Context: an optimization exercise on an open-source flow, tuned for small area. The choices shown serve that exercise and are no tape-out recipe. Only simulation tests tie the RTL to the original design; equivalence was not proved. Not every run is shown, and edits may drop behaviour that the tests do not exercise.

Run 1, layout detail:
Window x 224 to 254, y 224 to 254 microns. Cells in grey, sequential cells in the stronger grey; small squares are vias.
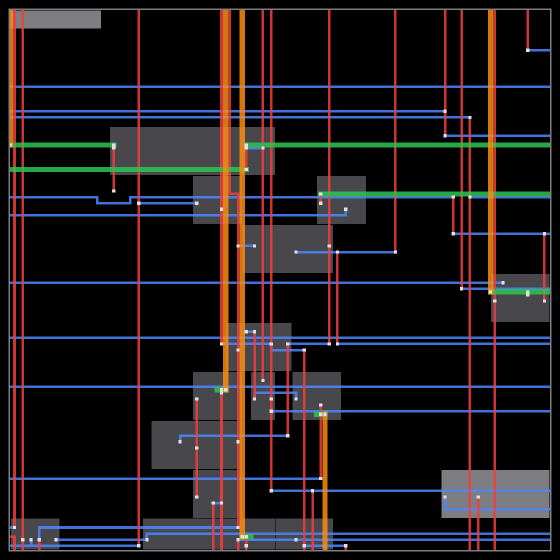
Run 1, routing view:
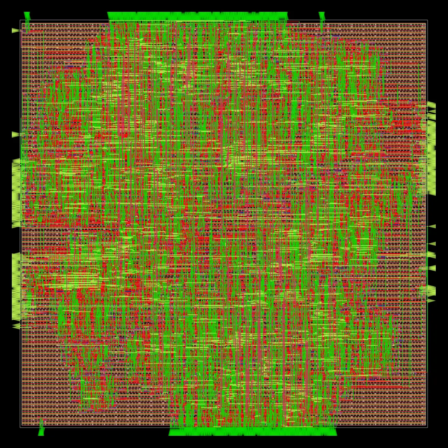
Run 1, signal wires on met3:
(1 px per micron)
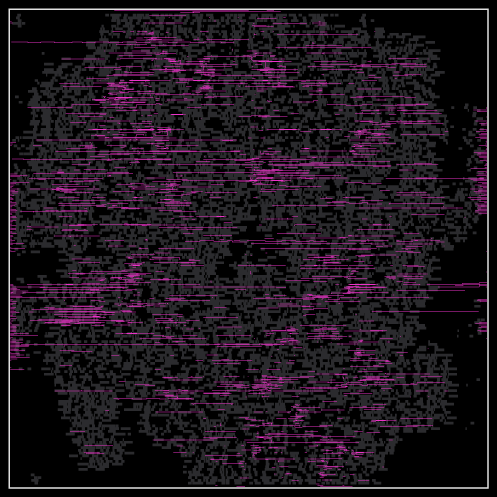
[flow/run.sh]
#!/bin/bash
# synth_recipe.tcl (not shown) runs the flow's synth.tcl, then flattens the netlist and writes it again
# the make line also repeats each setting of config.mk as NAME=value (left out here)
make -C /OpenROAD-flow-scripts/flow DESIGN_CONFIG=/design/flow/config.mk WORK_HOME=/design/flow/orfs CLKGATE_MAP_FILE= SYNTH_SCRIPT=/design/flow/synth_recipe.tcl finish
[flow/config.mk]
export PLATFORM = sky130hd
export DESIGN_NAME = rx_descrambler
export DESIGN_NICKNAME = rx_descrambler
export VERILOG_FILES = /design/flow/design.v
export SDC_FILE = /design/flow/constraint.sdc
export NUM_CORES = 4
export LEC_CHECK = 0
export CAP_MARGIN = 20
export CORE_MARGIN = 2
export CORE_UTILIZATION = 40
export SLEW_MARGIN = 20
[flow/constraint.sdc]
create_clock -name core_clock -period 12.0 [get_ports {clk}]
set_input_delay 2.4000 -clock core_clock [delete_from_list [all_inputs] [get_ports {clk}]]
set_output_delay 2.4000 -clock core_clock [all_outputs]
set_load 0.01 [all_outputs]
[flow/design.v]
module LFSR_8(scrambler_reset, reset_n, pclk, data_out);
  input scrambler_reset, reset_n, pclk;
  output wire [7:0] data_out;
  reg [15:0] lfsr_q, lfsr_c;
  reg [7:0] data_c;
  wire [15:0] lfsr_e = scrambler_reset ? 16'hFFFF : lfsr_q;
  always @(*) begin
    lfsr_c[0] = lfsr_e[ 8];
    lfsr_c[1] = lfsr_e[ 9];
    lfsr_c[2] = lfsr_e[10];
    lfsr_c[3] = lfsr_e[ 8] ^ lfsr_e[11];
    lfsr_c[4] = lfsr_e[ 8] ^ lfsr_e[ 9] ^ lfsr_e[12];
    lfsr_c[5] = lfsr_e[ 8] ^ lfsr_e[ 9] ^ lfsr_e[10] ^ lfsr_e[13];
    lfsr_c[6] = lfsr_e[ 9] ^ lfsr_e[10] ^ lfsr_e[11] ^ lfsr_e[14];
    lfsr_c[7] = lfsr_e[10] ^ lfsr_e[11] ^ lfsr_e[12] ^ lfsr_e[15];
    lfsr_c[8] = lfsr_e[ 0] ^ lfsr_e[11] ^ lfsr_e[12] ^ lfsr_e[13];
    lfsr_c[9] = lfsr_e[ 1] ^ lfsr_e[12] ^ lfsr_e[13] ^ lfsr_e[14];
    lfsr_c[10] = lfsr_e[2] ^ lfsr_e[13] ^ lfsr_e[14] ^ lfsr_e[15];
    lfsr_c[11] = lfsr_e[3] ^ lfsr_e[14] ^ lfsr_e[15];
    lfsr_c[12] = lfsr_e[4] ^ lfsr_e[15];
    lfsr_c[13] = lfsr_e[5];
    lfsr_c[14] = lfsr_e[6];
    lfsr_c[15] = lfsr_e[7];
    data_c[0] = lfsr_e[15];
    data_c[1] = lfsr_e[14];
    data_c[2] = lfsr_e[13];
    data_c[3] = lfsr_e[12];
    data_c[4] = lfsr_e[11];
    data_c[5] = lfsr_e[10];
    data_c[6] = lfsr_e[9];
    data_c[7] = lfsr_e[8];
  end
  always @(posedge pclk or negedge reset_n)
    if(~reset_n) 
      lfsr_q <= 16'hFFFF; 
    else
      lfsr_q <= lfsr_c ;
	assign data_out = data_c;
endmodule
module LFSR_16(scrambler_reset, reset_n, pclk, data_out);
  input scrambler_reset, reset_n, pclk;
  output wire [15:0] data_out;
  reg [15:0] lfsr_q, lfsr_c;
  reg [15:0] data_c;
  wire [15:0] lfsr_e = scrambler_reset ? 16'hFFFF : lfsr_q;
  always @(*) begin
    lfsr_c[0] = lfsr_e[ 0] ^ lfsr_e[11] ^ lfsr_e[12] ^ lfsr_e[13];
    lfsr_c[1] = lfsr_e[ 1] ^ lfsr_e[12] ^ lfsr_e[13] ^ lfsr_e[14];
    lfsr_c[2] = lfsr_e[ 2] ^ lfsr_e[13] ^ lfsr_e[14] ^ lfsr_e[15];
    lfsr_c[3] = lfsr_e[ 0] ^ lfsr_e[ 3] ^ lfsr_e[11] ^ lfsr_e[12] ^ lfsr_e[13] ^ lfsr_e[14] ^ lfsr_e[15];
    lfsr_c[4] = lfsr_e[ 0] ^ lfsr_e[ 1] ^ lfsr_e[ 4] ^ lfsr_e[11] ^ lfsr_e[14] ^ lfsr_e[15];
    lfsr_c[5] = lfsr_e[ 0] ^ lfsr_e[ 1] ^ lfsr_e[ 2] ^ lfsr_e[ 5] ^ lfsr_e[11] ^ lfsr_e[13] ^ lfsr_e[15];
    lfsr_c[6] = lfsr_e[ 1] ^ lfsr_e[ 2] ^ lfsr_e[ 3] ^ lfsr_e[ 6] ^ lfsr_e[12] ^ lfsr_e[14];
    lfsr_c[7] = lfsr_e[ 2] ^ lfsr_e[ 3] ^ lfsr_e[ 4] ^ lfsr_e[ 7] ^ lfsr_e[13] ^ lfsr_e[15];
    lfsr_c[8] = lfsr_e[ 3] ^ lfsr_e[ 4] ^ lfsr_e[ 5] ^ lfsr_e[ 8] ^ lfsr_e[14];
    lfsr_c[9] = lfsr_e[ 4] ^ lfsr_e[ 5] ^ lfsr_e[ 6] ^ lfsr_e[ 9] ^ lfsr_e[15];
    lfsr_c[10] = lfsr_e[5] ^ lfsr_e[ 6] ^ lfsr_e[ 7] ^ lfsr_e[10];
    lfsr_c[11] = lfsr_e[6] ^ lfsr_e[ 7] ^ lfsr_e[ 8] ^ lfsr_e[11];
    lfsr_c[12] = lfsr_e[7] ^ lfsr_e[ 8] ^ lfsr_e[ 9] ^ lfsr_e[12];
    lfsr_c[13] = lfsr_e[8] ^ lfsr_e[ 9] ^ lfsr_e[10] ^ lfsr_e[13];
    lfsr_c[14] = lfsr_e[9] ^ lfsr_e[10] ^ lfsr_e[11] ^ lfsr_e[14];
    lfsr_c[15] = lfsr_e[10] ^ lfsr_e[11] ^ lfsr_e[12] ^ lfsr_e[15];
    data_c[0] = lfsr_e[15];
    data_c[1] = lfsr_e[14];
    data_c[2] = lfsr_e[13];
    data_c[3] = lfsr_e[12];
    data_c[4] = lfsr_e[11];
    data_c[5] = lfsr_e[10];
    data_c[6] = lfsr_e[9];
    data_c[7] = lfsr_e[8];
    data_c[8] = lfsr_e[7];
    data_c[9] = lfsr_e[6];
    data_c[10] = lfsr_e[5];
    data_c[11] = lfsr_e[4] ^ lfsr_e[15];
    data_c[12] = lfsr_e[3] ^ lfsr_e[14] ^ lfsr_e[15];
    data_c[13] = lfsr_e[2] ^ lfsr_e[13] ^ lfsr_e[14] ^ lfsr_e[15];
    data_c[14] = lfsr_e[1] ^ lfsr_e[12] ^ lfsr_e[13] ^ lfsr_e[14];
    data_c[15] = lfsr_e[0] ^ lfsr_e[11] ^ lfsr_e[12] ^ lfsr_e[13];
  end
  always @(posedge pclk or negedge reset_n)
    if(~reset_n) 
      lfsr_q <= 16'hFFFF;
    else
      lfsr_q <= lfsr_c ;
	assign data_out = data_c;
endmodule
module LFSR_32(scrambler_reset, reset_n, pclk, data_out);
  input scrambler_reset, reset_n, pclk;
  output wire [31:0] data_out;
  reg [15:0] lfsr_q, lfsr_c;
  reg [31:0] data_c;
  wire [15:0] lfsr_e = scrambler_reset ? 16'hFFFF : lfsr_q;
  always @(*) begin
    lfsr_c[0]  = lfsr_e[0] ^ lfsr_e[6] ^ lfsr_e[ 8] ^ lfsr_e[10];
    lfsr_c[1]  = lfsr_e[1] ^ lfsr_e[7] ^ lfsr_e[ 9] ^ lfsr_e[11];
    lfsr_c[2]  = lfsr_e[2] ^ lfsr_e[8] ^ lfsr_e[10] ^ lfsr_e[12];
    lfsr_c[3]  = lfsr_e[3] ^ lfsr_e[6] ^ lfsr_e[ 8] ^ lfsr_e[ 9] ^ lfsr_e[10] ^ lfsr_e[11] ^ lfsr_e[13];
    lfsr_c[4]  = lfsr_e[4] ^ lfsr_e[6] ^ lfsr_e[ 7] ^ lfsr_e[ 8] ^ lfsr_e[ 9] ^ lfsr_e[11] ^ lfsr_e[12] ^ lfsr_e[14];
    lfsr_c[5]  = lfsr_e[5] ^ lfsr_e[6] ^ lfsr_e[ 7] ^ lfsr_e[ 9] ^ lfsr_e[12] ^ lfsr_e[13] ^ lfsr_e[15];
    lfsr_c[6]  = lfsr_e[0] ^ lfsr_e[6] ^ lfsr_e[ 7] ^ lfsr_e[ 8] ^ lfsr_e[10] ^ lfsr_e[13] ^ lfsr_e[14];
    lfsr_c[7]  = lfsr_e[1] ^ lfsr_e[7] ^ lfsr_e[ 8] ^ lfsr_e[ 9] ^ lfsr_e[11] ^ lfsr_e[14] ^ lfsr_e[15];
    lfsr_c[8]  = lfsr_e[0] ^ lfsr_e[2] ^ lfsr_e[ 8] ^ lfsr_e[ 9] ^ lfsr_e[10] ^ lfsr_e[12] ^ lfsr_e[15];
    lfsr_c[9]  = lfsr_e[1] ^ lfsr_e[3] ^ lfsr_e[ 9] ^ lfsr_e[10] ^ lfsr_e[11] ^ lfsr_e[13];
    lfsr_c[10] = lfsr_e[0] ^ lfsr_e[2] ^ lfsr_e[ 4] ^ lfsr_e[10] ^ lfsr_e[11] ^ lfsr_e[12] ^ lfsr_e[14];
    lfsr_c[11] = lfsr_e[1] ^ lfsr_e[3] ^ lfsr_e[ 5] ^ lfsr_e[11] ^ lfsr_e[12] ^ lfsr_e[13] ^ lfsr_e[15];
    lfsr_c[12] = lfsr_e[2] ^ lfsr_e[4] ^ lfsr_e[ 6] ^ lfsr_e[12] ^ lfsr_e[13] ^ lfsr_e[14];
    lfsr_c[13] = lfsr_e[3] ^ lfsr_e[5] ^ lfsr_e[ 7] ^ lfsr_e[13] ^ lfsr_e[14] ^ lfsr_e[15];
    lfsr_c[14] = lfsr_e[4] ^ lfsr_e[6] ^ lfsr_e[ 8] ^ lfsr_e[14] ^ lfsr_e[15];
    lfsr_c[15] = lfsr_e[5] ^ lfsr_e[7] ^ lfsr_e[ 9] ^ lfsr_e[15];
    data_c[0]  = lfsr_e[15];
    data_c[1]  = lfsr_e[14];
    data_c[2]  = lfsr_e[13];
    data_c[3]  = lfsr_e[12];
    data_c[4]  = lfsr_e[11];
    data_c[5]  = lfsr_e[10];
    data_c[6]  = lfsr_e[ 9];
    data_c[7]  = lfsr_e[ 8];
    data_c[8]  = lfsr_e[ 7];
    data_c[9]  = lfsr_e[ 6];
    data_c[10] = lfsr_e[ 5];
    data_c[11] = lfsr_e[ 4] ^ lfsr_e[15];
    data_c[12] = lfsr_e[ 3] ^ lfsr_e[14] ^ lfsr_e[15];
    data_c[13] = lfsr_e[ 2] ^ lfsr_e[13] ^ lfsr_e[14] ^ lfsr_e[15];
    data_c[14] = lfsr_e[ 1] ^ lfsr_e[12] ^ lfsr_e[13] ^ lfsr_e[14];
    data_c[15] = lfsr_e[ 0] ^ lfsr_e[11] ^ lfsr_e[12] ^ lfsr_e[13];
    data_c[16] = lfsr_e[10] ^ lfsr_e[11] ^ lfsr_e[12] ^ lfsr_e[15];
    data_c[17] = lfsr_e[ 9] ^ lfsr_e[10] ^ lfsr_e[11] ^ lfsr_e[14];
    data_c[18] = lfsr_e[ 8] ^ lfsr_e[ 9] ^ lfsr_e[10] ^ lfsr_e[13];
    data_c[19] = lfsr_e[ 7] ^ lfsr_e[ 8] ^ lfsr_e[ 9] ^ lfsr_e[12];
    data_c[20] = lfsr_e[ 6] ^ lfsr_e[ 7] ^ lfsr_e[ 8] ^ lfsr_e[11];
    data_c[21] = lfsr_e[ 5] ^ lfsr_e[ 6] ^ lfsr_e[ 7] ^ lfsr_e[10];
    data_c[22] = lfsr_e[ 4] ^ lfsr_e[ 5] ^ lfsr_e[ 6] ^ lfsr_e[ 9] ^ lfsr_e[15];
    data_c[23] = lfsr_e[ 3] ^ lfsr_e[ 4] ^ lfsr_e[ 5] ^ lfsr_e[ 8] ^ lfsr_e[14];
    data_c[24] = lfsr_e[ 2] ^ lfsr_e[ 3] ^ lfsr_e[ 4] ^ lfsr_e[ 7] ^ lfsr_e[13] ^ lfsr_e[15];
    data_c[25] = lfsr_e[ 1] ^ lfsr_e[ 2] ^ lfsr_e[ 3] ^ lfsr_e[ 6] ^ lfsr_e[12] ^ lfsr_e[14];
    data_c[26] = lfsr_e[ 0] ^ lfsr_e[ 1] ^ lfsr_e[ 2] ^ lfsr_e[ 5] ^ lfsr_e[11] ^ lfsr_e[13] ^ lfsr_e[15];
    data_c[27] = lfsr_e[ 0] ^ lfsr_e[ 1] ^ lfsr_e[ 4] ^ lfsr_e[10] ^ lfsr_e[12] ^ lfsr_e[14];
    data_c[28] = lfsr_e[ 0] ^ lfsr_e[ 3] ^ lfsr_e[ 9] ^ lfsr_e[11] ^ lfsr_e[13];
    data_c[29] = lfsr_e[ 2] ^ lfsr_e[ 8] ^ lfsr_e[10] ^ lfsr_e[12];
    data_c[30] = lfsr_e[ 1] ^ lfsr_e[ 7] ^ lfsr_e[ 9] ^ lfsr_e[11];
    data_c[31] = lfsr_e[ 0] ^ lfsr_e[ 6] ^ lfsr_e[ 8] ^ lfsr_e[10];
  end
  always @(posedge pclk or negedge reset_n) 
	begin
		if(!reset_n)
			lfsr_q <= 16'hFFFF;
		else
			lfsr_q <= lfsr_c ;
	end
  assign data_out = data_c;
endmodule
module LFSR_8_gen3 #(parameter [23:0] seedValue = 24'h1dbfbc) (scrambler_reset, reset_n, pclk, data_out);
  input scrambler_reset, reset_n, pclk;
  output wire [7:0] data_out;
  reg [22:0] lfsr_q,lfsr_c;
  reg [7:0] data_c;
  wire [22:0] lfsr_e = scrambler_reset ? seedValue[22:0] : lfsr_q;
  always @(*) begin
    lfsr_c[0] = lfsr_e[15] ^  lfsr_e[17] ^ lfsr_e[19] ^ lfsr_e[21] ^ lfsr_e[22];
    lfsr_c[1] = lfsr_e[16] ^  lfsr_e[18] ^ lfsr_e[20] ^ lfsr_e[22];
    lfsr_c[2] = lfsr_e[15] ^  lfsr_e[22];
    lfsr_c[3] = lfsr_e[16];
    lfsr_c[4] = lfsr_e[17];
    lfsr_c[5] = lfsr_e[15] ^  lfsr_e[17] ^ lfsr_e[18] ^ lfsr_e[19] ^ lfsr_e[21] ^ lfsr_e[22];
    lfsr_c[6] = lfsr_e[16] ^  lfsr_e[18] ^ lfsr_e[19] ^ lfsr_e[20] ^ lfsr_e[22];
    lfsr_c[7] = lfsr_e[17] ^  lfsr_e[19] ^ lfsr_e[20] ^ lfsr_e[21];
    lfsr_c[8] =  lfsr_e[0] ^  lfsr_e[15] ^ lfsr_e[17] ^ lfsr_e[18] ^ lfsr_e[19] ^ lfsr_e[20];
    lfsr_c[9] =  lfsr_e[1] ^  lfsr_e[16] ^ lfsr_e[18] ^ lfsr_e[19] ^ lfsr_e[20] ^ lfsr_e[21];
    lfsr_c[10] = lfsr_e[2] ^  lfsr_e[17] ^ lfsr_e[19] ^ lfsr_e[20] ^ lfsr_e[21] ^ lfsr_e[22];
    lfsr_c[11] = lfsr_e[3] ^  lfsr_e[18] ^ lfsr_e[20] ^ lfsr_e[21] ^ lfsr_e[22];
    lfsr_c[12] = lfsr_e[4] ^  lfsr_e[19] ^ lfsr_e[21] ^ lfsr_e[22];
    lfsr_c[13] = lfsr_e[5] ^  lfsr_e[20] ^ lfsr_e[22];
    lfsr_c[14] = lfsr_e[6] ^  lfsr_e[21];
    lfsr_c[15] = lfsr_e[7] ^  lfsr_e[22];
    lfsr_c[16] = lfsr_e[8] ^  lfsr_e[15] ^ lfsr_e[17] ^ lfsr_e[19] ^ lfsr_e[21] ^ lfsr_e[22];
    lfsr_c[17] = lfsr_e[9] ^  lfsr_e[16] ^ lfsr_e[18] ^ lfsr_e[20] ^ lfsr_e[22];
    lfsr_c[18] = lfsr_e[10] ^ lfsr_e[17] ^ lfsr_e[19] ^ lfsr_e[21];
    lfsr_c[19] = lfsr_e[11] ^ lfsr_e[18] ^ lfsr_e[20] ^ lfsr_e[22];
    lfsr_c[20] = lfsr_e[12] ^ lfsr_e[19] ^ lfsr_e[21];
    lfsr_c[21] = lfsr_e[13] ^ lfsr_e[15] ^ lfsr_e[17] ^ lfsr_e[19] ^ lfsr_e[20] ^ lfsr_e[21];
    lfsr_c[22] = lfsr_e[14] ^ lfsr_e[16] ^ lfsr_e[18] ^ lfsr_e[20] ^ lfsr_e[21] ^ lfsr_e[22];
    data_c[0] = lfsr_e[22];
    data_c[1] = lfsr_e[21];
    data_c[2] = lfsr_e[20] ^ lfsr_e[22];
    data_c[3] = lfsr_e[19] ^ lfsr_e[21];
    data_c[4] = lfsr_e[18] ^ lfsr_e[20] ^ lfsr_e[22];
    data_c[5] = lfsr_e[17] ^ lfsr_e[19] ^ lfsr_e[21];
    data_c[6] = lfsr_e[16] ^ lfsr_e[18] ^ lfsr_e[20] ^ lfsr_e[22];
    data_c[7] = lfsr_e[15] ^ lfsr_e[17] ^ lfsr_e[19] ^ lfsr_e[21] ^ lfsr_e[22];
  end
  always @(posedge pclk or negedge reset_n) begin
    if(~reset_n) 
      lfsr_q <= seedValue[22:0]; 
    else
      lfsr_q <= lfsr_c ;
  end
  assign data_out = data_c;
endmodule
module LFSR_16_gen3 #(parameter [23:0] seedValue = 24'h1dbfbc) (scrambler_reset, reset_n, pclk, data_out);
  input scrambler_reset, reset_n, pclk;
  output wire [15:0] data_out;
  reg [22:0] lfsr_q,lfsr_c;
  reg [15:0] data_c;
  wire [22:0] lfsr_e = scrambler_reset ? seedValue[22:0] : lfsr_q;
  always @(*) begin
    lfsr_c[0] =  lfsr_e[7] ^   lfsr_e[9] ^ lfsr_e[11] ^ lfsr_e[13] ^ lfsr_e[14] ^ lfsr_e[15] ^ lfsr_e[17] ^ lfsr_e[18] ^ lfsr_e[19];
    lfsr_c[1] =  lfsr_e[8] ^  lfsr_e[10] ^ lfsr_e[12] ^ lfsr_e[14] ^ lfsr_e[15] ^ lfsr_e[16] ^ lfsr_e[18] ^ lfsr_e[19] ^ lfsr_e[20];
    lfsr_c[2] =  lfsr_e[7] ^  lfsr_e[14] ^ lfsr_e[16] ^ lfsr_e[18] ^ lfsr_e[20] ^ lfsr_e[21];
    lfsr_c[3] =  lfsr_e[8] ^  lfsr_e[15] ^ lfsr_e[17] ^ lfsr_e[19] ^ lfsr_e[21] ^ lfsr_e[22];
    lfsr_c[4] =  lfsr_e[9] ^  lfsr_e[16] ^ lfsr_e[18] ^ lfsr_e[20] ^ lfsr_e[22];
    lfsr_c[5] =  lfsr_e[7] ^   lfsr_e[9] ^ lfsr_e[10] ^ lfsr_e[11] ^ lfsr_e[13] ^ lfsr_e[14] ^ lfsr_e[15] ^ lfsr_e[18] ^ lfsr_e[21];
    lfsr_c[6] =  lfsr_e[8] ^  lfsr_e[10] ^ lfsr_e[11] ^ lfsr_e[12] ^ lfsr_e[14] ^ lfsr_e[15] ^ lfsr_e[16] ^ lfsr_e[19] ^ lfsr_e[22];
    lfsr_c[7] =  lfsr_e[9] ^  lfsr_e[11] ^ lfsr_e[12] ^ lfsr_e[13] ^ lfsr_e[15] ^ lfsr_e[16] ^ lfsr_e[17] ^ lfsr_e[20];
    lfsr_c[8] =  lfsr_e[7] ^   lfsr_e[9] ^ lfsr_e[10] ^ lfsr_e[11] ^ lfsr_e[12] ^ lfsr_e[15] ^ lfsr_e[16] ^ lfsr_e[19] ^ lfsr_e[21];
    lfsr_c[9] =  lfsr_e[8] ^  lfsr_e[10] ^ lfsr_e[11] ^ lfsr_e[12] ^ lfsr_e[13] ^ lfsr_e[16] ^ lfsr_e[17] ^ lfsr_e[20] ^ lfsr_e[22];
    lfsr_c[10] = lfsr_e[9] ^  lfsr_e[11] ^ lfsr_e[12] ^ lfsr_e[13] ^ lfsr_e[14] ^ lfsr_e[17] ^ lfsr_e[18] ^ lfsr_e[21];
    lfsr_c[11] = lfsr_e[10] ^ lfsr_e[12] ^ lfsr_e[13] ^ lfsr_e[14] ^ lfsr_e[15] ^ lfsr_e[18] ^ lfsr_e[19] ^ lfsr_e[22];
    lfsr_c[12] = lfsr_e[11] ^ lfsr_e[13] ^ lfsr_e[14] ^ lfsr_e[15] ^ lfsr_e[16] ^ lfsr_e[19] ^ lfsr_e[20];
    lfsr_c[13] = lfsr_e[12] ^ lfsr_e[14] ^ lfsr_e[15] ^ lfsr_e[16] ^ lfsr_e[17] ^ lfsr_e[20] ^ lfsr_e[21];
    lfsr_c[14] = lfsr_e[13] ^ lfsr_e[15] ^ lfsr_e[16] ^ lfsr_e[17] ^ lfsr_e[18] ^ lfsr_e[21] ^ lfsr_e[22];
    lfsr_c[15] = lfsr_e[14] ^ lfsr_e[16] ^ lfsr_e[17] ^ lfsr_e[18] ^ lfsr_e[19] ^ lfsr_e[22];
    lfsr_c[16] = lfsr_e[0] ^   lfsr_e[7] ^  lfsr_e[9] ^ lfsr_e[11] ^ lfsr_e[13] ^ lfsr_e[14] ^ lfsr_e[20];
    lfsr_c[17] = lfsr_e[1] ^   lfsr_e[8] ^ lfsr_e[10] ^ lfsr_e[12] ^ lfsr_e[14] ^ lfsr_e[15] ^ lfsr_e[21];
    lfsr_c[18] = lfsr_e[2] ^   lfsr_e[9] ^ lfsr_e[11] ^ lfsr_e[13] ^ lfsr_e[15] ^ lfsr_e[16] ^ lfsr_e[22];
    lfsr_c[19] = lfsr_e[3] ^  lfsr_e[10] ^ lfsr_e[12] ^ lfsr_e[14] ^ lfsr_e[16] ^ lfsr_e[17];
    lfsr_c[20] = lfsr_e[4] ^  lfsr_e[11] ^ lfsr_e[13] ^ lfsr_e[15] ^ lfsr_e[17] ^ lfsr_e[18];
    lfsr_c[21] = lfsr_e[5] ^   lfsr_e[7] ^  lfsr_e[9] ^ lfsr_e[11] ^ lfsr_e[12] ^ lfsr_e[13] ^ lfsr_e[15] ^ lfsr_e[16] ^ lfsr_e[17];
    lfsr_c[22] = lfsr_e[6] ^   lfsr_e[8] ^ lfsr_e[10] ^ lfsr_e[12] ^ lfsr_e[13] ^ lfsr_e[14] ^ lfsr_e[16] ^ lfsr_e[17] ^ lfsr_e[18];
    data_c[0] =  lfsr_e[22];
    data_c[1] =  lfsr_e[21];
    data_c[2] =  lfsr_e[20] ^ lfsr_e[22];
    data_c[3] =  lfsr_e[19] ^ lfsr_e[21];
    data_c[4] =  lfsr_e[18] ^ lfsr_e[20] ^ lfsr_e[22];
    data_c[5] =  lfsr_e[17] ^ lfsr_e[19] ^ lfsr_e[21];
    data_c[6] =  lfsr_e[16] ^ lfsr_e[18] ^ lfsr_e[20] ^ lfsr_e[22];
    data_c[7] =  lfsr_e[15] ^ lfsr_e[17] ^ lfsr_e[19] ^ lfsr_e[21] ^ lfsr_e[22];
    data_c[8] =  lfsr_e[14] ^ lfsr_e[16] ^ lfsr_e[18] ^ lfsr_e[20] ^ lfsr_e[21] ^ lfsr_e[22];
    data_c[9] =  lfsr_e[13] ^ lfsr_e[15] ^ lfsr_e[17] ^ lfsr_e[19] ^ lfsr_e[20] ^ lfsr_e[21];
    data_c[10] = lfsr_e[12] ^ lfsr_e[14] ^ lfsr_e[16] ^ lfsr_e[18] ^ lfsr_e[19] ^ lfsr_e[20] ^ lfsr_e[22];
    data_c[11] = lfsr_e[11] ^ lfsr_e[13] ^ lfsr_e[15] ^ lfsr_e[17] ^ lfsr_e[18] ^ lfsr_e[19] ^ lfsr_e[21] ^ lfsr_e[22];
    data_c[12] = lfsr_e[10] ^ lfsr_e[12] ^ lfsr_e[14] ^ lfsr_e[16] ^ lfsr_e[17] ^ lfsr_e[18] ^ lfsr_e[20] ^ lfsr_e[21] ^ lfsr_e[22];
    data_c[13] =  lfsr_e[9] ^ lfsr_e[11] ^ lfsr_e[13] ^ lfsr_e[15] ^ lfsr_e[16] ^ lfsr_e[17] ^ lfsr_e[19] ^ lfsr_e[20] ^ lfsr_e[21];
    data_c[14] =  lfsr_e[8] ^ lfsr_e[10] ^ lfsr_e[12] ^ lfsr_e[14] ^ lfsr_e[15] ^ lfsr_e[16] ^ lfsr_e[18] ^ lfsr_e[19] ^ lfsr_e[20];
    data_c[15] =  lfsr_e[7] ^  lfsr_e[9] ^ lfsr_e[11] ^ lfsr_e[13] ^ lfsr_e[14] ^ lfsr_e[15] ^ lfsr_e[17] ^ lfsr_e[18] ^ lfsr_e[19];
  end
  always @(posedge pclk or negedge reset_n) begin
    if(~reset_n) 
      lfsr_q <= seedValue[22:0]; 
    else
      lfsr_q <= lfsr_c ;
  end
  assign data_out = data_c;
endmodule
module LFSR_32_gen3 #(parameter [23:0] seedValue = 24'h1dbfbc) (scrambler_reset, reset_n, pclk, data_out);
  input scrambler_reset, reset_n, pclk;
  output wire [31:0] data_out;
  reg [22:0] lfsr_q,lfsr_c;
  reg [31:0] data_c;
  wire [22:0] lfsr_e = scrambler_reset ? seedValue[22:0] : lfsr_q;
  always @(*) begin
    lfsr_c[0] =  lfsr_e[1] ^ lfsr_e[2] ^ lfsr_e[3] ^ lfsr_e[11] ^ lfsr_e[13] ^ lfsr_e[14] ^ lfsr_e[16] ^ lfsr_e[18] ^ lfsr_e[20] ^ lfsr_e[21] ^ lfsr_e[22];
    lfsr_c[1] =  lfsr_e[0] ^ lfsr_e[2] ^ lfsr_e[3] ^  lfsr_e[4] ^ lfsr_e[12] ^ lfsr_e[14] ^ lfsr_e[15] ^ lfsr_e[17] ^ lfsr_e[19] ^ lfsr_e[21] ^ lfsr_e[22];
    lfsr_c[2] =  lfsr_e[0] ^ lfsr_e[2] ^ lfsr_e[4] ^  lfsr_e[5] ^ lfsr_e[11] ^ lfsr_e[14] ^ lfsr_e[15] ^ lfsr_e[21];
    lfsr_c[3] =  lfsr_e[1] ^ lfsr_e[3] ^ lfsr_e[5] ^  lfsr_e[6] ^ lfsr_e[12] ^ lfsr_e[15] ^ lfsr_e[16] ^ lfsr_e[22];
    lfsr_c[4] =  lfsr_e[0] ^ lfsr_e[2] ^ lfsr_e[4] ^  lfsr_e[6] ^  lfsr_e[7] ^ lfsr_e[13] ^ lfsr_e[16] ^ lfsr_e[17];
    lfsr_c[5] =  lfsr_e[2] ^ lfsr_e[5] ^ lfsr_e[7] ^  lfsr_e[8] ^ lfsr_e[11] ^ lfsr_e[13] ^ lfsr_e[16] ^ lfsr_e[17] ^ lfsr_e[20] ^ lfsr_e[21] ^ lfsr_e[22];
    lfsr_c[6] =  lfsr_e[0] ^ lfsr_e[3] ^ lfsr_e[6] ^  lfsr_e[8] ^  lfsr_e[9] ^ lfsr_e[12] ^ lfsr_e[14] ^ lfsr_e[17] ^ lfsr_e[18] ^ lfsr_e[21] ^ lfsr_e[22];
    lfsr_c[7] =  lfsr_e[0] ^ lfsr_e[1] ^ lfsr_e[4] ^  lfsr_e[7] ^  lfsr_e[9] ^ lfsr_e[10] ^ lfsr_e[13] ^ lfsr_e[15] ^ lfsr_e[18] ^ lfsr_e[19] ^ lfsr_e[22];
    lfsr_c[8] =  lfsr_e[0] ^ lfsr_e[3] ^ lfsr_e[5] ^  lfsr_e[8] ^ lfsr_e[10] ^ lfsr_e[13] ^ lfsr_e[18] ^ lfsr_e[19] ^ lfsr_e[21] ^ lfsr_e[22];
    lfsr_c[9] =  lfsr_e[0] ^ lfsr_e[1] ^ lfsr_e[4] ^  lfsr_e[6] ^  lfsr_e[9] ^ lfsr_e[11] ^ lfsr_e[14] ^ lfsr_e[19] ^ lfsr_e[20] ^ lfsr_e[22];
    lfsr_c[10] = lfsr_e[1] ^ lfsr_e[2] ^ lfsr_e[5] ^  lfsr_e[7] ^ lfsr_e[10] ^ lfsr_e[12] ^ lfsr_e[15] ^ lfsr_e[20] ^ lfsr_e[21];
    lfsr_c[11] = lfsr_e[2] ^ lfsr_e[3] ^ lfsr_e[6] ^  lfsr_e[8] ^ lfsr_e[11] ^ lfsr_e[13] ^ lfsr_e[16] ^ lfsr_e[21] ^ lfsr_e[22];
    lfsr_c[12] = lfsr_e[0] ^ lfsr_e[3] ^ lfsr_e[4] ^  lfsr_e[7] ^  lfsr_e[9] ^ lfsr_e[12] ^ lfsr_e[14] ^ lfsr_e[17] ^ lfsr_e[22];
    lfsr_c[13] = lfsr_e[0] ^ lfsr_e[1] ^ lfsr_e[4] ^  lfsr_e[5] ^  lfsr_e[8] ^ lfsr_e[10] ^ lfsr_e[13] ^ lfsr_e[15] ^ lfsr_e[18];
    lfsr_c[14] = lfsr_e[0] ^ lfsr_e[1] ^ lfsr_e[2] ^  lfsr_e[5] ^  lfsr_e[6] ^  lfsr_e[9] ^ lfsr_e[11] ^ lfsr_e[14] ^ lfsr_e[16] ^ lfsr_e[19];
    lfsr_c[15] = lfsr_e[0] ^ lfsr_e[1] ^ lfsr_e[2] ^  lfsr_e[3] ^  lfsr_e[6] ^  lfsr_e[7] ^ lfsr_e[10] ^ lfsr_e[12] ^ lfsr_e[15] ^ lfsr_e[17] ^ lfsr_e[20];
    lfsr_c[16] = lfsr_e[4] ^ lfsr_e[7] ^ lfsr_e[8] ^ lfsr_e[14] ^ lfsr_e[20] ^ lfsr_e[22];
    lfsr_c[17] = lfsr_e[5] ^ lfsr_e[8] ^ lfsr_e[9] ^ lfsr_e[15] ^ lfsr_e[21];
    lfsr_c[18] = lfsr_e[0] ^ lfsr_e[6] ^ lfsr_e[9] ^ lfsr_e[10] ^ lfsr_e[16] ^ lfsr_e[22];
    lfsr_c[19] = lfsr_e[0] ^ lfsr_e[1] ^ lfsr_e[7] ^ lfsr_e[10] ^ lfsr_e[11] ^ lfsr_e[17];
    lfsr_c[20] = lfsr_e[1] ^ lfsr_e[2] ^ lfsr_e[8] ^ lfsr_e[11] ^ lfsr_e[12] ^ lfsr_e[18];
    lfsr_c[21] = lfsr_e[0] ^ lfsr_e[1] ^ lfsr_e[9] ^ lfsr_e[11] ^ lfsr_e[12] ^ lfsr_e[14] ^ lfsr_e[16] ^ lfsr_e[18] ^ lfsr_e[19] ^ lfsr_e[20] ^ lfsr_e[21] ^ lfsr_e[22];
    lfsr_c[22] = lfsr_e[0] ^ lfsr_e[1] ^ lfsr_e[2] ^ lfsr_e[10] ^ lfsr_e[12] ^ lfsr_e[13] ^ lfsr_e[15] ^ lfsr_e[17] ^ lfsr_e[19] ^ lfsr_e[20] ^ lfsr_e[21] ^ lfsr_e[22];
    data_c[0] =  lfsr_e[22];
    data_c[1] =  lfsr_e[21];
    data_c[2] =  lfsr_e[20] ^ lfsr_e[22];
    data_c[3] =  lfsr_e[19] ^ lfsr_e[21];
    data_c[4] =  lfsr_e[18] ^ lfsr_e[20] ^ lfsr_e[22];
    data_c[5] =  lfsr_e[17] ^ lfsr_e[19] ^ lfsr_e[21];
    data_c[6] =  lfsr_e[16] ^ lfsr_e[18] ^ lfsr_e[20] ^ lfsr_e[22];
    data_c[7] =  lfsr_e[15] ^ lfsr_e[17] ^ lfsr_e[19] ^ lfsr_e[21] ^ lfsr_e[22];
    data_c[8] =  lfsr_e[14] ^ lfsr_e[16] ^ lfsr_e[18] ^ lfsr_e[20] ^ lfsr_e[21] ^ lfsr_e[22];
    data_c[9] =  lfsr_e[13] ^ lfsr_e[15] ^ lfsr_e[17] ^ lfsr_e[19] ^ lfsr_e[20] ^ lfsr_e[21];
    data_c[10] = lfsr_e[12] ^ lfsr_e[14] ^ lfsr_e[16] ^ lfsr_e[18] ^ lfsr_e[19] ^ lfsr_e[20] ^ lfsr_e[22];
    data_c[11] = lfsr_e[11] ^ lfsr_e[13] ^ lfsr_e[15] ^ lfsr_e[17] ^ lfsr_e[18] ^ lfsr_e[19] ^ lfsr_e[21] ^ lfsr_e[22];
    data_c[12] = lfsr_e[10] ^ lfsr_e[12] ^ lfsr_e[14] ^ lfsr_e[16] ^ lfsr_e[17] ^ lfsr_e[18] ^ lfsr_e[20] ^ lfsr_e[21] ^ lfsr_e[22];
    data_c[13] =  lfsr_e[9] ^ lfsr_e[11] ^ lfsr_e[13] ^ lfsr_e[15] ^ lfsr_e[16] ^ lfsr_e[17] ^ lfsr_e[19] ^ lfsr_e[20] ^ lfsr_e[21];
    data_c[14] =  lfsr_e[8] ^ lfsr_e[10] ^ lfsr_e[12] ^ lfsr_e[14] ^ lfsr_e[15] ^ lfsr_e[16] ^ lfsr_e[18] ^ lfsr_e[19] ^ lfsr_e[20];
    data_c[15] =  lfsr_e[7] ^  lfsr_e[9] ^ lfsr_e[11] ^ lfsr_e[13] ^ lfsr_e[14] ^ lfsr_e[15] ^ lfsr_e[17] ^ lfsr_e[18] ^ lfsr_e[19];
    data_c[16] =  lfsr_e[6] ^  lfsr_e[8] ^ lfsr_e[10] ^ lfsr_e[12] ^ lfsr_e[13] ^ lfsr_e[14] ^ lfsr_e[16] ^ lfsr_e[17] ^ lfsr_e[18];
    data_c[17] =  lfsr_e[5] ^  lfsr_e[7] ^  lfsr_e[9] ^ lfsr_e[11] ^ lfsr_e[12] ^ lfsr_e[13] ^ lfsr_e[15] ^ lfsr_e[16] ^ lfsr_e[17];
    data_c[18] =  lfsr_e[4] ^  lfsr_e[6] ^  lfsr_e[8] ^ lfsr_e[10] ^ lfsr_e[11] ^ lfsr_e[12] ^ lfsr_e[14] ^ lfsr_e[15] ^ lfsr_e[16];
    data_c[19] =  lfsr_e[3] ^  lfsr_e[5] ^  lfsr_e[7] ^  lfsr_e[9] ^ lfsr_e[10] ^ lfsr_e[11] ^ lfsr_e[13] ^ lfsr_e[14] ^ lfsr_e[15];
    data_c[20] =  lfsr_e[2] ^  lfsr_e[4] ^  lfsr_e[6] ^  lfsr_e[8] ^  lfsr_e[9] ^ lfsr_e[10] ^ lfsr_e[12] ^ lfsr_e[13] ^ lfsr_e[14] ^ lfsr_e[22];
    data_c[21] =  lfsr_e[1] ^  lfsr_e[3] ^  lfsr_e[5] ^  lfsr_e[7] ^  lfsr_e[8] ^  lfsr_e[9] ^ lfsr_e[11] ^ lfsr_e[12] ^ lfsr_e[13] ^ lfsr_e[21];
    data_c[22] =  lfsr_e[0] ^  lfsr_e[2] ^  lfsr_e[4] ^  lfsr_e[6] ^  lfsr_e[7] ^  lfsr_e[8] ^ lfsr_e[10] ^ lfsr_e[11] ^ lfsr_e[12] ^ lfsr_e[20] ^ lfsr_e[22];
    data_c[23] =  lfsr_e[1] ^  lfsr_e[3] ^  lfsr_e[5] ^  lfsr_e[6] ^  lfsr_e[7] ^  lfsr_e[9] ^ lfsr_e[10] ^ lfsr_e[11] ^ lfsr_e[19] ^ lfsr_e[21] ^ lfsr_e[22];
    data_c[24] =  lfsr_e[0] ^  lfsr_e[2] ^  lfsr_e[4] ^  lfsr_e[5] ^  lfsr_e[6] ^  lfsr_e[8] ^  lfsr_e[9] ^ lfsr_e[10] ^ lfsr_e[18] ^ lfsr_e[20] ^ lfsr_e[21];
    data_c[25] =  lfsr_e[1] ^  lfsr_e[3] ^  lfsr_e[4] ^  lfsr_e[5] ^  lfsr_e[7] ^  lfsr_e[8] ^  lfsr_e[9] ^ lfsr_e[17] ^ lfsr_e[19] ^ lfsr_e[20] ^ lfsr_e[22];
    data_c[26] =  lfsr_e[0] ^  lfsr_e[2] ^  lfsr_e[3] ^  lfsr_e[4] ^  lfsr_e[6] ^  lfsr_e[7] ^  lfsr_e[8] ^ lfsr_e[16] ^ lfsr_e[18] ^ lfsr_e[19] ^ lfsr_e[21];
    data_c[27] =  lfsr_e[1] ^  lfsr_e[2] ^  lfsr_e[3] ^  lfsr_e[5] ^  lfsr_e[6] ^  lfsr_e[7] ^ lfsr_e[15] ^ lfsr_e[17] ^ lfsr_e[18] ^ lfsr_e[20] ^ lfsr_e[22];
    data_c[28] =  lfsr_e[0] ^  lfsr_e[1] ^  lfsr_e[2] ^  lfsr_e[4] ^  lfsr_e[5] ^  lfsr_e[6] ^ lfsr_e[14] ^ lfsr_e[16] ^ lfsr_e[17] ^ lfsr_e[19] ^ lfsr_e[21];
    data_c[29] =  lfsr_e[0] ^  lfsr_e[1] ^  lfsr_e[3] ^  lfsr_e[4] ^  lfsr_e[5] ^ lfsr_e[13] ^ lfsr_e[15] ^ lfsr_e[16] ^ lfsr_e[18] ^ lfsr_e[20] ^ lfsr_e[22];
    data_c[30] =  lfsr_e[0] ^  lfsr_e[2] ^  lfsr_e[3] ^  lfsr_e[4] ^ lfsr_e[12] ^ lfsr_e[14] ^ lfsr_e[15] ^ lfsr_e[17] ^ lfsr_e[19] ^ lfsr_e[21] ^ lfsr_e[22];
    data_c[31] =  lfsr_e[1] ^  lfsr_e[2] ^  lfsr_e[3] ^ lfsr_e[11] ^ lfsr_e[13] ^ lfsr_e[14] ^ lfsr_e[16] ^ lfsr_e[18] ^ lfsr_e[20] ^ lfsr_e[21] ^ lfsr_e[22];
  end
  always @(posedge pclk or negedge reset_n) begin
    if(~reset_n) 
      lfsr_q <= seedValue[22:0]; 
    else
      lfsr_q <= lfsr_c ;
  end
  assign data_out = data_c;
endmodule
module Master(input wire clk, input wire reset, input wire turnOff, input wire [1:0]syncHeader, input wire [5:0]PIPEWIDTH, input wire [31:0]masterData, input [2:0]GEN,
		output wire patternReset, output wire [1:0]LFSRSel, output wire [3:0]advance, output reg [3:0]descramblingEnable);
	localparam SKP = 28, COM = 188, SKPGEN3 = 8'hAA, EIEOS = 8'h00, TS1 = 8'h1E, TS2 = 8'h2D;
	localparam os = 2'b00, osInside = 2'b01, data = 2'b10;
	reg [1:0]state;
	reg ptrnReset, ptrnResetGEN3, EIEOSFlag, dataFlag;
	reg [3:0]write, writeGEN3;
	reg EIEOSFlag_q, dataFlag_q;
	reg [3:0]writeGEN3_q, descramblingEnable_q;
	always@(posedge clk or negedge reset)
		if(!reset)
			begin
			EIEOSFlag_q <= 0;
			dataFlag_q <= 0;
			writeGEN3_q <= 4'hF;
			descramblingEnable_q <= 0;
			end
		else
			begin
			EIEOSFlag_q <= EIEOSFlag;
			dataFlag_q <= dataFlag;
			writeGEN3_q <= writeGEN3;
			descramblingEnable_q <= descramblingEnable;
			end
	always@*
		if(turnOff)	 
			begin
			ptrnReset = 1;
			write = 4'hF;
			end
		else
			begin	
			write = 4'hF;
			ptrnReset = 0;
			if(masterData[7:0] == COM || masterData[15:8] == COM || masterData[23:16] == COM || masterData[31:24] == COM)
				ptrnReset = 1;
			if(masterData[7:0] == SKP)
				write[0] = 0; 
			if(masterData[15:8] == SKP)
				write[1] = 0;
			if(masterData[23:16] == SKP)
				write[2] = 0;
			if(masterData[31:24] == SKP)
				write[3] = 0;
			end
	always@*
		begin
		if(syncHeader == 2'b10)
			begin
			state = os;
			dataFlag = 0;
			end
		else if(syncHeader == 2'b01)
			begin
			state = data;
			dataFlag = 1;
			end
		else
			begin
			dataFlag = dataFlag_q;
			state = (dataFlag)? data:osInside;
			end
		writeGEN3 = writeGEN3_q;
		ptrnResetGEN3 = 0;
		descramblingEnable = descramblingEnable_q;
		EIEOSFlag = EIEOSFlag_q;
		case(state)
			os: 
				begin
				writeGEN3 = 4'hF;
				ptrnResetGEN3 = 0;
				descramblingEnable = 0;
				EIEOSFlag = 0;
				if (masterData[7:0]==TS1 || masterData[15:8]==TS1 || masterData[23:16]==TS1 || masterData[31:24]==TS1)
					descramblingEnable = ~{masterData[31:24]==TS1, masterData[23:16]==TS1, masterData[15:8]==TS1, masterData[7:0]==TS1};
				else if (masterData[7:0]==TS2 || masterData[15:8]==TS2 || masterData[23:16]==TS2 || masterData[31:24]==TS2)
					descramblingEnable = ~{masterData[31:24]==TS2, masterData[23:16]==TS2, masterData[15:8]==TS2, masterData[7:0]==TS2};
				else if(masterData[7:0] == EIEOS || ((masterData[15:8] == EIEOS)&&PIPEWIDTH>=16) || ((masterData[23:16] == EIEOS || masterData[31:24] == EIEOS)&&PIPEWIDTH==32))
					EIEOSFlag = 1;
				else if(masterData[7:0] == SKPGEN3)
					writeGEN3 = ~{masterData[31:24]==SKPGEN3, masterData[23:16]==SKPGEN3, masterData[15:8]==SKPGEN3, masterData[7:0]==SKPGEN3};
				end
			osInside:
				begin
				ptrnResetGEN3 = (EIEOSFlag_q)? 1:0;
				writeGEN3 = (writeGEN3_q == 4'hF)? writeGEN3_q : 4'b0;
				descramblingEnable = (descramblingEnable_q == 0)? 0 : 4'hF;
				end
			data: 
				begin
				EIEOSFlag = 0;
				ptrnResetGEN3 = 0;
				writeGEN3 = 4'hF;
				descramblingEnable = 4'b1111;
				end
			default: ;
		endcase
		end
	assign LFSRSel = (PIPEWIDTH == 8)?	0 : 
					 (PIPEWIDTH == 16)?	1 : 2;
	assign advance = (GEN < 3)? write:writeGEN3;
	assign patternReset = (GEN < 3)? ptrnReset:ptrnResetGEN3;
endmodule
module Descrambler #(parameter [23:0] seedValue = 24'h1dbfbc) (input wire clk, input wire reset, input wire turnOff, input wire PIPEDataValid, input wire [1:0]PIPESyncHeader, input wire [5:0]PIPEWIDTH,
					input wire [31:0]PIPEData, input wire [3:0]PIPEDataK, input [2:0]GEN, output wire descramblerDataValid,
					output wire [1:0]descramblerSyncHeader, output wire [31:0]descramblerData, output wire [3:0]descramblerDataK);
	wire patternReset;
	wire [3:0]advance;
	wire [1:0]lfsrSel;
	wire [3:0]descramblingEnable;
	wire [31:0]lfsrOut_8, lfsrOut_16, lfsrOut_32, lfsrOut_8_gen3, lfsrOut_16_gen3, lfsrOut_32_gen3;
	reg [7:0] reg1, reg2, reg3, reg4;
	reg [7:0] hold1, hold2, hold3, hold4;	 
	reg [31:0]data, lfsrOut;
	LFSR_8 lfsr_8(.scrambler_reset(patternReset), .reset_n(reset), .pclk(clk), .data_out(lfsrOut_8[7:0]));
	LFSR_16 lfsr_16(.scrambler_reset(patternReset), .reset_n(reset), .pclk(clk), .data_out(lfsrOut_16[15:0]));
	LFSR_32 lfsr_32(.scrambler_reset(patternReset), .reset_n(reset), .pclk(clk), .data_out(lfsrOut_32));
	LFSR_8_gen3 #(.seedValue(seedValue)) lfsr_8_gen3(.scrambler_reset(patternReset), .reset_n(reset), .pclk(clk), .data_out(lfsrOut_8_gen3[7:0]));
	LFSR_16_gen3 #(.seedValue(seedValue)) lfsr_16_gen3(.scrambler_reset(patternReset), .reset_n(reset), .pclk(clk), .data_out(lfsrOut_16_gen3[15:0]));
	LFSR_32_gen3 #(.seedValue(seedValue)) lfsr_32_gen3(.scrambler_reset(patternReset), .reset_n(reset), .pclk(clk), .data_out(lfsrOut_32_gen3));		
	assign lfsrOut_8[31:8] = 24'b0;
	assign lfsrOut_16[31:16] = 16'b0;
	assign lfsrOut_8_gen3[31:8] = 24'b0;
	assign lfsrOut_16_gen3[31:16] = 16'b0;
	Master master(.clk(clk), .reset(reset), .turnOff(turnOff), .syncHeader(PIPESyncHeader), .PIPEWIDTH(PIPEWIDTH), .masterData(PIPEData), .GEN(GEN),
					.patternReset(patternReset), .LFSRSel(lfsrSel), .advance(advance), .descramblingEnable(descramblingEnable));
	always@*
		if(GEN < 3) 
		begin
			if(lfsrSel == 0)
				lfsrOut = lfsrOut_8;
			else if(lfsrSel == 1)
				lfsrOut = lfsrOut_16;
			else 
				lfsrOut = lfsrOut_32;
		end
		else 
		begin
			if(lfsrSel == 0)
				lfsrOut = lfsrOut_8_gen3;
			else if(lfsrSel == 1)
				lfsrOut = lfsrOut_16_gen3;
			else 
				lfsrOut = lfsrOut_32_gen3;
		end
	always@(posedge clk or negedge reset)
		if(!reset)
			begin
			hold1 <= 0;
			hold2 <= 0;
			hold3 <= 0;
			hold4 <= 0;
			end
		else 
			begin
			hold1 <= reg1;
			hold2 <= reg2;
			hold3 <= reg3;
			hold4 <= reg4;
			end
	always@*
		begin
		reg1 = (advance[0] == 1)? lfsrOut[7:0] : hold1;
		reg2 = (advance[1] == 1)? lfsrOut[15:8] : hold2;
		reg3 = (advance[2] == 1)? lfsrOut[23:16] : hold3;
		reg4 = (advance[3] == 1)? lfsrOut[31:24] : hold4;
		end
	always@*
		begin
			if(GEN < 3)
			begin
				if(PIPEDataK[0] == 0)
					data[7:0] = reg1 ^ PIPEData[7:0];
				else
					data[7:0] = PIPEData[7:0];
				if(PIPEDataK[1] == 0)
					data[15:8] = reg2 ^ PIPEData[15:8];
				else 
					data[15:8] = PIPEData[15:8];
				if(PIPEDataK[2] == 0)
					data[23:16] = reg3 ^ PIPEData[23:16];
				else 
					data[23:16] = PIPEData[23:16];
				if(PIPEDataK[3] == 0)
					data[31:24] = reg4 ^ PIPEData[31:24];
				else 
					data[31:24] = PIPEData[31:24];
			end
			else
			begin
				if(descramblingEnable[0])
					data[7:0] = reg1 ^ PIPEData[7:0];
				else
					data[7:0] = PIPEData[7:0];
				if(descramblingEnable[1])
					data[15:8] = reg2 ^ PIPEData[15:8];
				else 
					data[15:8] = PIPEData[15:8];
				if(descramblingEnable[2])
					data[23:16] = reg3 ^ PIPEData[23:16];
				else 
					data[23:16] = PIPEData[23:16];
				if(descramblingEnable[3])
					data[31:24] = reg4 ^ PIPEData[31:24];
				else 
					data[31:24] = PIPEData[31:24];
			end
		end
	assign descramblerData =  (turnOff == 1 && GEN < 3)? PIPEData :  
							  (PIPEWIDTH == 8)? {24'b0, data[7:0]} : 
							  (PIPEWIDTH == 16)? {16'b0, data[15:0]} :
							  (PIPEWIDTH == 32)? data : 32'b0;
	assign descramblerDataK = PIPEDataK;	
	assign descramblerDataValid = PIPEDataValid;
	assign descramblerSyncHeader = PIPESyncHeader;
endmodule
module PIPE_Rx_Data #(parameter GEN1_PIPEWIDTH = 8, parameter GEN2_PIPEWIDTH = 16, parameter GEN3_PIPEWIDTH = 32, parameter GEN4_PIPEWIDTH = 8,
					 parameter GEN5_PIPEWIDTH = 8)(input wire reset, input wire clk, input wire [2:0]GEN, input wire PhyStatus, input wire RxValid,
												input wire RxStartBlock, input wire [2:0]RxStatus, input wire [1:0]RxSyncHeader, input wire RxElectricalIdle,
												input wire [31:0]RxData, input wire [3:0]RxDataK, output wire [1:0]PIPESyncHeader, output [5:0]PIPEWIDTH,
												output wire PIPEElectricalIdle, output wire PIPEDataValid, output wire [31:0]PIPEData, output wire [3:0]PIPEDataK);
	reg  dataValid, dataValid_next;
	reg [1:0]syncHeader, syncHeader_next;
	reg [5:0] pipeWidth;
	reg [31:0] data, data_next;
	reg [3:0]dataK, dataK_next;
	always@(posedge clk or negedge reset)
	if(!reset)
	begin
		data <= 0;
		dataK <= 0;
		dataValid <= 0;
		syncHeader <= 0;
	end
	else 
	begin
		data <= data_next;
		dataK <= dataK_next;
		dataValid <= dataValid_next;
		syncHeader <= syncHeader_next;
	end
	always@*
		begin
		if(RxStatus == 0)
			dataValid_next = RxValid;
		else 
			dataValid_next = 0;
		if(RxStartBlock == 1)
			syncHeader_next = RxSyncHeader;
		else 
			syncHeader_next = 0;
		if(GEN == 1)
			begin
			data_next = RxData[GEN1_PIPEWIDTH-1:0];
			dataK_next = RxDataK[(GEN1_PIPEWIDTH/8)-1:0];
			pipeWidth = GEN1_PIPEWIDTH;
			end
		else if(GEN == 2)
			begin
			data_next = RxData[GEN2_PIPEWIDTH-1:0];
			dataK_next = RxDataK[(GEN2_PIPEWIDTH/8)-1:0];
			pipeWidth = GEN2_PIPEWIDTH;
			end
		else if(GEN == 3)
			begin
			data_next = RxData[GEN3_PIPEWIDTH-1:0];
			dataK_next = RxDataK[(GEN3_PIPEWIDTH/8)-1:0];
			pipeWidth = GEN3_PIPEWIDTH;
			end
		else if(GEN == 4)
			begin
			data_next = RxData[GEN4_PIPEWIDTH-1:0];
			dataK_next = RxDataK[(GEN4_PIPEWIDTH/8)-1:0];
			pipeWidth = GEN4_PIPEWIDTH;
			end
		else if(GEN == 5)
			begin
			data_next = RxData[GEN5_PIPEWIDTH-1:0];
			dataK_next = RxDataK[(GEN5_PIPEWIDTH/8)-1:0];
			pipeWidth = GEN5_PIPEWIDTH;
			end
		else 
			begin
			data_next = 0;
			dataK_next = 0;
			pipeWidth = 0;
			end
		end
	assign PIPEData = data_next;
	assign PIPEDataK = dataK_next;
	assign PIPEWIDTH = pipeWidth;
	assign PIPEDataValid = dataValid_next;
	assign PIPESyncHeader = syncHeader_next;
	assign PIPEElectricalIdle = RxElectricalIdle;
endmodule
module rx_descrambler (
	input  wire         clk,
	input  wire         rst_n,
	input  wire [2:0]   gen,
	input  wire         turn_off,
	input  wire [7:0]   rx_valid,
	input  wire [7:0]   rx_start_block,
	input  wire [23:0]  rx_status,
	input  wire [15:0]  rx_sync_header,
	input  wire [255:0] rx_data,
	input  wire [31:0]  rx_datak,
	output wire [7:0]   out_valid,
	output wire [15:0]  out_sync_header,
	output wire [255:0] out_data,
	output wire [31:0]  out_datak
);
	parameter GEN1_PIPEWIDTH = 8, GEN2_PIPEWIDTH = 16, GEN3_PIPEWIDTH = 32, GEN4_PIPEWIDTH = 8, GEN5_PIPEWIDTH = 8;
	wire [5:0] PIPEWIDTH [0:7];
	wire [255:0] PIPEData;
	wire [31:0] PIPEDataK;
	wire [7:0] PIPEDataValid;
	wire [15:0] PIPESyncHeader;
	localparam [191:0] seedValue = {24'h1bb807, 24'h0277ce, 24'h19cfc9, 24'h010f12, 24'h18c0db, 24'h1ec760, 24'h0607bb, 24'h1dbfbc};
	genvar i;
	generate
		for(i=0; i<8; i=i+1)
			begin : lane
			localparam integer j = i*2;
			localparam integer k = i*3;
			localparam integer l = i*4;
			localparam integer m = i*32;
			localparam integer s = i*24;
			wire elecIdle;
			PIPE_Rx_Data #(.GEN1_PIPEWIDTH(GEN1_PIPEWIDTH), .GEN2_PIPEWIDTH(GEN2_PIPEWIDTH), .GEN3_PIPEWIDTH(GEN3_PIPEWIDTH), .GEN4_PIPEWIDTH(GEN4_PIPEWIDTH),
						.GEN5_PIPEWIDTH(GEN5_PIPEWIDTH))
						PIPE(.reset(rst_n), .clk(clk), .GEN(gen), .RxValid(rx_valid[i]), .RxStatus(rx_status[k+:3]), .PhyStatus(1'b0), .RxElectricalIdle(1'b0),
							.RxData(rx_data[m+:32]), .RxDataK(rx_datak[l+:4]), .RxStartBlock(rx_start_block[i]), .RxSyncHeader(rx_sync_header[j+:2]), .PIPEWIDTH(PIPEWIDTH[i]),
							.PIPESyncHeader(PIPESyncHeader[j+:2]), .PIPEDataValid(PIPEDataValid[i]), .PIPEData(PIPEData[m+:32]), .PIPEDataK(PIPEDataK[l+:4]), .PIPEElectricalIdle(elecIdle));
			Descrambler #(.seedValue(seedValue[s+:24])) descrambler(.clk(clk), .reset(rst_n), .turnOff(turn_off), .PIPEDataValid(PIPEDataValid[i]), .PIPEWIDTH(PIPEWIDTH[i]),
								.PIPESyncHeader(PIPESyncHeader[j+:2]), .PIPEData(PIPEData[m+:32]), .PIPEDataK(PIPEDataK[l+:4]), .GEN(gen),
								.descramblerDataValid(out_valid[i]), .descramblerData(out_data[m+:32]), .descramblerDataK(out_datak[l+:4]),
								.descramblerSyncHeader(out_sync_header[j+:2]));
			end
	endgenerate
endmodule
==> summary.txt, run 1 <==
- fraction of standard cell area that is sequential: 29.9%
- most area-hungry cell class in the final design: multi-input gates
- count of input and output buffers: 661
- via count of the first global-routing pass: 73200
- # hold bufs at CTS: 0
- startpoint of the worst-slack reg-to-reg timing path: lane[6].descrambler.lfsr_32_gen3.lfsr_q[22]$_DFF_PN0_
- maximum clock insertion buffer count: 3
- time the final worst path needs with I/O delays and setup: 10.52 ns
- antenna-violating nets left: 0
- Startpoint Class: input pin
- worst hold endpoint: lane[5].descrambler.hold2[2]$_DFF_PN0_
- Clock buffers and inverters, area share: 5.02%
- setup TNS: 0 ns
- post-route standard cell area excluding fillers: 0.104 sq mm
- run status: complete, no violations
- count leader, synth: sky130_fd_sc_hd__xnor2_1
- CP Max Fanout: 32
- number of cells in the finished layout apart from fillers: 13100
- worst min-delay path category: flop to flop
- max-cap check violation count: 0
- maximum frequency from static timing analysis: 95.1 MHz
- Post-CTS Setup Repair Bufs: 0
- post_cts resized: 0
- Finish-stage setup viols: 0
- cell count after synthesis: 9806
- placer's final routability congestion estimate: 0.977
- sequential cell area fraction in the yosys report: 34.5%
- DP Wirelength: 263000 microns
- number of cells on the critical path: 12
- Pre-Repair DR Iteration Count: 6
- fraction of the mapped netlist area in adder cells: 0.224%
- terminus of the critical flop-to-flop path: lane[6].descrambler.hold1[7]$_DFF_PN0_
- slowest library cell on the worst path: sky130_fd_sc_hd__nor3_1
- sort of element at the end of the critical path: output pin
- category of the most critical setup path: input pin to output pin
- remaining design rule violation count: 0
- Cells after DPL: 12800
- worst min-delay path startpoint: lane[5].descrambler.hold2[2]$_DFF_PN0_
- largest family of logic cells by synthesized area: XOR/XNOR gates
- XOR/XNOR share of the synthesized area: 35.6%
- number of pins exceeding their max-slew limit in the final report: 0
- largest incremental delay on the critical path: 0.71 ns
Notes on 'layout detail' above:
[red] metal 2
[blue] metal 1
[green] metal 3
[orange] metal 4
most frequent: buf_4 (5), nor2b_4 (2)
netlist names of flops here include: lane.descrambler.lfsr_16_gen3.lfsr_q (1)
sequential cells in the window: 1
cells with their middle in the window: 15

Notes on 'routing view' above:
routed wire length: 352000 microns
Overall Global Routing Usage: 30.1%
via count: 72500
Top Layer Used: met4

Notes on 'signal wires on met3' above:
nets with wire on the layer: 997
longest straight run: 201 microns
wire length on this layer: 24.3 mm
met3 capacity usage during global routing: 5.21%

run 1: per-layer routing:
| layer | vias up | track usage [%] | wire length, microns |
|---|---|---|---|
| met5 | - | 0 | 0 |
| met4 | 0 | 15.2 | 19300 |
| met3 | 667 | 5.21 | 24300 |
| met2 | 2838 | 47.0 | 159000 |
| met1 | 36600 | 40.0 | 150000 |
| li1 | 32400 | - | - |
run 1: worst min-delay path, delay by kind of cell, from the launching register on:
family	cells	cell delay, ns
AO/OA/AOI/OAI	1	0.07
buffers and inverters	1	0.05
flip-flops	1	0.32
run 1: how the worst max path moves through the flow:
stage | startpoint | to | slack [ns]
floorplan | gen[1] | out_data[47] | 4.33
global placement | gen[2] | out_data[7] | 1.65
detailed placement | gen[2] | out_data[7] | 1.69
CTS | gen[2] | out_data[7] | 1.68
global route | gen[2] | out_data[7] | 1.36
finish | gen[2] | out_data[0] | 1.48
## Run 2: files that changed since run 1, shown whole
==> flow/design.v <==
module rx_descrambler (
	input  wire         clk,
	input  wire         rst_n,
	input  wire [2:0]   gen,
	input  wire         turn_off,
	input  wire [7:0]   rx_valid,
	input  wire [7:0]   rx_start_block,
	input  wire [23:0]  rx_status,
	input  wire [15:0]  rx_sync_header,
	input  wire [255:0] rx_data,
	input  wire [31:0]  rx_datak,
	output wire [7:0]   out_valid,
	output wire [15:0]  out_sync_header,
	output wire [255:0] out_data,
	output wire [31:0]  out_datak
);
	localparam [22:0] SEQ12 = 23'h0017ff;
	localparam [183:0] SEQ3 = {23'h58ea9c, 23'h27a1a0, 23'h7f4b3c, 23'h0f6d40,
	                           23'h70267c, 23'h3c718c, 23'h4c57f0, 23'h14bd6c};
	wire mA = (gen == 3'd1);
	wire mB = (gen == 3'd2);
	wire mC = (gen == 3'd3);
	wire mD = (gen == 3'd4) | (gen == 3'd5);
	wire m12 = mA | mB;
	wire den0 = mA | mB | mC | mD;
	wire den1 = mB | mC;
	reg started;
	always @(posedge clk or negedge rst_n)
		if (!rst_n) started <= 1'b0;
		else started <= 1'b1;
	genvar i;
	generate
		for (i = 0; i < 8; i = i + 1) begin : lane
			reg [22:0] S_q;		 
			reg [7:0] h0, h1;	 
			reg df_q, ef_q, de_q;	 
			wire [22:0] S_n;
			wire [7:0] h0_n, h1_n;
			wire df_n, ef_n, de_n;
			always @(posedge clk)
				S_q <= S_n;
			always @(posedge clk or negedge rst_n)
				if (!rst_n) begin
					h0 <= 8'h00;
					h1 <= 8'h00;
					df_q <= 1'b0;
					ef_q <= 1'b0;
					de_q <= 1'b0;
				end else begin
					h0 <= h0_n;
					h1 <= h1_n;
					df_q <= df_n;
					ef_q <= ef_n;
					de_q <= de_n;
				end
			rx_lane #(.SEQ3(SEQ3[23*i +: 23]), .SEQ12(SEQ12)) u (
				.started(started), .turn_off(turn_off),
				.mA(mA), .mB(mB), .mC(mC), .mD(mD), .m12(m12), .den0(den0), .den1(den1),
				.rx_valid(rx_valid[i]), .rx_start_block(rx_start_block[i]),
				.rx_status(rx_status[3*i +: 3]), .rx_sync_header(rx_sync_header[2*i +: 2]),
				.rx_data(rx_data[32*i +: 32]), .rx_datak(rx_datak[4*i +: 4]),
				.S_q(S_q), .h0(h0), .h1(h1), .df_q(df_q), .ef_q(ef_q), .de_q(de_q),
				.S_n(S_n), .h0_n(h0_n), .h1_n(h1_n), .df_n(df_n), .ef_n(ef_n), .de_n(de_n),
				.out_valid(out_valid[i]), .out_sync_header(out_sync_header[2*i +: 2]),
				.out_data(out_data[32*i +: 32]), .out_datak(out_datak[4*i +: 4]));
		end
	endgenerate
endmodule
module kx2 (input wire a, input wire b, output wire y);
	assign y = a ^ b;
endmodule
module kstream3 (input wire [22:0] s, output wire [54:0] o);
	wire [36:0] c;
	wire [33:0] g;
	wire [31:0] t;
	assign o[22:0] = s;
	genvar j;
	generate
		for (j = 0; j < 37; j = j + 1) begin : gc
			kx2 x(.a(o[j]), .b(o[j+16]), .y(c[j]));
		end
		for (j = 2; j < 34; j = j + 1) begin : gg
			kx2 x(.a(o[j]), .b(o[j+6]), .y(g[j]));
		end
		for (j = 0; j < 32; j = j + 1) begin : go
			kx2 x1(.a(c[j]), .b(c[j+5]), .y(t[j]));
			kx2 x2(.a(t[j]), .b(g[j+2]), .y(o[j+23]));
		end
	endgenerate
	assign g[1:0] = 2'b00;
endmodule
module kstream12 (input wire [15:0] s, output wire [31:0] p);
	wire [19:4] e;
	wire [15:0] t;
	assign p[15:0] = s;
	genvar j;
	generate
		for (j = 0; j < 16; j = j + 1) begin : gp
			kx2 xe(.a(p[j+4]), .b(p[j+5]), .y(e[j+4]));
			kx2 x1(.a(p[j]), .b(p[j+3]), .y(t[j]));
			kx2 x2(.a(t[j]), .b(e[j+4]), .y(p[j+16]));
		end
	endgenerate
endmodule
module rx_lane #(parameter [22:0] SEQ3 = 23'h0, parameter [22:0] SEQ12 = 23'h0) (
	input  wire        started,
	input  wire        turn_off,
	input  wire        mA, mB, mC, mD, m12, den0, den1,
	input  wire        rx_valid,
	input  wire        rx_start_block,
	input  wire [2:0]  rx_status,
	input  wire [1:0]  rx_sync_header,
	input  wire [31:0] rx_data,
	input  wire [3:0]  rx_datak,
	input  wire [22:0] S_q,
	input  wire [7:0]  h0, h1,
	input  wire        df_q, ef_q, de_q,
	output wire [22:0] S_n,
	output wire [7:0]  h0_n, h1_n,
	output wire        df_n, ef_n, de_n,
	output wire        out_valid,
	output wire [1:0]  out_sync_header,
	output wire [31:0] out_data,
	output wire [3:0]  out_datak
);
	wire z;
	wire [3:0] en;
	wire hs0, hs1;
	lane_ctl ctl(.turn_off(turn_off), .started(started), .mB(mB), .mC(mC), .m12(m12), .den0(den0), .den1(den1),
		.rx_valid(rx_valid), .rx_start_block(rx_start_block), .rx_status(rx_status), .rx_sync_header(rx_sync_header),
		.rx_data(rx_data), .rx_datak(rx_datak), .df_q(df_q), .ef_q(ef_q), .de_q(de_q),
		.df_n(df_n), .ef_n(ef_n), .de_n(de_n), .z(z), .en(en), .hs0(hs0), .hs1(hs1),
		.out_valid(out_valid), .out_sync_header(out_sync_header), .out_datak(out_datak));
	wire [22:0] s;
	seed_gate #(.SEQ3(SEQ3), .SEQ12(SEQ12)) sg(.S_q(S_q), .z(z), .m12(m12), .s(s));
	wire [54:0] o;	 
	wire [31:0] p;	 
	kstream3 k3(.s(s), .o(o));
	kstream12 k12(.s(s[15:0]), .p(p));
	state_next sn(.o(o[54:23]), .s(s[22:8]), .p(p[31:16]), .mA(mA), .mB(mB), .mC(mC), .mD(mD), .S_n(S_n));
	hold_byte b0(.d(rx_data[7:0]), .o(o[7:0]), .h(h0), .hs(hs0), .en(en[0]), .den(den0), .h_n(h0_n), .out(out_data[7:0]));
	hold_byte b1(.d(rx_data[15:8]), .o(o[15:8]), .h(h1), .hs(hs1), .en(en[1]), .den(den1), .h_n(h1_n), .out(out_data[15:8]));
	key_byte b2(.d(rx_data[23:16]), .o(o[23:16]), .en(en[2]), .den(mC), .out(out_data[23:16]));
	key_byte b3(.d(rx_data[31:24]), .o(o[31:24]), .en(en[3]), .den(mC), .out(out_data[31:24]));
endmodule
module seed_gate #(parameter [22:0] SEQ3 = 23'h0, parameter [22:0] SEQ12 = 23'h0) (
	input wire [22:0] S_q, input wire z, input wire m12, output wire [22:0] s);
	wire [22:0] seed = m12 ? SEQ12 : SEQ3;
	assign s = z ? seed : S_q;
endmodule
module state_next (input wire [54:23] o, input wire [22:8] s, input wire [31:16] p,
	input wire mA, mB, mC, mD, output wire [22:0] S_n);
	assign S_n = mC ? o[54:32] :
	             mD ? {o[30:23], s[22:8]} :
	             mB ? {o[30:24], p[31:16]} :
	                  {o[30:24], p[23:16], s[15:8]};
endmodule
module hold_byte (input wire [7:0] d, input wire [7:0] o, input wire [7:0] h, input wire hs, input wire en, input wire den,
	output wire [7:0] h_n, output wire [7:0] out);
	assign h_n = hs ? h : o;
	assign out = den ? (d ^ (en ? h_n : 8'h00)) : 8'h00;
endmodule
module key_byte (input wire [7:0] d, input wire [7:0] o, input wire en, input wire den, output wire [7:0] out);
	assign out = den ? (d ^ (en ? o : 8'h00)) : 8'h00;
endmodule
module lane_ctl (
	input  wire        turn_off, started, mB, mC, m12, den0, den1,
	input  wire        rx_valid,
	input  wire        rx_start_block,
	input  wire [2:0]  rx_status,
	input  wire [1:0]  rx_sync_header,
	input  wire [31:0] rx_data,
	input  wire [3:0]  rx_datak,
	input  wire        df_q, ef_q, de_q,
	output wire        df_n, ef_n, de_n,
	output wire        z,
	output wire [3:0]  en,
	output wire        hs0, hs1,
	output wire        out_valid,
	output wire [1:0]  out_sync_header,
	output wire [3:0]  out_datak
);
	localparam [7:0] COM = 8'hBC, SKP = 8'h1C, TS1 = 8'h1E, TS2 = 8'h2D, EIEOS = 8'h00;
	wire [1:0] sh = rx_start_block ? rx_sync_header : 2'b00;
	assign out_valid = (rx_status == 3'd0) & rx_valid;
	assign out_sync_header = sh;
	assign out_datak = rx_datak & {mC, mC, den1, den0};
	wire [7:0] d0 = rx_data[7:0], d1 = rx_data[15:8], d2 = rx_data[23:16], d3 = rx_data[31:24];
	wire com = (d0 == COM) | (mB & (d1 == COM));
	wire pr12 = turn_off | com;
	assign hs0 = m12 & ~turn_off & (d0 == SKP);
	assign hs1 = m12 & ~turn_off & (d1 == SKP);
	wire [3:0] t1 = {mC & (d3 == TS1), mC & (d2 == TS1), mC & (d1 == TS1), d0 == TS1};
	wire [3:0] t2 = {mC & (d3 == TS2), mC & (d2 == TS2), mC & (d1 == TS2), d0 == TS2};
	wire any1 = |t1, any2 = |t2;
	wire eie = (d0 == EIEOS) | (mC & ((d1 == EIEOS) | (d2 == EIEOS) | (d3 == EIEOS)));
	wire isOs = (sh == 2'b10);
	wire isData = (sh == 2'b01) | ((sh[1] == sh[0]) & df_q);
	wire isIn = ~isOs & ~isData;
	wire [3:0] de = isData ? 4'hF :
	                isIn ? {4{de_q}} :
	                any1 ? ~t1 : any2 ? ~t2 : 4'h0;
	assign ef_n = isOs ? (~any1 & ~any2 & eie) : (isIn & ef_q);
	wire pr3 = isIn & ef_q;
	assign df_n = (sh == 2'b01) | (df_q & ~isOs);
	assign de_n = |de;
	wire pr = m12 ? pr12 : pr3;
	assign z = pr | ~started;
	assign en = m12 ? (~rx_datak & {4{~turn_off}}) : de;
endmodule
==> flow/config.mk <==
export PLATFORM = sky130hd
export DESIGN_NAME = rx_descrambler
export DESIGN_NICKNAME = rx_descrambler
export VERILOG_FILES = /design/flow/design.v
export SDC_FILE = /design/flow/constraint.sdc
export NUM_CORES = 4
export LEC_CHECK = 0
export CAP_MARGIN = 20
export CORE_MARGIN = 2
export CORE_UTILIZATION = 40
export SLEW_MARGIN = 20
export SYNTH_HIERARCHICAL = 1
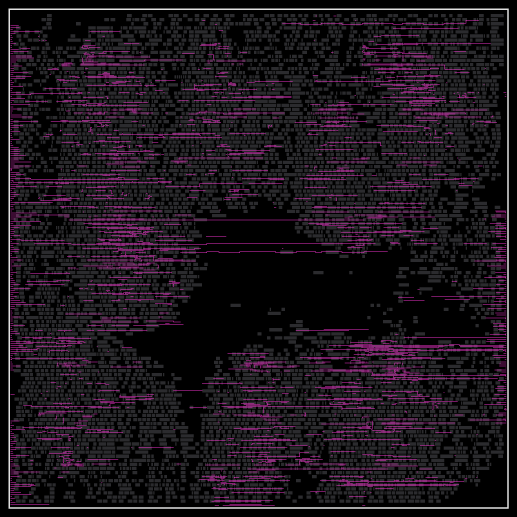
Run 2: signal wires on met3
(1.5 px per micron)
met3 capacity usage during global routing: 6.05%
via count: 46600
routed wire length: 199000 microns

==> summary.txt, run 2 <==
- layout violations: negative setup slack
- cell count after synthesis: 4940
- total length of routed met3 wires: 14900 microns
- maximum frequency from static timing analysis: 62.5 MHz
- Finish-stage setup viols: 97
- category of the most critical setup path: input pin to flop
- via count of the first global-routing pass: 46400
- max-cap check violation count: 0
- sort of element at the end of the critical path: flop
- number of cells in the finished layout apart from fillers: 8792
- largest incremental delay on the critical path: 0.32 ns
- number of pins exceeding their max-slew limit in the final report: 0
- Clock buffers and inverters, area share: 2.30%
- count of input and output buffers: 661
- met2 wire length: 93600 microns
- remaining design rule violation count: 0
- # hold bufs at CTS: 0
- worst min-delay path category: flop to flop
- placer's final routability congestion estimate: 0.967
- terminus of the critical flop-to-flop path: lane[2].S_q[21]$_DFF_P_
- Overall Global Routing Usage: 32.7%
- run status: finished with violations
- CP Max Fanout: 4
- Startpoint Class: input pin
- setup ws final: -3.99 ns
- number of cells on the critical path: 63
- met1 usage in global routing: 40.6%
- maximum clock insertion buffer count: 3
- Post-CTS Setup Repair Bufs: 895
- post-route standard cell area excluding fillers: 0.0702 sq mm
- Top Layer Used: met5
- slowest library cell on the worst path: sky130_fd_sc_hd__xor2_2
- post_cts resized: 439
- Cells after DPL: 7614
- busiest metal layer after global routing: met2
- global routing usage on met2: 54.7%
- time the final worst path needs with I/O delays and setup: 15.99 ns
- end point of the critical path: lane[2].S_q[21]$_DFF_P_
- fraction of standard cell area that is sequential: 10.7%
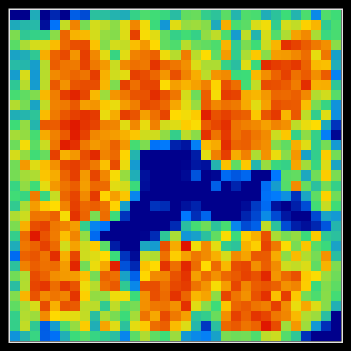
Run 2: cell density map
(1 px per micron) The die is cut into 33 by 33 equal tiles; dark blue is low, red is high, 0 to 100% covered.
emptiest ninth of the die: centre
tiles over 75% full: 45%
fullest tile: 98%
mean over tiles: 62%
nearly empty tiles: 7.3%
effective utilization at floorplan: 40.2%
placeable core region: 0.107 sq mm
final core occ: 65.8%

## run 2: cell count changes in the layout (fill, tap and decap cells not counted), sizes merged, moves of 184 or more
cell | previous run | this run
dfrtp | 547 | 153
mux2i | 121 | 322
nor2 | 849 | 81
xor2 | 1033 | 1448
xnor2 | 2570 | 1
dfstp | 656 | 0
a21oi | 296 | 25
buf | 127 | 2050
o21ai | 422 | 113
dfxtp | 0 | 184
## run 2: worst min path at each step
stage / slack [ns] / startpoint / cells past startpoint / to
after global placement: 0.46 / lane[7].df_q$_DFF_PN0_ / 1 / lane[7].df_q$_DFF_PN0_
after global routing: 0.50 / lane[2].h1[7]$_DFF_PN0_ / 1 / lane[2].h1[7]$_DFF_PN0_
after CTS: 0.50 / lane[7].h0[3]$_DFF_PN0_ / 1 / lane[7].h0[3]$_DFF_PN0_
after floorplan: 0.45 / lane[0].df_q$_DFF_PN0_ / 1 / lane[0].df_q$_DFF_PN0_
final: 0.50 / lane[0].h1[3]$_DFF_PN0_ / 1 / lane[0].h1[3]$_DFF_PN0_
after detailed placement: 0.47 / lane[2].df_q$_DFF_PN0_ / 1 / lane[2].df_q$_DFF_PN0_
--- run 3 (changed files replaced; the others as in run 2) ---
==> flow/design.v <==
module rx_descrambler (
	input  wire         clk,
	input  wire         rst_n,
	input  wire [2:0]   gen,
	input  wire         turn_off,
	input  wire [7:0]   rx_valid,
	input  wire [7:0]   rx_start_block,
	input  wire [23:0]  rx_status,
	input  wire [15:0]  rx_sync_header,
	input  wire [255:0] rx_data,
	input  wire [31:0]  rx_datak,
	output wire [7:0]   out_valid,
	output wire [15:0]  out_sync_header,
	output wire [255:0] out_data,
	output wire [31:0]  out_datak
);
	localparam [22:0] SEQ12 = 23'h0017ff;
	localparam [183:0] SEQ3 = {23'h58ea9c, 23'h27a1a0, 23'h7f4b3c, 23'h0f6d40, 23'h70267c, 23'h3c718c, 23'h4c57f0, 23'h14bd6c};
	wire mA = (gen == 3'd1);
	wire mB = (gen == 3'd2);
	wire mC = (gen == 3'd3);
	wire mD = (gen == 3'd4) | (gen == 3'd5);
	wire m12 = mA | mB;
	wire mAD = mA | mD;
	wire den0 = mA | mB | mC | mD;
	wire den1 = mB | mC;
	reg started;
	always @(posedge clk or negedge rst_n)
		if (!rst_n) started <= 1'b0;
		else started <= 1'b1;
	genvar i;
	generate
		for (i = 0; i < 8; i = i + 1) begin : lane
			reg [22:0] sq_n;	 
			reg [5:0] hq;
			reg df_q, ef_q, de_q;	 
			wire [22:0] sn_n;
			wire [5:0] hq_n;
			wire df_n, ef_n, de_n;
			always @(posedge clk)
				sq_n <= sn_n;
			always @(posedge clk or negedge rst_n)
				if (!rst_n) begin
					hq <= 6'h00;
					df_q <= 1'b0;
					ef_q <= 1'b0;
					de_q <= 1'b0;
				end else begin
					hq <= hq_n;
					df_q <= df_n;
					ef_q <= ef_n;
					de_q <= de_n;
				end
			rx_lane #(.SEQ3(SEQ3[23*i +: 23]), .SEQ12(SEQ12)) u (
				.started(started), .nstarted(~started), .turn_off(turn_off),
				.mA(mA), .mB(mB), .mC(mC), .mD(mD), .m12(m12), .mAD(mAD), .den0(den0), .den1(den1),
				.rx_valid(rx_valid[i]), .rx_start_block(rx_start_block[i]),
				.rx_status(rx_status[3*i +: 3]), .rx_sync_header(rx_sync_header[2*i +: 2]),
				.rx_data(rx_data[32*i +: 32]), .rx_datak(rx_datak[4*i +: 4]),
				.sq_n(sq_n), .hq(hq), .df_q(df_q), .ef_q(ef_q), .de_q(de_q),
				.sn_n(sn_n), .hq_n(hq_n), .df_n(df_n), .ef_n(ef_n), .de_n(de_n),
				.out_valid(out_valid[i]), .out_sync_header(out_sync_header[2*i +: 2]),
				.out_data(out_data[32*i +: 32]), .out_datak(out_datak[4*i +: 4]));
		end
	endgenerate
endmodule
module rx_lane #(parameter [22:0] SEQ3 = 23'h0, parameter [22:0] SEQ12 = 23'h0) (
	input  wire        started, nstarted,
	input  wire        turn_off,
	input  wire        mA, mB, mC, mD, m12, mAD, den0, den1,
	input  wire        rx_valid,
	input  wire        rx_start_block,
	input  wire [2:0]  rx_status,
	input  wire [1:0]  rx_sync_header,
	input  wire [31:0] rx_data,
	input  wire [3:0]  rx_datak,
	input  wire [22:0] sq_n,
	input  wire [5:0]  hq,
	input  wire        df_q, ef_q, de_q,
	output wire [22:0] sn_n,
	output wire [5:0]  hq_n,
	output wire        df_n, ef_n, de_n,
	output wire        out_valid,
	output wire [1:0]  out_sync_header,
	output wire [31:0] out_data,
	output wire [3:0]  out_datak
);
	wire z, nz, nzm, nzn;
	wire en2, en3, nen0, nen1, hs0, hs1, nden0, nden1, nden23;
	lane_ctl ctl(.turn_off(turn_off), .started(started), .mB(mB), .mC(mC), .m12(m12), .den0(den0), .den1(den1),
		.rx_valid(rx_valid), .rx_start_block(rx_start_block), .rx_status(rx_status), .rx_sync_header(rx_sync_header),
		.rx_data(rx_data), .rx_datak(rx_datak), .df_q(df_q), .ef_q(ef_q), .de_q(de_q), .hf_n(hp[9:7]),
		.df_n(df_n), .ef_n(ef_n), .de_n(de_n), .z(z), .nz(nz), .nzm(nzm), .nzn(nzn),
		.en2(en2), .en3(en3), .nen0(nen0), .nen1(nen1), .hs0(hs0), .hs1(hs1),
		.nden0(nden0), .nden1(nden1), .nden23(nden23),
		.out_valid(out_valid), .out_sync_header(out_sync_header), .out_datak(out_datak));
	wire [22:0] s;
	genvar j;
	generate
		for (j = 0; j < 23; j = j + 1) begin : gate
			localparam B3 = SEQ3[j];
			localparam B12 = (j < 16) ? SEQ12[j] : SEQ3[j];
			if (B3 == 1'b0 && B12 == 1'b0) begin : s00
				c_nor2 g(.a(sq_n[j]), .b(z), .y(s[j]));
			end else if (B3 == 1'b1 && B12 == 1'b1) begin : s11
				c_nand2 g(.a(sq_n[j]), .b(nz), .y(s[j]));
			end else if (B12 == 1'b1) begin : s10
				c_o21ai g(.a1(sq_n[j]), .a2(z), .b1(nzm), .y(s[j]));
			end else begin : s01
				c_o21ai g(.a1(sq_n[j]), .a2(z), .b1(nzn), .y(s[j]));
			end
		end
	endgenerate
	wire [54:0] o;	 
	wire [31:0] p;	 
	assign o[22:0] = s;
	assign p[15:0] = s[15:0];
	kstream ks(.s(s), .o(o[54:23]), .p(p[31:16]));
	generate
		for (j = 0; j < 8; j = j + 1) begin : nlo
			c_a222oi g(.a1(o[32+j]), .a2(mC), .b1(s[8+j]), .b2(mAD), .c1(p[16+j]), .c2(mB), .y(sn_n[j]));
		end
		for (j = 8; j < 16; j = j + 1) begin : nmid
			wire y1, n1;
			c_a222oi g1(.a1(o[32+j]), .a2(mC), .b1((j < 15) ? s[j+8] : o[23]), .b2(mD), .c1(p[16+j]), .c2(mB), .y(y1));
			c_nand2 g2(.a(p[8+j]), .b(mA), .y(n1));
			c_and2 g3(.a(y1), .b(n1), .y(sn_n[j]));
		end
		for (j = 16; j < 23; j = j + 1) begin : nhi
			c_a222oi g(.a1(o[32+j]), .a2(mC), .b1(o[j+8]), .b2(mD), .c1(hp[j-16]), .c2(m12), .y(sn_n[j]));
		end
	endgenerate
	wire [15:0] h, hp;
	generate
		for (j = 0; j < 7; j = j + 1) begin : hs
			c_nor2 g(.a(sq_n[16+j]), .b(nstarted), .y(h[j]));
		end
	endgenerate
	assign h[9:7] = {de_q, ef_q, df_q};
	assign h[15:10] = hq;
	assign hq_n = hp[15:10];
	hold_byte b0(.d(rx_data[7:0]), .o(o[7:0]), .h(h[7:0]), .hs(hs0), .nen(nen0), .nden(nden0), .h_n(hp[7:0]), .out(out_data[7:0]));
	hold_byte b1(.d(rx_data[15:8]), .o(o[15:8]), .h(h[15:8]), .hs(hs1), .nen(nen1), .nden(nden1), .h_n(hp[15:8]), .out(out_data[15:8]));
	key_byte b2(.d(rx_data[23:16]), .o(o[23:16]), .en(en2), .nden(nden23), .out(out_data[23:16]));
	key_byte b3(.d(rx_data[31:24]), .o(o[31:24]), .en(en3), .nden(nden23), .out(out_data[31:24]));
endmodule
module hold_byte (input wire [7:0] d, input wire [7:0] o, input wire [7:0] h, input wire hs, input wire nen, input wire nden,
	output wire [7:0] h_n, output wire [7:0] out);
	genvar j;
	generate
		for (j = 0; j < 8; j = j + 1) begin : b
			wire kn, ke, x;
			c_mux2i g1(.a0(o[j]), .a1(h[j]), .s(hs), .y(kn));
			c_inv g2(.a(kn), .y(h_n[j]));
			c_nor2 g3(.a(kn), .b(nen), .y(ke));
			c_xnor2 g4(.a(d[j]), .b(ke), .y(x));
			c_nor2 g5(.a(x), .b(nden), .y(out[j]));
		end
	endgenerate
endmodule
module key_byte (input wire [7:0] d, input wire [7:0] o, input wire en, input wire nden, output wire [7:0] out);
	genvar j;
	generate
		for (j = 0; j < 8; j = j + 1) begin : b
			wire ken, x;
			c_nand2 g1(.a(o[j]), .b(en), .y(ken));
			c_xor2 g2(.a(d[j]), .b(ken), .y(x));
			c_nor2 g3(.a(x), .b(nden), .y(out[j]));
		end
	endgenerate
endmodule
module lane_ctl (
	input  wire        turn_off, started, mB, mC, m12, den0, den1,
	input  wire        rx_valid,
	input  wire        rx_start_block,
	input  wire [2:0]  rx_status,
	input  wire [1:0]  rx_sync_header,
	input  wire [31:0] rx_data,
	input  wire [3:0]  rx_datak,
	input  wire        df_q, ef_q, de_q,
	input  wire [2:0]  hf_n,	 
	output wire        df_n, ef_n, de_n,
	output wire        z, nz, nzm, nzn,
	output wire        en2, en3, nen0, nen1,
	output wire        hs0, hs1,
	output wire        nden0, nden1, nden23,
	output wire        out_valid,
	output wire [1:0]  out_sync_header,
	output wire [3:0]  out_datak
);
	localparam [7:0] COM = 8'hBC, SKP = 8'h1C, TS1 = 8'h1E, TS2 = 8'h2D, EIEOS = 8'h00;
	wire [1:0] sh = rx_start_block ? rx_sync_header : 2'b00;
	assign out_valid = (rx_status == 3'd0) & rx_valid;
	assign out_sync_header = sh;
	assign out_datak = rx_datak & {mC, mC, den1, den0};
	assign nden0 = ~den0;
	assign nden1 = ~den1;
	assign nden23 = ~mC;
	wire [7:0] d0 = rx_data[7:0], d1 = rx_data[15:8], d2 = rx_data[23:16], d3 = rx_data[31:24];
	wire com = (d0 == COM) | (mB & (d1 == COM));
	wire pr12 = turn_off | com;
	assign hs0 = m12 & ~turn_off & (d0 == SKP);
	assign hs1 = m12 & ~turn_off & (d1 == SKP);
	wire [3:0] t1 = {mC & (d3 == TS1), mC & (d2 == TS1), mC & (d1 == TS1), d0 == TS1};
	wire [3:0] t2 = {mC & (d3 == TS2), mC & (d2 == TS2), mC & (d1 == TS2), d0 == TS2};
	wire any1 = |t1, any2 = |t2;
	wire eie = (d0 == EIEOS) | (mC & ((d1 == EIEOS) | (d2 == EIEOS) | (d3 == EIEOS)));
	wire isOs = (sh == 2'b10);
	wire isData = (sh == 2'b01) | ((sh[1] == sh[0]) & df_q);
	wire isIn = ~isOs & ~isData;
	wire [3:0] de = isData ? 4'hF :
	                isIn ? {4{de_q}} :
	                any1 ? ~t1 : any2 ? ~t2 : 4'h0;
	wire ef3 = isOs ? (~any1 & ~any2 & eie) : (isIn & ef_q);
	wire pr3 = isIn & ef_q;
	wire df3 = (sh == 2'b01) | (df_q & ~isOs);
	assign df_n = m12 ? hf_n[0] : df3;
	assign ef_n = m12 ? hf_n[1] : ef3;
	assign de_n = m12 ? hf_n[2] : |de;
	wire pr = m12 ? pr12 : pr3;
	assign z = pr | ~started;
	assign nz = ~z;
	assign nzm = ~(z & m12);
	assign nzn = ~(z & ~m12);
	wire [3:0] en = m12 ? (~rx_datak & {4{~turn_off}}) : de;
	assign en2 = en[2];
	assign en3 = en[3];
	assign nen0 = ~en[0];
	assign nen1 = ~en[1];
endmodule
module kstream (input wire [22:0] s, output wire [54:23] o, output wire [31:16] p);
	wire [158:0] x;
	c_xor2 g0 (.a(s[0]), .b(s[5]), .y(x[0]));
	c_xor2 g1 (.a(s[1]), .b(s[6]), .y(x[1]));
	c_xor2 g2 (.a(s[7]), .b(s[8]), .y(x[2]));
	c_xor2 g3 (.a(s[9]), .b(s[21]), .y(x[3]));
	c_xor2 g4 (.a(s[10]), .b(s[22]), .y(x[4]));
	c_xor2 g5 (.a(s[11]), .b(x[0]), .y(x[5]));
	c_xor2 g6 (.a(s[12]), .b(x[1]), .y(x[6]));
	c_xor2 g7 (.a(s[3]), .b(s[15]), .y(x[7]));
	c_xor2 g8 (.a(s[14]), .b(x[3]), .y(x[8]));
	c_xor2 g9 (.a(s[18]), .b(x[2]), .y(x[9]));
	c_xor2 g10 (.a(s[13]), .b(s[17]), .y(x[10]));
	c_xor2 g11 (.a(s[2]), .b(s[7]), .y(x[11]));
	c_xor2 g12 (.a(s[4]), .b(s[14]), .y(x[12]));
	c_xor2 g13 (.a(s[15]), .b(s[19]), .y(x[13]));
	c_xor2 g14 (.a(s[12]), .b(s[16]), .y(x[14]));
	c_xor2 g15 (.a(s[5]), .b(s[8]), .y(x[15]));
	c_xor2 g16 (.a(x[4]), .b(x[5]), .y(x[16]));
	c_xor2 g17 (.a(s[4]), .b(s[5]), .y(x[17]));
	c_xor2 g18 (.a(x[4]), .b(x[7]), .y(x[18]));
	c_xor2 g19 (.a(s[6]), .b(s[11]), .y(x[19]));
	c_xor2 g20 (.a(s[16]), .b(x[6]), .y(x[20]));
	c_xor2 g21 (.a(s[16]), .b(x[0]), .y(x[21]));
	c_xor2 g22 (.a(s[2]), .b(x[8]), .y(x[22]));
	c_xor2 g23 (.a(s[3]), .b(x[5]), .y(x[23]));
	c_xor2 g24 (.a(s[1]), .b(x[11]), .y(x[24]));
	c_xor2 g25 (.a(s[2]), .b(x[16]), .y(x[25]));
	c_xor2 g26 (.a(s[7]), .b(x[8]), .y(x[26]));
	c_xor2 g27 (.a(s[20]), .b(s[21]), .y(x[27]));
	c_xor2 g28 (.a(s[17]), .b(x[1]), .y(x[28]));
	c_xor2 g29 (.a(s[4]), .b(s[13]), .y(x[29]));
	c_xor2 g30 (.a(s[19]), .b(s[20]), .y(x[30]));
	c_xor2 g31 (.a(s[0]), .b(x[6]), .y(x[31]));
	c_xor2 g32 (.a(s[2]), .b(s[8]), .y(x[32]));
	c_xor2 g33 (.a(s[6]), .b(x[2]), .y(x[33]));
	c_xor2 g34 (.a(x[10]), .b(x[15]), .y(x[34]));
	c_xor2 g35 (.a(s[9]), .b(x[28]), .y(x[35]));
	c_xor2 g36 (.a(s[0]), .b(s[13]), .y(x[36]));
	c_xor2 g37 (.a(s[9]), .b(x[7]), .y(x[37]));
	c_xor2 g38 (.a(s[10]), .b(s[14]), .y(x[38]));
	c_xor2 g39 (.a(x[13]), .b(x[17]), .y(x[39]));
	c_xor2 g40 (.a(s[9]), .b(s[10]), .y(x[40]));
	c_xor2 g41 (.a(s[22]), .b(x[2]), .y(x[41]));
	c_xor2 g42 (.a(x[3]), .b(x[4]), .y(x[42]));
	c_xor2 g43 (.a(s[18]), .b(x[12]), .y(x[43]));
	c_xor2 g44 (.a(s[7]), .b(s[10]), .y(x[44]));
	c_xor2 g45 (.a(s[8]), .b(s[11]), .y(x[45]));
	c_xor2 g46 (.a(x[6]), .b(x[27]), .y(x[46]));
	c_xor2 g47 (.a(s[21]), .b(x[21]), .y(x[47]));
	c_xor2 g48 (.a(s[3]), .b(x[0]), .y(x[48]));
	c_xor2 g49 (.a(s[10]), .b(x[9]), .y(x[49]));
	c_xor2 g50 (.a(s[22]), .b(x[6]), .y(x[50]));
	c_xor2 g51 (.a(s[22]), .b(x[35]), .y(x[51]));
	c_xor2 g52 (.a(x[9]), .b(x[23]), .y(x[52]));
	c_xor2 g53 (.a(s[18]), .b(x[26]), .y(x[53]));
	c_xor2 g54 (.a(x[7]), .b(x[31]), .y(x[54]));
	c_xor2 g55 (.a(s[20]), .b(x[14]), .y(x[55]));
	c_xor2 g56 (.a(s[12]), .b(s[13]), .y(x[56]));
	c_xor2 g57 (.a(s[11]), .b(s[19]), .y(x[57]));
	c_xor2 g58 (.a(x[9]), .b(x[13]), .y(x[58]));
	c_xor2 g59 (.a(s[3]), .b(x[12]), .y(x[59]));
	c_xor2 g60 (.a(s[4]), .b(x[47]), .y(x[60]));
	c_xor2 g61 (.a(s[13]), .b(x[24]), .y(x[61]));
	c_xor2 g62 (.a(x[1]), .b(x[2]), .y(x[62]));
	c_xor2 g63 (.a(x[57]), .b(x[62]), .y(x[63]));
	c_xor2 g64 (.a(s[22]), .b(x[52]), .y(x[64]));
	c_xor2 g65 (.a(x[15]), .b(x[40]), .y(x[65]));
	c_xor2 g66 (.a(s[3]), .b(x[38]), .y(x[66]));
	c_xor2 g67 (.a(x[15]), .b(x[51]), .y(x[67]));
	c_xor2 g68 (.a(s[15]), .b(x[12]), .y(x[68]));
	c_xor2 g69 (.a(s[6]), .b(s[17]), .y(x[69]));
	c_xor2 g70 (.a(s[4]), .b(s[9]), .y(x[70]));
	c_xor2 g71 (.a(x[25]), .b(x[68]), .y(x[71]));
	c_xor2 g72 (.a(x[22]), .b(x[29]), .y(x[72]));
	c_xor2 g73 (.a(x[10]), .b(x[24]), .y(x[73]));
	c_xor2 g74 (.a(x[2]), .b(x[70]), .y(x[74]));
	c_xor2 g75 (.a(x[17]), .b(x[37]), .y(x[75]));
	c_xor2 g76 (.a(x[39]), .b(x[50]), .y(x[76]));
	c_xor2 g77 (.a(s[6]), .b(x[0]), .y(x[77]));
	c_xor2 g78 (.a(s[20]), .b(x[34]), .y(x[78]));
	c_xor2 g79 (.a(x[11]), .b(x[75]), .y(x[79]));
	c_xor2 g80 (.a(s[3]), .b(x[33]), .y(x[80]));
	c_xor2 g81 (.a(x[16]), .b(x[55]), .y(x[81]));
	c_xor2 g82 (.a(x[14]), .b(x[39]), .y(x[82]));
	c_xor2 g83 (.a(x[10]), .b(x[25]), .y(x[83]));
	c_xor2 g84 (.a(x[32]), .b(x[59]), .y(x[84]));
	c_xor2 g85 (.a(s[14]), .b(x[10]), .y(x[85]));
	c_xor2 g86 (.a(s[16]), .b(x[78]), .y(x[86]));
	c_xor2 g87 (.a(s[11]), .b(x[44]), .y(x[87]));
	c_xor2 g88 (.a(x[3]), .b(x[77]), .y(x[88]));
	c_xor2 g89 (.a(x[20]), .b(x[83]), .y(x[89]));
	c_xor2 g90 (.a(x[14]), .b(x[29]), .y(x[90]));
	c_xor2 g91 (.a(x[18]), .b(x[26]), .y(x[91]));
	c_xor2 g92 (.a(x[50]), .b(x[58]), .y(x[92]));
	c_xor2 g93 (.a(x[1]), .b(x[84]), .y(x[93]));
	c_xor2 g94 (.a(s[9]), .b(x[24]), .y(x[94]));
	c_xor2 g95 (.a(x[21]), .b(x[42]), .y(x[95]));
	c_xor2 g96 (.a(x[46]), .b(x[85]), .y(x[96]));
	c_xor2 g97 (.a(x[90]), .b(x[94]), .y(x[97]));
	c_xor2 g98 (.a(x[13]), .b(x[89]), .y(x[98]));
	c_xor2 g99 (.a(x[5]), .b(x[12]), .y(x[99]));
	c_xor2 g100 (.a(x[5]), .b(x[22]), .y(x[100]));
	c_xor2 g101 (.a(s[8]), .b(x[25]), .y(x[101]));
	c_xor2 g102 (.a(x[53]), .b(x[69]), .y(x[102]));
	c_xor2 g103 (.a(x[5]), .b(x[41]), .y(x[103]));
	c_xor2 g104 (.a(s[13]), .b(x[38]), .y(x[104]));
	c_xor2 g105 (.a(x[34]), .b(x[66]), .y(x[105]));
	c_xor2 g106 (.a(s[13]), .b(x[58]), .y(x[106]));
	c_xor2 g107 (.a(s[9]), .b(s[14]), .y(x[107]));
	c_xor2 g108 (.a(x[19]), .b(x[86]), .y(x[108]));
	c_xor2 g109 (.a(x[56]), .b(x[107]), .y(x[109]));
	c_xor2 g110 (.a(x[10]), .b(x[63]), .y(x[110]));
	c_xor2 g111 (.a(x[45]), .b(x[54]), .y(x[111]));
	c_xor2 g112 (.a(x[20]), .b(x[22]), .y(x[112]));
	c_xor2 g113 (.a(x[28]), .b(x[101]), .y(x[113]));
	c_xor2 g114 (.a(s[4]), .b(x[48]), .y(x[114]));
	c_xor2 g115 (.a(x[18]), .b(x[46]), .y(x[115]));
	c_xor2 g116 (.a(s[3]), .b(x[51]), .y(x[116]));
	c_xor2 g117 (.a(s[12]), .b(x[87]), .y(x[117]));
	c_xor2 g118 (.a(x[36]), .b(x[91]), .y(x[118]));
	c_xor2 g119 (.a(s[21]), .b(x[43]), .y(x[119]));
	c_xor2 g120 (.a(s[1]), .b(x[71]), .y(x[120]));
	c_xor2 g121 (.a(x[20]), .b(x[64]), .y(x[121]));
	c_xor2 g122 (.a(x[57]), .b(x[67]), .y(x[122]));
	c_xor2 g123 (.a(s[15]), .b(x[95]), .y(x[123]));
	c_xor2 g124 (.a(x[72]), .b(x[92]), .y(x[124]));
	c_xor2 g125 (.a(x[7]), .b(x[99]), .y(x[125]));
	c_xor2 g126 (.a(s[1]), .b(x[41]), .y(x[126]));
	c_xor2 g127 (.a(x[23]), .b(x[119]), .y(x[127]));
	c_xor2 g128 (.a(x[8]), .b(x[126]), .y(x[128]));
	c_xor2 g129 (.a(x[19]), .b(x[43]), .y(x[129]));
	c_xor2 g130 (.a(x[30]), .b(x[118]), .y(x[130]));
	c_xor2 g131 (.a(s[2]), .b(x[105]), .y(x[131]));
	c_xor2 g132 (.a(s[20]), .b(x[120]), .y(x[132]));
	c_xor2 g133 (.a(s[5]), .b(x[11]), .y(x[133]));
	c_xor2 g134 (.a(s[12]), .b(x[102]), .y(x[134]));
	c_xor2 g135 (.a(x[4]), .b(x[106]), .y(x[135]));
	c_xor2 g136 (.a(x[37]), .b(x[129]), .y(x[136]));
	c_xor2 g137 (.a(x[27]), .b(x[36]), .y(x[137]));
	c_xor2 g138 (.a(x[52]), .b(x[96]), .y(x[138]));
	c_xor2 g139 (.a(x[48]), .b(x[61]), .y(x[139]));
	c_xor2 g140 (.a(x[33]), .b(x[137]), .y(x[140]));
	c_xor2 g141 (.a(x[32]), .b(x[47]), .y(x[141]));
	c_xor2 g142 (.a(s[15]), .b(x[104]), .y(x[142]));
	c_xor2 g143 (.a(x[49]), .b(x[88]), .y(x[143]));
	c_xor2 g144 (.a(x[3]), .b(x[121]), .y(x[144]));
	c_xor2 g145 (.a(x[49]), .b(x[60]), .y(x[145]));
	c_xor2 g146 (.a(x[55]), .b(x[143]), .y(x[146]));
	c_xor2 g147 (.a(x[30]), .b(x[100]), .y(x[147]));
	c_xor2 g148 (.a(x[19]), .b(x[40]), .y(x[148]));
	c_xor2 g149 (.a(x[44]), .b(x[82]), .y(x[149]));
	c_xor2 g150 (.a(s[0]), .b(x[112]), .y(x[150]));
	c_xor2 g151 (.a(s[6]), .b(x[133]), .y(x[151]));
	c_xor2 g152 (.a(x[42]), .b(x[110]), .y(x[152]));
	c_xor2 g153 (.a(x[45]), .b(x[56]), .y(x[153]));
	c_xor2 g154 (.a(x[53]), .b(x[81]), .y(x[154]));
	c_xor2 g155 (.a(x[29]), .b(x[103]), .y(x[155]));
	c_xor2 g156 (.a(x[18]), .b(x[73]), .y(x[156]));
	c_xor2 g157 (.a(s[21]), .b(x[113]), .y(x[157]));
	c_xor2 g158 (.a(x[1]), .b(x[17]), .y(x[158]));
	assign o[23] = x[141];
	assign o[24] = x[116];
	assign o[25] = x[145];
	assign o[26] = x[122];
	assign o[27] = x[146];
	assign o[28] = x[152];
	assign o[29] = x[154];
	assign o[30] = x[98];
	assign o[31] = x[138];
	assign o[32] = x[124];
	assign o[33] = x[130];
	assign o[34] = x[132];
	assign o[35] = x[111];
	assign o[36] = x[97];
	assign o[37] = x[131];
	assign o[38] = x[136];
	assign o[39] = x[149];
	assign o[40] = x[108];
	assign o[41] = x[134];
	assign o[42] = x[135];
	assign o[43] = x[147];
	assign o[44] = x[115];
	assign o[45] = x[155];
	assign o[46] = x[150];
	assign o[47] = x[156];
	assign o[48] = x[127];
	assign o[49] = x[76];
	assign o[50] = x[140];
	assign o[51] = x[128];
	assign o[52] = x[123];
	assign o[53] = x[157];
	assign o[54] = x[144];
	assign p[16] = x[114];
	assign p[17] = x[158];
	assign p[18] = x[151];
	assign p[19] = x[80];
	assign p[20] = x[74];
	assign p[21] = x[65];
	assign p[22] = x[148];
	assign p[23] = x[117];
	assign p[24] = x[153];
	assign p[25] = x[109];
	assign p[26] = x[142];
	assign p[27] = x[125];
	assign p[28] = x[54];
	assign p[29] = x[139];
	assign p[30] = x[93];
	assign p[31] = x[79];
endmodule
module c_inv   (input wire a, output wire y); assign y = ~a; endmodule
module c_nand2 (input wire a, input wire b, output wire y); assign y = ~(a & b); endmodule
module c_nor2  (input wire a, input wire b, output wire y); assign y = ~(a | b); endmodule
module c_and2  (input wire a, input wire b, output wire y); assign y = a & b; endmodule
module c_xor2  (input wire a, input wire b, output wire y); assign y = a ^ b; endmodule
module c_xnor2 (input wire a, input wire b, output wire y); assign y = ~(a ^ b); endmodule
module c_mux2i (input wire a0, input wire a1, input wire s, output wire y); assign y = ~(s ? a1 : a0); endmodule
module c_o21ai (input wire a1, input wire a2, input wire b1, output wire y); assign y = ~((a1 | a2) & b1); endmodule
module c_a222oi (input wire a1, input wire a2, input wire b1, input wire b2, input wire c1, input wire c2, output wire y);
	assign y = ~((a1 & a2) | (b1 & b2) | (c1 & c2));
endmodule
==> flow/config.mk <==
export PLATFORM = sky130hd
export DESIGN_NAME = rx_descrambler
export DESIGN_NICKNAME = rx_descrambler
export VERILOG_FILES = /design/flow/design.v
export SDC_FILE = /design/flow/constraint.sdc
export NUM_CORES = 4
export LEC_CHECK = 0
export CAP_MARGIN = 20
export CORE_MARGIN = 2
export CORE_UTILIZATION = 40
export SLEW_MARGIN = 20
export SYNTH_HIERARCHICAL = 1
export SYNTH_MINIMUM_KEEP_SIZE = 0
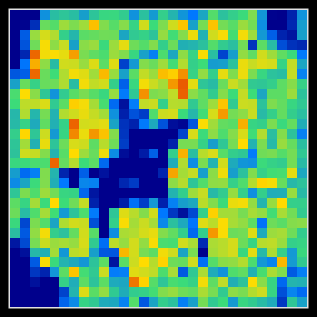
Run 3: cell density map
(1 px per micron) The die is cut into 30 by 30 equal tiles; dark blue is low, red is high, 0 to 100% covered.
mean over tiles: 46%
nearly empty tiles: 8.4%
emptiest ninth of the die: centre
tiles over 75% full: 4.4%
final core occ: 49.4%
placeable core region: 0.0851 sq mm
effective utilization at floorplan: 40.4%

==> summary.txt, run 3 <==
- run status: complete, no violations
- hold depth: 2
- # hold bufs at CTS: 0
- worst min-delay path startpoint: lane[0].hq[4]$_DFF_PN0_
- largest family of logic cells by synthesized area: XOR/XNOR gates
- max-cap check violation count: 0
- terminus of the critical flop-to-flop path: lane[1].sq_n[14]$_DFF_P_
- Post-CTS Setup Repair Bufs: 0
- startpoint of the worst-slack reg-to-reg timing path: lane[1].df_q$_DFF_PN0_
- worst hold endpoint: lane[0].hq[4]$_DFF_PN0_
- number of cells in the finished layout apart from fillers: 5940
- Pre-Repair DR Iteration Count: 13
- routed wire length: 142000 microns
- placer's final routability congestion estimate: 1.02
- Cells after DPL: 5867
- antenna-violating nets left: 0
- count leader, synth: sky130_fd_sc_hd__xor2_1
- setup TNS: 0 ns
- category of the most critical setup path: input pin to output pin
- maximum clock insertion buffer count: 3
- Finish-stage setup viols: 0
- post_cts resized: 0
- worst min-delay path category: flop to flop
- number of pins exceeding their max-slew limit in the final report: 0
- cell count after synthesis: 4302
- maximum frequency from static timing analysis: 90.5 MHz
- largest incremental delay on the critical path: 0.80 ns
- slowest library cell on the worst path: sky130_fd_sc_hd__xor2_1
- remaining design rule violation count: 0
- via count: 33300
- time the final worst path needs with I/O delays and setup: 11.05 ns
- Startpoint Class: input pin
- via count of the first global-routing pass: 32500
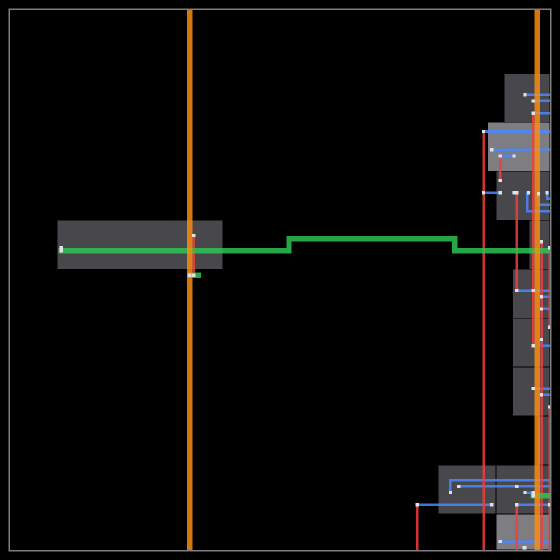
Run 3: layout detail
Window x 134 to 164, y 134 to 164 microns. Cells in grey, sequential cells in the stronger grey; small squares are vias.
[orange] metal 4
[blue] metal 1
[red] metal 2
[green] metal 3
sequential cells in the window: 0
most frequent: xor2_1 (6), a222oi_1 (1), clkbuf_16 (1)
cells with their middle in the window: 8

[run 3: per-layer routing]
metal	track usage, %	up-vias	part of all wire (%)
li1	-	15200	-
met1	40.8	16000	43
met2	49.1	1805	45
met3	4.86	275	8.3
met4	11.5	0	3.8
met5	0	-	0
[run 3: layout make-up]
type,instances,area share (%)
Tap cell,1144,3.40
Multi-Input combinational cell,3444,60.1
Clock buffer,51,2.52
Antenna cell,5,0.0297
Timing Repair Buffer,813,18.6
Sequential cell,257,13.1
Clock inverter,17,0.425
Inverter,209,1.86
[run 3: critical path: cells and delay by family]
kind | cells | cell delay (ns)
xor gates and xnor gates | 7 | 2.41
AOI/OAI and AO/OA | 2 | 0.33
buffers and inverters | 5 | 2.13
and+or+nand+nor | 6 | 1.33
[run 3: worst max path at each step]
stage / start / endpoint / slack [ns]
after floorplan: gen[1] / out_data[158] / 0.21
after global placement: gen[1] / out_data[91] / 1.08
after detailed placement: gen[1] / out_data[62] / 1.11
after CTS: gen[1] / out_data[62] / 1.09
after global routing: gen[1] / out_data[62] / 0.62
final: gen[1] / out_data[91] / 0.95
==> run 4: changes to the inputs <==
--- a/flow/design.v
+++ b/flow/design.v
@@ -25,4 +25,7 @@
 	wire den0 = mA | mB | mC | mD;
 	wire den1 = mB | mC;
+	wire nden0 = ~den0;
+	wire nden1 = ~den1;
+	wire nden23 = ~mC;
 	reg started;
 	always @(posedge clk or negedge rst_n)
@@ -54,5 +57,5 @@
 			rx_lane #(.SEQ3(SEQ3[23*i +: 23]), .SEQ12(SEQ12)) u (
 				.started(started), .nstarted(~started), .turn_off(turn_off),
-				.mA(mA), .mB(mB), .mC(mC), .mD(mD), .m12(m12), .mAD(mAD), .den0(den0), .den1(den1),
+				.mA(mA), .mB(mB), .mC(mC), .mD(mD), .m12(m12), .mAD(mAD), .den0(den0), .den1(den1), .nden0(nden0), .nden1(nden1), .nden23(nden23),
 				.rx_valid(rx_valid[i]), .rx_start_block(rx_start_block[i]),
 				.rx_status(rx_status[3*i +: 3]), .rx_sync_header(rx_sync_header[2*i +: 2]),
@@ -68,5 +71,5 @@
 	input  wire        started, nstarted,
 	input  wire        turn_off,
-	input  wire        mA, mB, mC, mD, m12, mAD, den0, den1,
+	input  wire        mA, mB, mC, mD, m12, mAD, den0, den1, nden0, nden1, nden23,
 	input  wire        rx_valid,
 	input  wire        rx_start_block,
@@ -87,11 +90,10 @@
 );
 	wire z, nz, nzm, nzn;
-	wire en2, en3, nen0, nen1, hs0, hs1, nden0, nden1, nden23;
+	wire en0, en1, en2, en3, hs0, hs1, nhs0, nhs1;
 	lane_ctl ctl(.turn_off(turn_off), .started(started), .mB(mB), .mC(mC), .m12(m12), .den0(den0), .den1(den1),
 		.rx_valid(rx_valid), .rx_start_block(rx_start_block), .rx_status(rx_status), .rx_sync_header(rx_sync_header),
 		.rx_data(rx_data), .rx_datak(rx_datak), .df_q(df_q), .ef_q(ef_q), .de_q(de_q), .hf_n(hp[9:7]),
 		.df_n(df_n), .ef_n(ef_n), .de_n(de_n), .z(z), .nz(nz), .nzm(nzm), .nzn(nzn),
-		.en2(en2), .en3(en3), .nen0(nen0), .nen1(nen1), .hs0(hs0), .hs1(hs1),
-		.nden0(nden0), .nden1(nden1), .nden23(nden23),
+		.en0(en0), .en1(en1), .en2(en2), .en3(en3), .hs0(hs0), .hs1(hs1), .nhs0(nhs0), .nhs1(nhs1),
 		.out_valid(out_valid), .out_sync_header(out_sync_header), .out_datak(out_datak));
 	wire [22:0] s;
@@ -140,20 +142,19 @@
 	assign h[15:10] = hq;
 	assign hq_n = hp[15:10];
-	hold_byte b0(.d(rx_data[7:0]), .o(o[7:0]), .h(h[7:0]), .hs(hs0), .nen(nen0), .nden(nden0), .h_n(hp[7:0]), .out(out_data[7:0]));
-	hold_byte b1(.d(rx_data[15:8]), .o(o[15:8]), .h(h[15:8]), .hs(hs1), .nen(nen1), .nden(nden1), .h_n(hp[15:8]), .out(out_data[15:8]));
+	hold_byte b0(.d(rx_data[7:0]), .o(o[7:0]), .h(h[7:0]), .hs(hs0), .nhs(nhs0), .en(en0), .nden(nden0), .h_n(hp[7:0]), .out(out_data[7:0]));
+	hold_byte b1(.d(rx_data[15:8]), .o(o[15:8]), .h(h[15:8]), .hs(hs1), .nhs(nhs1), .en(en1), .nden(nden1), .h_n(hp[15:8]), .out(out_data[15:8]));
 	key_byte b2(.d(rx_data[23:16]), .o(o[23:16]), .en(en2), .nden(nden23), .out(out_data[23:16]));
 	key_byte b3(.d(rx_data[31:24]), .o(o[31:24]), .en(en3), .nden(nden23), .out(out_data[31:24]));
 endmodule
-module hold_byte (input wire [7:0] d, input wire [7:0] o, input wire [7:0] h, input wire hs, input wire nen, input wire nden,
+module hold_byte (input wire [7:0] d, input wire [7:0] o, input wire [7:0] h, input wire hs, input wire nhs, input wire en, input wire nden,
 	output wire [7:0] h_n, output wire [7:0] out);
 	genvar j;
 	generate
 		for (j = 0; j < 8; j = j + 1) begin : b
-			wire kn, ke, x;
-			c_mux2i g1(.a0(o[j]), .a1(h[j]), .s(hs), .y(kn));
-			c_inv g2(.a(kn), .y(h_n[j]));
-			c_nor2 g3(.a(kn), .b(nen), .y(ke));
-			c_xnor2 g4(.a(d[j]), .b(ke), .y(x));
-			c_nor2 g5(.a(x), .b(nden), .y(out[j]));
+			wire ken, x;
+			c_a22o g1(.a1(h[j]), .a2(hs), .b1(o[j]), .b2(nhs), .y(h_n[j]));
+			c_nand2 g2(.a(h_n[j]), .b(en), .y(ken));
+			c_xor2 g3(.a(d[j]), .b(ken), .y(x));
+			c_nor2 g4(.a(x), .b(nden), .y(out[j]));
 		end
 	endgenerate
@@ -182,7 +183,6 @@
 	output wire        df_n, ef_n, de_n,
 	output wire        z, nz, nzm, nzn,
-	output wire        en2, en3, nen0, nen1,
-	output wire        hs0, hs1,
-	output wire        nden0, nden1, nden23,
+	output wire        en0, en1, en2, en3,
+	output wire        hs0, hs1, nhs0, nhs1,
 	output wire        out_valid,
 	output wire [1:0]  out_sync_header,
@@ -194,7 +194,4 @@
 	assign out_sync_header = sh;
 	assign out_datak = rx_datak & {mC, mC, den1, den0};
-	assign nden0 = ~den0;
-	assign nden1 = ~den1;
-	assign nden23 = ~mC;
 	wire [7:0] d0 = rx_data[7:0], d1 = rx_data[15:8], d2 = rx_data[23:16], d3 = rx_data[31:24];
 	wire com = (d0 == COM) | (mB & (d1 == COM));
@@ -202,4 +199,6 @@
 	assign hs0 = m12 & ~turn_off & (d0 == SKP);
 	assign hs1 = m12 & ~turn_off & (d1 == SKP);
+	assign nhs0 = ~hs0;
+	assign nhs1 = ~hs1;
 	wire [3:0] t1 = {mC & (d3 == TS1), mC & (d2 == TS1), mC & (d1 == TS1), d0 == TS1};
 	wire [3:0] t2 = {mC & (d3 == TS2), mC & (d2 == TS2), mC & (d1 == TS2), d0 == TS2};
@@ -223,9 +222,8 @@
 	assign nzm = ~(z & m12);
 	assign nzn = ~(z & ~m12);
-	wire [3:0] en = m12 ? (~rx_datak & {4{~turn_off}}) : de;
-	assign en2 = en[2];
-	assign en3 = en[3];
-	assign nen0 = ~en[0];
-	assign nen1 = ~en[1];
+	assign en0 = m12 ? (~rx_datak[0] & ~turn_off) : de[0];
+	assign en1 = m12 ? (~rx_datak[1] & ~turn_off) : de[1];
+	assign en2 = de[2];
+	assign en3 = de[3];
 endmodule
 module kstream (input wire [22:0] s, output wire [54:23] o, output wire [31:16] p);
@@ -445,4 +443,5 @@
 module c_xor2  (input wire a, input wire b, output wire y); assign y = a ^ b; endmodule
 module c_xnor2 (input wire a, input wire b, output wire y); assign y = ~(a ^ b); endmodule
+module c_a22o  (input wire a1, input wire a2, input wire b1, input wire b2, output wire y); assign y = (a1 & a2) | (b1 & b2); endmodule
 module c_mux2i (input wire a0, input wire a1, input wire s, output wire y); assign y = ~(s ? a1 : a0); endmodule
 module c_o21ai (input wire a1, input wire a2, input wire b1, output wire y); assign y = ~((a1 | a2) & b1); endmodule
==> flow/flow/run.sh (new file) <==
#!/bin/bash
# Layout flow: the standard flow (standard.sh, unchanged synthesis and
# steps) with the port buffers that global placement inserts made from the
# smallest buffer cell instead of ORFS's default choice.  Every input and
# output port still gets its own buffer.
set -euo pipefail
export BUFFER_PORTS_ARGS="-buffer_cell sky130_fd_sc_hd__buf_1"
bash standard.sh finish > flow_make.log 2>&1
==> flow/standard.sh (new file) <==
#!/bin/bash
# synth_recipe.tcl (not shown) runs the flow's synth.tcl, then flattens the netlist and writes it again
# the make line also repeats each setting of config.mk as NAME=value (left out here)
make -C /OpenROAD-flow-scripts/flow DESIGN_CONFIG=/design/flow/config.mk WORK_HOME=/design/flow/orfs CLKGATE_MAP_FILE= SYNTH_SCRIPT=/design/flow/synth_recipe.tcl "${@:-finish}"
--- a/flow/config.mk
+++ b/flow/config.mk
@@ -9,4 +9,5 @@
 export CORE_MARGIN = 2
 export CORE_UTILIZATION = 40
+export CTS_BUF_LIST = sky130_fd_sc_hd__clkbuf_4 sky130_fd_sc_hd__clkbuf_8
 export SLEW_MARGIN = 20
 export SYNTH_HIERARCHICAL = 1
removed: flow/run.sh
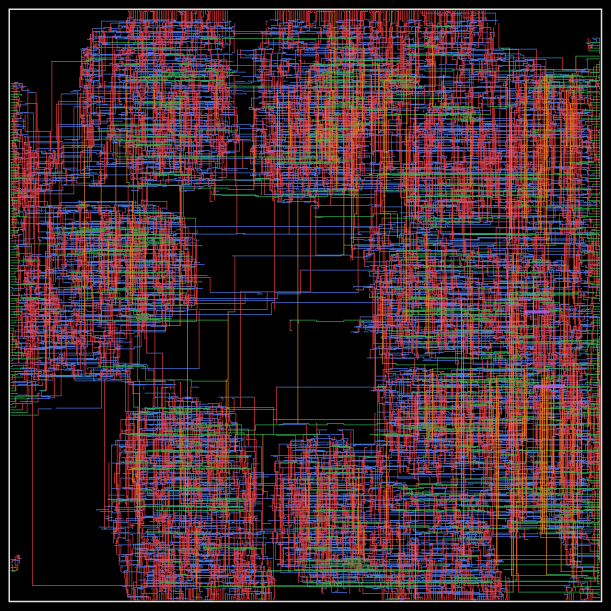
Run 4: signal wires by layer
(2 px per micron)
[red] metal 2 | wire length: 60.1 mm
[green] metal 3 | wire length: 13300 microns
[blue] metal 1 | wire length: 57.4 mm
[purple] metal 5 | wire length: 24.8 microns
[orange] metal 4 | wire length: 7360 microns
wire per inst: 23.6 microns
Overall Global Routing Usage: 30.0%
routed wire length: 138000 microns

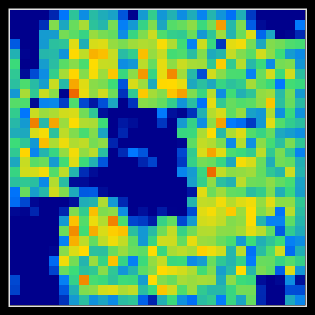
Run 4: cell density map
(1 px per micron) The die is cut into 30 by 30 equal tiles; dark blue is low, red is high, 0 to 100% covered.
effective utilization at floorplan: 40.5%
placeable core region: 0.0838 sq mm
final core occ: 44.0%

==> summary.txt, run 4 <==
- antenna-violating nets left: 0
- non-clock buffer contribution to total cell area: 9.07%
- remaining design rule violation count: 0
- max-cap check violation count: 0
- number of non-clock inverters: 66
- CP top delay family: XOR/XNOR gates
- buffers and inverters on the worst path: 4
- via count of the first global-routing pass: 31800
- number of cells on the critical path: 22
- time the final worst path needs with I/O delays and setup: 11.02 ns
- CLK BUF: 82
- count of input and output buffers: 661
- cell count after synthesis: 4226
- Pre-Repair DR Iteration Count: 10
- most area-hungry cell class in the final design: multi-input gates
- Post-CTS Setup Repair Bufs: 0
- worst min-delay path category: flop to flop
- Finish-stage setup viols: 0
- setup ws final: 0.982 ns
- category of the most critical setup path: input pin to output pin
- run status: complete, no violations
- fraction of standard cell area that is sequential: 14.9%
- Inserted Diodes: 24
- Clock buffers and inverters, area share: 3.03%
- DP Wirelength: 104000 microns
- number of cells in the finished layout apart from fillers: 5849
- post-route standard cell area excluding fillers: 0.0369 sq mm
- Cells after DPL: 5731
## run 4: changes by cell type in the layout (fill, tap and decap cells not counted), sizes merged, moves of 40 or more
cell	previous run	this run
nand2	338	507
nand3	32	80
o211ai	8	48
nor2	539	428
clkdlybuf4s50	659	0
xor2	1400	1528
mux2i	128	0
a22o	0	128
xnor2	129	1
inv	210	66
buf	154	770
and4bb	16	56
## run 4: cell families (layout without fill, tap and decap cells)
family	Yosys count	count (layout)	synth area share [%]
AOI/OAI and AO/OA	592	592	14.1
DFF	257	257	16.2
other	1	25	0.0110
xor gates and xnor gates	1529	1529	39.4
adders and majority gates	16	16	0.589
buffers and inverters	467	932	9.84
and+or+nand+nor	1364	1364	19.8
## run 4: metal layers
metal	track usage, %	up-vias	routed length (microns)
met4	16.5	4	7360
met1	39.6	16200	57400
met2	45.4	1924	60100
met5	0	-	24
li1	-	15200	-
met3	6.41	342	13300
## run 4: modules after synthesis, one instance, submodules excluded, a selection
module / flip-flops and latches / area, sq um
kstream: 0 / 360
c_xor2: 0 / 8.76
c_a222oi: 0 / 10.0
c_o21ai: 0 / 5.00
c_and2: 0 / 6.26
rx_descrambler: 257 / 5620
c_nand2: 0 / 3.75
==> run 5: changes to the inputs <==
--- a/flow/design.v
+++ b/flow/design.v
@@ -17,4 +17,8 @@
 	localparam [22:0] SEQ12 = 23'h0017ff;
 	localparam [183:0] SEQ3 = {23'h58ea9c, 23'h27a1a0, 23'h7f4b3c, 23'h0f6d40, 23'h70267c, 23'h3c718c, 23'h4c57f0, 23'h14bd6c};
+	reg started;
+	always @(posedge clk or negedge rst_n)
+		if (!rst_n) started <= 1'b0;
+		else started <= 1'b1;
 	wire mA = (gen == 3'd1);
 	wire mB = (gen == 3'd2);
@@ -28,8 +32,8 @@
 	wire nden1 = ~den1;
 	wire nden23 = ~mC;
-	reg started;
-	always @(posedge clk or negedge rst_n)
-		if (!rst_n) started <= 1'b0;
-		else started <= 1'b1;
+	wire nm12 = ~m12;
+	wire gto = m12 & ~turn_off;
+	wire ngA = ~(m12 & (~started | turn_off));
+	wire gB = ~m12 & ~started;
 	genvar i;
 	generate
@@ -57,5 +61,5 @@
 			rx_lane #(.SEQ3(SEQ3[23*i +: 23]), .SEQ12(SEQ12)) u (
 				.started(started), .nstarted(~started), .turn_off(turn_off),
-				.mA(mA), .mB(mB), .mC(mC), .mD(mD), .m12(m12), .mAD(mAD), .den0(den0), .den1(den1), .nden0(nden0), .nden1(nden1), .nden23(nden23),
+				.mA(mA), .mB(mB), .mC(mC), .mD(mD), .m12(m12), .mAD(mAD), .den0(den0), .den1(den1), .nden0(nden0), .nden1(nden1), .nden23(nden23), .nm12(nm12), .gto(gto), .ngA(ngA), .gB(gB),
 				.rx_valid(rx_valid[i]), .rx_start_block(rx_start_block[i]),
 				.rx_status(rx_status[3*i +: 3]), .rx_sync_header(rx_sync_header[2*i +: 2]),
@@ -71,5 +75,5 @@
 	input  wire        started, nstarted,
 	input  wire        turn_off,
-	input  wire        mA, mB, mC, mD, m12, mAD, den0, den1, nden0, nden1, nden23,
+	input  wire        mA, mB, mC, mD, m12, nm12, mAD, den0, den1, nden0, nden1, nden23, gto, ngA, gB,
 	input  wire        rx_valid,
 	input  wire        rx_start_block,
@@ -91,5 +95,5 @@
 	wire z, nz, nzm, nzn;
 	wire en0, en1, en2, en3, hs0, hs1, nhs0, nhs1;
-	lane_ctl ctl(.turn_off(turn_off), .started(started), .mB(mB), .mC(mC), .m12(m12), .den0(den0), .den1(den1),
+	lane_ctl ctl(.mB(mB), .mC(mC), .nmC(nden23), .m12(m12), .nm12(nm12), .den0(den0), .den1(den1), .gto(gto), .ngA(ngA), .gB(gB),
 		.rx_valid(rx_valid), .rx_start_block(rx_start_block), .rx_status(rx_status), .rx_sync_header(rx_sync_header),
 		.rx_data(rx_data), .rx_datak(rx_datak), .df_q(df_q), .ef_q(ef_q), .de_q(de_q), .hf_n(hp[9:7]),
@@ -172,5 +176,8 @@
 endmodule
 module lane_ctl (
-	input  wire        turn_off, started, mB, mC, m12, den0, den1,
+	input  wire        mB, mC, nmC, m12, nm12, den0, den1,
+	input  wire        gto,	 
+	input  wire        ngA,	 
+	input  wire        gB,	 
 	input  wire        rx_valid,
 	input  wire        rx_start_block,
@@ -189,41 +196,88 @@
 	output wire [3:0]  out_datak
 );
-	localparam [7:0] COM = 8'hBC, SKP = 8'h1C, TS1 = 8'h1E, TS2 = 8'h2D, EIEOS = 8'h00;
-	wire [1:0] sh = rx_start_block ? rx_sync_header : 2'b00;
-	assign out_valid = (rx_status == 3'd0) & rx_valid;
-	assign out_sync_header = sh;
-	assign out_datak = rx_datak & {mC, mC, den1, den0};
-	wire [7:0] d0 = rx_data[7:0], d1 = rx_data[15:8], d2 = rx_data[23:16], d3 = rx_data[31:24];
-	wire com = (d0 == COM) | (mB & (d1 == COM));
-	wire pr12 = turn_off | com;
-	assign hs0 = m12 & ~turn_off & (d0 == SKP);
-	assign hs1 = m12 & ~turn_off & (d1 == SKP);
-	assign nhs0 = ~hs0;
-	assign nhs1 = ~hs1;
-	wire [3:0] t1 = {mC & (d3 == TS1), mC & (d2 == TS1), mC & (d1 == TS1), d0 == TS1};
-	wire [3:0] t2 = {mC & (d3 == TS2), mC & (d2 == TS2), mC & (d1 == TS2), d0 == TS2};
-	wire any1 = |t1, any2 = |t2;
-	wire eie = (d0 == EIEOS) | (mC & ((d1 == EIEOS) | (d2 == EIEOS) | (d3 == EIEOS)));
-	wire isOs = (sh == 2'b10);
-	wire isData = (sh == 2'b01) | ((sh[1] == sh[0]) & df_q);
-	wire isIn = ~isOs & ~isData;
-	wire [3:0] de = isData ? 4'hF :
-	                isIn ? {4{de_q}} :
-	                any1 ? ~t1 : any2 ? ~t2 : 4'h0;
-	wire ef3 = isOs ? (~any1 & ~any2 & eie) : (isIn & ef_q);
-	wire pr3 = isIn & ef_q;
-	wire df3 = (sh == 2'b01) | (df_q & ~isOs);
-	assign df_n = m12 ? hf_n[0] : df3;
-	assign ef_n = m12 ? hf_n[1] : ef3;
-	assign de_n = m12 ? hf_n[2] : |de;
-	wire pr = m12 ? pr12 : pr3;
-	assign z = pr | ~started;
-	assign nz = ~z;
-	assign nzm = ~(z & m12);
-	assign nzn = ~(z & ~m12);
-	assign en0 = m12 ? (~rx_datak[0] & ~turn_off) : de[0];
-	assign en1 = m12 ? (~rx_datak[1] & ~turn_off) : de[1];
+	wire com0, skp0, com1, skp1;
+	wire [3:0] nt1, nt2, zr;
+	det5 u0(.d(rx_data[7:0]), .com(com0), .skp(skp0), .nt1(nt1[0]), .nt2(nt2[0]), .zr(zr[0]));
+	det5 u1(.d(rx_data[15:8]), .com(com1), .skp(skp1), .nt1(nt1[1]), .nt2(nt2[1]), .zr(zr[1]));
+	det3 u2(.d(rx_data[23:16]), .nt1(nt1[2]), .nt2(nt2[2]), .zr(zr[2]));
+	det3 u3(.d(rx_data[31:24]), .nt1(nt1[3]), .nt2(nt2[3]), .zr(zr[3]));
+	wire sv;
+	c_and2 gsh1(.a(rx_start_block), .b(rx_sync_header[1]), .y(out_sync_header[1]));
+	c_and2 gsh0(.a(rx_start_block), .b(rx_sync_header[0]), .y(out_sync_header[0]));
+	c_nor2 gv0(.a(rx_status[0]), .b(rx_status[1]), .y(sv));
+	c_and3b gv1(.an(rx_status[2]), .b(sv), .c(rx_valid), .y(out_valid));
+	c_and2 gk0(.a(rx_datak[0]), .b(den0), .y(out_datak[0]));
+	c_and2 gk1(.a(rx_datak[1]), .b(den1), .y(out_datak[1]));
+	c_and2 gk2(.a(rx_datak[2]), .b(mC), .y(out_datak[2]));
+	c_and2 gk3(.a(rx_datak[3]), .b(mC), .y(out_datak[3]));
+	c_and2 ghs0(.a(gto), .b(skp0), .y(hs0));
+	c_nand2 gns0(.a(gto), .b(skp0), .y(nhs0));
+	c_and2 ghs1(.a(gto), .b(skp1), .y(hs1));
+	c_nand2 gns1(.a(gto), .b(skp1), .y(nhs1));
+	wire nOs, isOs, sh01, isData, isIn;
+	c_nand3b gos(.an(rx_sync_header[0]), .b(rx_start_block), .c(rx_sync_header[1]), .y(nOs));
+	c_inv gosi(.a(nOs), .y(isOs));
+	c_and3b gd1(.an(rx_sync_header[1]), .b(rx_start_block), .c(rx_sync_header[0]), .y(sh01));
+	c_o21a gd2(.a1(df_q), .a2(sh01), .b1(nOs), .y(isData));	 
+	c_nor2 gin(.a(isOs), .b(isData), .y(isIn));
+	wire v1, v2, w1, w2, any1, any2, x1, x2, nall1, nall2, wz, eie, n12;
+	c_nand3 ga1(.a(nt1[1]), .b(nt1[2]), .c(nt1[3]), .y(v1));
+	c_nand2 ga2(.a(mC), .b(v1), .y(w1));
+	c_nand2 ga3(.a(nt1[0]), .b(w1), .y(any1));
+	c_nand3 gb1(.a(nt2[1]), .b(nt2[2]), .c(nt2[3]), .y(v2));
+	c_nand2 gb2(.a(mC), .b(v2), .y(w2));
+	c_nand2 gb3(.a(nt2[0]), .b(w2), .y(any2));
+	c_or4 gc1(.a(nt1[0]), .b(nt1[1]), .c(nt1[2]), .d(nt1[3]), .y(x1));
+	c_or2 gc2(.a(x1), .b(nmC), .y(nall1));
+	c_or4 gc3(.a(nt2[0]), .b(nt2[1]), .c(nt2[2]), .d(nt2[3]), .y(x2));
+	c_or2 gc4(.a(x2), .b(nmC), .y(nall2));
+	c_or3 ge1(.a(zr[1]), .b(zr[2]), .c(zr[3]), .y(wz));
+	c_a21o ge2(.a1(mC), .a2(wz), .b1(zr[0]), .y(eie));
+	c_nor2 ge4(.a(any1), .b(any2), .y(n12));
+	wire a1m, a2m, ide, dd, keepm, de3, ef3;
+	c_and3 gm1(.a(isOs), .b(any1), .c(nm12), .y(a1m));
+	c_and4b gm2(.an(any1), .b(isOs), .c(any2), .d(nm12), .y(a2m));
+	c_and2 gm3(.a(isIn), .b(de_q), .y(ide));
+	c_o21a gm4(.a1(isData), .a2(ide), .b1(nm12), .y(keepm));
+	wire [3:0] de;
+	genvar j;
+	generate
+		for (j = 0; j < 4; j = j + 1) begin : gde
+			c_a221o g(.a1(a1m), .a2(nt1[j]), .b1(a2m), .b2(nt2[j]), .c1(keepm), .y(de[j]));
+		end
+	endgenerate
+	c_a221o gde3(.a1(a1m), .a2(nall1), .b1(a2m), .b2(nall2), .c1(keepm), .y(de3));
+	c_a32o gef(.a1(isOs), .a2(n12), .a3(eie), .b1(isIn), .b2(ef_q), .y(ef3));
+	wire nk0, nk1, c0, c1;
+	c_inv gnk0(.a(rx_datak[0]), .y(nk0));
+	c_inv gnk1(.a(rx_datak[1]), .y(nk1));
+	c_a21o gc0(.a1(gto), .a2(nk0), .b1(keepm), .y(c0));
+	c_a21o gc1x(.a1(gto), .a2(nk1), .b1(keepm), .y(c1));
+	c_a221o gen0(.a1(a1m), .a2(nt1[0]), .b1(a2m), .b2(nt2[0]), .c1(c0), .y(en0));
+	c_a221o gen1(.a1(a1m), .a2(nt1[1]), .b1(a2m), .b2(nt2[1]), .c1(c1), .y(en1));
 	assign en2 = de[2];
 	assign en3 = de[3];
+	c_a22o gf0(.a1(m12), .a2(hf_n[0]), .b1(nm12), .b2(isData), .y(df_n));
+	c_a22o gf1(.a1(m12), .a2(hf_n[1]), .b1(nm12), .b2(ef3), .y(ef_n));
+	c_a21o gf2(.a1(m12), .a2(hf_n[2]), .b1(de3), .y(de_n));
+	wire n1, n2;
+	c_nand2 gz1(.a(m12), .b(com0), .y(n1));
+	c_nand2 gz2(.a(mB), .b(com1), .y(n2));
+	c_and3 gz3(.a(n1), .b(n2), .c(ngA), .y(nzm));
+	c_a31oi gz4(.a1(nm12), .a2(isIn), .a3(ef_q), .b1(gB), .y(nzn));
+	c_nand2 gz5(.a(nzm), .b(nzn), .y(z));
+	c_and2 gz6(.a(nzm), .b(nzn), .y(nz));
+endmodule
+module det5 (input wire [7:0] d, output wire com, output wire skp, output wire nt1, output wire nt2, output wire zr);
+	assign com = (d == 8'hBC);
+	assign skp = (d == 8'h1C);
+	assign nt1 = (d != 8'h1E);
+	assign nt2 = (d != 8'h2D);
+	assign zr = (d == 8'h00);
+endmodule
+module det3 (input wire [7:0] d, output wire nt1, output wire nt2, output wire zr);
+	assign nt1 = (d != 8'h1E);
+	assign nt2 = (d != 8'h2D);
+	assign zr = (d == 8'h00);
 endmodule
 module kstream (input wire [22:0] s, output wire [54:23] o, output wire [31:16] p);
@@ -444,4 +498,17 @@
 module c_xnor2 (input wire a, input wire b, output wire y); assign y = ~(a ^ b); endmodule
 module c_a22o  (input wire a1, input wire a2, input wire b1, input wire b2, output wire y); assign y = (a1 & a2) | (b1 & b2); endmodule
+module c_or2   (input wire a, input wire b, output wire y); assign y = a | b; endmodule
+module c_or3   (input wire a, input wire b, input wire c, output wire y); assign y = a | b | c; endmodule
+module c_and3  (input wire a, input wire b, input wire c, output wire y); assign y = a & b & c; endmodule
+module c_nand3 (input wire a, input wire b, input wire c, output wire y); assign y = ~(a & b & c); endmodule
+module c_and3b (input wire an, input wire b, input wire c, output wire y); assign y = ~an & b & c; endmodule
+module c_nand3b (input wire an, input wire b, input wire c, output wire y); assign y = ~(~an & b & c); endmodule
+module c_and4b (input wire an, input wire b, input wire c, input wire d, output wire y); assign y = ~an & b & c & d; endmodule
+module c_or4   (input wire a, input wire b, input wire c, input wire d, output wire y); assign y = a | b | c | d; endmodule
+module c_o21a  (input wire a1, input wire a2, input wire b1, output wire y); assign y = (a1 | a2) & b1; endmodule
+module c_a21o  (input wire a1, input wire a2, input wire b1, output wire y); assign y = (a1 & a2) | b1; endmodule
+module c_a31oi (input wire a1, input wire a2, input wire a3, input wire b1, output wire y); assign y = ~((a1 & a2 & a3) | b1); endmodule
+module c_a32o  (input wire a1, input wire a2, input wire a3, input wire b1, input wire b2, output wire y); assign y = (a1 & a2 & a3) | (b1 & b2); endmodule
+module c_a221o (input wire a1, input wire a2, input wire b1, input wire b2, input wire c1, output wire y); assign y = (a1 & a2) | (b1 & b2) | c1; endmodule
 module c_mux2i (input wire a0, input wire a1, input wire s, output wire y); assign y = ~(s ? a1 : a0); endmodule
 module c_o21ai (input wire a1, input wire a2, input wire b1, output wire y); assign y = ~((a1 | a2) & b1); endmodule
==> flow/flow/run.sh (replaced) <==
#!/bin/bash
# Layout flow: the standard flow (standard.sh, unchanged synthesis and
# steps) with two changes to how the layout is made:
#  - the port buffers that global placement inserts use the smallest buffer
#    cell instead of ORFS's default choice (every port still gets a buffer);
#  - the buffers Yosys/ABC put in the netlist are removed at floorplan
#    (REMOVE_ABC_BUFFERS) instead of by timing-driven global placement.
set -euo pipefail
export BUFFER_PORTS_ARGS="-buffer_cell sky130_fd_sc_hd__buf_1"
export REMOVE_ABC_BUFFERS=1
bash standard.sh finish > flow_make.log 2>&1
--- a/flow/config.mk
+++ b/flow/config.mk
@@ -9,5 +9,6 @@
 export CORE_MARGIN = 2
 export CORE_UTILIZATION = 40
-export CTS_BUF_LIST = sky130_fd_sc_hd__clkbuf_4 sky130_fd_sc_hd__clkbuf_8
+export CTS_BUF_LIST = sky130_fd_sc_hd__clkbuf_4
+export GPL_TIMING_DRIVEN = 0
 export SLEW_MARGIN = 20
 export SYNTH_HIERARCHICAL = 1
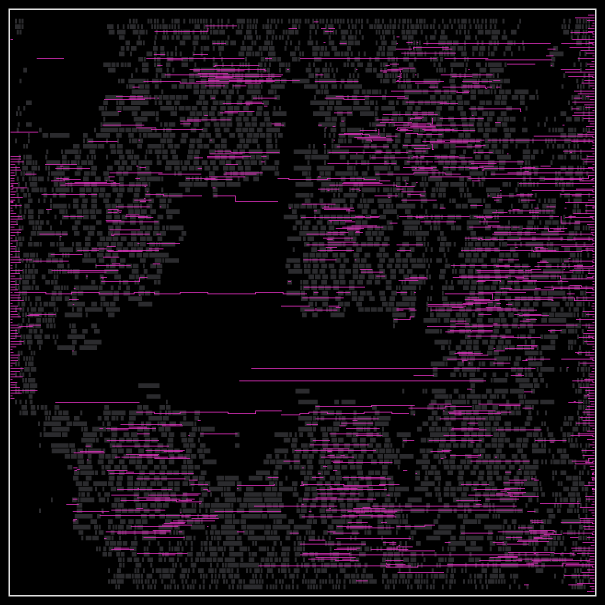
Run 5: signal wires on met3
(2 px per micron)
nets with wire on the layer: 764
longest straight run: 142 microns
met3 capacity usage during global routing: 5.69%
routed wire length: 128000 microns
via count: 32100

==> summary.txt, run 5 <==
- run status: complete, no violations
- max-cap check violation count: 0
- number of non-clock inverters: 43
- Finish-stage setup viols: 0
- final core occ: 44.2%
- hold depth: 1
- setup TNS: 0 ns
- RSZ-0062 raised after global routing: no
- placeable core region: 0.0822 sq mm
- Startpoint Class: input pin
- effective utilization at floorplan: 40.5%
- category of the most critical setup path: input pin to output pin
- placer's final routability congestion estimate: 0.972
- number of flip-flops and latches: 257
- CP dominant cell by count: sky130_fd_sc_hd__xor2_1
- number of pins exceeding their max-slew limit in the final report: 0
- Cells after DPL: 5520
- count leader, synth: sky130_fd_sc_hd__xor2_1
- busiest metal layer after global routing: met2
- antenna-violating nets left: 0
- most area-hungry cell class in the final design: multi-input gates
- required time reported for the critical path endpoint: 9.60 ns
- yosys warns: 7
- maximum frequency from static timing analysis: 85.7 MHz
- time the final worst path needs with I/O delays and setup: 11.67 ns
- non-clock buffer contribution to total cell area: 9.29%
- Inserted Diodes: 16
- cell count after synthesis: 4130
- count of input and output buffers: 661
- worst min-delay path category: flop to flop
- remaining design rule violation count: 0
- sequential cell area fraction in the yosys report: 16.5%
- end point of the critical path: out_data[190]
- met1 usage in global routing: 36.3%
- Arr. time, crit path: 9.27 ns
- global routing usage on met2: 45.9%
- Pre-Repair DR Iteration Count: 14
- post-route standard cell area excluding fillers: 0.0364 sq mm
- largest incremental delay on the critical path: 0.63 ns
- number of buffers other than clock buffers in the final layout: 712
- worst min-delay path startpoint: lane[3].hq[3]$_DFF_PN0_
- number of cells in the finished layout apart from fillers: 5698
- startpoint of the worst-slack reg-to-reg timing path: started$_DFF_PN0_
- maximum clock insertion buffer count: 3
- via count of the first global-routing pass: 31000
- Clock buffers and inverters, area share: 3.08%
- TAP cells: 1070
- terminus of the critical flop-to-flop path: lane[2].sq_n[9]$_DFF_P_
- count of multi-input gates: 3443
- fraction of standard cell area that is sequential: 15.2%
- CP Max Fanout: 27
- multi-input logic portion of the cell area: 68.2%
- slowest library cell on the worst path: sky130_fd_sc_hd__xor2_1
- startpoint of the most critical setup path: gen[2]
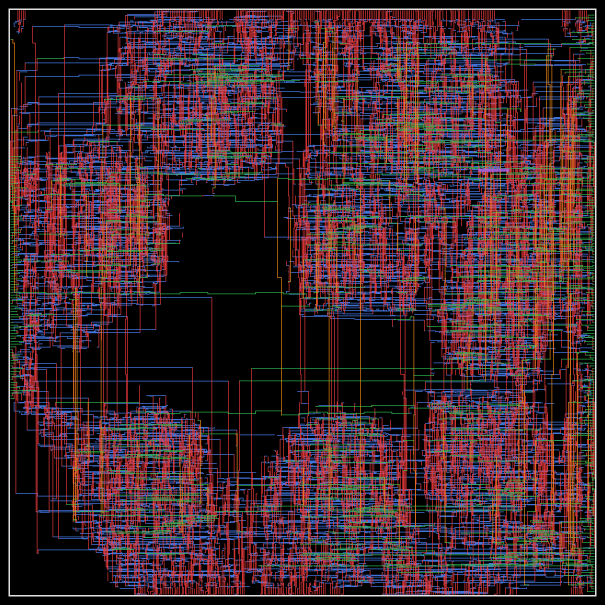
Run 5: signal wires by layer
(2 px per micron)
[purple] metal 5 | wire length: 13.8 microns
[green] metal 3 | wire length: 11400 microns
[blue] metal 1 | wire length: 52.3 mm
[orange] metal 4 | wire length: 5800 microns
[red] metal 2 | wire length: 58.2 mm
Overall Global Routing Usage: 28.4%
wire per inst: 22.4 microns

## run 5: per-layer routing
metal | vias up | wire, microns
li1 | 14800 | -
met3 | 274 | 11400
met2 | 1667 | 58200
met4 | 2 | 5800
met5 | - | 13
met1 | 15400 | 52300
## run 5: worst max-delay path, delay by kind of cell
family | cells | cell delay [ns]
xor+xnor | 8 | 2.81
buf+inv | 7 | 1.77
simple gates | 8 | 2.16
## run 5: cell families after synthesis
logic type             count (synthesis)  synth area share [%]
flip-flops                           257                  16.5
other                                  1                0.0113
AND/OR/NAND/NOR                     1406                  20.9
XOR/XNOR                            1530                  40.3
AO/OA/AOI/OAI                        506                  13.1
buffers and inverters                430                  9.21
## run 5: repair_timing
item / CTS / global route
hold endpoints to repair: 0 / 0
hold buffers: 0 / 0
buffers inserted: 4 / 0
resized for setup: 0 / 1
endpoints found under the setup margin: 8 / 1
==> run 6: changes to the inputs <==
==> flow/flow/run.sh (replaced) <==
#!/bin/bash
# Layout flow: the standard flow (standard.sh, unchanged synthesis and
# steps) with the port buffers that global placement inserts made from the
# smallest buffer cell instead of ORFS's default choice.  Every input and
# output port still gets its own buffer.
set -euo pipefail
export BUFFER_PORTS_ARGS="-buffer_cell sky130_fd_sc_hd__buf_1"
bash standard.sh finish > flow_make.log 2>&1
--- a/flow/config.mk
+++ b/flow/config.mk
@@ -8,7 +8,7 @@
 export CAP_MARGIN = 20
 export CORE_MARGIN = 2
-export CORE_UTILIZATION = 40
+export CORE_UTILIZATION = 65
 export CTS_BUF_LIST = sky130_fd_sc_hd__clkbuf_4
-export GPL_TIMING_DRIVEN = 0
+export PLACE_DENSITY = 0.75
 export SLEW_MARGIN = 20
 export SYNTH_HIERARCHICAL = 1
==> summary.txt, run 6 <==
- wire per inst: 23.5 microns
- remaining design rule violation count: 0
- final-stage net count: 4918
- Finish-stage setup viols: 0
- number of cells on the critical path: 20
- CP dominant cell by count: sky130_fd_sc_hd__xor2_1
- startpoint of the worst-slack reg-to-reg timing path: started$_DFF_PN0_
- run status: complete, no violations
- time the final worst path needs with I/O delays and setup: 10.76 ns
- category of the most critical setup path: input pin to output pin
- slowest library cell on the worst path: sky130_fd_sc_hd__nor2b_4
- Startpoint Class: input pin
- CP top delay family: XOR/XNOR gates
- worst min-delay path category: flop to flop
- hold depth: 1
- cell count after synthesis: 4130
- startpoint of the most critical setup path: gen[1]
- worst hold endpoint: lane[0].hq[4]$_DFF_PN0_
- Arr. time, crit path: 8.36 ns
- DP Wirelength: 94600 microns
- max-cap check violation count: 0
- maximum clock insertion buffer count: 3
- Pre-Repair DR Iteration Count: 15
- via count of the first global-routing pass: 31000
- antenna-violating nets left: 0
- post_cts resized: 0
- count leader, synth: sky130_fd_sc_hd__xor2_1
- required time reported for the critical path endpoint: 9.60 ns
- # hold bufs at CTS: 0
- sort of element at the end of the critical path: output pin
- Post-CTS Setup Repair Bufs: 0
- RSZ-0062 raised after global routing: no
- post-route standard cell area excluding fillers: 0.0356 sq mm
- sequential cell area fraction in the yosys report: 16.5%
- CP Max Fanout: 69
- count of input and output buffers: 661
- setup TNS: 0 ns
- largest incremental delay on the critical path: 0.64 ns
- end point of the critical path: out_data[222]
- Yosys reg bits: 257
- placer's final routability congestion estimate: 1.05
- number of pins exceeding their max-slew limit in the final report: 0
- yosys warns: 7
- terminus of the critical flop-to-flop path: lane[6].sq_n[2]$_DFF_P_
[run 6: final cells by class]
cell class	count	share of cell area [%]
Inverter	43	0.453
Multi-Input combinational cell	3443	69.6
Sequential cell	257	15.5
Timing Repair Buffer	747	8.87
Clock inverter	29	0.780
Antenna cell	27	0.190
Tap cell	672	2.36
Clock buffer	110	2.32
[run 6: metal layers]
metal,routed length [microns],vias to the layer above,global-route usage (%)
li1,-,14800,-
met1,49300,15500,59.3
met2,53900,2465,66.7
met3,15600,421,11.5
met4,6600,10,23.4
met5,64,-,0
[run 6: stage by stage]
step	std cells	util [%]	hold WS (ns)	setup WS (ns)
after floorplan	4130	-	0.478	0.635
after global placement	5162	68.4	0.491	1.66
after detailed placement	5162	68.4	0.495	1.47
after CTS	5301	70.6	0.511	1.47
after global routing	5324	70.7	0.527	0.939
final	5328	70.7	0.506	1.24
[run 6: logic make-up after synthesis]
group	count (synthesis)	share of synthesized area [%]
and+or+nand+nor	1406	20.9
other	1	0.0113
buffers and inverters	430	9.21
xor gates and xnor gates	1530	40.3
DFF	257	16.5
AOI/OAI and AO/OA	506	13.1
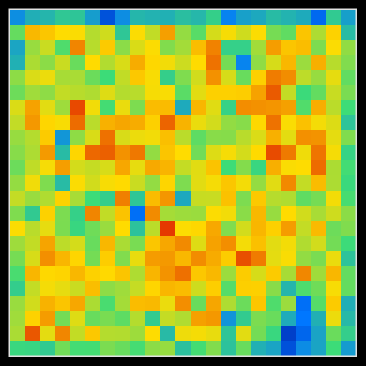
Run 6: cell density map
(1.5 px per micron) The die is cut into 23 by 23 equal tiles; dark blue is low, red is high, 0 to 100% covered.
tiles over 75% full: 30%
emptiest ninth of the die: lower right
fullest tile: 94%
mean over tiles: 65%
effective utilization at floorplan: 66.1%
placeable core region: 0.0504 sq mm

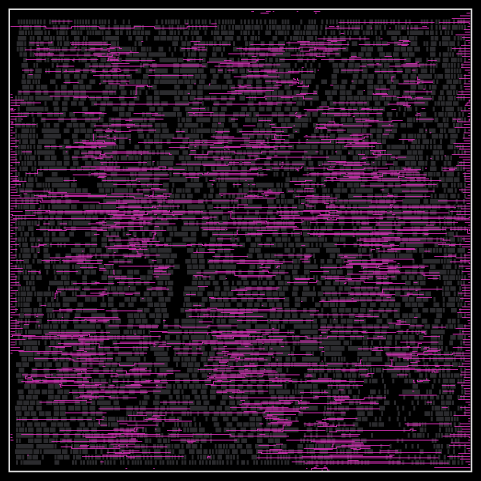
Run 6: signal wires on met3
(2 px per micron)
via count: 33200
met3 capacity usage during global routing: 11.5%
routed wire length: 125000 microns

==> run 7: changes to the inputs <==
--- a/flow/config.mk
+++ b/flow/config.mk
@@ -8,7 +8,6 @@
 export CAP_MARGIN = 20
 export CORE_MARGIN = 2
-export CORE_UTILIZATION = 65
+export CORE_UTILIZATION = 40
 export CTS_BUF_LIST = sky130_fd_sc_hd__clkbuf_4
-export PLACE_DENSITY = 0.75
 export SLEW_MARGIN = 20
 export SYNTH_HIERARCHICAL = 1
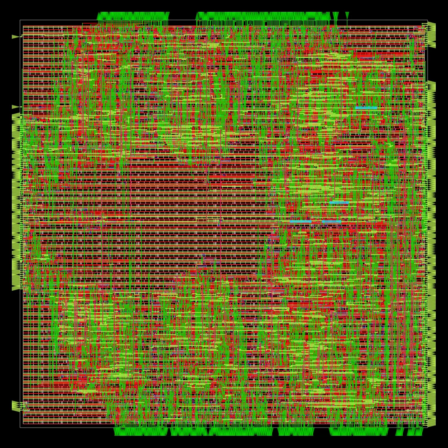
Run 7: routing view
met2 wire length: 61300 microns
total length of routed met3 wires: 12200 microns
Top Layer Used: met5

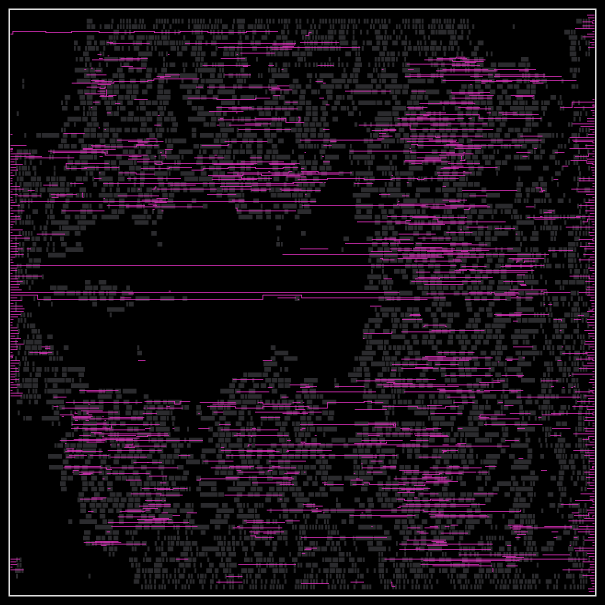
Run 7: signal wires on met3
(2 px per micron)
via count: 32400
routed wire length: 133000 microns
met3 capacity usage during global routing: 5.77%

==> summary.txt, run 7 <==
- maximum frequency from static timing analysis: 93.4 MHz
- worst-case setup slack after placement: 1.38 ns
- sort of element at the end of the critical path: output pin
- required time reported for the critical path endpoint: 9.60 ns
- Post-CTS Setup Repair Bufs: 0
- Cells after DPL: 5568
- count of input and output buffers: 661
- time the final worst path needs with I/O delays and setup: 10.71 ns
- cell count after synthesis: 4130
- Overall Global Routing Usage: 29.5%
- count of multi-input gates: 3443
- busiest metal layer after global routing: met2
- TAP cells: 1070
- startpoint of the worst-slack reg-to-reg timing path: started$_DFF_PN0_
- category of the most critical setup path: input pin to output pin
- CP Max Fanout: 19
- via count of the first global-routing pass: 31400
- run status: complete, no violations
- remaining design rule violation count: 0
- antenna-violating nets left: 0
- final-stage net count: 4930
- buffers and inverters on the worst path: 3
- wire per inst: 23.3 microns
- number of flip-flops and latches: 257
- CP top delay family: XOR/XNOR gates
- placer's final routability congestion estimate: 1.04
- DP Wirelength: 101000 microns
- # hold bufs at CTS: 0
- post_cts resized: 0
- max-cap check violation count: 0
- worst min-delay path startpoint: lane[3].hq[1]$_DFF_PN0_
- maximum clock insertion buffer count: 3
[run 7: cell families after synthesis]
family | count (synthesis) | share of synthesized area (%)
XOR/XNOR | 1530 | 40.3
AND/OR/NAND/NOR | 1406 | 20.9
AO/OA/AOI/OAI | 506 | 13.1
buffers and inverters | 430 | 9.21
flip-flops | 257 | 16.5
other | 1 | 0.0113
[run 7: worst max path at each step]
stage,from,end,slack (ns),depth (start not counted)
3_5_place_dp,gen[1],out_data[254],1.38,18
6_report,gen[1],out_data[94],1.29,19
3_3_place_gp,gen[1],out_data[254],1.52,18
5_1_grt,gen[1],out_data[254],0.86,18
2_1_floorplan,gen[2],out_data[158],0.64,19
4_1_cts,gen[1],out_data[254],1.38,18
[run 7: stage by stage]
step | cell area (sq um) | utilization [%] | hold slack (ns)
floorplan | 33300 | - | 0.478
global placement | 35000 | 42.6 | 0.495
detailed placement | 35000 | 42.6 | 0.495
CTS | 36100 | 43.9 | 0.513
global route | 36100 | 43.9 | 0.516
finish | 36100 | 43.9 | 0.510
[run 7: layer usage]
metal,routed length [microns],up-vias
met5,51,-
met4,4410,8
met3,12200,250
met2,61300,1792
met1,55200,15500
li1,-,14800
Run 7, cell density map:
(1 px per micron) The die is cut into 29 by 29 equal tiles; dark blue is low, red is high, 0 to 100% covered.
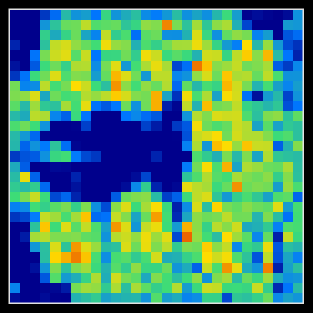

==> run 8: changes to the inputs <==
==> flow/flow/run.sh (replaced) <==
#!/bin/bash
# Layout flow: the standard flow (standard.sh, unchanged synthesis and
# steps) with these changes to how the layout is made:
#  - the port buffers that global placement inserts use the smallest buffer
#    cell instead of ORFS's default choice (every port still gets a buffer);
#  - timing-driven global placement does not keep the buffers its trial
#    repairs insert (later repair steps still fix slew, load and timing);
#  - clock tree synthesis inserts no dummy load cells.
set -euo pipefail
export BUFFER_PORTS_ARGS="-buffer_cell sky130_fd_sc_hd__buf_1"
export GPL_KEEP_OVERFLOW=0
export CTS_ARGS="-sink_clustering_enable -repair_clock_nets -buf_list sky130_fd_sc_hd__clkbuf_4 -dont_use_dummy_load"
bash standard.sh finish > flow_make.log 2>&1
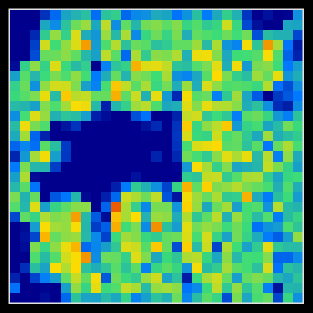
Run 8: cell density map
(1 px per micron) The die is cut into 29 by 29 equal tiles; dark blue is low, red is high, 0 to 100% covered.
fullest tile: 90%
tiles over 75% full: 3.0%
nearly empty tiles: 13%
placeable core region: 0.0822 sq mm
effective utilization at floorplan: 40.5%
final core occ: 43.6%

==> summary.txt, run 8 <==
- most area-hungry cell class in the final design: multi-input gates
- RSZ-0062 raised after global routing: no
- hold depth: 1
- number of non-clock inverters: 43
- global routing usage on met2: 48.4%
- CP dominant cell by count: sky130_fd_sc_hd__xor2_1
- remaining design rule violation count: 0
- slowest library cell on the worst path: sky130_fd_sc_hd__buf_1
- Startpoint Class: input pin
- CP Max Fanout: 31
- CLK BUF: 87
- yosys warns: 7
- run status: complete, no violations
- cell area after placement: 0.0352 sq mm
- final-stage net count: 4892
- multi-input logic portion of the cell area: 69.2%
- fraction of standard cell area that is sequential: 15.4%
- startpoint of the most critical setup path: gen[1]
- category of the most critical setup path: input pin to output pin
- largest incremental delay on the critical path: 0.57 ns
- terminus of the critical flop-to-flop path: lane[4].sq_n[2]$_DFF_P_
- Arr. time, crit path: 8.83 ns
- fraction of the mapped netlist area in adder cells: 0%
- startpoint of the worst-slack reg-to-reg timing path: started$_DFF_PN0_
- met3 capacity usage during global routing: 5.43%
- count of multi-input gates: 3443
- largest family of logic cells by synthesized area: XOR/XNOR gates
- Inserted Diodes: 6
- wire per inst: 23.4 microns
- worst min-delay path category: flop to flop
- max-cap check violation count: 0
- number of pins exceeding their max-slew limit in the final report: 0
- maximum clock insertion buffer count: 3
- time the final worst path needs with I/O delays and setup: 11.23 ns
- worst hold endpoint: lane[0].hq[4]$_DFF_PN0_
- number of cells on the critical path: 21
- via count of the first global-routing pass: 31200
- via count: 32000
- cell count after synthesis: 4130
- busiest metal layer after global routing: met2
- placer's final routability congestion estimate: 0.957
- maximum frequency from static timing analysis: 89.1 MHz
- Compound-Gate Fraction of Synth Area: 13.1%
- non-clock buffer contribution to total cell area: 9.33%
- end point of the critical path: out_data[158]
- worst min-delay path startpoint: lane[0].hq[4]$_DFF_PN0_
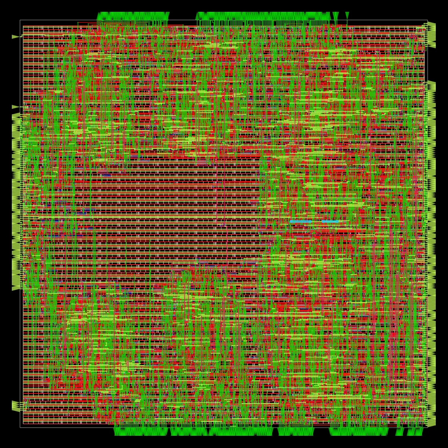
Run 8: routing view
Overall Global Routing Usage: 29.2%
routed wire length: 131000 microns
Post-Route M1 WL: 55100 microns
total length of routed met3 wires: 10500 microns
met2 wire length: 61100 microns

## run 8: cell counts after synthesis
No cell type changed its count.
## run 8: stage by stage
| step | hold slack (ns) | setup TNS (ns) | std cells | setup slack [ns] |
|---|---|---|---|---|
| 6_report | 0.509 | 0 | 5616 | 0.771 |
| 4_1_cts | 0.512 | 0 | 5607 | 0.155 |
| 3_5_place_dp | 0.495 | 0 | 5520 | 0.162 |
| 2_1_floorplan | 0.478 | 0 | 4130 | 0.635 |
| 5_1_grt | 0.524 | 0 | 5616 | 0.420 |
| 3_3_place_gp | 0.495 | -927.34 | 5474 | -4.24 |
## run 8: Yosys stat by module (local to each module, per instance), excerpt
module,flip-flops and latches,area [sq um],cells inside,times used
c_a31oi,0,6.26,1,8
c_nand3b,0,7.51,1,8
c_and2,0,6.26,1,144
c_nand3,0,5.00,1,16
c_or3,0,6.26,1,8
c_a32o,0,10.0,1,8
c_inv,0,3.75,1,24
c_and4b,0,10.0,1,8
c_a221o,0,10.0,1,40
c_a222oi,0,10.0,1,184
det5,0,80.1,12,16
--- run 9 (changed files replaced; the others as in run 8) ---
==> flow/design.v <==
module rx_descrambler (
	input  wire         clk,
	input  wire         rst_n,
	input  wire [2:0]   gen,
	input  wire         turn_off,
	input  wire [7:0]   rx_valid,
	input  wire [7:0]   rx_start_block,
	input  wire [23:0]  rx_status,
	input  wire [15:0]  rx_sync_header,
	input  wire [255:0] rx_data,
	input  wire [31:0]  rx_datak,
	output wire [7:0]   out_valid,
	output wire [15:0]  out_sync_header,
	output wire [255:0] out_data,
	output wire [31:0]  out_datak
);
	localparam [22:0] SEQ12 = 23'h0017ff;
	localparam [183:0] SEQ3 = {23'h58ea9c, 23'h27a1a0, 23'h7f4b3c, 23'h0f6d40, 23'h70267c, 23'h3c718c, 23'h4c57f0, 23'h14bd6c};
	reg started;
	always @(posedge clk or negedge rst_n)
		if (!rst_n) started <= 1'b0;
		else started <= 1'b1;
	wire mA = (gen == 3'd1);
	wire mB = (gen == 3'd2);
	wire mC = (gen == 3'd3);
	wire mD = (gen == 3'd4) | (gen == 3'd5);
	wire m12 = mA | mB;
	wire mAD = mA | mD;
	wire den0 = mA | mB | mC | mD;
	wire den1 = mB | mC;
	wire nden0 = ~den0;
	wire nden1 = ~den1;
	wire nden23 = ~mC;
	wire nm12 = ~m12;
	wire gto = m12 & ~turn_off;
	wire ngA = ~(m12 & (~started | turn_off));
	wire gB = ~m12 & ~started;
	genvar i;
	generate
		for (i = 0; i < 8; i = i + 1) begin : lane
			reg [22:0] sq_n;	 
			reg [5:0] hq;
			reg df_q, ef_q, de_q;	 
			wire [22:0] sn_n;
			wire [5:0] hq_n;
			wire df_n, ef_n, de_n;
			always @(posedge clk)
				sq_n <= sn_n;
			always @(posedge clk or negedge rst_n)
				if (!rst_n) begin
					hq <= 6'h00;
					df_q <= 1'b0;
					ef_q <= 1'b0;
					de_q <= 1'b0;
				end else begin
					hq <= hq_n;
					df_q <= df_n;
					ef_q <= ef_n;
					de_q <= de_n;
				end
			rx_lane #(.SEQ3(SEQ3[23*i +: 23]), .SEQ12(SEQ12)) u (
				.started(started), .nstarted(~started), .turn_off(turn_off),
				.mA(mA), .mB(mB), .mC(mC), .mD(mD), .m12(m12), .mAD(mAD), .den0(den0), .den1(den1), .nden0(nden0), .nden1(nden1), .nden23(nden23), .nm12(nm12), .gto(gto), .ngA(ngA), .gB(gB),
				.rx_valid(rx_valid[i]), .rx_start_block(rx_start_block[i]),
				.rx_status(rx_status[3*i +: 3]), .rx_sync_header(rx_sync_header[2*i +: 2]),
				.rx_data(rx_data[32*i +: 32]), .rx_datak(rx_datak[4*i +: 4]),
				.sq_n(sq_n), .hq(hq), .df_q(df_q), .ef_q(ef_q), .de_q(de_q),
				.sn_n(sn_n), .hq_n(hq_n), .df_n(df_n), .ef_n(ef_n), .de_n(de_n),
				.out_valid(out_valid[i]), .out_sync_header(out_sync_header[2*i +: 2]),
				.out_data(out_data[32*i +: 32]), .out_datak(out_datak[4*i +: 4]));
		end
	endgenerate
endmodule
module rx_lane #(parameter [22:0] SEQ3 = 23'h0, parameter [22:0] SEQ12 = 23'h0) (
	input  wire        started, nstarted,
	input  wire        turn_off,
	input  wire        mA, mB, mC, mD, m12, nm12, mAD, den0, den1, nden0, nden1, nden23, gto, ngA, gB,
	input  wire        rx_valid,
	input  wire        rx_start_block,
	input  wire [2:0]  rx_status,
	input  wire [1:0]  rx_sync_header,
	input  wire [31:0] rx_data,
	input  wire [3:0]  rx_datak,
	input  wire [22:0] sq_n,
	input  wire [5:0]  hq,
	input  wire        df_q, ef_q, de_q,
	output wire [22:0] sn_n,
	output wire [5:0]  hq_n,
	output wire        df_n, ef_n, de_n,
	output wire        out_valid,
	output wire [1:0]  out_sync_header,
	output wire [31:0] out_data,
	output wire [3:0]  out_datak
);
	wire z, nz, nzm, nzn;
	wire en0, en1, en2, en3, hs0, hs1, nhs0, nhs1;
	lane_ctl ctl(.mB(mB), .mC(mC), .nmC(nden23), .m12(m12), .nm12(nm12), .den0(den0), .den1(den1), .gto(gto), .ngA(ngA), .gB(gB),
		.rx_valid(rx_valid), .rx_start_block(rx_start_block), .rx_status(rx_status), .rx_sync_header(rx_sync_header),
		.rx_data(rx_data), .rx_datak(rx_datak), .df_q(df_q), .ef_q(ef_q), .de_q(de_q), .hf_n(hp[9:7]),
		.df_n(df_n), .ef_n(ef_n), .de_n(de_n), .z(z), .nz(nz), .nzm(nzm), .nzn(nzn),
		.en0(en0), .en1(en1), .en2(en2), .en3(en3), .hs0(hs0), .hs1(hs1), .nhs0(nhs0), .nhs1(nhs1),
		.out_valid(out_valid), .out_sync_header(out_sync_header), .out_datak(out_datak));
	wire [22:0] s;
	genvar j;
	generate
		for (j = 0; j < 23; j = j + 1) begin : gate
			localparam B3 = SEQ3[j];
			localparam B12 = (j < 16) ? SEQ12[j] : SEQ3[j];
			if (B3 == 1'b0 && B12 == 1'b0) begin : s00
				c_nor2 g(.a(sq_n[j]), .b(z), .y(s[j]));
			end else if (B3 == 1'b1 && B12 == 1'b1) begin : s11
				c_nand2 g(.a(sq_n[j]), .b(nz), .y(s[j]));
			end else if (B12 == 1'b1) begin : s10
				c_o21ai g(.a1(sq_n[j]), .a2(z), .b1(nzm), .y(s[j]));
			end else begin : s01
				c_o21ai g(.a1(sq_n[j]), .a2(z), .b1(nzn), .y(s[j]));
			end
		end
	endgenerate
	wire [54:0] o;	 
	wire [31:0] p;	 
	assign o[22:0] = s;
	assign p[15:0] = s[15:0];
	kstream ks(.s(s), .o(o[54:23]), .p(p[31:16]));
	generate
		for (j = 0; j < 8; j = j + 1) begin : nlo
			c_a222oi g(.a1(o[32+j]), .a2(mC), .b1(s[8+j]), .b2(mAD), .c1(p[16+j]), .c2(mB), .y(sn_n[j]));
		end
		for (j = 8; j < 16; j = j + 1) begin : nmid
			wire y1, n1;
			c_a222oi g1(.a1(o[32+j]), .a2(mC), .b1((j < 15) ? s[j+8] : o[23]), .b2(mD), .c1(p[16+j]), .c2(mB), .y(y1));
			c_nand2 g2(.a(p[8+j]), .b(mA), .y(n1));
			c_and2 g3(.a(y1), .b(n1), .y(sn_n[j]));
		end
		for (j = 16; j < 23; j = j + 1) begin : nhi
			c_a222oi g(.a1(o[32+j]), .a2(mC), .b1(o[j+8]), .b2(mD), .c1(hp[j-16]), .c2(m12), .y(sn_n[j]));
		end
	endgenerate
	wire [15:0] h, hp;
	generate
		for (j = 0; j < 7; j = j + 1) begin : hs
			c_nor2 g(.a(sq_n[16+j]), .b(nstarted), .y(h[j]));
		end
	endgenerate
	assign h[9:7] = {de_q, ef_q, df_q};
	assign h[15:10] = hq;
	assign hq_n = hp[15:10];
	hold_byte b0(.d(rx_data[7:0]), .o(o[7:0]), .h(h[7:0]), .hs(hs0), .nhs(nhs0), .en(en0), .nden(nden0), .h_n(hp[7:0]), .out(out_data[7:0]));
	hold_byte b1(.d(rx_data[15:8]), .o(o[15:8]), .h(h[15:8]), .hs(hs1), .nhs(nhs1), .en(en1), .nden(nden1), .h_n(hp[15:8]), .out(out_data[15:8]));
	key_byte b2(.d(rx_data[23:16]), .o(o[23:16]), .en(en2), .nden(nden23), .out(out_data[23:16]));
	key_byte b3(.d(rx_data[31:24]), .o(o[31:24]), .en(en3), .nden(nden23), .out(out_data[31:24]));
endmodule
module hold_byte (input wire [7:0] d, input wire [7:0] o, input wire [7:0] h, input wire hs, input wire nhs, input wire en, input wire nden,
	output wire [7:0] h_n, output wire [7:0] out);
	genvar j;
	generate
		for (j = 0; j < 8; j = j + 1) begin : b
			wire ken, x;
			c_a22o g1(.a1(h[j]), .a2(hs), .b1(o[j]), .b2(nhs), .y(h_n[j]));
			c_nand2 g2(.a(h_n[j]), .b(en), .y(ken));
			c_xor2 g3(.a(d[j]), .b(ken), .y(x));
			c_nor2 g4(.a(x), .b(nden), .y(out[j]));
		end
	endgenerate
endmodule
module key_byte (input wire [7:0] d, input wire [7:0] o, input wire en, input wire nden, output wire [7:0] out);
	genvar j;
	generate
		for (j = 0; j < 8; j = j + 1) begin : b
			wire ken, x;
			c_nand2 g1(.a(o[j]), .b(en), .y(ken));
			c_xor2 g2(.a(d[j]), .b(ken), .y(x));
			c_nor2 g3(.a(x), .b(nden), .y(out[j]));
		end
	endgenerate
endmodule
module lane_ctl (
	input  wire        mB, mC, nmC, m12, nm12, den0, den1,
	input  wire        gto,	 
	input  wire        ngA,	 
	input  wire        gB,	 
	input  wire        rx_valid,
	input  wire        rx_start_block,
	input  wire [2:0]  rx_status,
	input  wire [1:0]  rx_sync_header,
	input  wire [31:0] rx_data,
	input  wire [3:0]  rx_datak,
	input  wire        df_q, ef_q, de_q,
	input  wire [2:0]  hf_n,	 
	output wire        df_n, ef_n, de_n,
	output wire        z, nz, nzm, nzn,
	output wire        en0, en1, en2, en3,
	output wire        hs0, hs1, nhs0, nhs1,
	output wire        out_valid,
	output wire [1:0]  out_sync_header,
	output wire [3:0]  out_datak
);
	wire com0, skp0, com1, skp1;
	wire [3:0] nt1, nt2, zr;
	det5 u0(.d(rx_data[7:0]), .com(com0), .skp(skp0), .nt1(nt1[0]), .nt2(nt2[0]), .zr(zr[0]));
	det5 u1(.d(rx_data[15:8]), .com(com1), .skp(skp1), .nt1(nt1[1]), .nt2(nt2[1]), .zr(zr[1]));
	det3 u2(.d(rx_data[23:16]), .nt1(nt1[2]), .nt2(nt2[2]), .zr(zr[2]));
	det3 u3(.d(rx_data[31:24]), .nt1(nt1[3]), .nt2(nt2[3]), .zr(zr[3]));
	wire sv;
	c_and2 gsh1(.a(rx_start_block), .b(rx_sync_header[1]), .y(out_sync_header[1]));
	c_and2 gsh0(.a(rx_start_block), .b(rx_sync_header[0]), .y(out_sync_header[0]));
	c_nor2 gv0(.a(rx_status[0]), .b(rx_status[1]), .y(sv));
	c_and3b gv1(.an(rx_status[2]), .b(sv), .c(rx_valid), .y(out_valid));
	c_and2 gk0(.a(rx_datak[0]), .b(den0), .y(out_datak[0]));
	c_and2 gk1(.a(rx_datak[1]), .b(den1), .y(out_datak[1]));
	c_and2 gk2(.a(rx_datak[2]), .b(mC), .y(out_datak[2]));
	c_and2 gk3(.a(rx_datak[3]), .b(mC), .y(out_datak[3]));
	c_and2 ghs0(.a(gto), .b(skp0), .y(hs0));
	c_nand2 gns0(.a(gto), .b(skp0), .y(nhs0));
	c_and2 ghs1(.a(gto), .b(skp1), .y(hs1));
	c_nand2 gns1(.a(gto), .b(skp1), .y(nhs1));
	wire nOs, isOs, sh01, isData, isIn;
	c_nand3b gos(.an(rx_sync_header[0]), .b(rx_start_block), .c(rx_sync_header[1]), .y(nOs));
	c_inv gosi(.a(nOs), .y(isOs));
	c_and3b gd1(.an(rx_sync_header[1]), .b(rx_start_block), .c(rx_sync_header[0]), .y(sh01));
	c_o21a gd2(.a1(df_q), .a2(sh01), .b1(nOs), .y(isData));	 
	c_nor2 gin(.a(isOs), .b(isData), .y(isIn));
	wire v1, v2, w1, w2, any1, any2, x1, x2, nall1, nall2, wz, eie, n12;
	c_nand3 ga1(.a(nt1[1]), .b(nt1[2]), .c(nt1[3]), .y(v1));
	c_nand2 ga2(.a(mC), .b(v1), .y(w1));
	c_nand2 ga3(.a(nt1[0]), .b(w1), .y(any1));
	c_nand3 gb1(.a(nt2[1]), .b(nt2[2]), .c(nt2[3]), .y(v2));
	c_nand2 gb2(.a(mC), .b(v2), .y(w2));
	c_nand2 gb3(.a(nt2[0]), .b(w2), .y(any2));
	c_or4 gc1(.a(nt1[0]), .b(nt1[1]), .c(nt1[2]), .d(nt1[3]), .y(x1));
	c_or2 gc2(.a(x1), .b(nmC), .y(nall1));
	c_or4 gc3(.a(nt2[0]), .b(nt2[1]), .c(nt2[2]), .d(nt2[3]), .y(x2));
	c_or2 gc4(.a(x2), .b(nmC), .y(nall2));
	c_or3 ge1(.a(zr[1]), .b(zr[2]), .c(zr[3]), .y(wz));
	c_a21o ge2(.a1(mC), .a2(wz), .b1(zr[0]), .y(eie));
	c_nor2 ge4(.a(any1), .b(any2), .y(n12));
	wire a1m, a2m, ide, dd, keepm, de3, ef3;
	c_and3 gm1(.a(isOs), .b(any1), .c(nm12), .y(a1m));
	c_and4b gm2(.an(any1), .b(isOs), .c(any2), .d(nm12), .y(a2m));
	c_and2 gm3(.a(isIn), .b(de_q), .y(ide));
	c_o21a gm4(.a1(isData), .a2(ide), .b1(nm12), .y(keepm));
	wire [3:0] de;
	genvar j;
	generate
		for (j = 0; j < 4; j = j + 1) begin : gde
			c_a221o g(.a1(a1m), .a2(nt1[j]), .b1(a2m), .b2(nt2[j]), .c1(keepm), .y(de[j]));
		end
	endgenerate
	c_a221o gde3(.a1(a1m), .a2(nall1), .b1(a2m), .b2(nall2), .c1(keepm), .y(de3));
	c_a32o gef(.a1(isOs), .a2(n12), .a3(eie), .b1(isIn), .b2(ef_q), .y(ef3));
	wire nk0, nk1, c0, c1;
	c_inv gnk0(.a(rx_datak[0]), .y(nk0));
	c_inv gnk1(.a(rx_datak[1]), .y(nk1));
	c_a21o gc0(.a1(gto), .a2(nk0), .b1(keepm), .y(c0));
	c_a21o gc1x(.a1(gto), .a2(nk1), .b1(keepm), .y(c1));
	c_a221o gen0(.a1(a1m), .a2(nt1[0]), .b1(a2m), .b2(nt2[0]), .c1(c0), .y(en0));
	c_a221o gen1(.a1(a1m), .a2(nt1[1]), .b1(a2m), .b2(nt2[1]), .c1(c1), .y(en1));
	assign en2 = de[2];
	assign en3 = de[3];
	c_a22o gf0(.a1(m12), .a2(hf_n[0]), .b1(nm12), .b2(isData), .y(df_n));
	c_a22o gf1(.a1(m12), .a2(hf_n[1]), .b1(nm12), .b2(ef3), .y(ef_n));
	c_a21o gf2(.a1(m12), .a2(hf_n[2]), .b1(de3), .y(de_n));
	wire n1, n2;
	c_nand2 gz1(.a(m12), .b(com0), .y(n1));
	c_nand2 gz2(.a(mB), .b(com1), .y(n2));
	c_and3 gz3(.a(n1), .b(n2), .c(ngA), .y(nzm));
	c_a31oi gz4(.a1(nm12), .a2(isIn), .a3(ef_q), .b1(gB), .y(nzn));
	c_nand2 gz5(.a(nzm), .b(nzn), .y(z));
	c_and2 gz6(.a(nzm), .b(nzn), .y(nz));
endmodule
module det5 (input wire [7:0] d, output wire com, output wire skp, output wire nt1, output wire nt2, output wire zr);
	assign com = (d == 8'hBC);
	assign skp = (d == 8'h1C);
	assign nt1 = (d != 8'h1E);
	assign nt2 = (d != 8'h2D);
	assign zr = (d == 8'h00);
endmodule
module det3 (input wire [7:0] d, output wire nt1, output wire nt2, output wire zr);
	assign nt1 = (d != 8'h1E);
	assign nt2 = (d != 8'h2D);
	assign zr = (d == 8'h00);
endmodule
module kstream (input wire [22:0] s, output wire [54:23] o, output wire [31:16] p);
	wire [156:0] x;
	c_xor2 g0 (.a(s[0]), .b(s[5]), .y(x[0]));
	c_xor2 g1 (.a(s[1]), .b(s[6]), .y(x[1]));
	c_xor2 g2 (.a(s[7]), .b(s[8]), .y(x[2]));
	c_xor2 g3 (.a(s[9]), .b(s[21]), .y(x[3]));
	c_xor2 g4 (.a(s[11]), .b(x[0]), .y(x[4]));
	c_xor2 g5 (.a(s[10]), .b(s[22]), .y(x[5]));
	c_xor2 g6 (.a(s[12]), .b(x[1]), .y(x[6]));
	c_xor2 g7 (.a(s[3]), .b(s[15]), .y(x[7]));
	c_xor2 g8 (.a(s[14]), .b(x[3]), .y(x[8]));
	c_xor2 g9 (.a(s[13]), .b(s[17]), .y(x[9]));
	c_xor2 g10 (.a(s[18]), .b(x[2]), .y(x[10]));
	c_xor2 g11 (.a(s[4]), .b(s[14]), .y(x[11]));
	c_xor2 g12 (.a(s[15]), .b(s[19]), .y(x[12]));
	c_xor2 g13 (.a(s[2]), .b(s[7]), .y(x[13]));
	c_xor2 g14 (.a(s[8]), .b(s[11]), .y(x[14]));
	c_xor2 g15 (.a(x[4]), .b(x[5]), .y(x[15]));
	c_xor2 g16 (.a(s[16]), .b(x[0]), .y(x[16]));
	c_xor2 g17 (.a(s[4]), .b(s[5]), .y(x[17]));
	c_xor2 g18 (.a(s[2]), .b(s[8]), .y(x[18]));
	c_xor2 g19 (.a(s[7]), .b(s[12]), .y(x[19]));
	c_xor2 g20 (.a(s[12]), .b(s[13]), .y(x[20]));
	c_xor2 g21 (.a(s[2]), .b(x[8]), .y(x[21]));
	c_xor2 g22 (.a(s[22]), .b(x[6]), .y(x[22]));
	c_xor2 g23 (.a(x[5]), .b(x[7]), .y(x[23]));
	c_xor2 g24 (.a(s[1]), .b(x[13]), .y(x[24]));
	c_xor2 g25 (.a(s[20]), .b(s[21]), .y(x[25]));
	c_xor2 g26 (.a(s[3]), .b(x[4]), .y(x[26]));
	c_xor2 g27 (.a(s[17]), .b(x[1]), .y(x[27]));
	c_xor2 g28 (.a(s[0]), .b(x[6]), .y(x[28]));
	c_xor2 g29 (.a(s[10]), .b(x[10]), .y(x[29]));
	c_xor2 g30 (.a(s[22]), .b(x[27]), .y(x[30]));
	c_xor2 g31 (.a(s[4]), .b(s[13]), .y(x[31]));
	c_xor2 g32 (.a(s[3]), .b(x[18]), .y(x[32]));
	c_xor2 g33 (.a(s[14]), .b(x[9]), .y(x[33]));
	c_xor2 g34 (.a(s[6]), .b(s[18]), .y(x[34]));
	c_xor2 g35 (.a(s[3]), .b(x[0]), .y(x[35]));
	c_xor2 g36 (.a(s[9]), .b(s[11]), .y(x[36]));
	c_xor2 g37 (.a(s[20]), .b(x[15]), .y(x[37]));
	c_xor2 g38 (.a(s[16]), .b(x[9]), .y(x[38]));
	c_xor2 g39 (.a(x[7]), .b(x[11]), .y(x[39]));
	c_xor2 g40 (.a(s[6]), .b(s[20]), .y(x[40]));
	c_xor2 g41 (.a(x[10]), .b(x[12]), .y(x[41]));
	c_xor2 g42 (.a(x[10]), .b(x[26]), .y(x[42]));
	c_xor2 g43 (.a(x[3]), .b(x[5]), .y(x[43]));
	c_xor2 g44 (.a(s[0]), .b(s[13]), .y(x[44]));
	c_xor2 g45 (.a(s[5]), .b(s[10]), .y(x[45]));
	c_xor2 g46 (.a(s[19]), .b(s[20]), .y(x[46]));
	c_xor2 g47 (.a(s[9]), .b(x[20]), .y(x[47]));
	c_xor2 g48 (.a(s[6]), .b(x[2]), .y(x[48]));
	c_xor2 g49 (.a(s[5]), .b(x[14]), .y(x[49]));
	c_xor2 g50 (.a(x[16]), .b(x[29]), .y(x[50]));
	c_xor2 g51 (.a(x[8]), .b(x[19]), .y(x[51]));
	c_xor2 g52 (.a(x[12]), .b(x[17]), .y(x[52]));
	c_xor2 g53 (.a(s[10]), .b(x[19]), .y(x[53]));
	c_xor2 g54 (.a(s[9]), .b(x[30]), .y(x[54]));
	c_xor2 g55 (.a(s[21]), .b(x[18]), .y(x[55]));
	c_xor2 g56 (.a(s[22]), .b(x[2]), .y(x[56]));
	c_xor2 g57 (.a(x[6]), .b(x[25]), .y(x[57]));
	c_xor2 g58 (.a(x[7]), .b(x[28]), .y(x[58]));
	c_xor2 g59 (.a(s[15]), .b(x[16]), .y(x[59]));
	c_xor2 g60 (.a(x[8]), .b(x[44]), .y(x[60]));
	c_xor2 g61 (.a(x[12]), .b(x[15]), .y(x[61]));
	c_xor2 g62 (.a(x[43]), .b(x[59]), .y(x[62]));
	c_xor2 g63 (.a(x[34]), .b(x[39]), .y(x[63]));
	c_xor2 g64 (.a(s[13]), .b(x[24]), .y(x[64]));
	c_xor2 g65 (.a(x[11]), .b(x[37]), .y(x[65]));
	c_xor2 g66 (.a(x[33]), .b(x[42]), .y(x[66]));
	c_xor2 g67 (.a(s[16]), .b(x[52]), .y(x[67]));
	c_xor2 g68 (.a(x[22]), .b(x[42]), .y(x[68]));
	c_xor2 g69 (.a(x[22]), .b(x[41]), .y(x[69]));
	c_xor2 g70 (.a(x[21]), .b(x[28]), .y(x[70]));
	c_xor2 g71 (.a(x[7]), .b(x[17]), .y(x[71]));
	c_xor2 g72 (.a(x[1]), .b(x[11]), .y(x[72]));
	c_xor2 g73 (.a(x[40]), .b(x[49]), .y(x[73]));
	c_xor2 g74 (.a(s[17]), .b(x[34]), .y(x[74]));
	c_xor2 g75 (.a(x[4]), .b(x[21]), .y(x[75]));
	c_xor2 g76 (.a(x[31]), .b(x[56]), .y(x[76]));
	c_xor2 g77 (.a(x[3]), .b(x[68]), .y(x[77]));
	c_xor2 g78 (.a(s[19]), .b(x[54]), .y(x[78]));
	c_xor2 g79 (.a(s[1]), .b(x[8]), .y(x[79]));
	c_xor2 g80 (.a(s[18]), .b(x[37]), .y(x[80]));
	c_xor2 g81 (.a(s[9]), .b(x[45]), .y(x[81]));
	c_xor2 g82 (.a(s[19]), .b(x[1]), .y(x[82]));
	c_xor2 g83 (.a(s[6]), .b(x[36]), .y(x[83]));
	c_xor2 g84 (.a(s[9]), .b(x[71]), .y(x[84]));
	c_xor2 g85 (.a(s[4]), .b(x[24]), .y(x[85]));
	c_xor2 g86 (.a(s[1]), .b(s[15]), .y(x[86]));
	c_xor2 g87 (.a(x[1]), .b(x[17]), .y(x[87]));
	c_xor2 g88 (.a(x[14]), .b(x[20]), .y(x[88]));
	c_xor2 g89 (.a(x[25]), .b(x[44]), .y(x[89]));
	c_xor2 g90 (.a(s[7]), .b(x[60]), .y(x[90]));
	c_xor2 g91 (.a(x[48]), .b(x[89]), .y(x[91]));
	c_xor2 g92 (.a(x[32]), .b(x[45]), .y(x[92]));
	c_xor2 g93 (.a(x[85]), .b(x[87]), .y(x[93]));
	c_xor2 g94 (.a(x[23]), .b(x[46]), .y(x[94]));
	c_xor2 g95 (.a(x[51]), .b(x[74]), .y(x[95]));
	c_xor2 g96 (.a(x[51]), .b(x[80]), .y(x[96]));
	c_xor2 g97 (.a(x[2]), .b(x[43]), .y(x[97]));
	c_xor2 g98 (.a(s[2]), .b(x[65]), .y(x[98]));
	c_xor2 g99 (.a(s[4]), .b(x[35]), .y(x[99]));
	c_xor2 g100 (.a(s[13]), .b(s[15]), .y(x[100]));
	c_xor2 g101 (.a(x[23]), .b(x[57]), .y(x[101]));
	c_xor2 g102 (.a(s[3]), .b(x[54]), .y(x[102]));
	c_xor2 g103 (.a(x[9]), .b(x[24]), .y(x[103]));
	c_xor2 g104 (.a(x[3]), .b(x[50]), .y(x[104]));
	c_xor2 g105 (.a(x[16]), .b(x[55]), .y(x[105]));
	c_xor2 g106 (.a(x[31]), .b(x[69]), .y(x[106]));
	c_xor2 g107 (.a(x[14]), .b(x[58]), .y(x[107]));
	c_xor2 g108 (.a(x[11]), .b(x[26]), .y(x[108]));
	c_xor2 g109 (.a(s[11]), .b(x[97]), .y(x[109]));
	c_xor2 g110 (.a(x[4]), .b(x[39]), .y(x[110]));
	c_xor2 g111 (.a(x[4]), .b(x[76]), .y(x[111]));
	c_xor2 g112 (.a(s[11]), .b(x[53]), .y(x[112]));
	c_xor2 g113 (.a(x[90]), .b(x[94]), .y(x[113]));
	c_xor2 g114 (.a(x[9]), .b(x[82]), .y(x[114]));
	c_xor2 g115 (.a(x[13]), .b(x[84]), .y(x[115]));
	c_xor2 g116 (.a(s[9]), .b(x[2]), .y(x[116]));
	c_xor2 g117 (.a(s[2]), .b(x[6]), .y(x[117]));
	c_xor2 g118 (.a(s[16]), .b(x[47]), .y(x[118]));
	c_xor2 g119 (.a(s[18]), .b(x[108]), .y(x[119]));
	c_xor2 g120 (.a(x[38]), .b(x[117]), .y(x[120]));
	c_xor2 g121 (.a(s[16]), .b(x[77]), .y(x[121]));
	c_xor2 g122 (.a(s[14]), .b(x[47]), .y(x[122]));
	c_xor2 g123 (.a(x[32]), .b(x[72]), .y(x[123]));
	c_xor2 g124 (.a(s[16]), .b(x[96]), .y(x[124]));
	c_xor2 g125 (.a(x[15]), .b(x[55]), .y(x[125]));
	c_xor2 g126 (.a(s[13]), .b(x[41]), .y(x[126]));
	c_xor2 g127 (.a(x[49]), .b(x[78]), .y(x[127]));
	c_xor2 g128 (.a(x[53]), .b(x[67]), .y(x[128]));
	c_xor2 g129 (.a(s[3]), .b(x[48]), .y(x[129]));
	c_xor2 g130 (.a(x[46]), .b(x[75]), .y(x[130]));
	c_xor2 g131 (.a(s[10]), .b(s[14]), .y(x[131]));
	c_xor2 g132 (.a(s[10]), .b(x[83]), .y(x[132]));
	c_xor2 g133 (.a(x[85]), .b(x[118]), .y(x[133]));
	c_xor2 g134 (.a(s[12]), .b(x[104]), .y(x[134]));
	c_xor2 g135 (.a(x[61]), .b(x[120]), .y(x[135]));
	c_xor2 g136 (.a(x[35]), .b(x[64]), .y(x[136]));
	c_xor2 g137 (.a(x[5]), .b(x[126]), .y(x[137]));
	c_xor2 g138 (.a(x[21]), .b(x[106]), .y(x[138]));
	c_xor2 g139 (.a(s[21]), .b(x[50]), .y(x[139]));
	c_xor2 g140 (.a(x[86]), .b(x[98]), .y(x[140]));
	c_xor2 g141 (.a(x[57]), .b(x[66]), .y(x[141]));
	c_xor2 g142 (.a(x[109]), .b(x[114]), .y(x[142]));
	c_xor2 g143 (.a(s[21]), .b(x[119]), .y(x[143]));
	c_xor2 g144 (.a(x[100]), .b(x[131]), .y(x[144]));
	c_xor2 g145 (.a(x[36]), .b(x[63]), .y(x[145]));
	c_xor2 g146 (.a(x[23]), .b(x[103]), .y(x[146]));
	c_xor2 g147 (.a(x[40]), .b(x[134]), .y(x[147]));
	c_xor2 g148 (.a(x[22]), .b(x[52]), .y(x[148]));
	c_xor2 g149 (.a(s[16]), .b(x[70]), .y(x[149]));
	c_xor2 g150 (.a(x[56]), .b(x[79]), .y(x[150]));
	c_xor2 g151 (.a(s[8]), .b(x[81]), .y(x[151]));
	c_xor2 g152 (.a(x[33]), .b(x[92]), .y(x[152]));
	c_xor2 g153 (.a(s[4]), .b(x[116]), .y(x[153]));
	c_xor2 g154 (.a(s[4]), .b(x[139]), .y(x[154]));
	c_xor2 g155 (.a(x[38]), .b(x[73]), .y(x[155]));
	c_xor2 g156 (.a(x[27]), .b(x[125]), .y(x[156]));
	assign o[23] = x[105];
	assign o[24] = x[102];
	assign o[25] = x[154];
	assign o[26] = x[127];
	assign o[27] = x[147];
	assign o[28] = x[142];
	assign o[29] = x[124];
	assign o[30] = x[135];
	assign o[31] = x[141];
	assign o[32] = x[138];
	assign o[33] = x[113];
	assign o[34] = x[140];
	assign o[35] = x[107];
	assign o[36] = x[133];
	assign o[37] = x[152];
	assign o[38] = x[145];
	assign o[39] = x[128];
	assign o[40] = x[155];
	assign o[41] = x[95];
	assign o[42] = x[137];
	assign o[43] = x[130];
	assign o[44] = x[101];
	assign o[45] = x[111];
	assign o[46] = x[149];
	assign o[47] = x[146];
	assign o[48] = x[143];
	assign o[49] = x[148];
	assign o[50] = x[91];
	assign o[51] = x[150];
	assign o[52] = x[62];
	assign o[53] = x[156];
	assign o[54] = x[121];
	assign p[16] = x[99];
	assign p[17] = x[87];
	assign p[18] = x[93];
	assign p[19] = x[129];
	assign p[20] = x[153];
	assign p[21] = x[151];
	assign p[22] = x[132];
	assign p[23] = x[112];
	assign p[24] = x[88];
	assign p[25] = x[122];
	assign p[26] = x[144];
	assign p[27] = x[110];
	assign p[28] = x[58];
	assign p[29] = x[136];
	assign p[30] = x[123];
	assign p[31] = x[115];
endmodule
module c_inv   (input wire a, output wire y); assign y = ~a; endmodule
module c_nand2 (input wire a, input wire b, output wire y); assign y = ~(a & b); endmodule
module c_nor2  (input wire a, input wire b, output wire y); assign y = ~(a | b); endmodule
module c_and2  (input wire a, input wire b, output wire y); assign y = a & b; endmodule
module c_xor2  (input wire a, input wire b, output wire y); assign y = a ^ b; endmodule
module c_xnor2 (input wire a, input wire b, output wire y); assign y = ~(a ^ b); endmodule
module c_a22o  (input wire a1, input wire a2, input wire b1, input wire b2, output wire y); assign y = (a1 & a2) | (b1 & b2); endmodule
module c_or2   (input wire a, input wire b, output wire y); assign y = a | b; endmodule
module c_or3   (input wire a, input wire b, input wire c, output wire y); assign y = a | b | c; endmodule
module c_and3  (input wire a, input wire b, input wire c, output wire y); assign y = a & b & c; endmodule
module c_nand3 (input wire a, input wire b, input wire c, output wire y); assign y = ~(a & b & c); endmodule
module c_and3b (input wire an, input wire b, input wire c, output wire y); assign y = ~an & b & c; endmodule
module c_nand3b (input wire an, input wire b, input wire c, output wire y); assign y = ~(~an & b & c); endmodule
module c_and4b (input wire an, input wire b, input wire c, input wire d, output wire y); assign y = ~an & b & c & d; endmodule
module c_or4   (input wire a, input wire b, input wire c, input wire d, output wire y); assign y = a | b | c | d; endmodule
module c_o21a  (input wire a1, input wire a2, input wire b1, output wire y); assign y = (a1 | a2) & b1; endmodule
module c_a21o  (input wire a1, input wire a2, input wire b1, output wire y); assign y = (a1 & a2) | b1; endmodule
module c_a31oi (input wire a1, input wire a2, input wire a3, input wire b1, output wire y); assign y = ~((a1 & a2 & a3) | b1); endmodule
module c_a32o  (input wire a1, input wire a2, input wire a3, input wire b1, input wire b2, output wire y); assign y = (a1 & a2 & a3) | (b1 & b2); endmodule
module c_a221o (input wire a1, input wire a2, input wire b1, input wire b2, input wire c1, output wire y); assign y = (a1 & a2) | (b1 & b2) | c1; endmodule
module c_mux2i (input wire a0, input wire a1, input wire s, output wire y); assign y = ~(s ? a1 : a0); endmodule
module c_o21ai (input wire a1, input wire a2, input wire b1, output wire y); assign y = ~((a1 | a2) & b1); endmodule
module c_a222oi (input wire a1, input wire a2, input wire b1, input wire b2, input wire c1, input wire c2, output wire y);
	assign y = ~((a1 & a2) | (b1 & b2) | (c1 & c2));
endmodule
==> flow/flow/run.sh <==
#!/bin/bash
# Layout flow: the standard flow (standard.sh, unchanged synthesis and
# steps) with these changes to how the layout is made:
#  - the port buffers that global placement inserts use the smallest buffer
#    cell instead of ORFS's default choice (every port still gets a buffer);
#  - timing-driven global placement does not keep the buffers its trial
#    repairs insert (later repair steps still fix slew, load and timing);
#  - clock tree synthesis inserts no dummy load cells.
set -euo pipefail
export BUFFER_PORTS_ARGS="-buffer_cell sky130_fd_sc_hd__buf_1"
export GPL_KEEP_OVERFLOW=0
export CTS_ARGS="-sink_clustering_enable -repair_clock_nets -buf_list sky130_fd_sc_hd__clkbuf_8 -sink_clustering_size 16 -sink_clustering_max_diameter 60 -dont_use_dummy_load"
bash standard.sh finish > flow_make.log 2>&1
==> summary.txt, run 9 <==
- sequential cell area fraction in the yosys report: 16.6%
- yosys warns: 7
- met1 usage in global routing: 38.4%
- antenna-violating nets left: 0
- run status: complete, no violations
- CP Max Fanout: 32
- count of input and output buffers: 661
- CP top delay family: XOR/XNOR gates
- category of the most critical setup path: input pin to output pin
- CP dominant cell by count: sky130_fd_sc_hd__xor2_1
- worst hold endpoint: lane[4].hq[1]$_DFF_PN0_
- effective utilization at floorplan: 40.4%
- post_cts resized: 0
- largest incremental delay on the critical path: 0.59 ns
- cell count after synthesis: 4114
- remaining design rule violation count: 0
- met3 capacity usage during global routing: 4.31%
- final-stage net count: 4829
- sort of element at the end of the critical path: output pin
- # hold bufs at CTS: 0
- placeable core region: 0.0821 sq mm
- terminus of the critical flop-to-flop path: lane[6].sq_n[22]$_DFF_P_
-- run 9: worst max-delay path by stage --
stage          startpoint             to  depth (start not counted)
2_1_floorplan      gen[2]  out_data[157]                         19
3_3_place_gp       gen[1]  out_data[251]                         18
3_5_place_dp       gen[1]  out_data[251]                         22
4_1_cts            gen[1]  out_data[251]                         22
5_1_grt            gen[1]  out_data[253]                         23
6_report           gen[1]  out_data[251]                         23
-- run 9: per-stage QoR --
stage	area, sq um	utilization, %	setup TNS [ns]	hold WS (ns)
after global placement	34100	41.5	-765.76	0.495
after CTS	35600	43.3	0	0.509
after detailed placement	35000	42.7	0	0.494
after floorplan	33200	-	0	0.478
after global routing	35600	43.4	0	0.531
final	35600	43.4	0	0.512
-- run 9: layout make-up --
cell class                 count  area (sq um)  share of cell area [%]
timing repair buffer         710          3370                    9.45
inverter                      43           166                   0.467
tap                         1070          1340                    3.76
multi-input combinational   3427         24700                    69.3
sequential                   257          5510                    15.5
antenna                        4          10.0                  0.0281
clock buffer                  40           551                    1.54
-- run 9: cell families after synthesis --
family,share of synthesized area (%)
simple gates,20.9
other cells,0.0113
flops,16.6
compound gates,13.2
xor+xnor,40.0
buf+inv,9.25
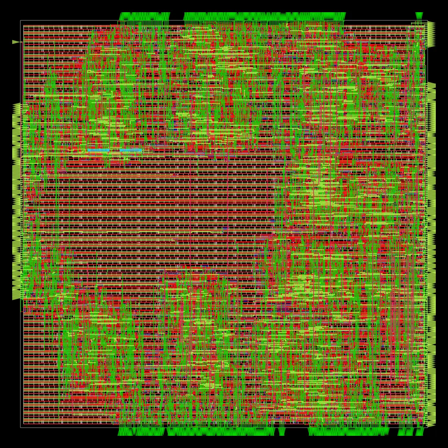
Run 9: routing view
Post-Route M1 WL: 54800 microns
routed wire length: 129000 microns
total length of routed met3 wires: 11100 microns
Overall Global Routing Usage: 28.5%

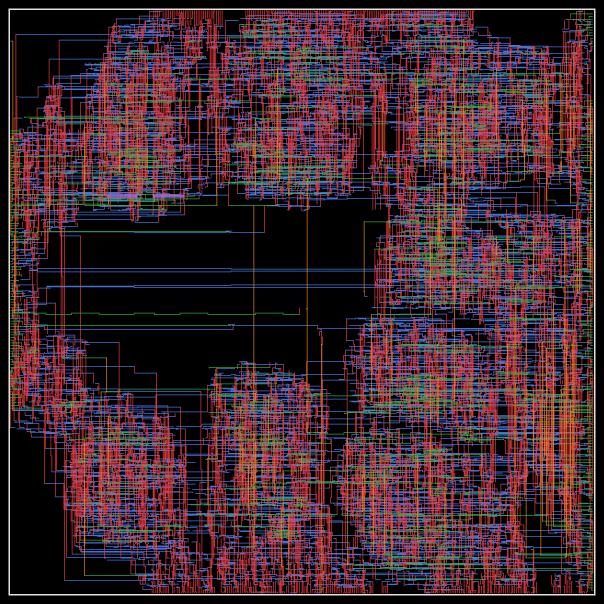
Run 9: signal wires by layer
(2 px per micron)
[blue] metal 1 | wire length: 54.8 mm
[purple] metal 5 | wire length: 27.6 microns
[green] metal 3 | wire length: 11100 microns
[red] metal 2 | wire length: 58.5 mm
[orange] metal 4 | wire length: 4780 microns
via count: 32000
wire per inst: 23.3 microns

==> run 10: changes to the inputs <==
--- a/flow/flow/run.sh
+++ b/flow/flow/run.sh
@@ -6,8 +6,10 @@
 #  - timing-driven global placement does not keep the buffers its trial
 #    repairs insert (later repair steps still fix slew, load and timing);
-#  - clock tree synthesis inserts no dummy load cells.
+#  - clock tree synthesis inserts no dummy load cells;
+#  - after global routing, gates with timing slack are downsized (RECOVER_POWER).
 set -euo pipefail
 export BUFFER_PORTS_ARGS="-buffer_cell sky130_fd_sc_hd__buf_1"
 export GPL_KEEP_OVERFLOW=0
+export RECOVER_POWER=100
 export CTS_ARGS="-sink_clustering_enable -repair_clock_nets -buf_list sky130_fd_sc_hd__clkbuf_8 -sink_clustering_size 16 -sink_clustering_max_diameter 60 -dont_use_dummy_load"
 bash standard.sh finish > flow_make.log 2>&1
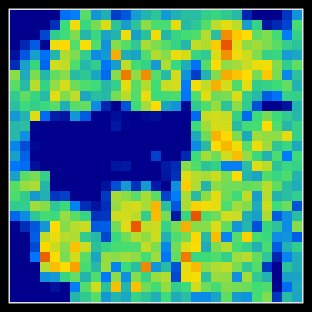
Run 10: cell density map
(1 px per micron) The die is cut into 29 by 29 equal tiles; dark blue is low, red is high, 0 to 100% covered.
mean over tiles: 40%
emptiest ninth of the die: middle left
fullest tile: 91%
nearly empty tiles: 18%
placeable core region: 0.0821 sq mm
final core occ: 43.2%

==> summary.txt, run 10 <==
- run status: finished with violations
- layout violations: max-capacitance violations, max-slew violations
- count of multi-input gates: 3427
- sequential cell area fraction in the yosys report: 16.6%
- remaining design rule violation count: 0
- XOR/XNOR share of the synthesized area: 40.0%
- largest family of logic cells by synthesized area: XOR/XNOR gates
- count of input and output buffers: 661
- CP top delay family: XOR/XNOR gates
- Arr. time, crit path: 9.07 ns
- maximum frequency from static timing analysis: 87.2 MHz
- fraction of the mapped netlist area in simple logic gates: 20.9%
- CP Max Fanout: 32
- final-stage net count: 4829
- hold depth: 1
- flip-flop and latch area: 0.00551 sq mm
- worst-case setup slack after placement: 0.247 ns
- Pre-Repair DR Iteration Count: 12
- Top Layer Used: met5
- terminus of the critical flop-to-flop path: lane[4].sq_n[11]$_DFF_P_
- placer's final routability congestion estimate: 1.01
- worst hold endpoint: lane[4].hq[1]$_DFF_PN0_
- sort of element at the end of the critical path: output pin
- setup ws final: 0.532 ns
- Overall Global Routing Usage: 28.5%
- fraction of the mapped netlist area in adder cells: 0%
- Cells after DPL: 5503
- Yosys reg bits: 257
- via count of the first global-routing pass: 30300
- category of the most critical setup path: input pin to output pin
- non-clock buffer contribution to total cell area: 9.21%
- number of pins exceeding their max-slew limit in the final report: 313
- required time reported for the critical path endpoint: 9.60 ns
- CP dominant cell by count: sky130_fd_sc_hd__xor2_1
- yosys warns: 7
- Startpoint Class: input pin
- most area-hungry cell class in the final design: multi-input gates
- worst min-delay path category: flop to flop
- # hold bufs at CTS: 0
- startpoint of the worst-slack reg-to-reg timing path: started$_DFF_PN0_
- max-cap check violation count: 30
- multiplexer share of the synthesized area: 0%
- CLK BUF: 40
- number of buffers other than clock buffers in the final layout: 710
- effective utilization at floorplan: 40.4%
- largest incremental delay on the critical path: 0.66 ns
- buffers and inverters on the worst path: 7
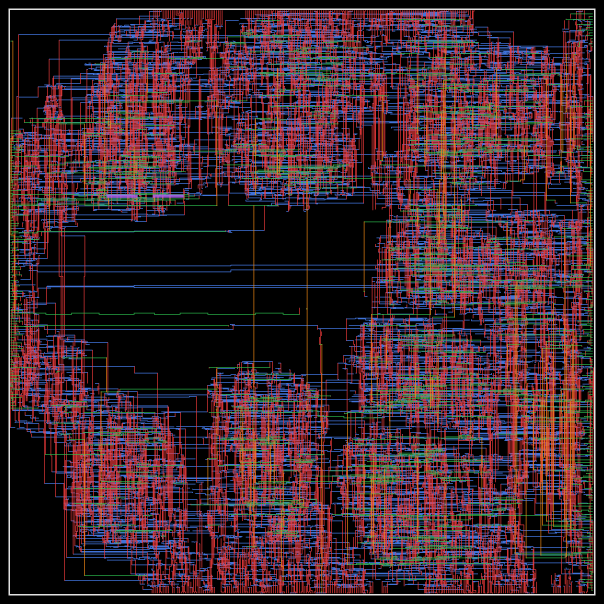
Run 10: signal wires by layer
(2 px per micron)
via count: 31800
wire per inst: 23.3 microns
routed wire length: 129000 microns

run 10: per-stage QoR:
step | cell area (sq um) | hold WS (ns) | setup TNS [ns] | util (%)
6_report | 35500 | 0.513 | 0 | 43.2
5_1_grt | 35500 | 0.531 | 0 | 43.2
4_1_cts | 35600 | 0.509 | 0 | 43.3
3_3_place_gp | 34100 | 0.495 | -765.76 | 41.5
2_1_floorplan | 33200 | 0.478 | 0 | -
3_5_place_dp | 35000 | 0.494 | 0 | 42.7
run 10: worst max-delay path by stage:
stage | from | to | slack, ns | depth (start not counted)
after floorplan | gen[2] | out_data[157] | 0.71 | 19
after global placement | gen[1] | out_data[251] | -4.18 | 18
after detailed placement | gen[1] | out_data[251] | 0.25 | 22
after CTS | gen[1] | out_data[251] | 0.24 | 22
after global routing | gen[2] | out_data[251] | 0.28 | 23
final | gen[1] | out_data[251] | 0.53 | 23
run 10: routing by layer:
layer	track usage [%]	vias to the layer above
li1	-	14500
met1	38.4	15400
met2	46.1	1639
met3	4.31	220
met4	10.0	4
met5	0	-
==> run 11: changes to the inputs <==
==> flow/flow/run.sh (replaced) <==
#!/bin/bash
# Layout flow: the standard flow (standard.sh, unchanged synthesis and
# steps) with these changes to how the layout is made:
#  - the port buffers that global placement inserts use the smallest buffer
#    cell instead of ORFS's default choice (every port still gets a buffer);
#  - timing-driven global placement does not keep the buffers its trial
#    repairs insert (later repair steps still fix slew, load and timing);
#  - clock tree synthesis inserts no dummy load cells.
set -euo pipefail
export BUFFER_PORTS_ARGS="-buffer_cell sky130_fd_sc_hd__buf_1"
export GPL_KEEP_OVERFLOW=0
export CTS_ARGS="-sink_clustering_enable -repair_clock_nets -buf_list sky130_fd_sc_hd__clkbuf_4 -dont_use_dummy_load"
bash standard.sh finish > flow_make.log 2>&1
--- a/flow/config.mk
+++ b/flow/config.mk
@@ -6,9 +6,9 @@
 export NUM_CORES = 4
 export LEC_CHECK = 0
-export CAP_MARGIN = 20
+export CAP_MARGIN = 5
 export CORE_MARGIN = 2
 export CORE_UTILIZATION = 40
 export CTS_BUF_LIST = sky130_fd_sc_hd__clkbuf_4
-export SLEW_MARGIN = 20
+export SLEW_MARGIN = 5
 export SYNTH_HIERARCHICAL = 1
 export SYNTH_MINIMUM_KEEP_SIZE = 0
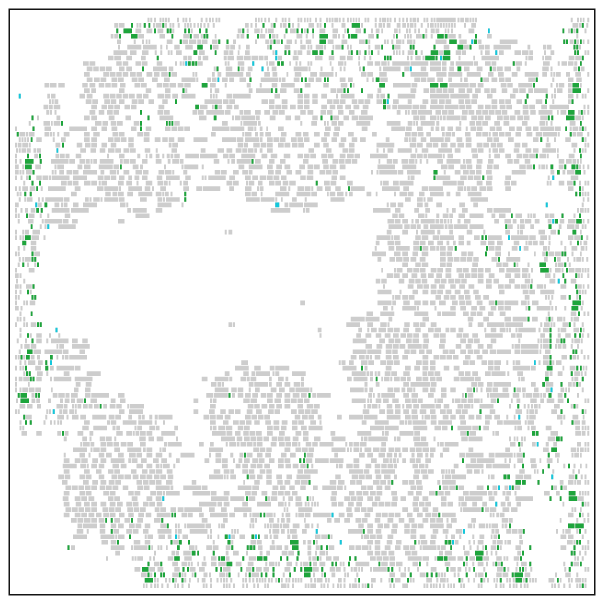
Run 11: selected gate families
(2 px per micron)
[cyan] inverters | cells: 43 | most used: inv_1 | where: widely spread
[green] NOR gates | cells: 530 | most used: nor2_1 | where: widely spread
multi-input logic portion of the cell area: 69.7%
commonest non-fill, non-tap cell in the layout: sky130_fd_sc_hd__xor2_1
number of cells in the finished layout apart from fillers: 5585

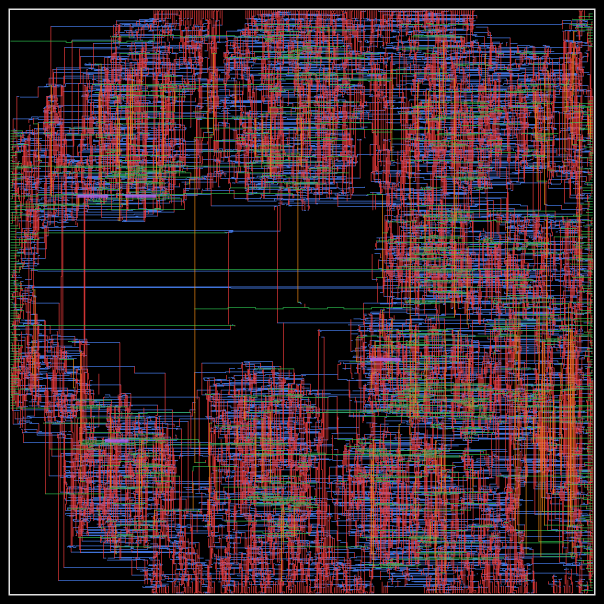
Run 11: signal wires by layer
(2 px per micron)
[red] metal 2 | wire length: 59.1 mm
[green] metal 3 | wire length: 11300 microns
[blue] metal 1 | wire length: 54.8 mm
[orange] metal 4 | wire length: 4510 microns
[purple] metal 5 | wire length: 51.5 microns
via count: 32100
wire per inst: 23.2 microns
routed wire length: 130000 microns

==> summary.txt, run 11 <==
- TAP cells: 1070
- cell area after placement: 0.0348 sq mm
- worst min-delay path startpoint: lane[2].hq[1]$_DFF_PN0_
- remaining design rule violation count: 0
- hold depth: 1
- max-cap check violation count: 0
- worst hold endpoint: lane[2].hq[1]$_DFF_PN0_
- Top Layer Used: met5
- sort of element at the end of the critical path: output pin
- DP Wirelength: 101000 microns
- largest family of logic cells by synthesized area: XOR/XNOR gates
- post-route standard cell area excluding fillers: 0.0354 sq mm
- Post-Route M1 WL: 54800 microns
- post_cts resized: 0
- CP Max Fanout: 36
- met1 usage in global routing: 38.0%
- largest incremental delay on the critical path: 0.76 ns
- busiest metal layer after global routing: met2
- met3 capacity usage during global routing: 5.23%
- most area-hungry cell class in the final design: multi-input gates
- end point of the critical path: out_data[251]
- terminus of the critical flop-to-flop path: lane[6].sq_n[22]$_DFF_P_
- global routing usage on met2: 46.6%
- RSZ-0062 raised after global routing: no
- startpoint of the most critical setup path: gen[1]
- slowest library cell on the worst path: sky130_fd_sc_hd__xor2_1
- final-stage net count: 4857
- fraction of the mapped netlist area in adder cells: 0%
- maximum frequency from static timing analysis: 85.2 MHz
- CLK BUF: 82
- worst-case setup slack after placement: 0.199 ns
- final core occ: 43.1%
- effective utilization at floorplan: 40.4%
- run status: complete, no violations
- count of input and output buffers: 661
- Clock buffers and inverters, area share: 1.74%
- CP dominant cell by count: sky130_fd_sc_hd__xor2_1
-- run 11: cell count changes in the layout (fill, tap and decap cells not counted), moves of 2 or more --
cell / previous run / this run
sky130_fd_sc_hd__clkbuf_8: 40 / 0
sky130_fd_sc_hd__diode_2: 4 / 10
sky130_fd_sc_hd__and2_0: 89 / 0
sky130_fd_sc_hd__buf_4: 14 / 10
sky130_fd_sc_hd__buf_12: 10 / 13
sky130_fd_sc_hd__buf_6: 4 / 2
sky130_fd_sc_hd__and2_1: 72 / 160
sky130_fd_sc_hd__clkbuf_1: 11 / 0
sky130_fd_sc_hd__buf_16: 15 / 9
sky130_fd_sc_hd__buf_1: 655 / 660
sky130_fd_sc_hd__o21ai_0: 49 / 0
sky130_fd_sc_hd__clkbuf_4: 0 / 82
sky130_fd_sc_hd__o21ai_1: 20 / 70
sky130_fd_sc_hd__nor2_1: 423 / 425
-- run 11: timing repair --
item                                   4_1_cts  5_1_grt
hold buffers                                 0        0
setup endpoints to repair                    0        5
endpoints found under the hold margin        0        0
Run 11, routing view:
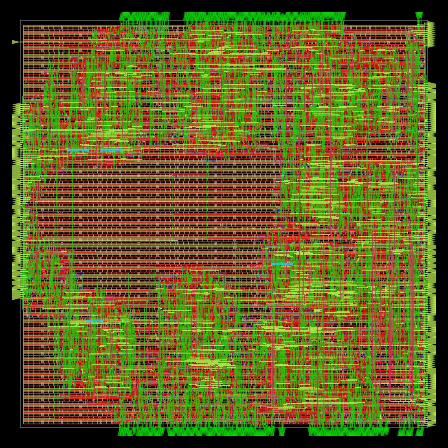

==> run 12: changes to the inputs <==
--- a/flow/config.mk
+++ b/flow/config.mk
@@ -6,9 +6,9 @@
 export NUM_CORES = 4
 export LEC_CHECK = 0
-export CAP_MARGIN = 5
+export CAP_MARGIN = 20
 export CORE_MARGIN = 2
 export CORE_UTILIZATION = 40
 export CTS_BUF_LIST = sky130_fd_sc_hd__clkbuf_4
-export SLEW_MARGIN = 5
+export SLEW_MARGIN = 20
 export SYNTH_HIERARCHICAL = 1
 export SYNTH_MINIMUM_KEEP_SIZE = 0
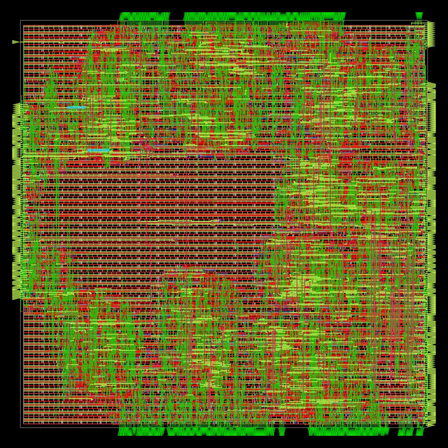
Run 12: routing view
routed wire length: 130000 microns
met2 wire length: 58800 microns
via count: 32200
total length of routed met3 wires: 11500 microns
wire per inst: 23.2 microns

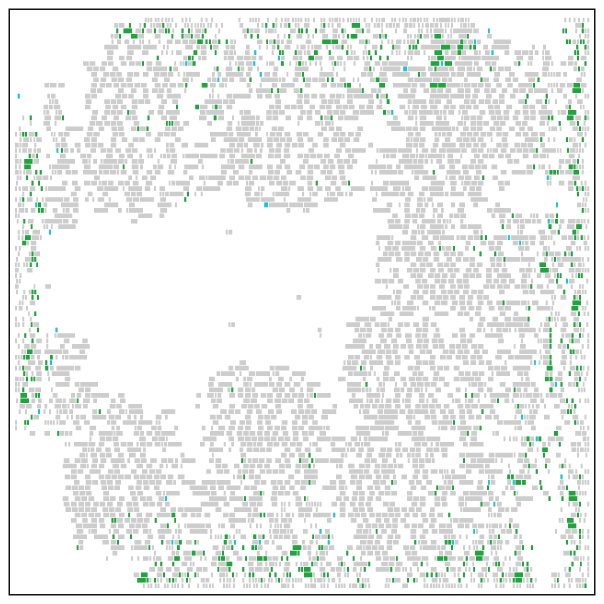
Run 12: selected gate families
(2 px per micron)
multi-input logic portion of the cell area: 69.1%
number of cells in the finished layout apart from fillers: 5594

==> summary.txt, run 12 <==
- Yosys reg bits: 257
- commonest non-fill, non-tap cell in the layout: sky130_fd_sc_hd__xor2_1
- largest incremental delay on the critical path: 0.59 ns
- Pre-Repair DR Iteration Count: 14
- Min Hold Slack: 0.508 ns
- terminus of the critical flop-to-flop path: lane[6].sq_n[22]$_DFF_P_
- setup ws final: 0.706 ns
- worst hold endpoint: lane[2].hq[2]$_DFF_PN0_
- buffers and inverters on the worst path: 7
- TAP cells: 1070
- placeable core region: 0.0821 sq mm
- count of multi-input gates: 3427
- Multi-input gate area: 0.0247 sq mm
- slowest library cell on the worst path: sky130_fd_sc_hd__buf_1
- flip-flop and latch area: 0.00551 sq mm
- startpoint of the most critical setup path: gen[1]
- required time reported for the critical path endpoint: 9.60 ns
- number of buffers other than clock buffers in the final layout: 711
- sequential cell area fraction in the yosys report: 16.6%
- run status: complete, no violations
- number of non-clock inverters: 43
- RSZ-0062 raised after global routing: no
- maximum clock insertion buffer count: 3
- CP top delay family: XOR/XNOR gates
- CP Max Fanout: 32
[run 12: cell types whose count changed in the layout (fill, tap and decap cells not counted), moves of 2 or more]
cell | previous run | this run
sky130_fd_sc_hd__o21ai_1 | 70 | 65
sky130_fd_sc_hd__diode_2 | 10 | 4
sky130_fd_sc_hd__buf_6 | 2 | 5
sky130_fd_sc_hd__nor2_1 | 425 | 423
sky130_fd_sc_hd__buf_16 | 9 | 17
sky130_fd_sc_hd__buf_4 | 10 | 15
sky130_fd_sc_hd__o21ai_2 | 0 | 5
[run 12: cells by family (layout without fill, tap and decap cells)]
group | count (synthesis) | in the layout | synth area share, %
other | 1 | 5 | 0.0113
xor gates and xnor gates | 1514 | 1514 | 40.0
DFF | 257 | 257 | 16.6
buffers and inverters | 430 | 836 | 9.25
AOI/OAI and AO/OA | 506 | 506 | 13.2
and+or+nand+nor | 1406 | 1406 | 20.9
[run 12: what timing repair did]
item,in CTS,in global routing
resized for setup,0,1
setup endpoints to repair,0,3
hold buffers,0,0
buffers inserted,0,3
hold endpoints to repair,0,0
[run 12: routing by layer]
layer,share of wire [%],global-route usage [%]
met3,8.9,4.74
met4,3.7,11.1
met2,45,46.1
met1,42,38.3
met5,0.019,0
## Run 13: large edit since run 12, in outline
flow/design.v: 515 -> 512 lines; modules unchanged: 30
  kstream: edited, 208 -> 205 lines
==> module kstream as of run 13 <==
module kstream (input wire [22:0] s, output wire [54:23] o, output wire [31:16] p);
	wire [153:0] x;
	c_xor2 g0 (.a(s[0]), .b(s[5]), .y(x[0]));
	c_xor2 g1 (.a(s[1]), .b(s[6]), .y(x[1]));
	c_xor2 g2 (.a(s[7]), .b(s[8]), .y(x[2]));
	c_xor2 g3 (.a(s[9]), .b(s[21]), .y(x[3]));
	c_xor2 g4 (.a(s[11]), .b(x[0]), .y(x[4]));
	c_xor2 g5 (.a(s[10]), .b(s[22]), .y(x[5]));
	c_xor2 g6 (.a(s[12]), .b(x[1]), .y(x[6]));
	c_xor2 g7 (.a(s[3]), .b(s[15]), .y(x[7]));
	c_xor2 g8 (.a(s[14]), .b(x[3]), .y(x[8]));
	c_xor2 g9 (.a(s[13]), .b(x[2]), .y(x[9]));
	c_xor2 g10 (.a(s[4]), .b(s[14]), .y(x[10]));
	c_xor2 g11 (.a(s[2]), .b(s[7]), .y(x[11]));
	c_xor2 g12 (.a(s[15]), .b(s[19]), .y(x[12]));
	c_xor2 g13 (.a(s[20]), .b(x[5]), .y(x[13]));
	c_xor2 g14 (.a(s[16]), .b(x[0]), .y(x[14]));
	c_xor2 g15 (.a(s[7]), .b(s[12]), .y(x[15]));
	c_xor2 g16 (.a(s[5]), .b(s[8]), .y(x[16]));
	c_xor2 g17 (.a(s[4]), .b(s[5]), .y(x[17]));
	c_xor2 g18 (.a(s[13]), .b(s[17]), .y(x[18]));
	c_xor2 g19 (.a(s[18]), .b(x[4]), .y(x[19]));
	c_xor2 g20 (.a(s[17]), .b(x[1]), .y(x[20]));
	c_xor2 g21 (.a(s[2]), .b(x[4]), .y(x[21]));
	c_xor2 g22 (.a(s[6]), .b(s[20]), .y(x[22]));
	c_xor2 g23 (.a(s[12]), .b(s[13]), .y(x[23]));
	c_xor2 g24 (.a(s[16]), .b(x[6]), .y(x[24]));
	c_xor2 g25 (.a(s[0]), .b(x[7]), .y(x[25]));
	c_xor2 g26 (.a(s[3]), .b(x[19]), .y(x[26]));
	c_xor2 g27 (.a(s[9]), .b(s[11]), .y(x[27]));
	c_xor2 g28 (.a(s[1]), .b(x[11]), .y(x[28]));
	c_xor2 g29 (.a(s[2]), .b(x[8]), .y(x[29]));
	c_xor2 g30 (.a(s[22]), .b(x[9]), .y(x[30]));
	c_xor2 g31 (.a(x[3]), .b(x[5]), .y(x[31]));
	c_xor2 g32 (.a(s[6]), .b(x[27]), .y(x[32]));
	c_xor2 g33 (.a(s[8]), .b(s[21]), .y(x[33]));
	c_xor2 g34 (.a(x[5]), .b(x[21]), .y(x[34]));
	c_xor2 g35 (.a(s[3]), .b(x[0]), .y(x[35]));
	c_xor2 g36 (.a(x[2]), .b(x[3]), .y(x[36]));
	c_xor2 g37 (.a(s[4]), .b(x[30]), .y(x[37]));
	c_xor2 g38 (.a(x[8]), .b(x[13]), .y(x[38]));
	c_xor2 g39 (.a(s[8]), .b(s[11]), .y(x[39]));
	c_xor2 g40 (.a(s[10]), .b(x[15]), .y(x[40]));
	c_xor2 g41 (.a(s[10]), .b(s[14]), .y(x[41]));
	c_xor2 g42 (.a(s[10]), .b(x[14]), .y(x[42]));
	c_xor2 g43 (.a(s[21]), .b(x[26]), .y(x[43]));
	c_xor2 g44 (.a(s[9]), .b(x[23]), .y(x[44]));
	c_xor2 g45 (.a(s[18]), .b(x[42]), .y(x[45]));
	c_xor2 g46 (.a(s[22]), .b(x[20]), .y(x[46]));
	c_xor2 g47 (.a(x[16]), .b(x[18]), .y(x[47]));
	c_xor2 g48 (.a(s[18]), .b(x[12]), .y(x[48]));
	c_xor2 g49 (.a(s[2]), .b(s[3]), .y(x[49]));
	c_xor2 g50 (.a(x[12]), .b(x[17]), .y(x[50]));
	c_xor2 g51 (.a(x[7]), .b(x[10]), .y(x[51]));
	c_xor2 g52 (.a(x[6]), .b(x[25]), .y(x[52]));
	c_xor2 g53 (.a(s[4]), .b(x[2]), .y(x[53]));
	c_xor2 g54 (.a(x[9]), .b(x[48]), .y(x[54]));
	c_xor2 g55 (.a(x[9]), .b(x[22]), .y(x[55]));
	c_xor2 g56 (.a(s[14]), .b(x[6]), .y(x[56]));
	c_xor2 g57 (.a(x[40]), .b(x[50]), .y(x[57]));
	c_xor2 g58 (.a(s[22]), .b(x[50]), .y(x[58]));
	c_xor2 g59 (.a(s[18]), .b(x[51]), .y(x[59]));
	c_xor2 g60 (.a(s[11]), .b(x[20]), .y(x[60]));
	c_xor2 g61 (.a(s[19]), .b(x[16]), .y(x[61]));
	c_xor2 g62 (.a(x[6]), .b(x[29]), .y(x[62]));
	c_xor2 g63 (.a(s[9]), .b(x[17]), .y(x[63]));
	c_xor2 g64 (.a(x[18]), .b(x[28]), .y(x[64]));
	c_xor2 g65 (.a(s[17]), .b(x[8]), .y(x[65]));
	c_xor2 g66 (.a(x[4]), .b(x[51]), .y(x[66]));
	c_xor2 g67 (.a(x[7]), .b(x[63]), .y(x[67]));
	c_xor2 g68 (.a(s[21]), .b(x[45]), .y(x[68]));
	c_xor2 g69 (.a(s[17]), .b(x[9]), .y(x[69]));
	c_xor2 g70 (.a(x[25]), .b(x[38]), .y(x[70]));
	c_xor2 g71 (.a(s[5]), .b(s[6]), .y(x[71]));
	c_xor2 g72 (.a(s[9]), .b(x[53]), .y(x[72]));
	c_xor2 g73 (.a(s[3]), .b(x[46]), .y(x[73]));
	c_xor2 g74 (.a(s[16]), .b(x[57]), .y(x[74]));
	c_xor2 g75 (.a(x[26]), .b(x[36]), .y(x[75]));
	c_xor2 g76 (.a(x[49]), .b(x[66]), .y(x[76]));
	c_xor2 g77 (.a(x[11]), .b(x[67]), .y(x[77]));
	c_xor2 g78 (.a(s[4]), .b(x[35]), .y(x[78]));
	c_xor2 g79 (.a(s[11]), .b(x[22]), .y(x[79]));
	c_xor2 g80 (.a(x[12]), .b(x[24]), .y(x[80]));
	c_xor2 g81 (.a(s[6]), .b(x[2]), .y(x[81]));
	c_xor2 g82 (.a(x[47]), .b(x[49]), .y(x[82]));
	c_xor2 g83 (.a(s[20]), .b(x[69]), .y(x[83]));
	c_xor2 g84 (.a(x[37]), .b(x[62]), .y(x[84]));
	c_xor2 g85 (.a(s[19]), .b(x[9]), .y(x[85]));
	c_xor2 g86 (.a(s[8]), .b(x[85]), .y(x[86]));
	c_xor2 g87 (.a(s[0]), .b(x[24]), .y(x[87]));
	c_xor2 g88 (.a(s[18]), .b(x[15]), .y(x[88]));
	c_xor2 g89 (.a(s[13]), .b(x[28]), .y(x[89]));
	c_xor2 g90 (.a(s[9]), .b(x[73]), .y(x[90]));
	c_xor2 g91 (.a(x[43]), .b(x[56]), .y(x[91]));
	c_xor2 g92 (.a(x[44]), .b(x[55]), .y(x[92]));
	c_xor2 g93 (.a(x[92]), .b(x[68]), .y(x[93]));
	c_xor2 g94 (.a(x[27]), .b(x[61]), .y(x[94]));
	c_xor2 g95 (.a(s[15]), .b(x[31]), .y(x[95]));
	c_xor2 g96 (.a(x[65]), .b(x[88]), .y(x[96]));
	c_xor2 g97 (.a(x[10]), .b(x[28]), .y(x[97]));
	c_xor2 g98 (.a(s[16]), .b(x[97]), .y(x[98]));
	c_xor2 g99 (.a(s[14]), .b(x[44]), .y(x[99]));
	c_xor2 g100 (.a(x[98]), .b(x[99]), .y(x[100]));
	c_xor2 g101 (.a(x[24]), .b(x[75]), .y(x[101]));
	c_xor2 g102 (.a(x[18]), .b(x[34]), .y(x[102]));
	c_xor2 g103 (.a(s[13]), .b(x[41]), .y(x[103]));
	c_xor2 g104 (.a(x[7]), .b(x[64]), .y(x[104]));
	c_xor2 g105 (.a(x[60]), .b(x[85]), .y(x[105]));
	c_xor2 g106 (.a(x[14]), .b(x[33]), .y(x[106]));
	c_xor2 g107 (.a(s[1]), .b(x[13]), .y(x[107]));
	c_xor2 g108 (.a(x[11]), .b(x[71]), .y(x[108]));
	c_xor2 g109 (.a(x[32]), .b(x[59]), .y(x[109]));
	c_xor2 g110 (.a(s[10]), .b(x[32]), .y(x[110]));
	c_xor2 g111 (.a(x[13]), .b(x[52]), .y(x[111]));
	c_xor2 g112 (.a(s[0]), .b(s[21]), .y(x[112]));
	c_xor2 g113 (.a(x[111]), .b(x[112]), .y(x[113]));
	c_xor2 g114 (.a(x[14]), .b(x[95]), .y(x[114]));
	c_xor2 g115 (.a(x[29]), .b(x[87]), .y(x[115]));
	c_xor2 g116 (.a(x[5]), .b(x[104]), .y(x[116]));
	c_xor2 g117 (.a(s[3]), .b(x[81]), .y(x[117]));
	c_xor2 g118 (.a(x[97]), .b(x[117]), .y(x[118]));
	c_xor2 g119 (.a(x[48]), .b(x[84]), .y(x[119]));
	c_xor2 g120 (.a(x[41]), .b(x[82]), .y(x[120]));
	c_xor2 g121 (.a(x[5]), .b(x[54]), .y(x[121]));
	c_xor2 g122 (.a(x[20]), .b(x[34]), .y(x[122]));
	c_xor2 g123 (.a(s[6]), .b(x[96]), .y(x[123]));
	c_xor2 g124 (.a(s[16]), .b(x[79]), .y(x[124]));
	c_xor2 g125 (.a(s[9]), .b(s[10]), .y(x[125]));
	c_xor2 g126 (.a(s[2]), .b(x[106]), .y(x[126]));
	c_xor2 g127 (.a(x[83]), .b(x[91]), .y(x[127]));
	c_xor2 g128 (.a(x[38]), .b(x[45]), .y(x[128]));
	c_xor2 g129 (.a(s[11]), .b(x[40]), .y(x[129]));
	c_xor2 g130 (.a(x[128]), .b(x[129]), .y(x[130]));
	c_xor2 g131 (.a(x[1]), .b(x[17]), .y(x[131]));
	c_xor2 g132 (.a(x[10]), .b(x[43]), .y(x[132]));
	c_xor2 g133 (.a(x[70]), .b(x[86]), .y(x[133]));
	c_xor2 g134 (.a(x[46]), .b(x[94]), .y(x[134]));
	c_xor2 g135 (.a(s[15]), .b(x[103]), .y(x[135]));
	c_xor2 g136 (.a(x[33]), .b(x[122]), .y(x[136]));
	c_xor2 g137 (.a(x[80]), .b(x[102]), .y(x[137]));
	c_xor2 g138 (.a(s[19]), .b(x[34]), .y(x[138]));
	c_xor2 g139 (.a(x[138]), .b(x[38]), .y(x[139]));
	c_xor2 g140 (.a(x[39]), .b(x[52]), .y(x[140]));
	c_xor2 g141 (.a(x[31]), .b(x[105]), .y(x[141]));
	c_xor2 g142 (.a(x[16]), .b(x[125]), .y(x[142]));
	c_xor2 g143 (.a(x[47]), .b(x[124]), .y(x[143]));
	c_xor2 g144 (.a(x[46]), .b(x[65]), .y(x[144]));
	c_xor2 g145 (.a(x[144]), .b(x[81]), .y(x[145]));
	c_xor2 g146 (.a(x[76]), .b(x[107]), .y(x[146]));
	c_xor2 g147 (.a(x[4]), .b(x[37]), .y(x[147]));
	c_xor2 g148 (.a(x[23]), .b(x[39]), .y(x[148]));
	c_xor2 g149 (.a(x[55]), .b(x[112]), .y(x[149]));
	c_xor2 g150 (.a(x[53]), .b(x[68]), .y(x[150]));
	c_xor2 g151 (.a(s[22]), .b(x[101]), .y(x[151]));
	c_xor2 g152 (.a(x[35]), .b(x[89]), .y(x[152]));
	c_xor2 g153 (.a(x[6]), .b(x[58]), .y(x[153]));
	assign o[23] = x[126];
	assign o[24] = x[90];
	assign o[25] = x[150];
	assign o[26] = x[134];
	assign o[27] = x[93];
	assign o[28] = x[141];
	assign o[29] = x[130];
	assign o[30] = x[137];
	assign o[31] = x[127];
	assign o[32] = x[119];
	assign o[33] = x[133];
	assign o[34] = x[146];
	assign o[35] = x[140];
	assign o[36] = x[100];
	assign o[37] = x[120];
	assign o[38] = x[109];
	assign o[39] = x[74];
	assign o[40] = x[143];
	assign o[41] = x[123];
	assign o[42] = x[121];
	assign o[43] = x[139];
	assign o[44] = x[113];
	assign o[45] = x[147];
	assign o[46] = x[115];
	assign o[47] = x[116];
	assign o[48] = x[132];
	assign o[49] = x[153];
	assign o[50] = x[149];
	assign o[51] = x[145];
	assign o[52] = x[114];
	assign o[53] = x[136];
	assign o[54] = x[151];
	assign p[16] = x[78];
	assign p[17] = x[131];
	assign p[18] = x[108];
	assign p[19] = x[117];
	assign p[20] = x[72];
	assign p[21] = x[142];
	assign p[22] = x[110];
	assign p[23] = x[129];
	assign p[24] = x[148];
	assign p[25] = x[99];
	assign p[26] = x[135];
	assign p[27] = x[66];
	assign p[28] = x[52];
	assign p[29] = x[152];
	assign p[30] = x[118];
	assign p[31] = x[77];
endmodule
==> summary.txt, run 13 <==
- run status: complete, no violations
- required time reported for the critical path endpoint: 9.60 ns
- count of input and output buffers: 661
- antenna-violating nets left: 0
- max-cap check violation count: 0
- Clock buffers and inverters, area share: 1.76%
- worst-case setup slack after placement: -0.0221 ns
- final-stage net count: 4850
- Finish-stage setup viols: 0
- Top Layer Used: met5
- buffers and inverters on the worst path: 7
- category of the most critical setup path: input pin to output pin
- multi-input logic portion of the cell area: 69.0%
- number of cells in the finished layout apart from fillers: 5574
- effective utilization at floorplan: 40.3%
- maximum frequency from static timing analysis: 86.8 MHz
- Post-Route M1 WL: 57100 microns
- largest incremental delay on the critical path: 1.00 ns
- number of pins exceeding their max-slew limit in the final report: 0
- placer's final routability congestion estimate: 0.974
- global routing usage on met2: 47.4%
- startpoint of the worst-slack reg-to-reg timing path: started$_DFF_PN0_
- CP Max Fanout: 41
- slowest library cell on the worst path: sky130_fd_sc_hd__o21ai_1
- RSZ-0062 raised after global routing: no
- time the final worst path needs with I/O delays and setup: 11.52 ns
- worst min-delay path category: flop to flop
- yosys warns: 7
- CLK BUF: 83
- Startpoint Class: input pin
- startpoint of the most critical setup path: gen[2]
- placeable core region: 0.0818 sq mm
- worst min-delay path startpoint: lane[5].hq[2]$_DFF_PN0_
- busiest metal layer after global routing: met2
- Arr. time, crit path: 9.12 ns
- remaining design rule violation count: 0
- number of non-clock inverters: 43
- sort of element at the end of the critical path: output pin
- commonest non-fill, non-tap cell in the layout: sky130_fd_sc_hd__xor2_1
- Pre-Repair DR Iteration Count: 14
- Inserted Diodes: 6
- total length of routed met3 wires: 11800 microns
- cell count after synthesis: 4090
- Yosys reg bits: 257
- Cells after DPL: 5482
- post_cts resized: 0
- setup ws final: 0.475 ns
- final core occ: 43.3%
- most area-hungry cell class in the final design: multi-input gates
- CP dominant cell by count: sky130_fd_sc_hd__xor2_1
-- run 13: cell count changes after synthesis --
cell	before	now
sky130_fd_sc_hd__xor2_1	1512	1488
-- run 13: repair_timing --
item	in CTS	in global routing
hold endpoints to repair	0	0
endpoints found under the setup margin	1	0
setup buffers	3	0
-- run 13: cells by family after synthesis --
kind of cell / count (synthesis) / share of synthesized area [%]
simple gates: 1406 / 21.1
other cells: 1 / 0.0114
xor+xnor: 1490 / 39.6
buf+inv: 430 / 9.31
flops: 257 / 16.7
compound gates: 506 / 13.3
-- run 13: worst paths after layout --
path                                             to  slack [ns]  depth (start not counted)
max in group asynchronous   lane[6].hq[4]$_DFF_PN0_        9.88                          3
max reg2reg                lane[6].sq_n[11]$_DFF_P_        6.02                         13
max                                   out_data[221]        0.48                         21
min                         lane[5].hq[2]$_DFF_PN0_        0.50                          1
min reg2reg                 lane[5].hq[2]$_DFF_PN0_        0.50                          1
min in group asynchronous   lane[0].hq[5]$_DFF_PN0_        1.43                          1
-- run 13: per-stage QoR --
stage          instance area (sq um)  setup TNS (ns)
3_3_place_gp                   33900         -883.97
5_1_grt                        35500               0
4_1_cts                        35500               0
6_report                       35500               0
2_1_floorplan                  33000               0
3_5_place_dp                   34800         -0.0221
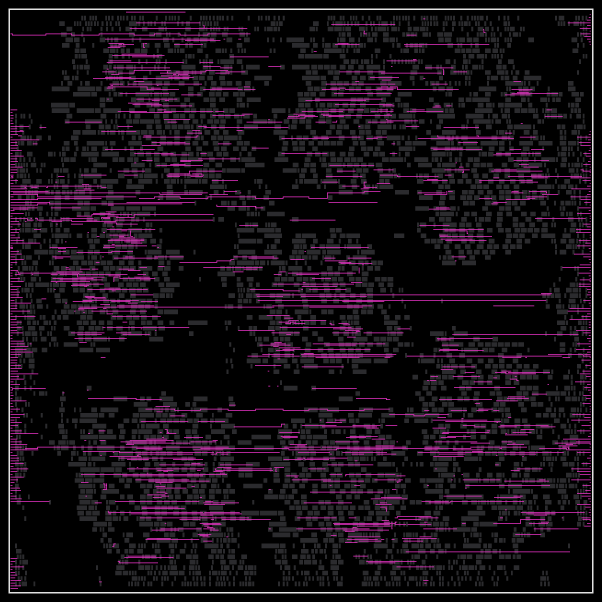
Run 13: signal wires on met3
(2 px per micron)
via count: 32000
met3 capacity usage during global routing: 5.61%

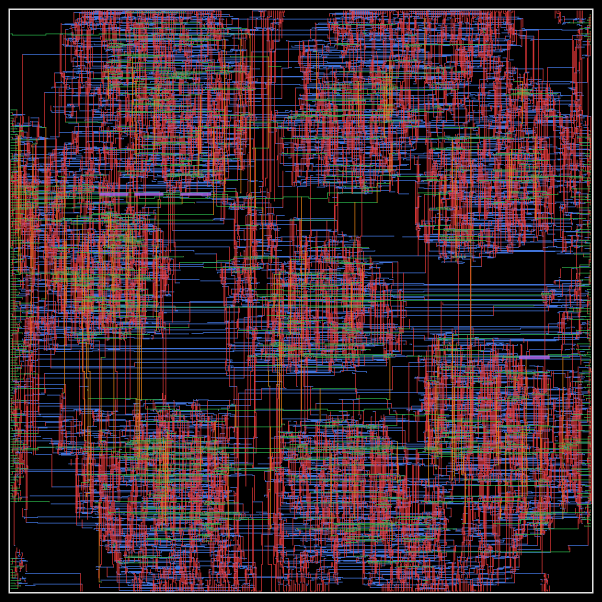
Run 13: signal wires by layer
(2 px per micron)
[orange] metal 4 | wire length: 4390 microns
[green] metal 3 | wire length: 11800 microns
[red] metal 2 | wire length: 59.8 mm
[purple] metal 5 | wire length: 53.4 microns
[blue] metal 1 | wire length: 57.1 mm
Overall Global Routing Usage: 29.9%
routed wire length: 133000 microns
wire per inst: 23.9 microns

Run 13, cell density map:
(1 px per micron) The die is cut into 29 by 29 equal tiles; dark blue is low, red is high, 0 to 100% covered.
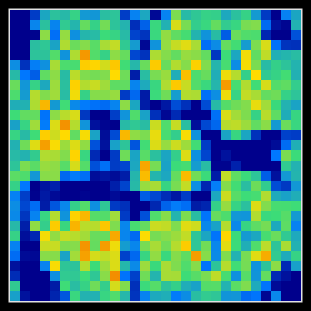

==> run 14: changes to the inputs <==
--- a/flow/config.mk
+++ b/flow/config.mk
@@ -6,9 +6,9 @@
 export NUM_CORES = 4
 export LEC_CHECK = 0
-export CAP_MARGIN = 20
+export CAP_MARGIN = 10
 export CORE_MARGIN = 2
 export CORE_UTILIZATION = 40
 export CTS_BUF_LIST = sky130_fd_sc_hd__clkbuf_4
-export SLEW_MARGIN = 20
+export SLEW_MARGIN = 10
 export SYNTH_HIERARCHICAL = 1
 export SYNTH_MINIMUM_KEEP_SIZE = 0
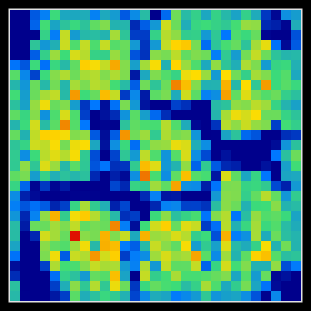
Run 14: cell density map
(1 px per micron) The die is cut into 29 by 29 equal tiles; dark blue is low, red is high, 0 to 100% covered.
effective utilization at floorplan: 40.3%
final core occ: 43.2%

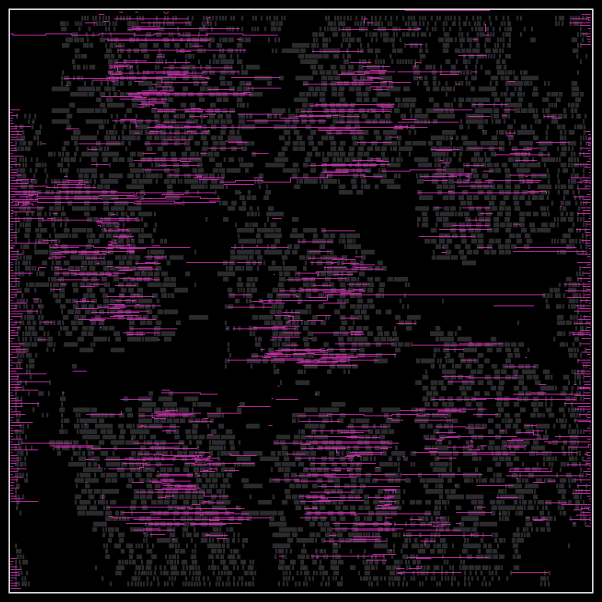
Run 14: signal wires on met3
(2 px per micron)
share of all routed wire: 8.4%
nets with wire on the layer: 783
longest straight run: 140 microns
wire length on this layer: 11200 microns
main direction: horizontal
via count: 31900
met3 capacity usage during global routing: 5.55%
routed wire length: 133000 microns

==> summary.txt, run 14 <==
- post-route standard cell area excluding fillers: 0.0354 sq mm
- remaining design rule violation count: 0
- wire per inst: 23.9 microns
- Multi-input gate area: 0.0245 sq mm
- hold depth: 1
- commonest non-fill, non-tap cell in the layout: sky130_fd_sc_hd__xor2_1
- met1 usage in global routing: 40.6%
- Post-CTS Setup Repair Bufs: 0
- Pre-Repair DR Iteration Count: 13
- startpoint of the most critical setup path: gen[2]
- run status: complete, no violations
- flip-flop and latch area: 0.00551 sq mm
- Cells after DPL: 5475
- busiest metal layer after global routing: met2
- fraction of standard cell area that is sequential: 15.6%
- buffers and inverters on the worst path: 7
- global routing usage on met2: 47.4%
- Inserted Diodes: 3
- sort of element at the end of the critical path: output pin
- cell count after synthesis: 4090
- count leader, synth: sky130_fd_sc_hd__xor2_1
- maximum clock insertion buffer count: 3
- multi-input logic portion of the cell area: 69.1%
- cell area after placement: 0.0347 sq mm
- worst hold endpoint: lane[1].hq[2]$_DFF_PN0_
- setup ws final: 0.606 ns
- antenna-violating nets left: 0
- count of input and output buffers: 661
-- run 14: changes by cell type in the layout (fill, tap and decap cells not counted) --
cell,change
sky130_fd_sc_hd__buf_8,-1
sky130_fd_sc_hd__buf_4,-8
sky130_fd_sc_hd__buf_16,-1
sky130_fd_sc_hd__o21ai_2,-5
sky130_fd_sc_hd__o21ai_1,+5
sky130_fd_sc_hd__nor4bb_1,+1
sky130_fd_sc_hd__buf_6,+3
sky130_fd_sc_hd__buf_12,-1
sky130_fd_sc_hd__diode_2,-3
sky130_fd_sc_hd__nor4bb_2,-1
sky130_fd_sc_hd__clkbuf_4,+2
sky130_fd_sc_hd__buf_2,+1
-- run 14: metal layers --
metal  routed length (microns)  vias up
met5                        40        -
met2                     59600     1705
li1                          -    14500
met1                     57900    15400
met3                     11200      245
met4                      4180        6
-- run 14: cells by family (layout without fill, tap and decap cells) --
| group | after synthesis | after routing | synth area share, % |
|---|---|---|---|
| XOR/XNOR | 1490 | 1490 | 39.6 |
| AND/OR/NAND/NOR | 1406 | 1406 | 21.1 |
| buffers and inverters | 430 | 833 | 9.31 |
| AO/OA/AOI/OAI | 506 | 506 | 13.3 |
| flip-flops | 257 | 257 | 16.7 |
| other | 1 | 4 | 0.0114 |
Run 14, routing view:
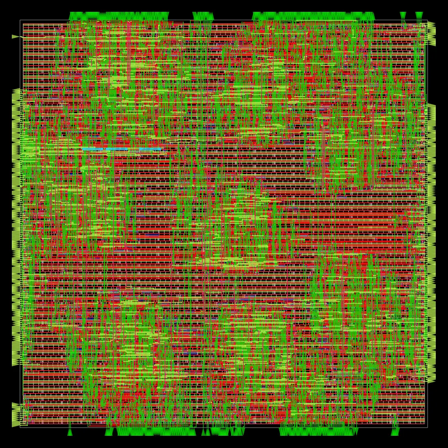

==> run 15: changes to the inputs <==
--- a/flow/design.v
+++ b/flow/design.v
@@ -34,6 +34,7 @@
 	wire nm12 = ~m12;
 	wire gto = m12 & ~turn_off;
-	wire ngA = ~(m12 & (~started | turn_off));
-	wire gB = ~m12 & ~started;
+	wire ngA, gB, m12z, nm12z, mBz;
+	zmode u_zm(.gen(gen), .turn_off(turn_off), .started(started),
+		.m12(m12z), .nm12(nm12z), .mB(mBz), .ngA(ngA), .gB(gB));
 	genvar i;
 	generate
@@ -61,5 +62,5 @@
 			rx_lane #(.SEQ3(SEQ3[23*i +: 23]), .SEQ12(SEQ12)) u (
 				.started(started), .nstarted(~started), .turn_off(turn_off),
-				.mA(mA), .mB(mB), .mC(mC), .mD(mD), .m12(m12), .mAD(mAD), .den0(den0), .den1(den1), .nden0(nden0), .nden1(nden1), .nden23(nden23), .nm12(nm12), .gto(gto), .ngA(ngA), .gB(gB),
+				.mA(mA), .mB(mB), .mC(mC), .mD(mD), .m12(m12), .mAD(mAD), .den0(den0), .den1(den1), .nden0(nden0), .nden1(nden1), .nden23(nden23), .nm12(nm12), .gto(gto), .ngA(ngA), .gB(gB), .m12z(m12z), .nm12z(nm12z), .mBz(mBz),
 				.rx_valid(rx_valid[i]), .rx_start_block(rx_start_block[i]),
 				.rx_status(rx_status[3*i +: 3]), .rx_sync_header(rx_sync_header[2*i +: 2]),
@@ -72,8 +73,16 @@
 	endgenerate
 endmodule
+module zmode (input wire [2:0] gen, input wire turn_off, input wire started,
+	output wire m12, output wire nm12, output wire mB, output wire ngA, output wire gB);
+	assign m12 = ~gen[2] & (gen[1] ^ gen[0]);
+	assign nm12 = ~m12;
+	assign mB = ~gen[2] & gen[1] & ~gen[0];
+	assign ngA = ~(m12 & (~started | turn_off));
+	assign gB = ~m12 & ~started;
+endmodule
 module rx_lane #(parameter [22:0] SEQ3 = 23'h0, parameter [22:0] SEQ12 = 23'h0) (
 	input  wire        started, nstarted,
 	input  wire        turn_off,
-	input  wire        mA, mB, mC, mD, m12, nm12, mAD, den0, den1, nden0, nden1, nden23, gto, ngA, gB,
+	input  wire        mA, mB, mC, mD, m12, nm12, mAD, den0, den1, nden0, nden1, nden23, gto, ngA, gB, m12z, nm12z, mBz,
 	input  wire        rx_valid,
 	input  wire        rx_start_block,
@@ -96,4 +105,5 @@
 	wire en0, en1, en2, en3, hs0, hs1, nhs0, nhs1;
 	lane_ctl ctl(.mB(mB), .mC(mC), .nmC(nden23), .m12(m12), .nm12(nm12), .den0(den0), .den1(den1), .gto(gto), .ngA(ngA), .gB(gB),
+		.m12z(m12z), .nm12z(nm12z), .mBz(mBz),
 		.rx_valid(rx_valid), .rx_start_block(rx_start_block), .rx_status(rx_status), .rx_sync_header(rx_sync_header),
 		.rx_data(rx_data), .rx_datak(rx_datak), .df_q(df_q), .ef_q(ef_q), .de_q(de_q), .hf_n(hp[9:7]),
@@ -180,4 +190,5 @@
 	input  wire        ngA,	 
 	input  wire        gB,	 
+	input  wire        m12z, nm12z, mBz,	 
 	input  wire        rx_valid,
 	input  wire        rx_start_block,
@@ -262,8 +273,8 @@
 	c_a21o gf2(.a1(m12), .a2(hf_n[2]), .b1(de3), .y(de_n));
 	wire n1, n2;
-	c_nand2 gz1(.a(m12), .b(com0), .y(n1));
-	c_nand2 gz2(.a(mB), .b(com1), .y(n2));
+	c_nand2 gz1(.a(m12z), .b(com0), .y(n1));
+	c_nand2 gz2(.a(mBz), .b(com1), .y(n2));
 	c_and3 gz3(.a(n1), .b(n2), .c(ngA), .y(nzm));
-	c_a31oi gz4(.a1(nm12), .a2(isIn), .a3(ef_q), .b1(gB), .y(nzn));
+	c_a31oi gz4(.a1(nm12z), .a2(isIn), .a3(ef_q), .b1(gB), .y(nzn));
 	c_nand2 gz5(.a(nzm), .b(nzn), .y(z));
 	c_and2 gz6(.a(nzm), .b(nzn), .y(nz));
--- a/flow/config.mk
+++ b/flow/config.mk
@@ -6,9 +6,9 @@
 export NUM_CORES = 4
 export LEC_CHECK = 0
-export CAP_MARGIN = 10
+export CAP_MARGIN = 5
 export CORE_MARGIN = 2
 export CORE_UTILIZATION = 40
 export CTS_BUF_LIST = sky130_fd_sc_hd__clkbuf_4
-export SLEW_MARGIN = 10
+export SLEW_MARGIN = 5
 export SYNTH_HIERARCHICAL = 1
 export SYNTH_MINIMUM_KEEP_SIZE = 0
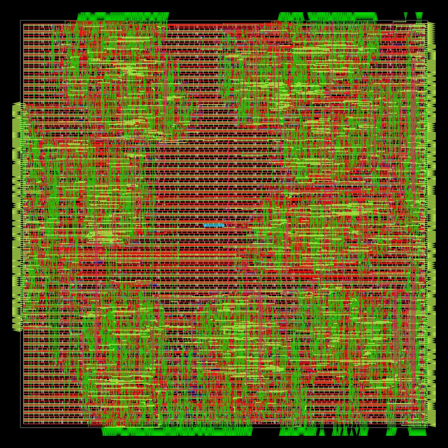
Run 15: routing view
routed wire length: 132000 microns
total length of routed met3 wires: 10800 microns

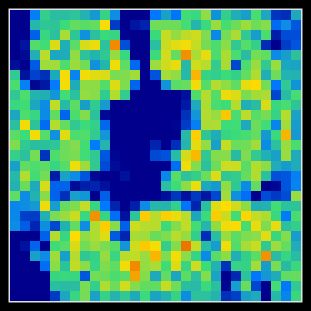
Run 15: cell density map
(1 px per micron) The die is cut into 29 by 29 equal tiles; dark blue is low, red is high, 0 to 100% covered.
fullest tile: 87%
mean over tiles: 40%
emptiest ninth of the die: centre
effective utilization at floorplan: 40.3%
placeable core region: 0.0818 sq mm
final core occ: 43.1%

==> summary.txt, run 15 <==
- met3 capacity usage during global routing: 4.80%
- Startpoint Class: input pin
- CP dominant cell by count: sky130_fd_sc_hd__xor2_1
- maximum clock insertion buffer count: 3
- wire per inst: 23.7 microns
- Cells after DPL: 5475
- run status: complete, no violations
- startpoint of the most critical setup path: gen[1]
- largest family of logic cells by synthesized area: XOR/XNOR gates
- Pre-Repair DR Iteration Count: 14
- hold depth: 1
- fraction of the mapped netlist area in adder cells: 0%
- busiest metal layer after global routing: met2
- multiplexer share of the synthesized area: 0%
- flop-to-flop setup slack: 6.66 ns
- number of pins exceeding their max-slew limit in the final report: 0
- cell depth of the worst flop-to-flop path: 12
- worst-case setup slack after placement: 0.935 ns
- sequential cell area fraction in the yosys report: 16.7%
- max-cap check violation count: 0
- Compound-Gate Fraction of Synth Area: 13.2%
- final-stage net count: 4842
- Min Hold Slack: 0.510 ns
- slowest library cell on the worst path: sky130_fd_sc_hd__o21ai_1
- DP Wirelength: 103000 microns
- # hold bufs at CTS: 0
- Arr. time, crit path: 8.94 ns
- setup ws final: 0.663 ns
- post-route standard cell area excluding fillers: 0.0353 sq mm
- cell area after placement: 0.0346 sq mm
-- run 15: area by class of cell --
cell class,instances,area [sq um]
Multi-Input combinational cell,3407,24500
Inverter,43,164
Tap cell,1070,1340
Fill cell,8643,46600
Sequential cell,257,5510
Antenna cell,5,12.5
Clock buffer,85,638
Timing Repair Buffer,698,3140
-- run 15: Yosys stat by module, one instance, submodules excluded, excerpt --
module | cells inside | cell area, sq um
c_nand3b | 1 | 7.51
c_or2 | 1 | 6.26
c_and4b | 1 | 10.0
c_or3 | 1 | 6.26
kstream | 48 | 360
c_a221o | 1 | 10.0
c_xor2 | 1 | 8.76
c_inv | 1 | 3.75
zmode | 8 | 46.3
det3 | 8 | 53.8
c_a31oi | 1 | 6.26
c_a22o | 1 | 8.76
det5 | 12 | 80.1
-- run 15: layer usage --
layer	wire, microns	up-vias
met4	4890	2
met3	10800	238
met1	58700	15300
li1	-	14600
met5	12	-
met2	57200	1747
==> run 16: changes to the inputs <==
--- a/flow/design.v
+++ b/flow/design.v
@@ -62,5 +62,5 @@
 			rx_lane #(.SEQ3(SEQ3[23*i +: 23]), .SEQ12(SEQ12)) u (
 				.started(started), .nstarted(~started), .turn_off(turn_off),
-				.mA(mA), .mB(mB), .mC(mC), .mD(mD), .m12(m12), .mAD(mAD), .den0(den0), .den1(den1), .nden0(nden0), .nden1(nden1), .nden23(nden23), .nm12(nm12), .gto(gto), .ngA(ngA), .gB(gB), .m12z(m12z), .nm12z(nm12z), .mBz(mBz),
+				.nmA_g(~mA), .nmB_g(~mB), .nmC_g(nden23), .nmD_g(~mD), .nm12_g(nm12), .nmAD_g(~mAD), .den0(den0), .den1(den1), .mC_g(mC), .nm12(nm12), .gto(gto), .ngA(ngA), .gB(gB), .m12z(m12z), .nm12z(nm12z), .mBz(mBz),
 				.rx_valid(rx_valid[i]), .rx_start_block(rx_start_block[i]),
 				.rx_status(rx_status[3*i +: 3]), .rx_sync_header(rx_sync_header[2*i +: 2]),
@@ -84,5 +84,5 @@
 	input  wire        started, nstarted,
 	input  wire        turn_off,
-	input  wire        mA, mB, mC, mD, m12, nm12, mAD, den0, den1, nden0, nden1, nden23, gto, ngA, gB, m12z, nm12z, mBz,
+	input  wire        nmA_g, nmB_g, nmC_g, nmD_g, nm12_g, nmAD_g, mC_g, den0, den1, nm12, gto, ngA, gB, m12z, nm12z, mBz,
 	input  wire        rx_valid,
 	input  wire        rx_start_block,
@@ -102,4 +102,14 @@
 	output wire [3:0]  out_datak
 );
+	wire mA, mB, mC, mD, m12, mAD, nden0, nden1, nden23;
+	c_inv gmA(.a(nmA_g), .y(mA));
+	c_inv gmB(.a(nmB_g), .y(mB));
+	c_inv gmC(.a(nmC_g), .y(mC));
+	c_inv gmD(.a(nmD_g), .y(mD));
+	c_inv gm12(.a(nm12_g), .y(m12));
+	c_inv gmAD(.a(nmAD_g), .y(mAD));
+	c_inv gnd0(.a(den0), .y(nden0));
+	c_inv gnd1(.a(den1), .y(nden1));
+	c_inv gnd23(.a(mC_g), .y(nden23));
 	wire z, nz, nzm, nzn;
 	wire en0, en1, en2, en3, hs0, hs1, nhs0, nhs1;
--- a/flow/config.mk
+++ b/flow/config.mk
@@ -6,9 +6,9 @@
 export NUM_CORES = 4
 export LEC_CHECK = 0
-export CAP_MARGIN = 5
+export CAP_MARGIN = 0
 export CORE_MARGIN = 2
 export CORE_UTILIZATION = 40
 export CTS_BUF_LIST = sky130_fd_sc_hd__clkbuf_4
-export SLEW_MARGIN = 5
+export SLEW_MARGIN = 0
 export SYNTH_HIERARCHICAL = 1
 export SYNTH_MINIMUM_KEEP_SIZE = 0
==> summary.txt, run 16 <==
- run status: complete, no violations
- Startpoint Class: input pin
- maximum clock insertion buffer count: 3
- multi-input logic portion of the cell area: 69.7%
- Pre-Repair DR Iteration Count: 15
- end point of the critical path: out_data[221]
- time the final worst path needs with I/O delays and setup: 10.64 ns
- number of buffers other than clock buffers in the final layout: 671
- largest family of logic cells by synthesized area: XOR/XNOR gates
- Min Hold Slack: 0.509 ns
- Finish-stage setup viols: 0
- count of input and output buffers: 661
- CP top delay family: XOR/XNOR gates
- flip-flop and latch area: 0.00551 sq mm
- Arr. time, crit path: 8.24 ns
- DP Wirelength: 103000 microns
- number of non-clock inverters: 114
- buffers and inverters on the worst path: 3
- Yosys reg bits: 257
- CP dominant cell by count: sky130_fd_sc_hd__xor2_1
- category of the most critical setup path: input pin to output pin
- worst min-delay path category: flop to flop
- fraction of standard cell area that is sequential: 15.7%
- via count of the first global-routing pass: 30700
- number of flip-flops and latches: 257
- RSZ-0062 raised after global routing: no
- Compound-Gate Fraction of Synth Area: 13.1%
- CLK BUF: 82
- Clock buffers and inverters, area share: 1.76%
- worst min-delay path startpoint: lane[1].hq[2]$_DFF_PN0_
- final-stage net count: 4881
- largest incremental delay on the critical path: 1.10 ns
- Inserted Diodes: 13
- count of multi-input gates: 3405
- cell depth of the worst flop-to-flop path: 11
- startpoint of the most critical setup path: gen[2]
- startpoint of the worst-slack reg-to-reg timing path: started$_DFF_PN0_
- XOR/XNOR share of the synthesized area: 39.3%
- yosys warns: 7
- TAP cells: 1070
- post_cts resized: 0
- non-clock buffer contribution to total cell area: 7.64%
- Multi-input gate area: 0.0244 sq mm
- sort of element at the end of the critical path: output pin
- Cells after DPL: 5517
==> run 16: changes by cell type in the layout (fill, tap and decap cells not counted), moves of 2 or more <==
cell,change
sky130_fd_sc_hd__buf_12,-12
sky130_fd_sc_hd__buf_16,-5
sky130_fd_sc_hd__buf_4,-6
sky130_fd_sc_hd__buf_6,-5
sky130_fd_sc_hd__clkbuf_4,-3
sky130_fd_sc_hd__diode_2,+8
sky130_fd_sc_hd__inv_1,+72
sky130_fd_sc_hd__nand2_1,+2
sky130_fd_sc_hd__nand2b_2,+2
sky130_fd_sc_hd__nor2_4,-3
==> run 16: layer usage <==
metal  vias to the layer above  routed length [microns]  track usage [%]
met5                         -                       80                0
met4                        10                     5680             13.2
met3                       332                    12900             5.98
met2                      1903                    58000             45.5
met1                     15200                    55500             39.2
li1                      14600                        -                -
==> run 16: per-module statistics from Yosys, one instance, submodules excluded, excerpt <==
module    times used  area [sq um]
c_a222oi         184          10.0
c_a32o             8          10.0
c_and3b           16          8.76
c_and4b            8          10.0
c_inv             96          3.75
c_nor2           376          3.75
c_o21a            16          7.51
c_or4             16          7.51
c_xor2          1488          8.76
det3              16          53.8
kstream            8           360
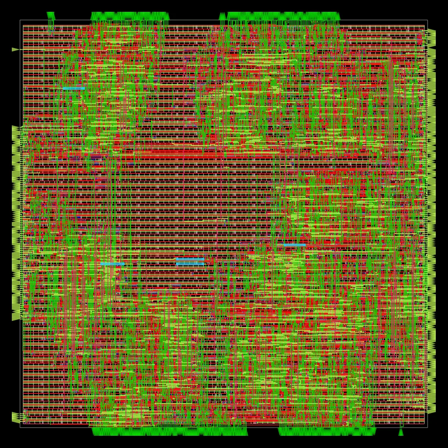
Run 16: routing view
Overall Global Routing Usage: 29.4%
wire per inst: 23.6 microns
Post-Route M1 WL: 55500 microns
met2 wire length: 58000 microns
routed wire length: 132000 microns

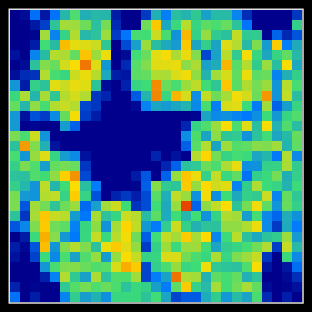
Run 16: cell density map
(1 px per micron) The die is cut into 29 by 29 equal tiles; dark blue is low, red is high, 0 to 100% covered.
nearly empty tiles: 16%
fullest tile: 92%
emptiest ninth of the die: centre
mean over tiles: 39%
tiles over 75% full: 4.0%
effective utilization at floorplan: 40.4%
final core occ: 42.7%
placeable core region: 0.0821 sq mm

==> run 17: changes to the inputs <==
--- a/flow/config.mk
+++ b/flow/config.mk
@@ -6,9 +6,9 @@
 export NUM_CORES = 4
 export LEC_CHECK = 0
-export CAP_MARGIN = 0
+export CAP_MARGIN = 5
 export CORE_MARGIN = 2
 export CORE_UTILIZATION = 40
 export CTS_BUF_LIST = sky130_fd_sc_hd__clkbuf_4
-export SLEW_MARGIN = 0
+export SLEW_MARGIN = 5
 export SYNTH_HIERARCHICAL = 1
 export SYNTH_MINIMUM_KEEP_SIZE = 0
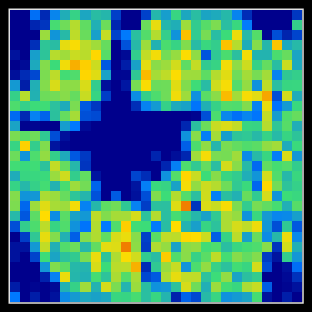
Run 17: cell density map
(1 px per micron) The die is cut into 29 by 29 equal tiles; dark blue is low, red is high, 0 to 100% covered.
mean over tiles: 39%
nearly empty tiles: 15%
tiles over 75% full: 2.5%
final core occ: 42.6%

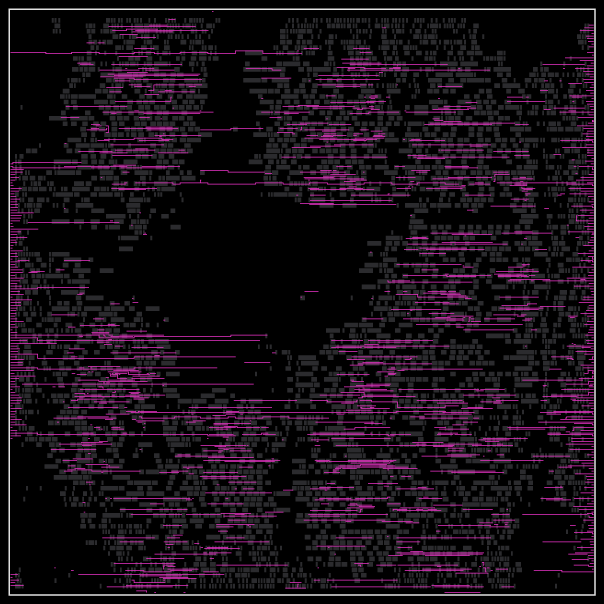
Run 17: signal wires on met3
(2 px per micron)
share of all routed wire: 9.2%
nets with wire on the layer: 847
routed wire length: 132000 microns
via count: 32100
met3 capacity usage during global routing: 5.73%

==> summary.txt, run 17 <==
- cell depth of the worst flop-to-flop path: 11
- Multi-input gate area: 0.0244 sq mm
- flip-flop and latch area: 0.00551 sq mm
- Post-Route M1 WL: 56100 microns
- sequential cell area fraction in the yosys report: 16.6%
- buffers and inverters on the worst path: 3
- number of pins exceeding their max-slew limit in the final report: 0
- placer's final routability congestion estimate: 1.00
- XOR/XNOR share of the synthesized area: 39.3%
- Top Layer Used: met5
- maximum frequency from static timing analysis: 93.1 MHz
- post_cts resized: 0
- met1 usage in global routing: 39.8%
- wire per inst: 23.6 microns
- setup TNS: 0 ns
- Overall Global Routing Usage: 29.6%
- cell count after synthesis: 4160
- via count of the first global-routing pass: 30700
- total length of routed met3 wires: 12200 microns
- category of the most critical setup path: input pin to output pin
- required time reported for the critical path endpoint: 9.60 ns
- cell area after placement: 0.0344 sq mm
- effective utilization at floorplan: 40.4%
- largest incremental delay on the critical path: 1.22 ns
- Min Hold Slack: 0.506 ns
- DP Wirelength: 103000 microns
- placeable core region: 0.0821 sq mm
- Finish-stage setup viols: 0
- number of cells in the finished layout apart from fillers: 5610
- setup ws final: 1.26 ns
- max-cap check violation count: 0
- CP Max Fanout: 16
- met2 wire length: 57500 microns
- count leader, synth: sky130_fd_sc_hd__xor2_1
- run status: complete, no violations
- Post-CTS Setup Repair Bufs: 0
- RSZ-0062 raised after global routing: no
- final-stage net count: 4881
- yosys warns: 7
- Compound-Gate Fraction of Synth Area: 13.1%
- worst min-delay path startpoint: lane[1].hq[2]$_DFF_PN0_
- worst hold endpoint: lane[1].hq[2]$_DFF_PN0_
- terminus of the critical flop-to-flop path: lane[6].sq_n[1]$_DFF_P_
- Startpoint Class: input pin
- Arr. time, crit path: 8.34 ns
- time the final worst path needs with I/O delays and setup: 10.74 ns
- commonest non-fill, non-tap cell in the layout: sky130_fd_sc_hd__xor2_1
-- run 17: cell counts after synthesis --
Identical to the previous run, type by type.
-- run 17: worst max-delay path by stage --
stage | startpoint | to | slack, ns | depth (start not counted)
floorplan | gen[0] | out_data[255] | 3.51 | 16
global placement | gen[1] | out_data[251] | 0.71 | 15
detailed placement | gen[2] | out_data[221] | 1.49 | 15
CTS | gen[2] | out_data[221] | 1.49 | 15
global route | gen[2] | out_data[221] | 0.94 | 15
finish | gen[2] | out_data[221] | 1.26 | 15
-- run 17: cell type report --
type / count / share of cell area, %
multi-input combinational: 3405 / 69.8
sequential: 257 / 15.7
timing repair buffer: 671 / 7.57
tap: 1070 / 3.83
clock buffer: 82 / 1.76
inverter: 114 / 1.22
antenna: 11 / 0.0787
-- run 17: modules after synthesis (local to each module, per instance), excerpt --
module | times used | flip-flops and latches
c_and2 | 144 | 0
c_nand3b | 8 | 0
c_or3 | 8 | 0
zmode | 1 | 0
c_a21o | 32 | 0
c_a31oi | 8 | 0
c_a32o | 8 | 0
c_o21ai | 70 | 0
c_and3b | 16 | 0
c_nand2 | 466 | 0
c_o21a | 16 | 0
det5 | 16 | 0
c_xor2 | 1488 | 0
c_or4 | 16 | 0

==> gallery <==
Layout detail.
Plate I
Window x 100 to 130, y 100 to 130 microns. Cells in grey, sequential cells in the stronger grey; small squares are vias.
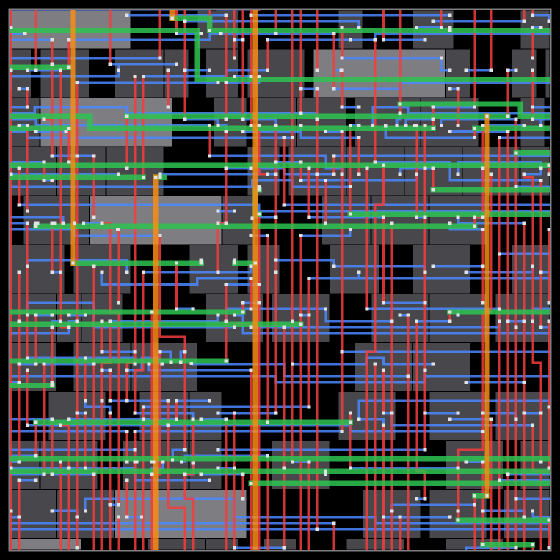
Plate II
Window x 131 to 161, y 131 to 161 microns. Cells in grey, sequential cells in the stronger grey; small squares are vias.
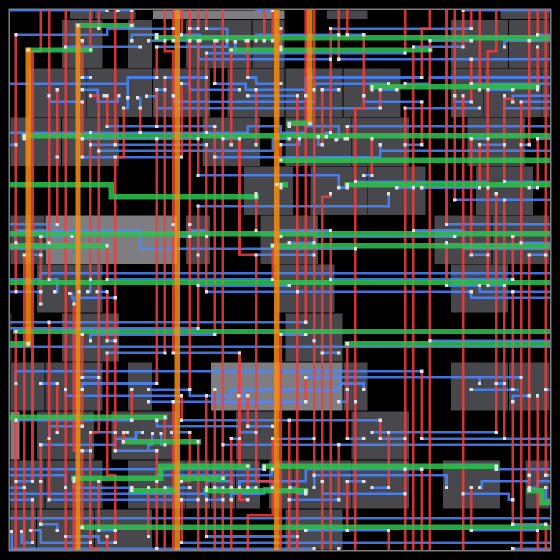
Plate III
Window x 131 to 161, y 131 to 161 microns. Cells in grey, sequential cells in the stronger grey; small squares are vias.
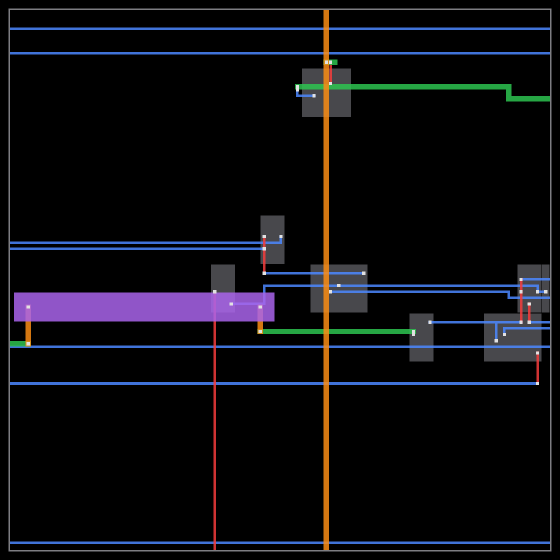
Plate IV
Window x 131 to 161, y 131 to 161 microns. Cells in grey, sequential cells in the stronger grey; small squares are vias.
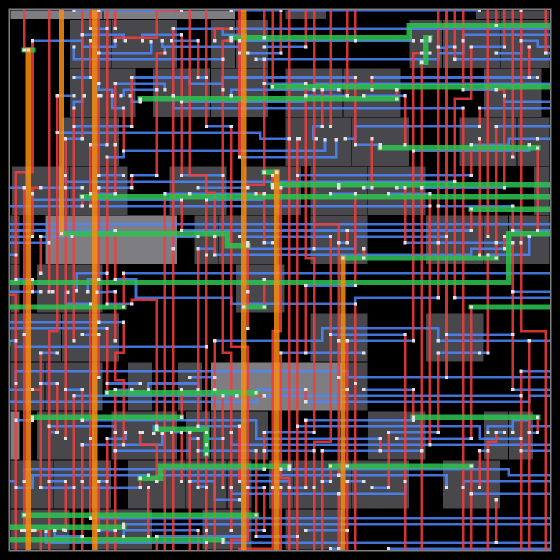
Plate V
Window x 131 to 161, y 131 to 161 microns. Cells in grey, sequential cells in the stronger grey; small squares are vias.
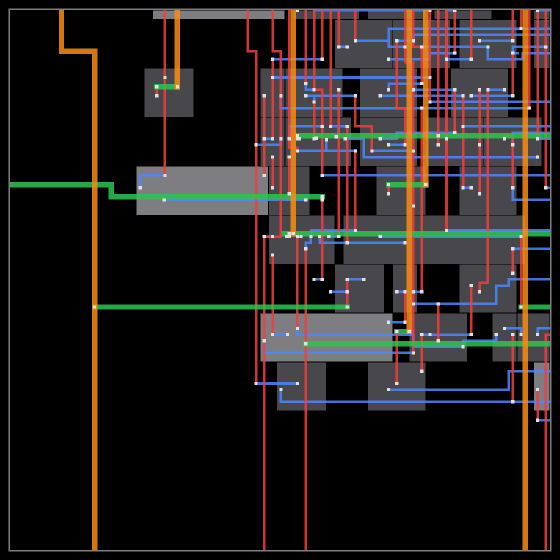
For run 15, see Plate III.
For run 6, see Plate I.
For run 5, see Plate V.
For run 14, see Plate IV.
For run 13, see Plate II.

Key to Plate V:
[orange] metal 4
[blue] metal 1
[red] metal 2
[green] metal 3
most frequent: xor2_1 (13), nand2_1 (4), clkbuf_4 (3)
cells with their middle in the window: 28
sequential cells in the window: 2
netlist names of flops here include: lane.sq_n (2)


==> gallery <==
Signal wires by layer.
shot_01.png
(2 px per micron)
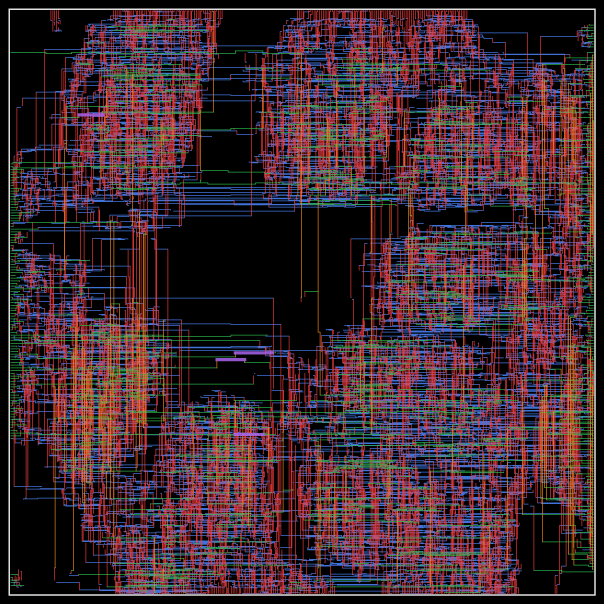
shot_02.png
(2 px per micron)
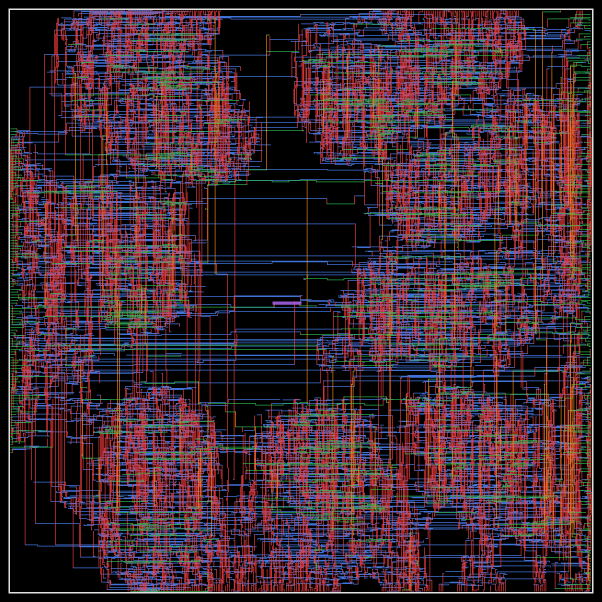
shot_03.png
(2 px per micron)
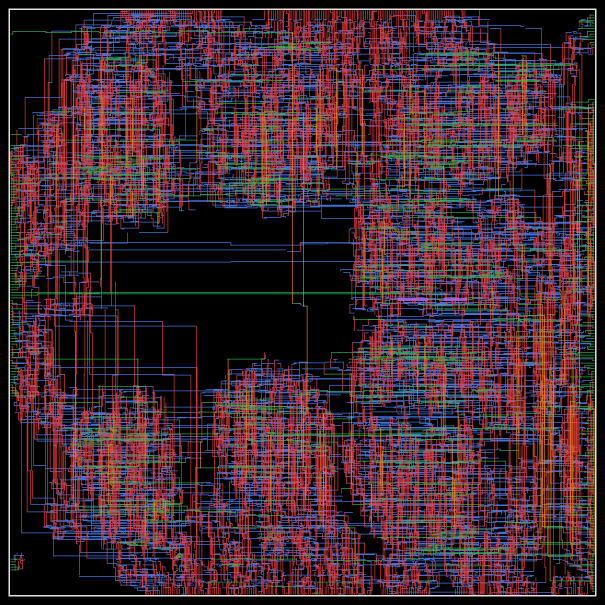
shot_04.png
(1 px per micron)
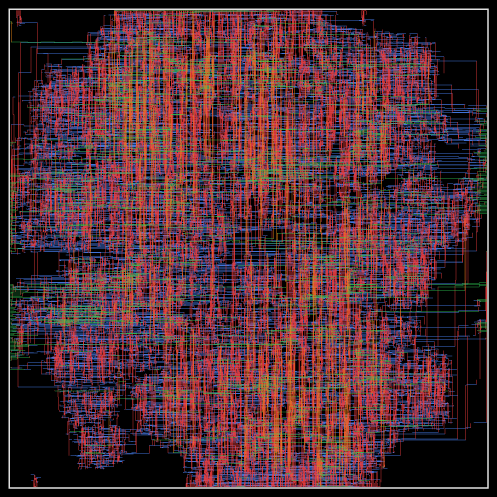
shot_05.png
(2 px per micron)
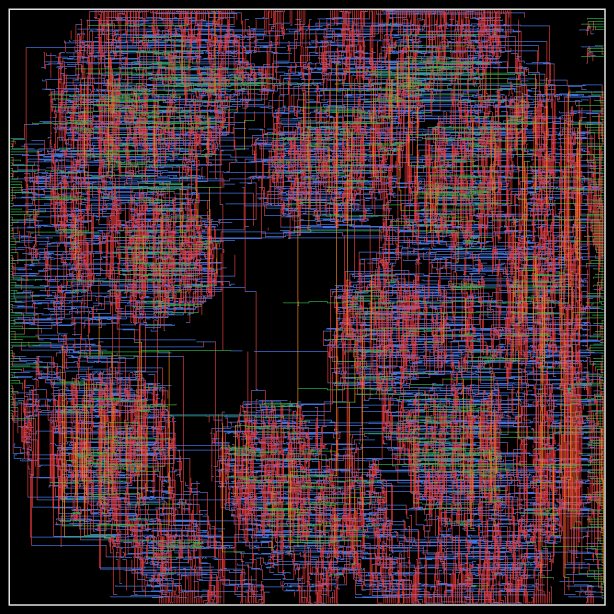
shot_06.png
(2 px per micron)
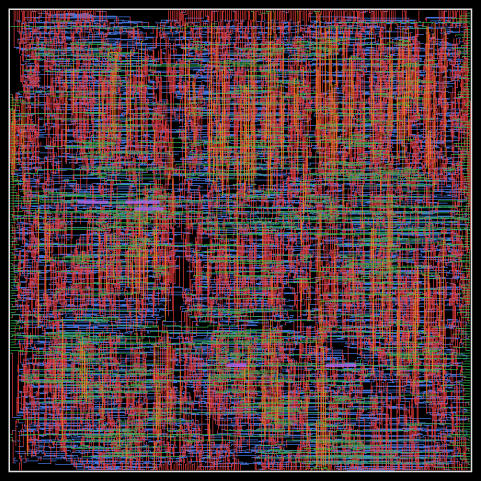
shot_01.png: run 17
shot_02.png: run 15
shot_06.png: run 6
shot_05.png: run 3
shot_03.png: run 8
shot_04.png: run 1
The one with the smallest die is shot_06.png.
The one with the most wire is shot_04.png.

separate check: timing with driven ports:
How much do the figures lean on ideal ports? The routed layouts below were timed once more, with nothing changed but the port constraints.
Step 1: set_driving_cell puts a clkbuf_16 on clk and a buf_2 on each other input, an assumption about the parent block.
Step 2 also shifts input and output timing later by t, the mid clock arrival at the registers, as if the neighbouring blocks saw the same clock.
Three values: ideal ports, drivers, drivers and shift; two values: the first two.
run | t, ns | setup WS [ns] | hold WS [ns] | worst setup path at the end
run 1 | 0.918 | 1.482 / 1.450 / 1.450 | 0.472 / 0.472 / 0.472 | input to output
run 2 | 0.710 | -3.994 / -3.952 / -4.662 | 0.498 / 0.498 / 0.498 | input to register
run 3 | 0.619 | 0.952 / 0.922 / 0.922 | 0.481 / 0.481 / 0.481 | input to output
run 4 | 0.704 | 0.982 / 0.935 / 0.935 | 0.513 / 0.513 / 0.513 | input to output
run 5 | 0.875 | 0.330 / 0.296 / 0.296 | 0.510 / 0.510 / 0.510 | input to output
run 6 | 0.877 | 1.241 / 1.203 / 1.203 | 0.506 / 0.506 / 0.506 | input to output
run 7 | 0.877 | 1.288 / 1.217 / 1.217 | 0.510 / 0.510 / 0.510 | input to output
run 8 | 0.876 | 0.771 / 0.702 / 0.702 | 0.509 / 0.509 / 0.509 | input to output
run 9 | 0.669 | 0.714 / 0.684 / 0.684 | 0.512 / 0.512 / 0.512 | input to output
run 10 | 0.672 | 0.532 / 0.504 / 0.504 | 0.513 / 0.513 / 0.513 | input to output
run 11 | 0.839 | 0.264 / 0.237 / 0.237 | 0.509 / 0.509 / 0.509 | input to output
run 12 | 0.832 | 0.706 / 0.676 / 0.676 | 0.508 / 0.508 / 0.508 | input to output
run 13 | 0.845 | 0.475 / 0.386 / 0.386 | 0.505 / 0.505 / 0.505 | input to output
run 14 | 0.842 | 0.606 / 0.513 / 0.513 | 0.508 / 0.508 / 0.508 | input to output
run 15 | 0.847 | 0.663 / 0.626 / 0.626 | 0.510 / 0.510 / 0.510 | input to output
run 16 | 0.841 | 1.358 / 1.287 / 1.287 | 0.509 / 0.509 / 0.509 | input to output
run 17 | 0.861 | 1.264 / 1.195 / 1.195 | 0.506 / 0.506 / 0.506 | input to output
For run 2, which loses most, drivers alone change the setup slack by +0.042 ns; drivers and shift together by -0.668 ns.
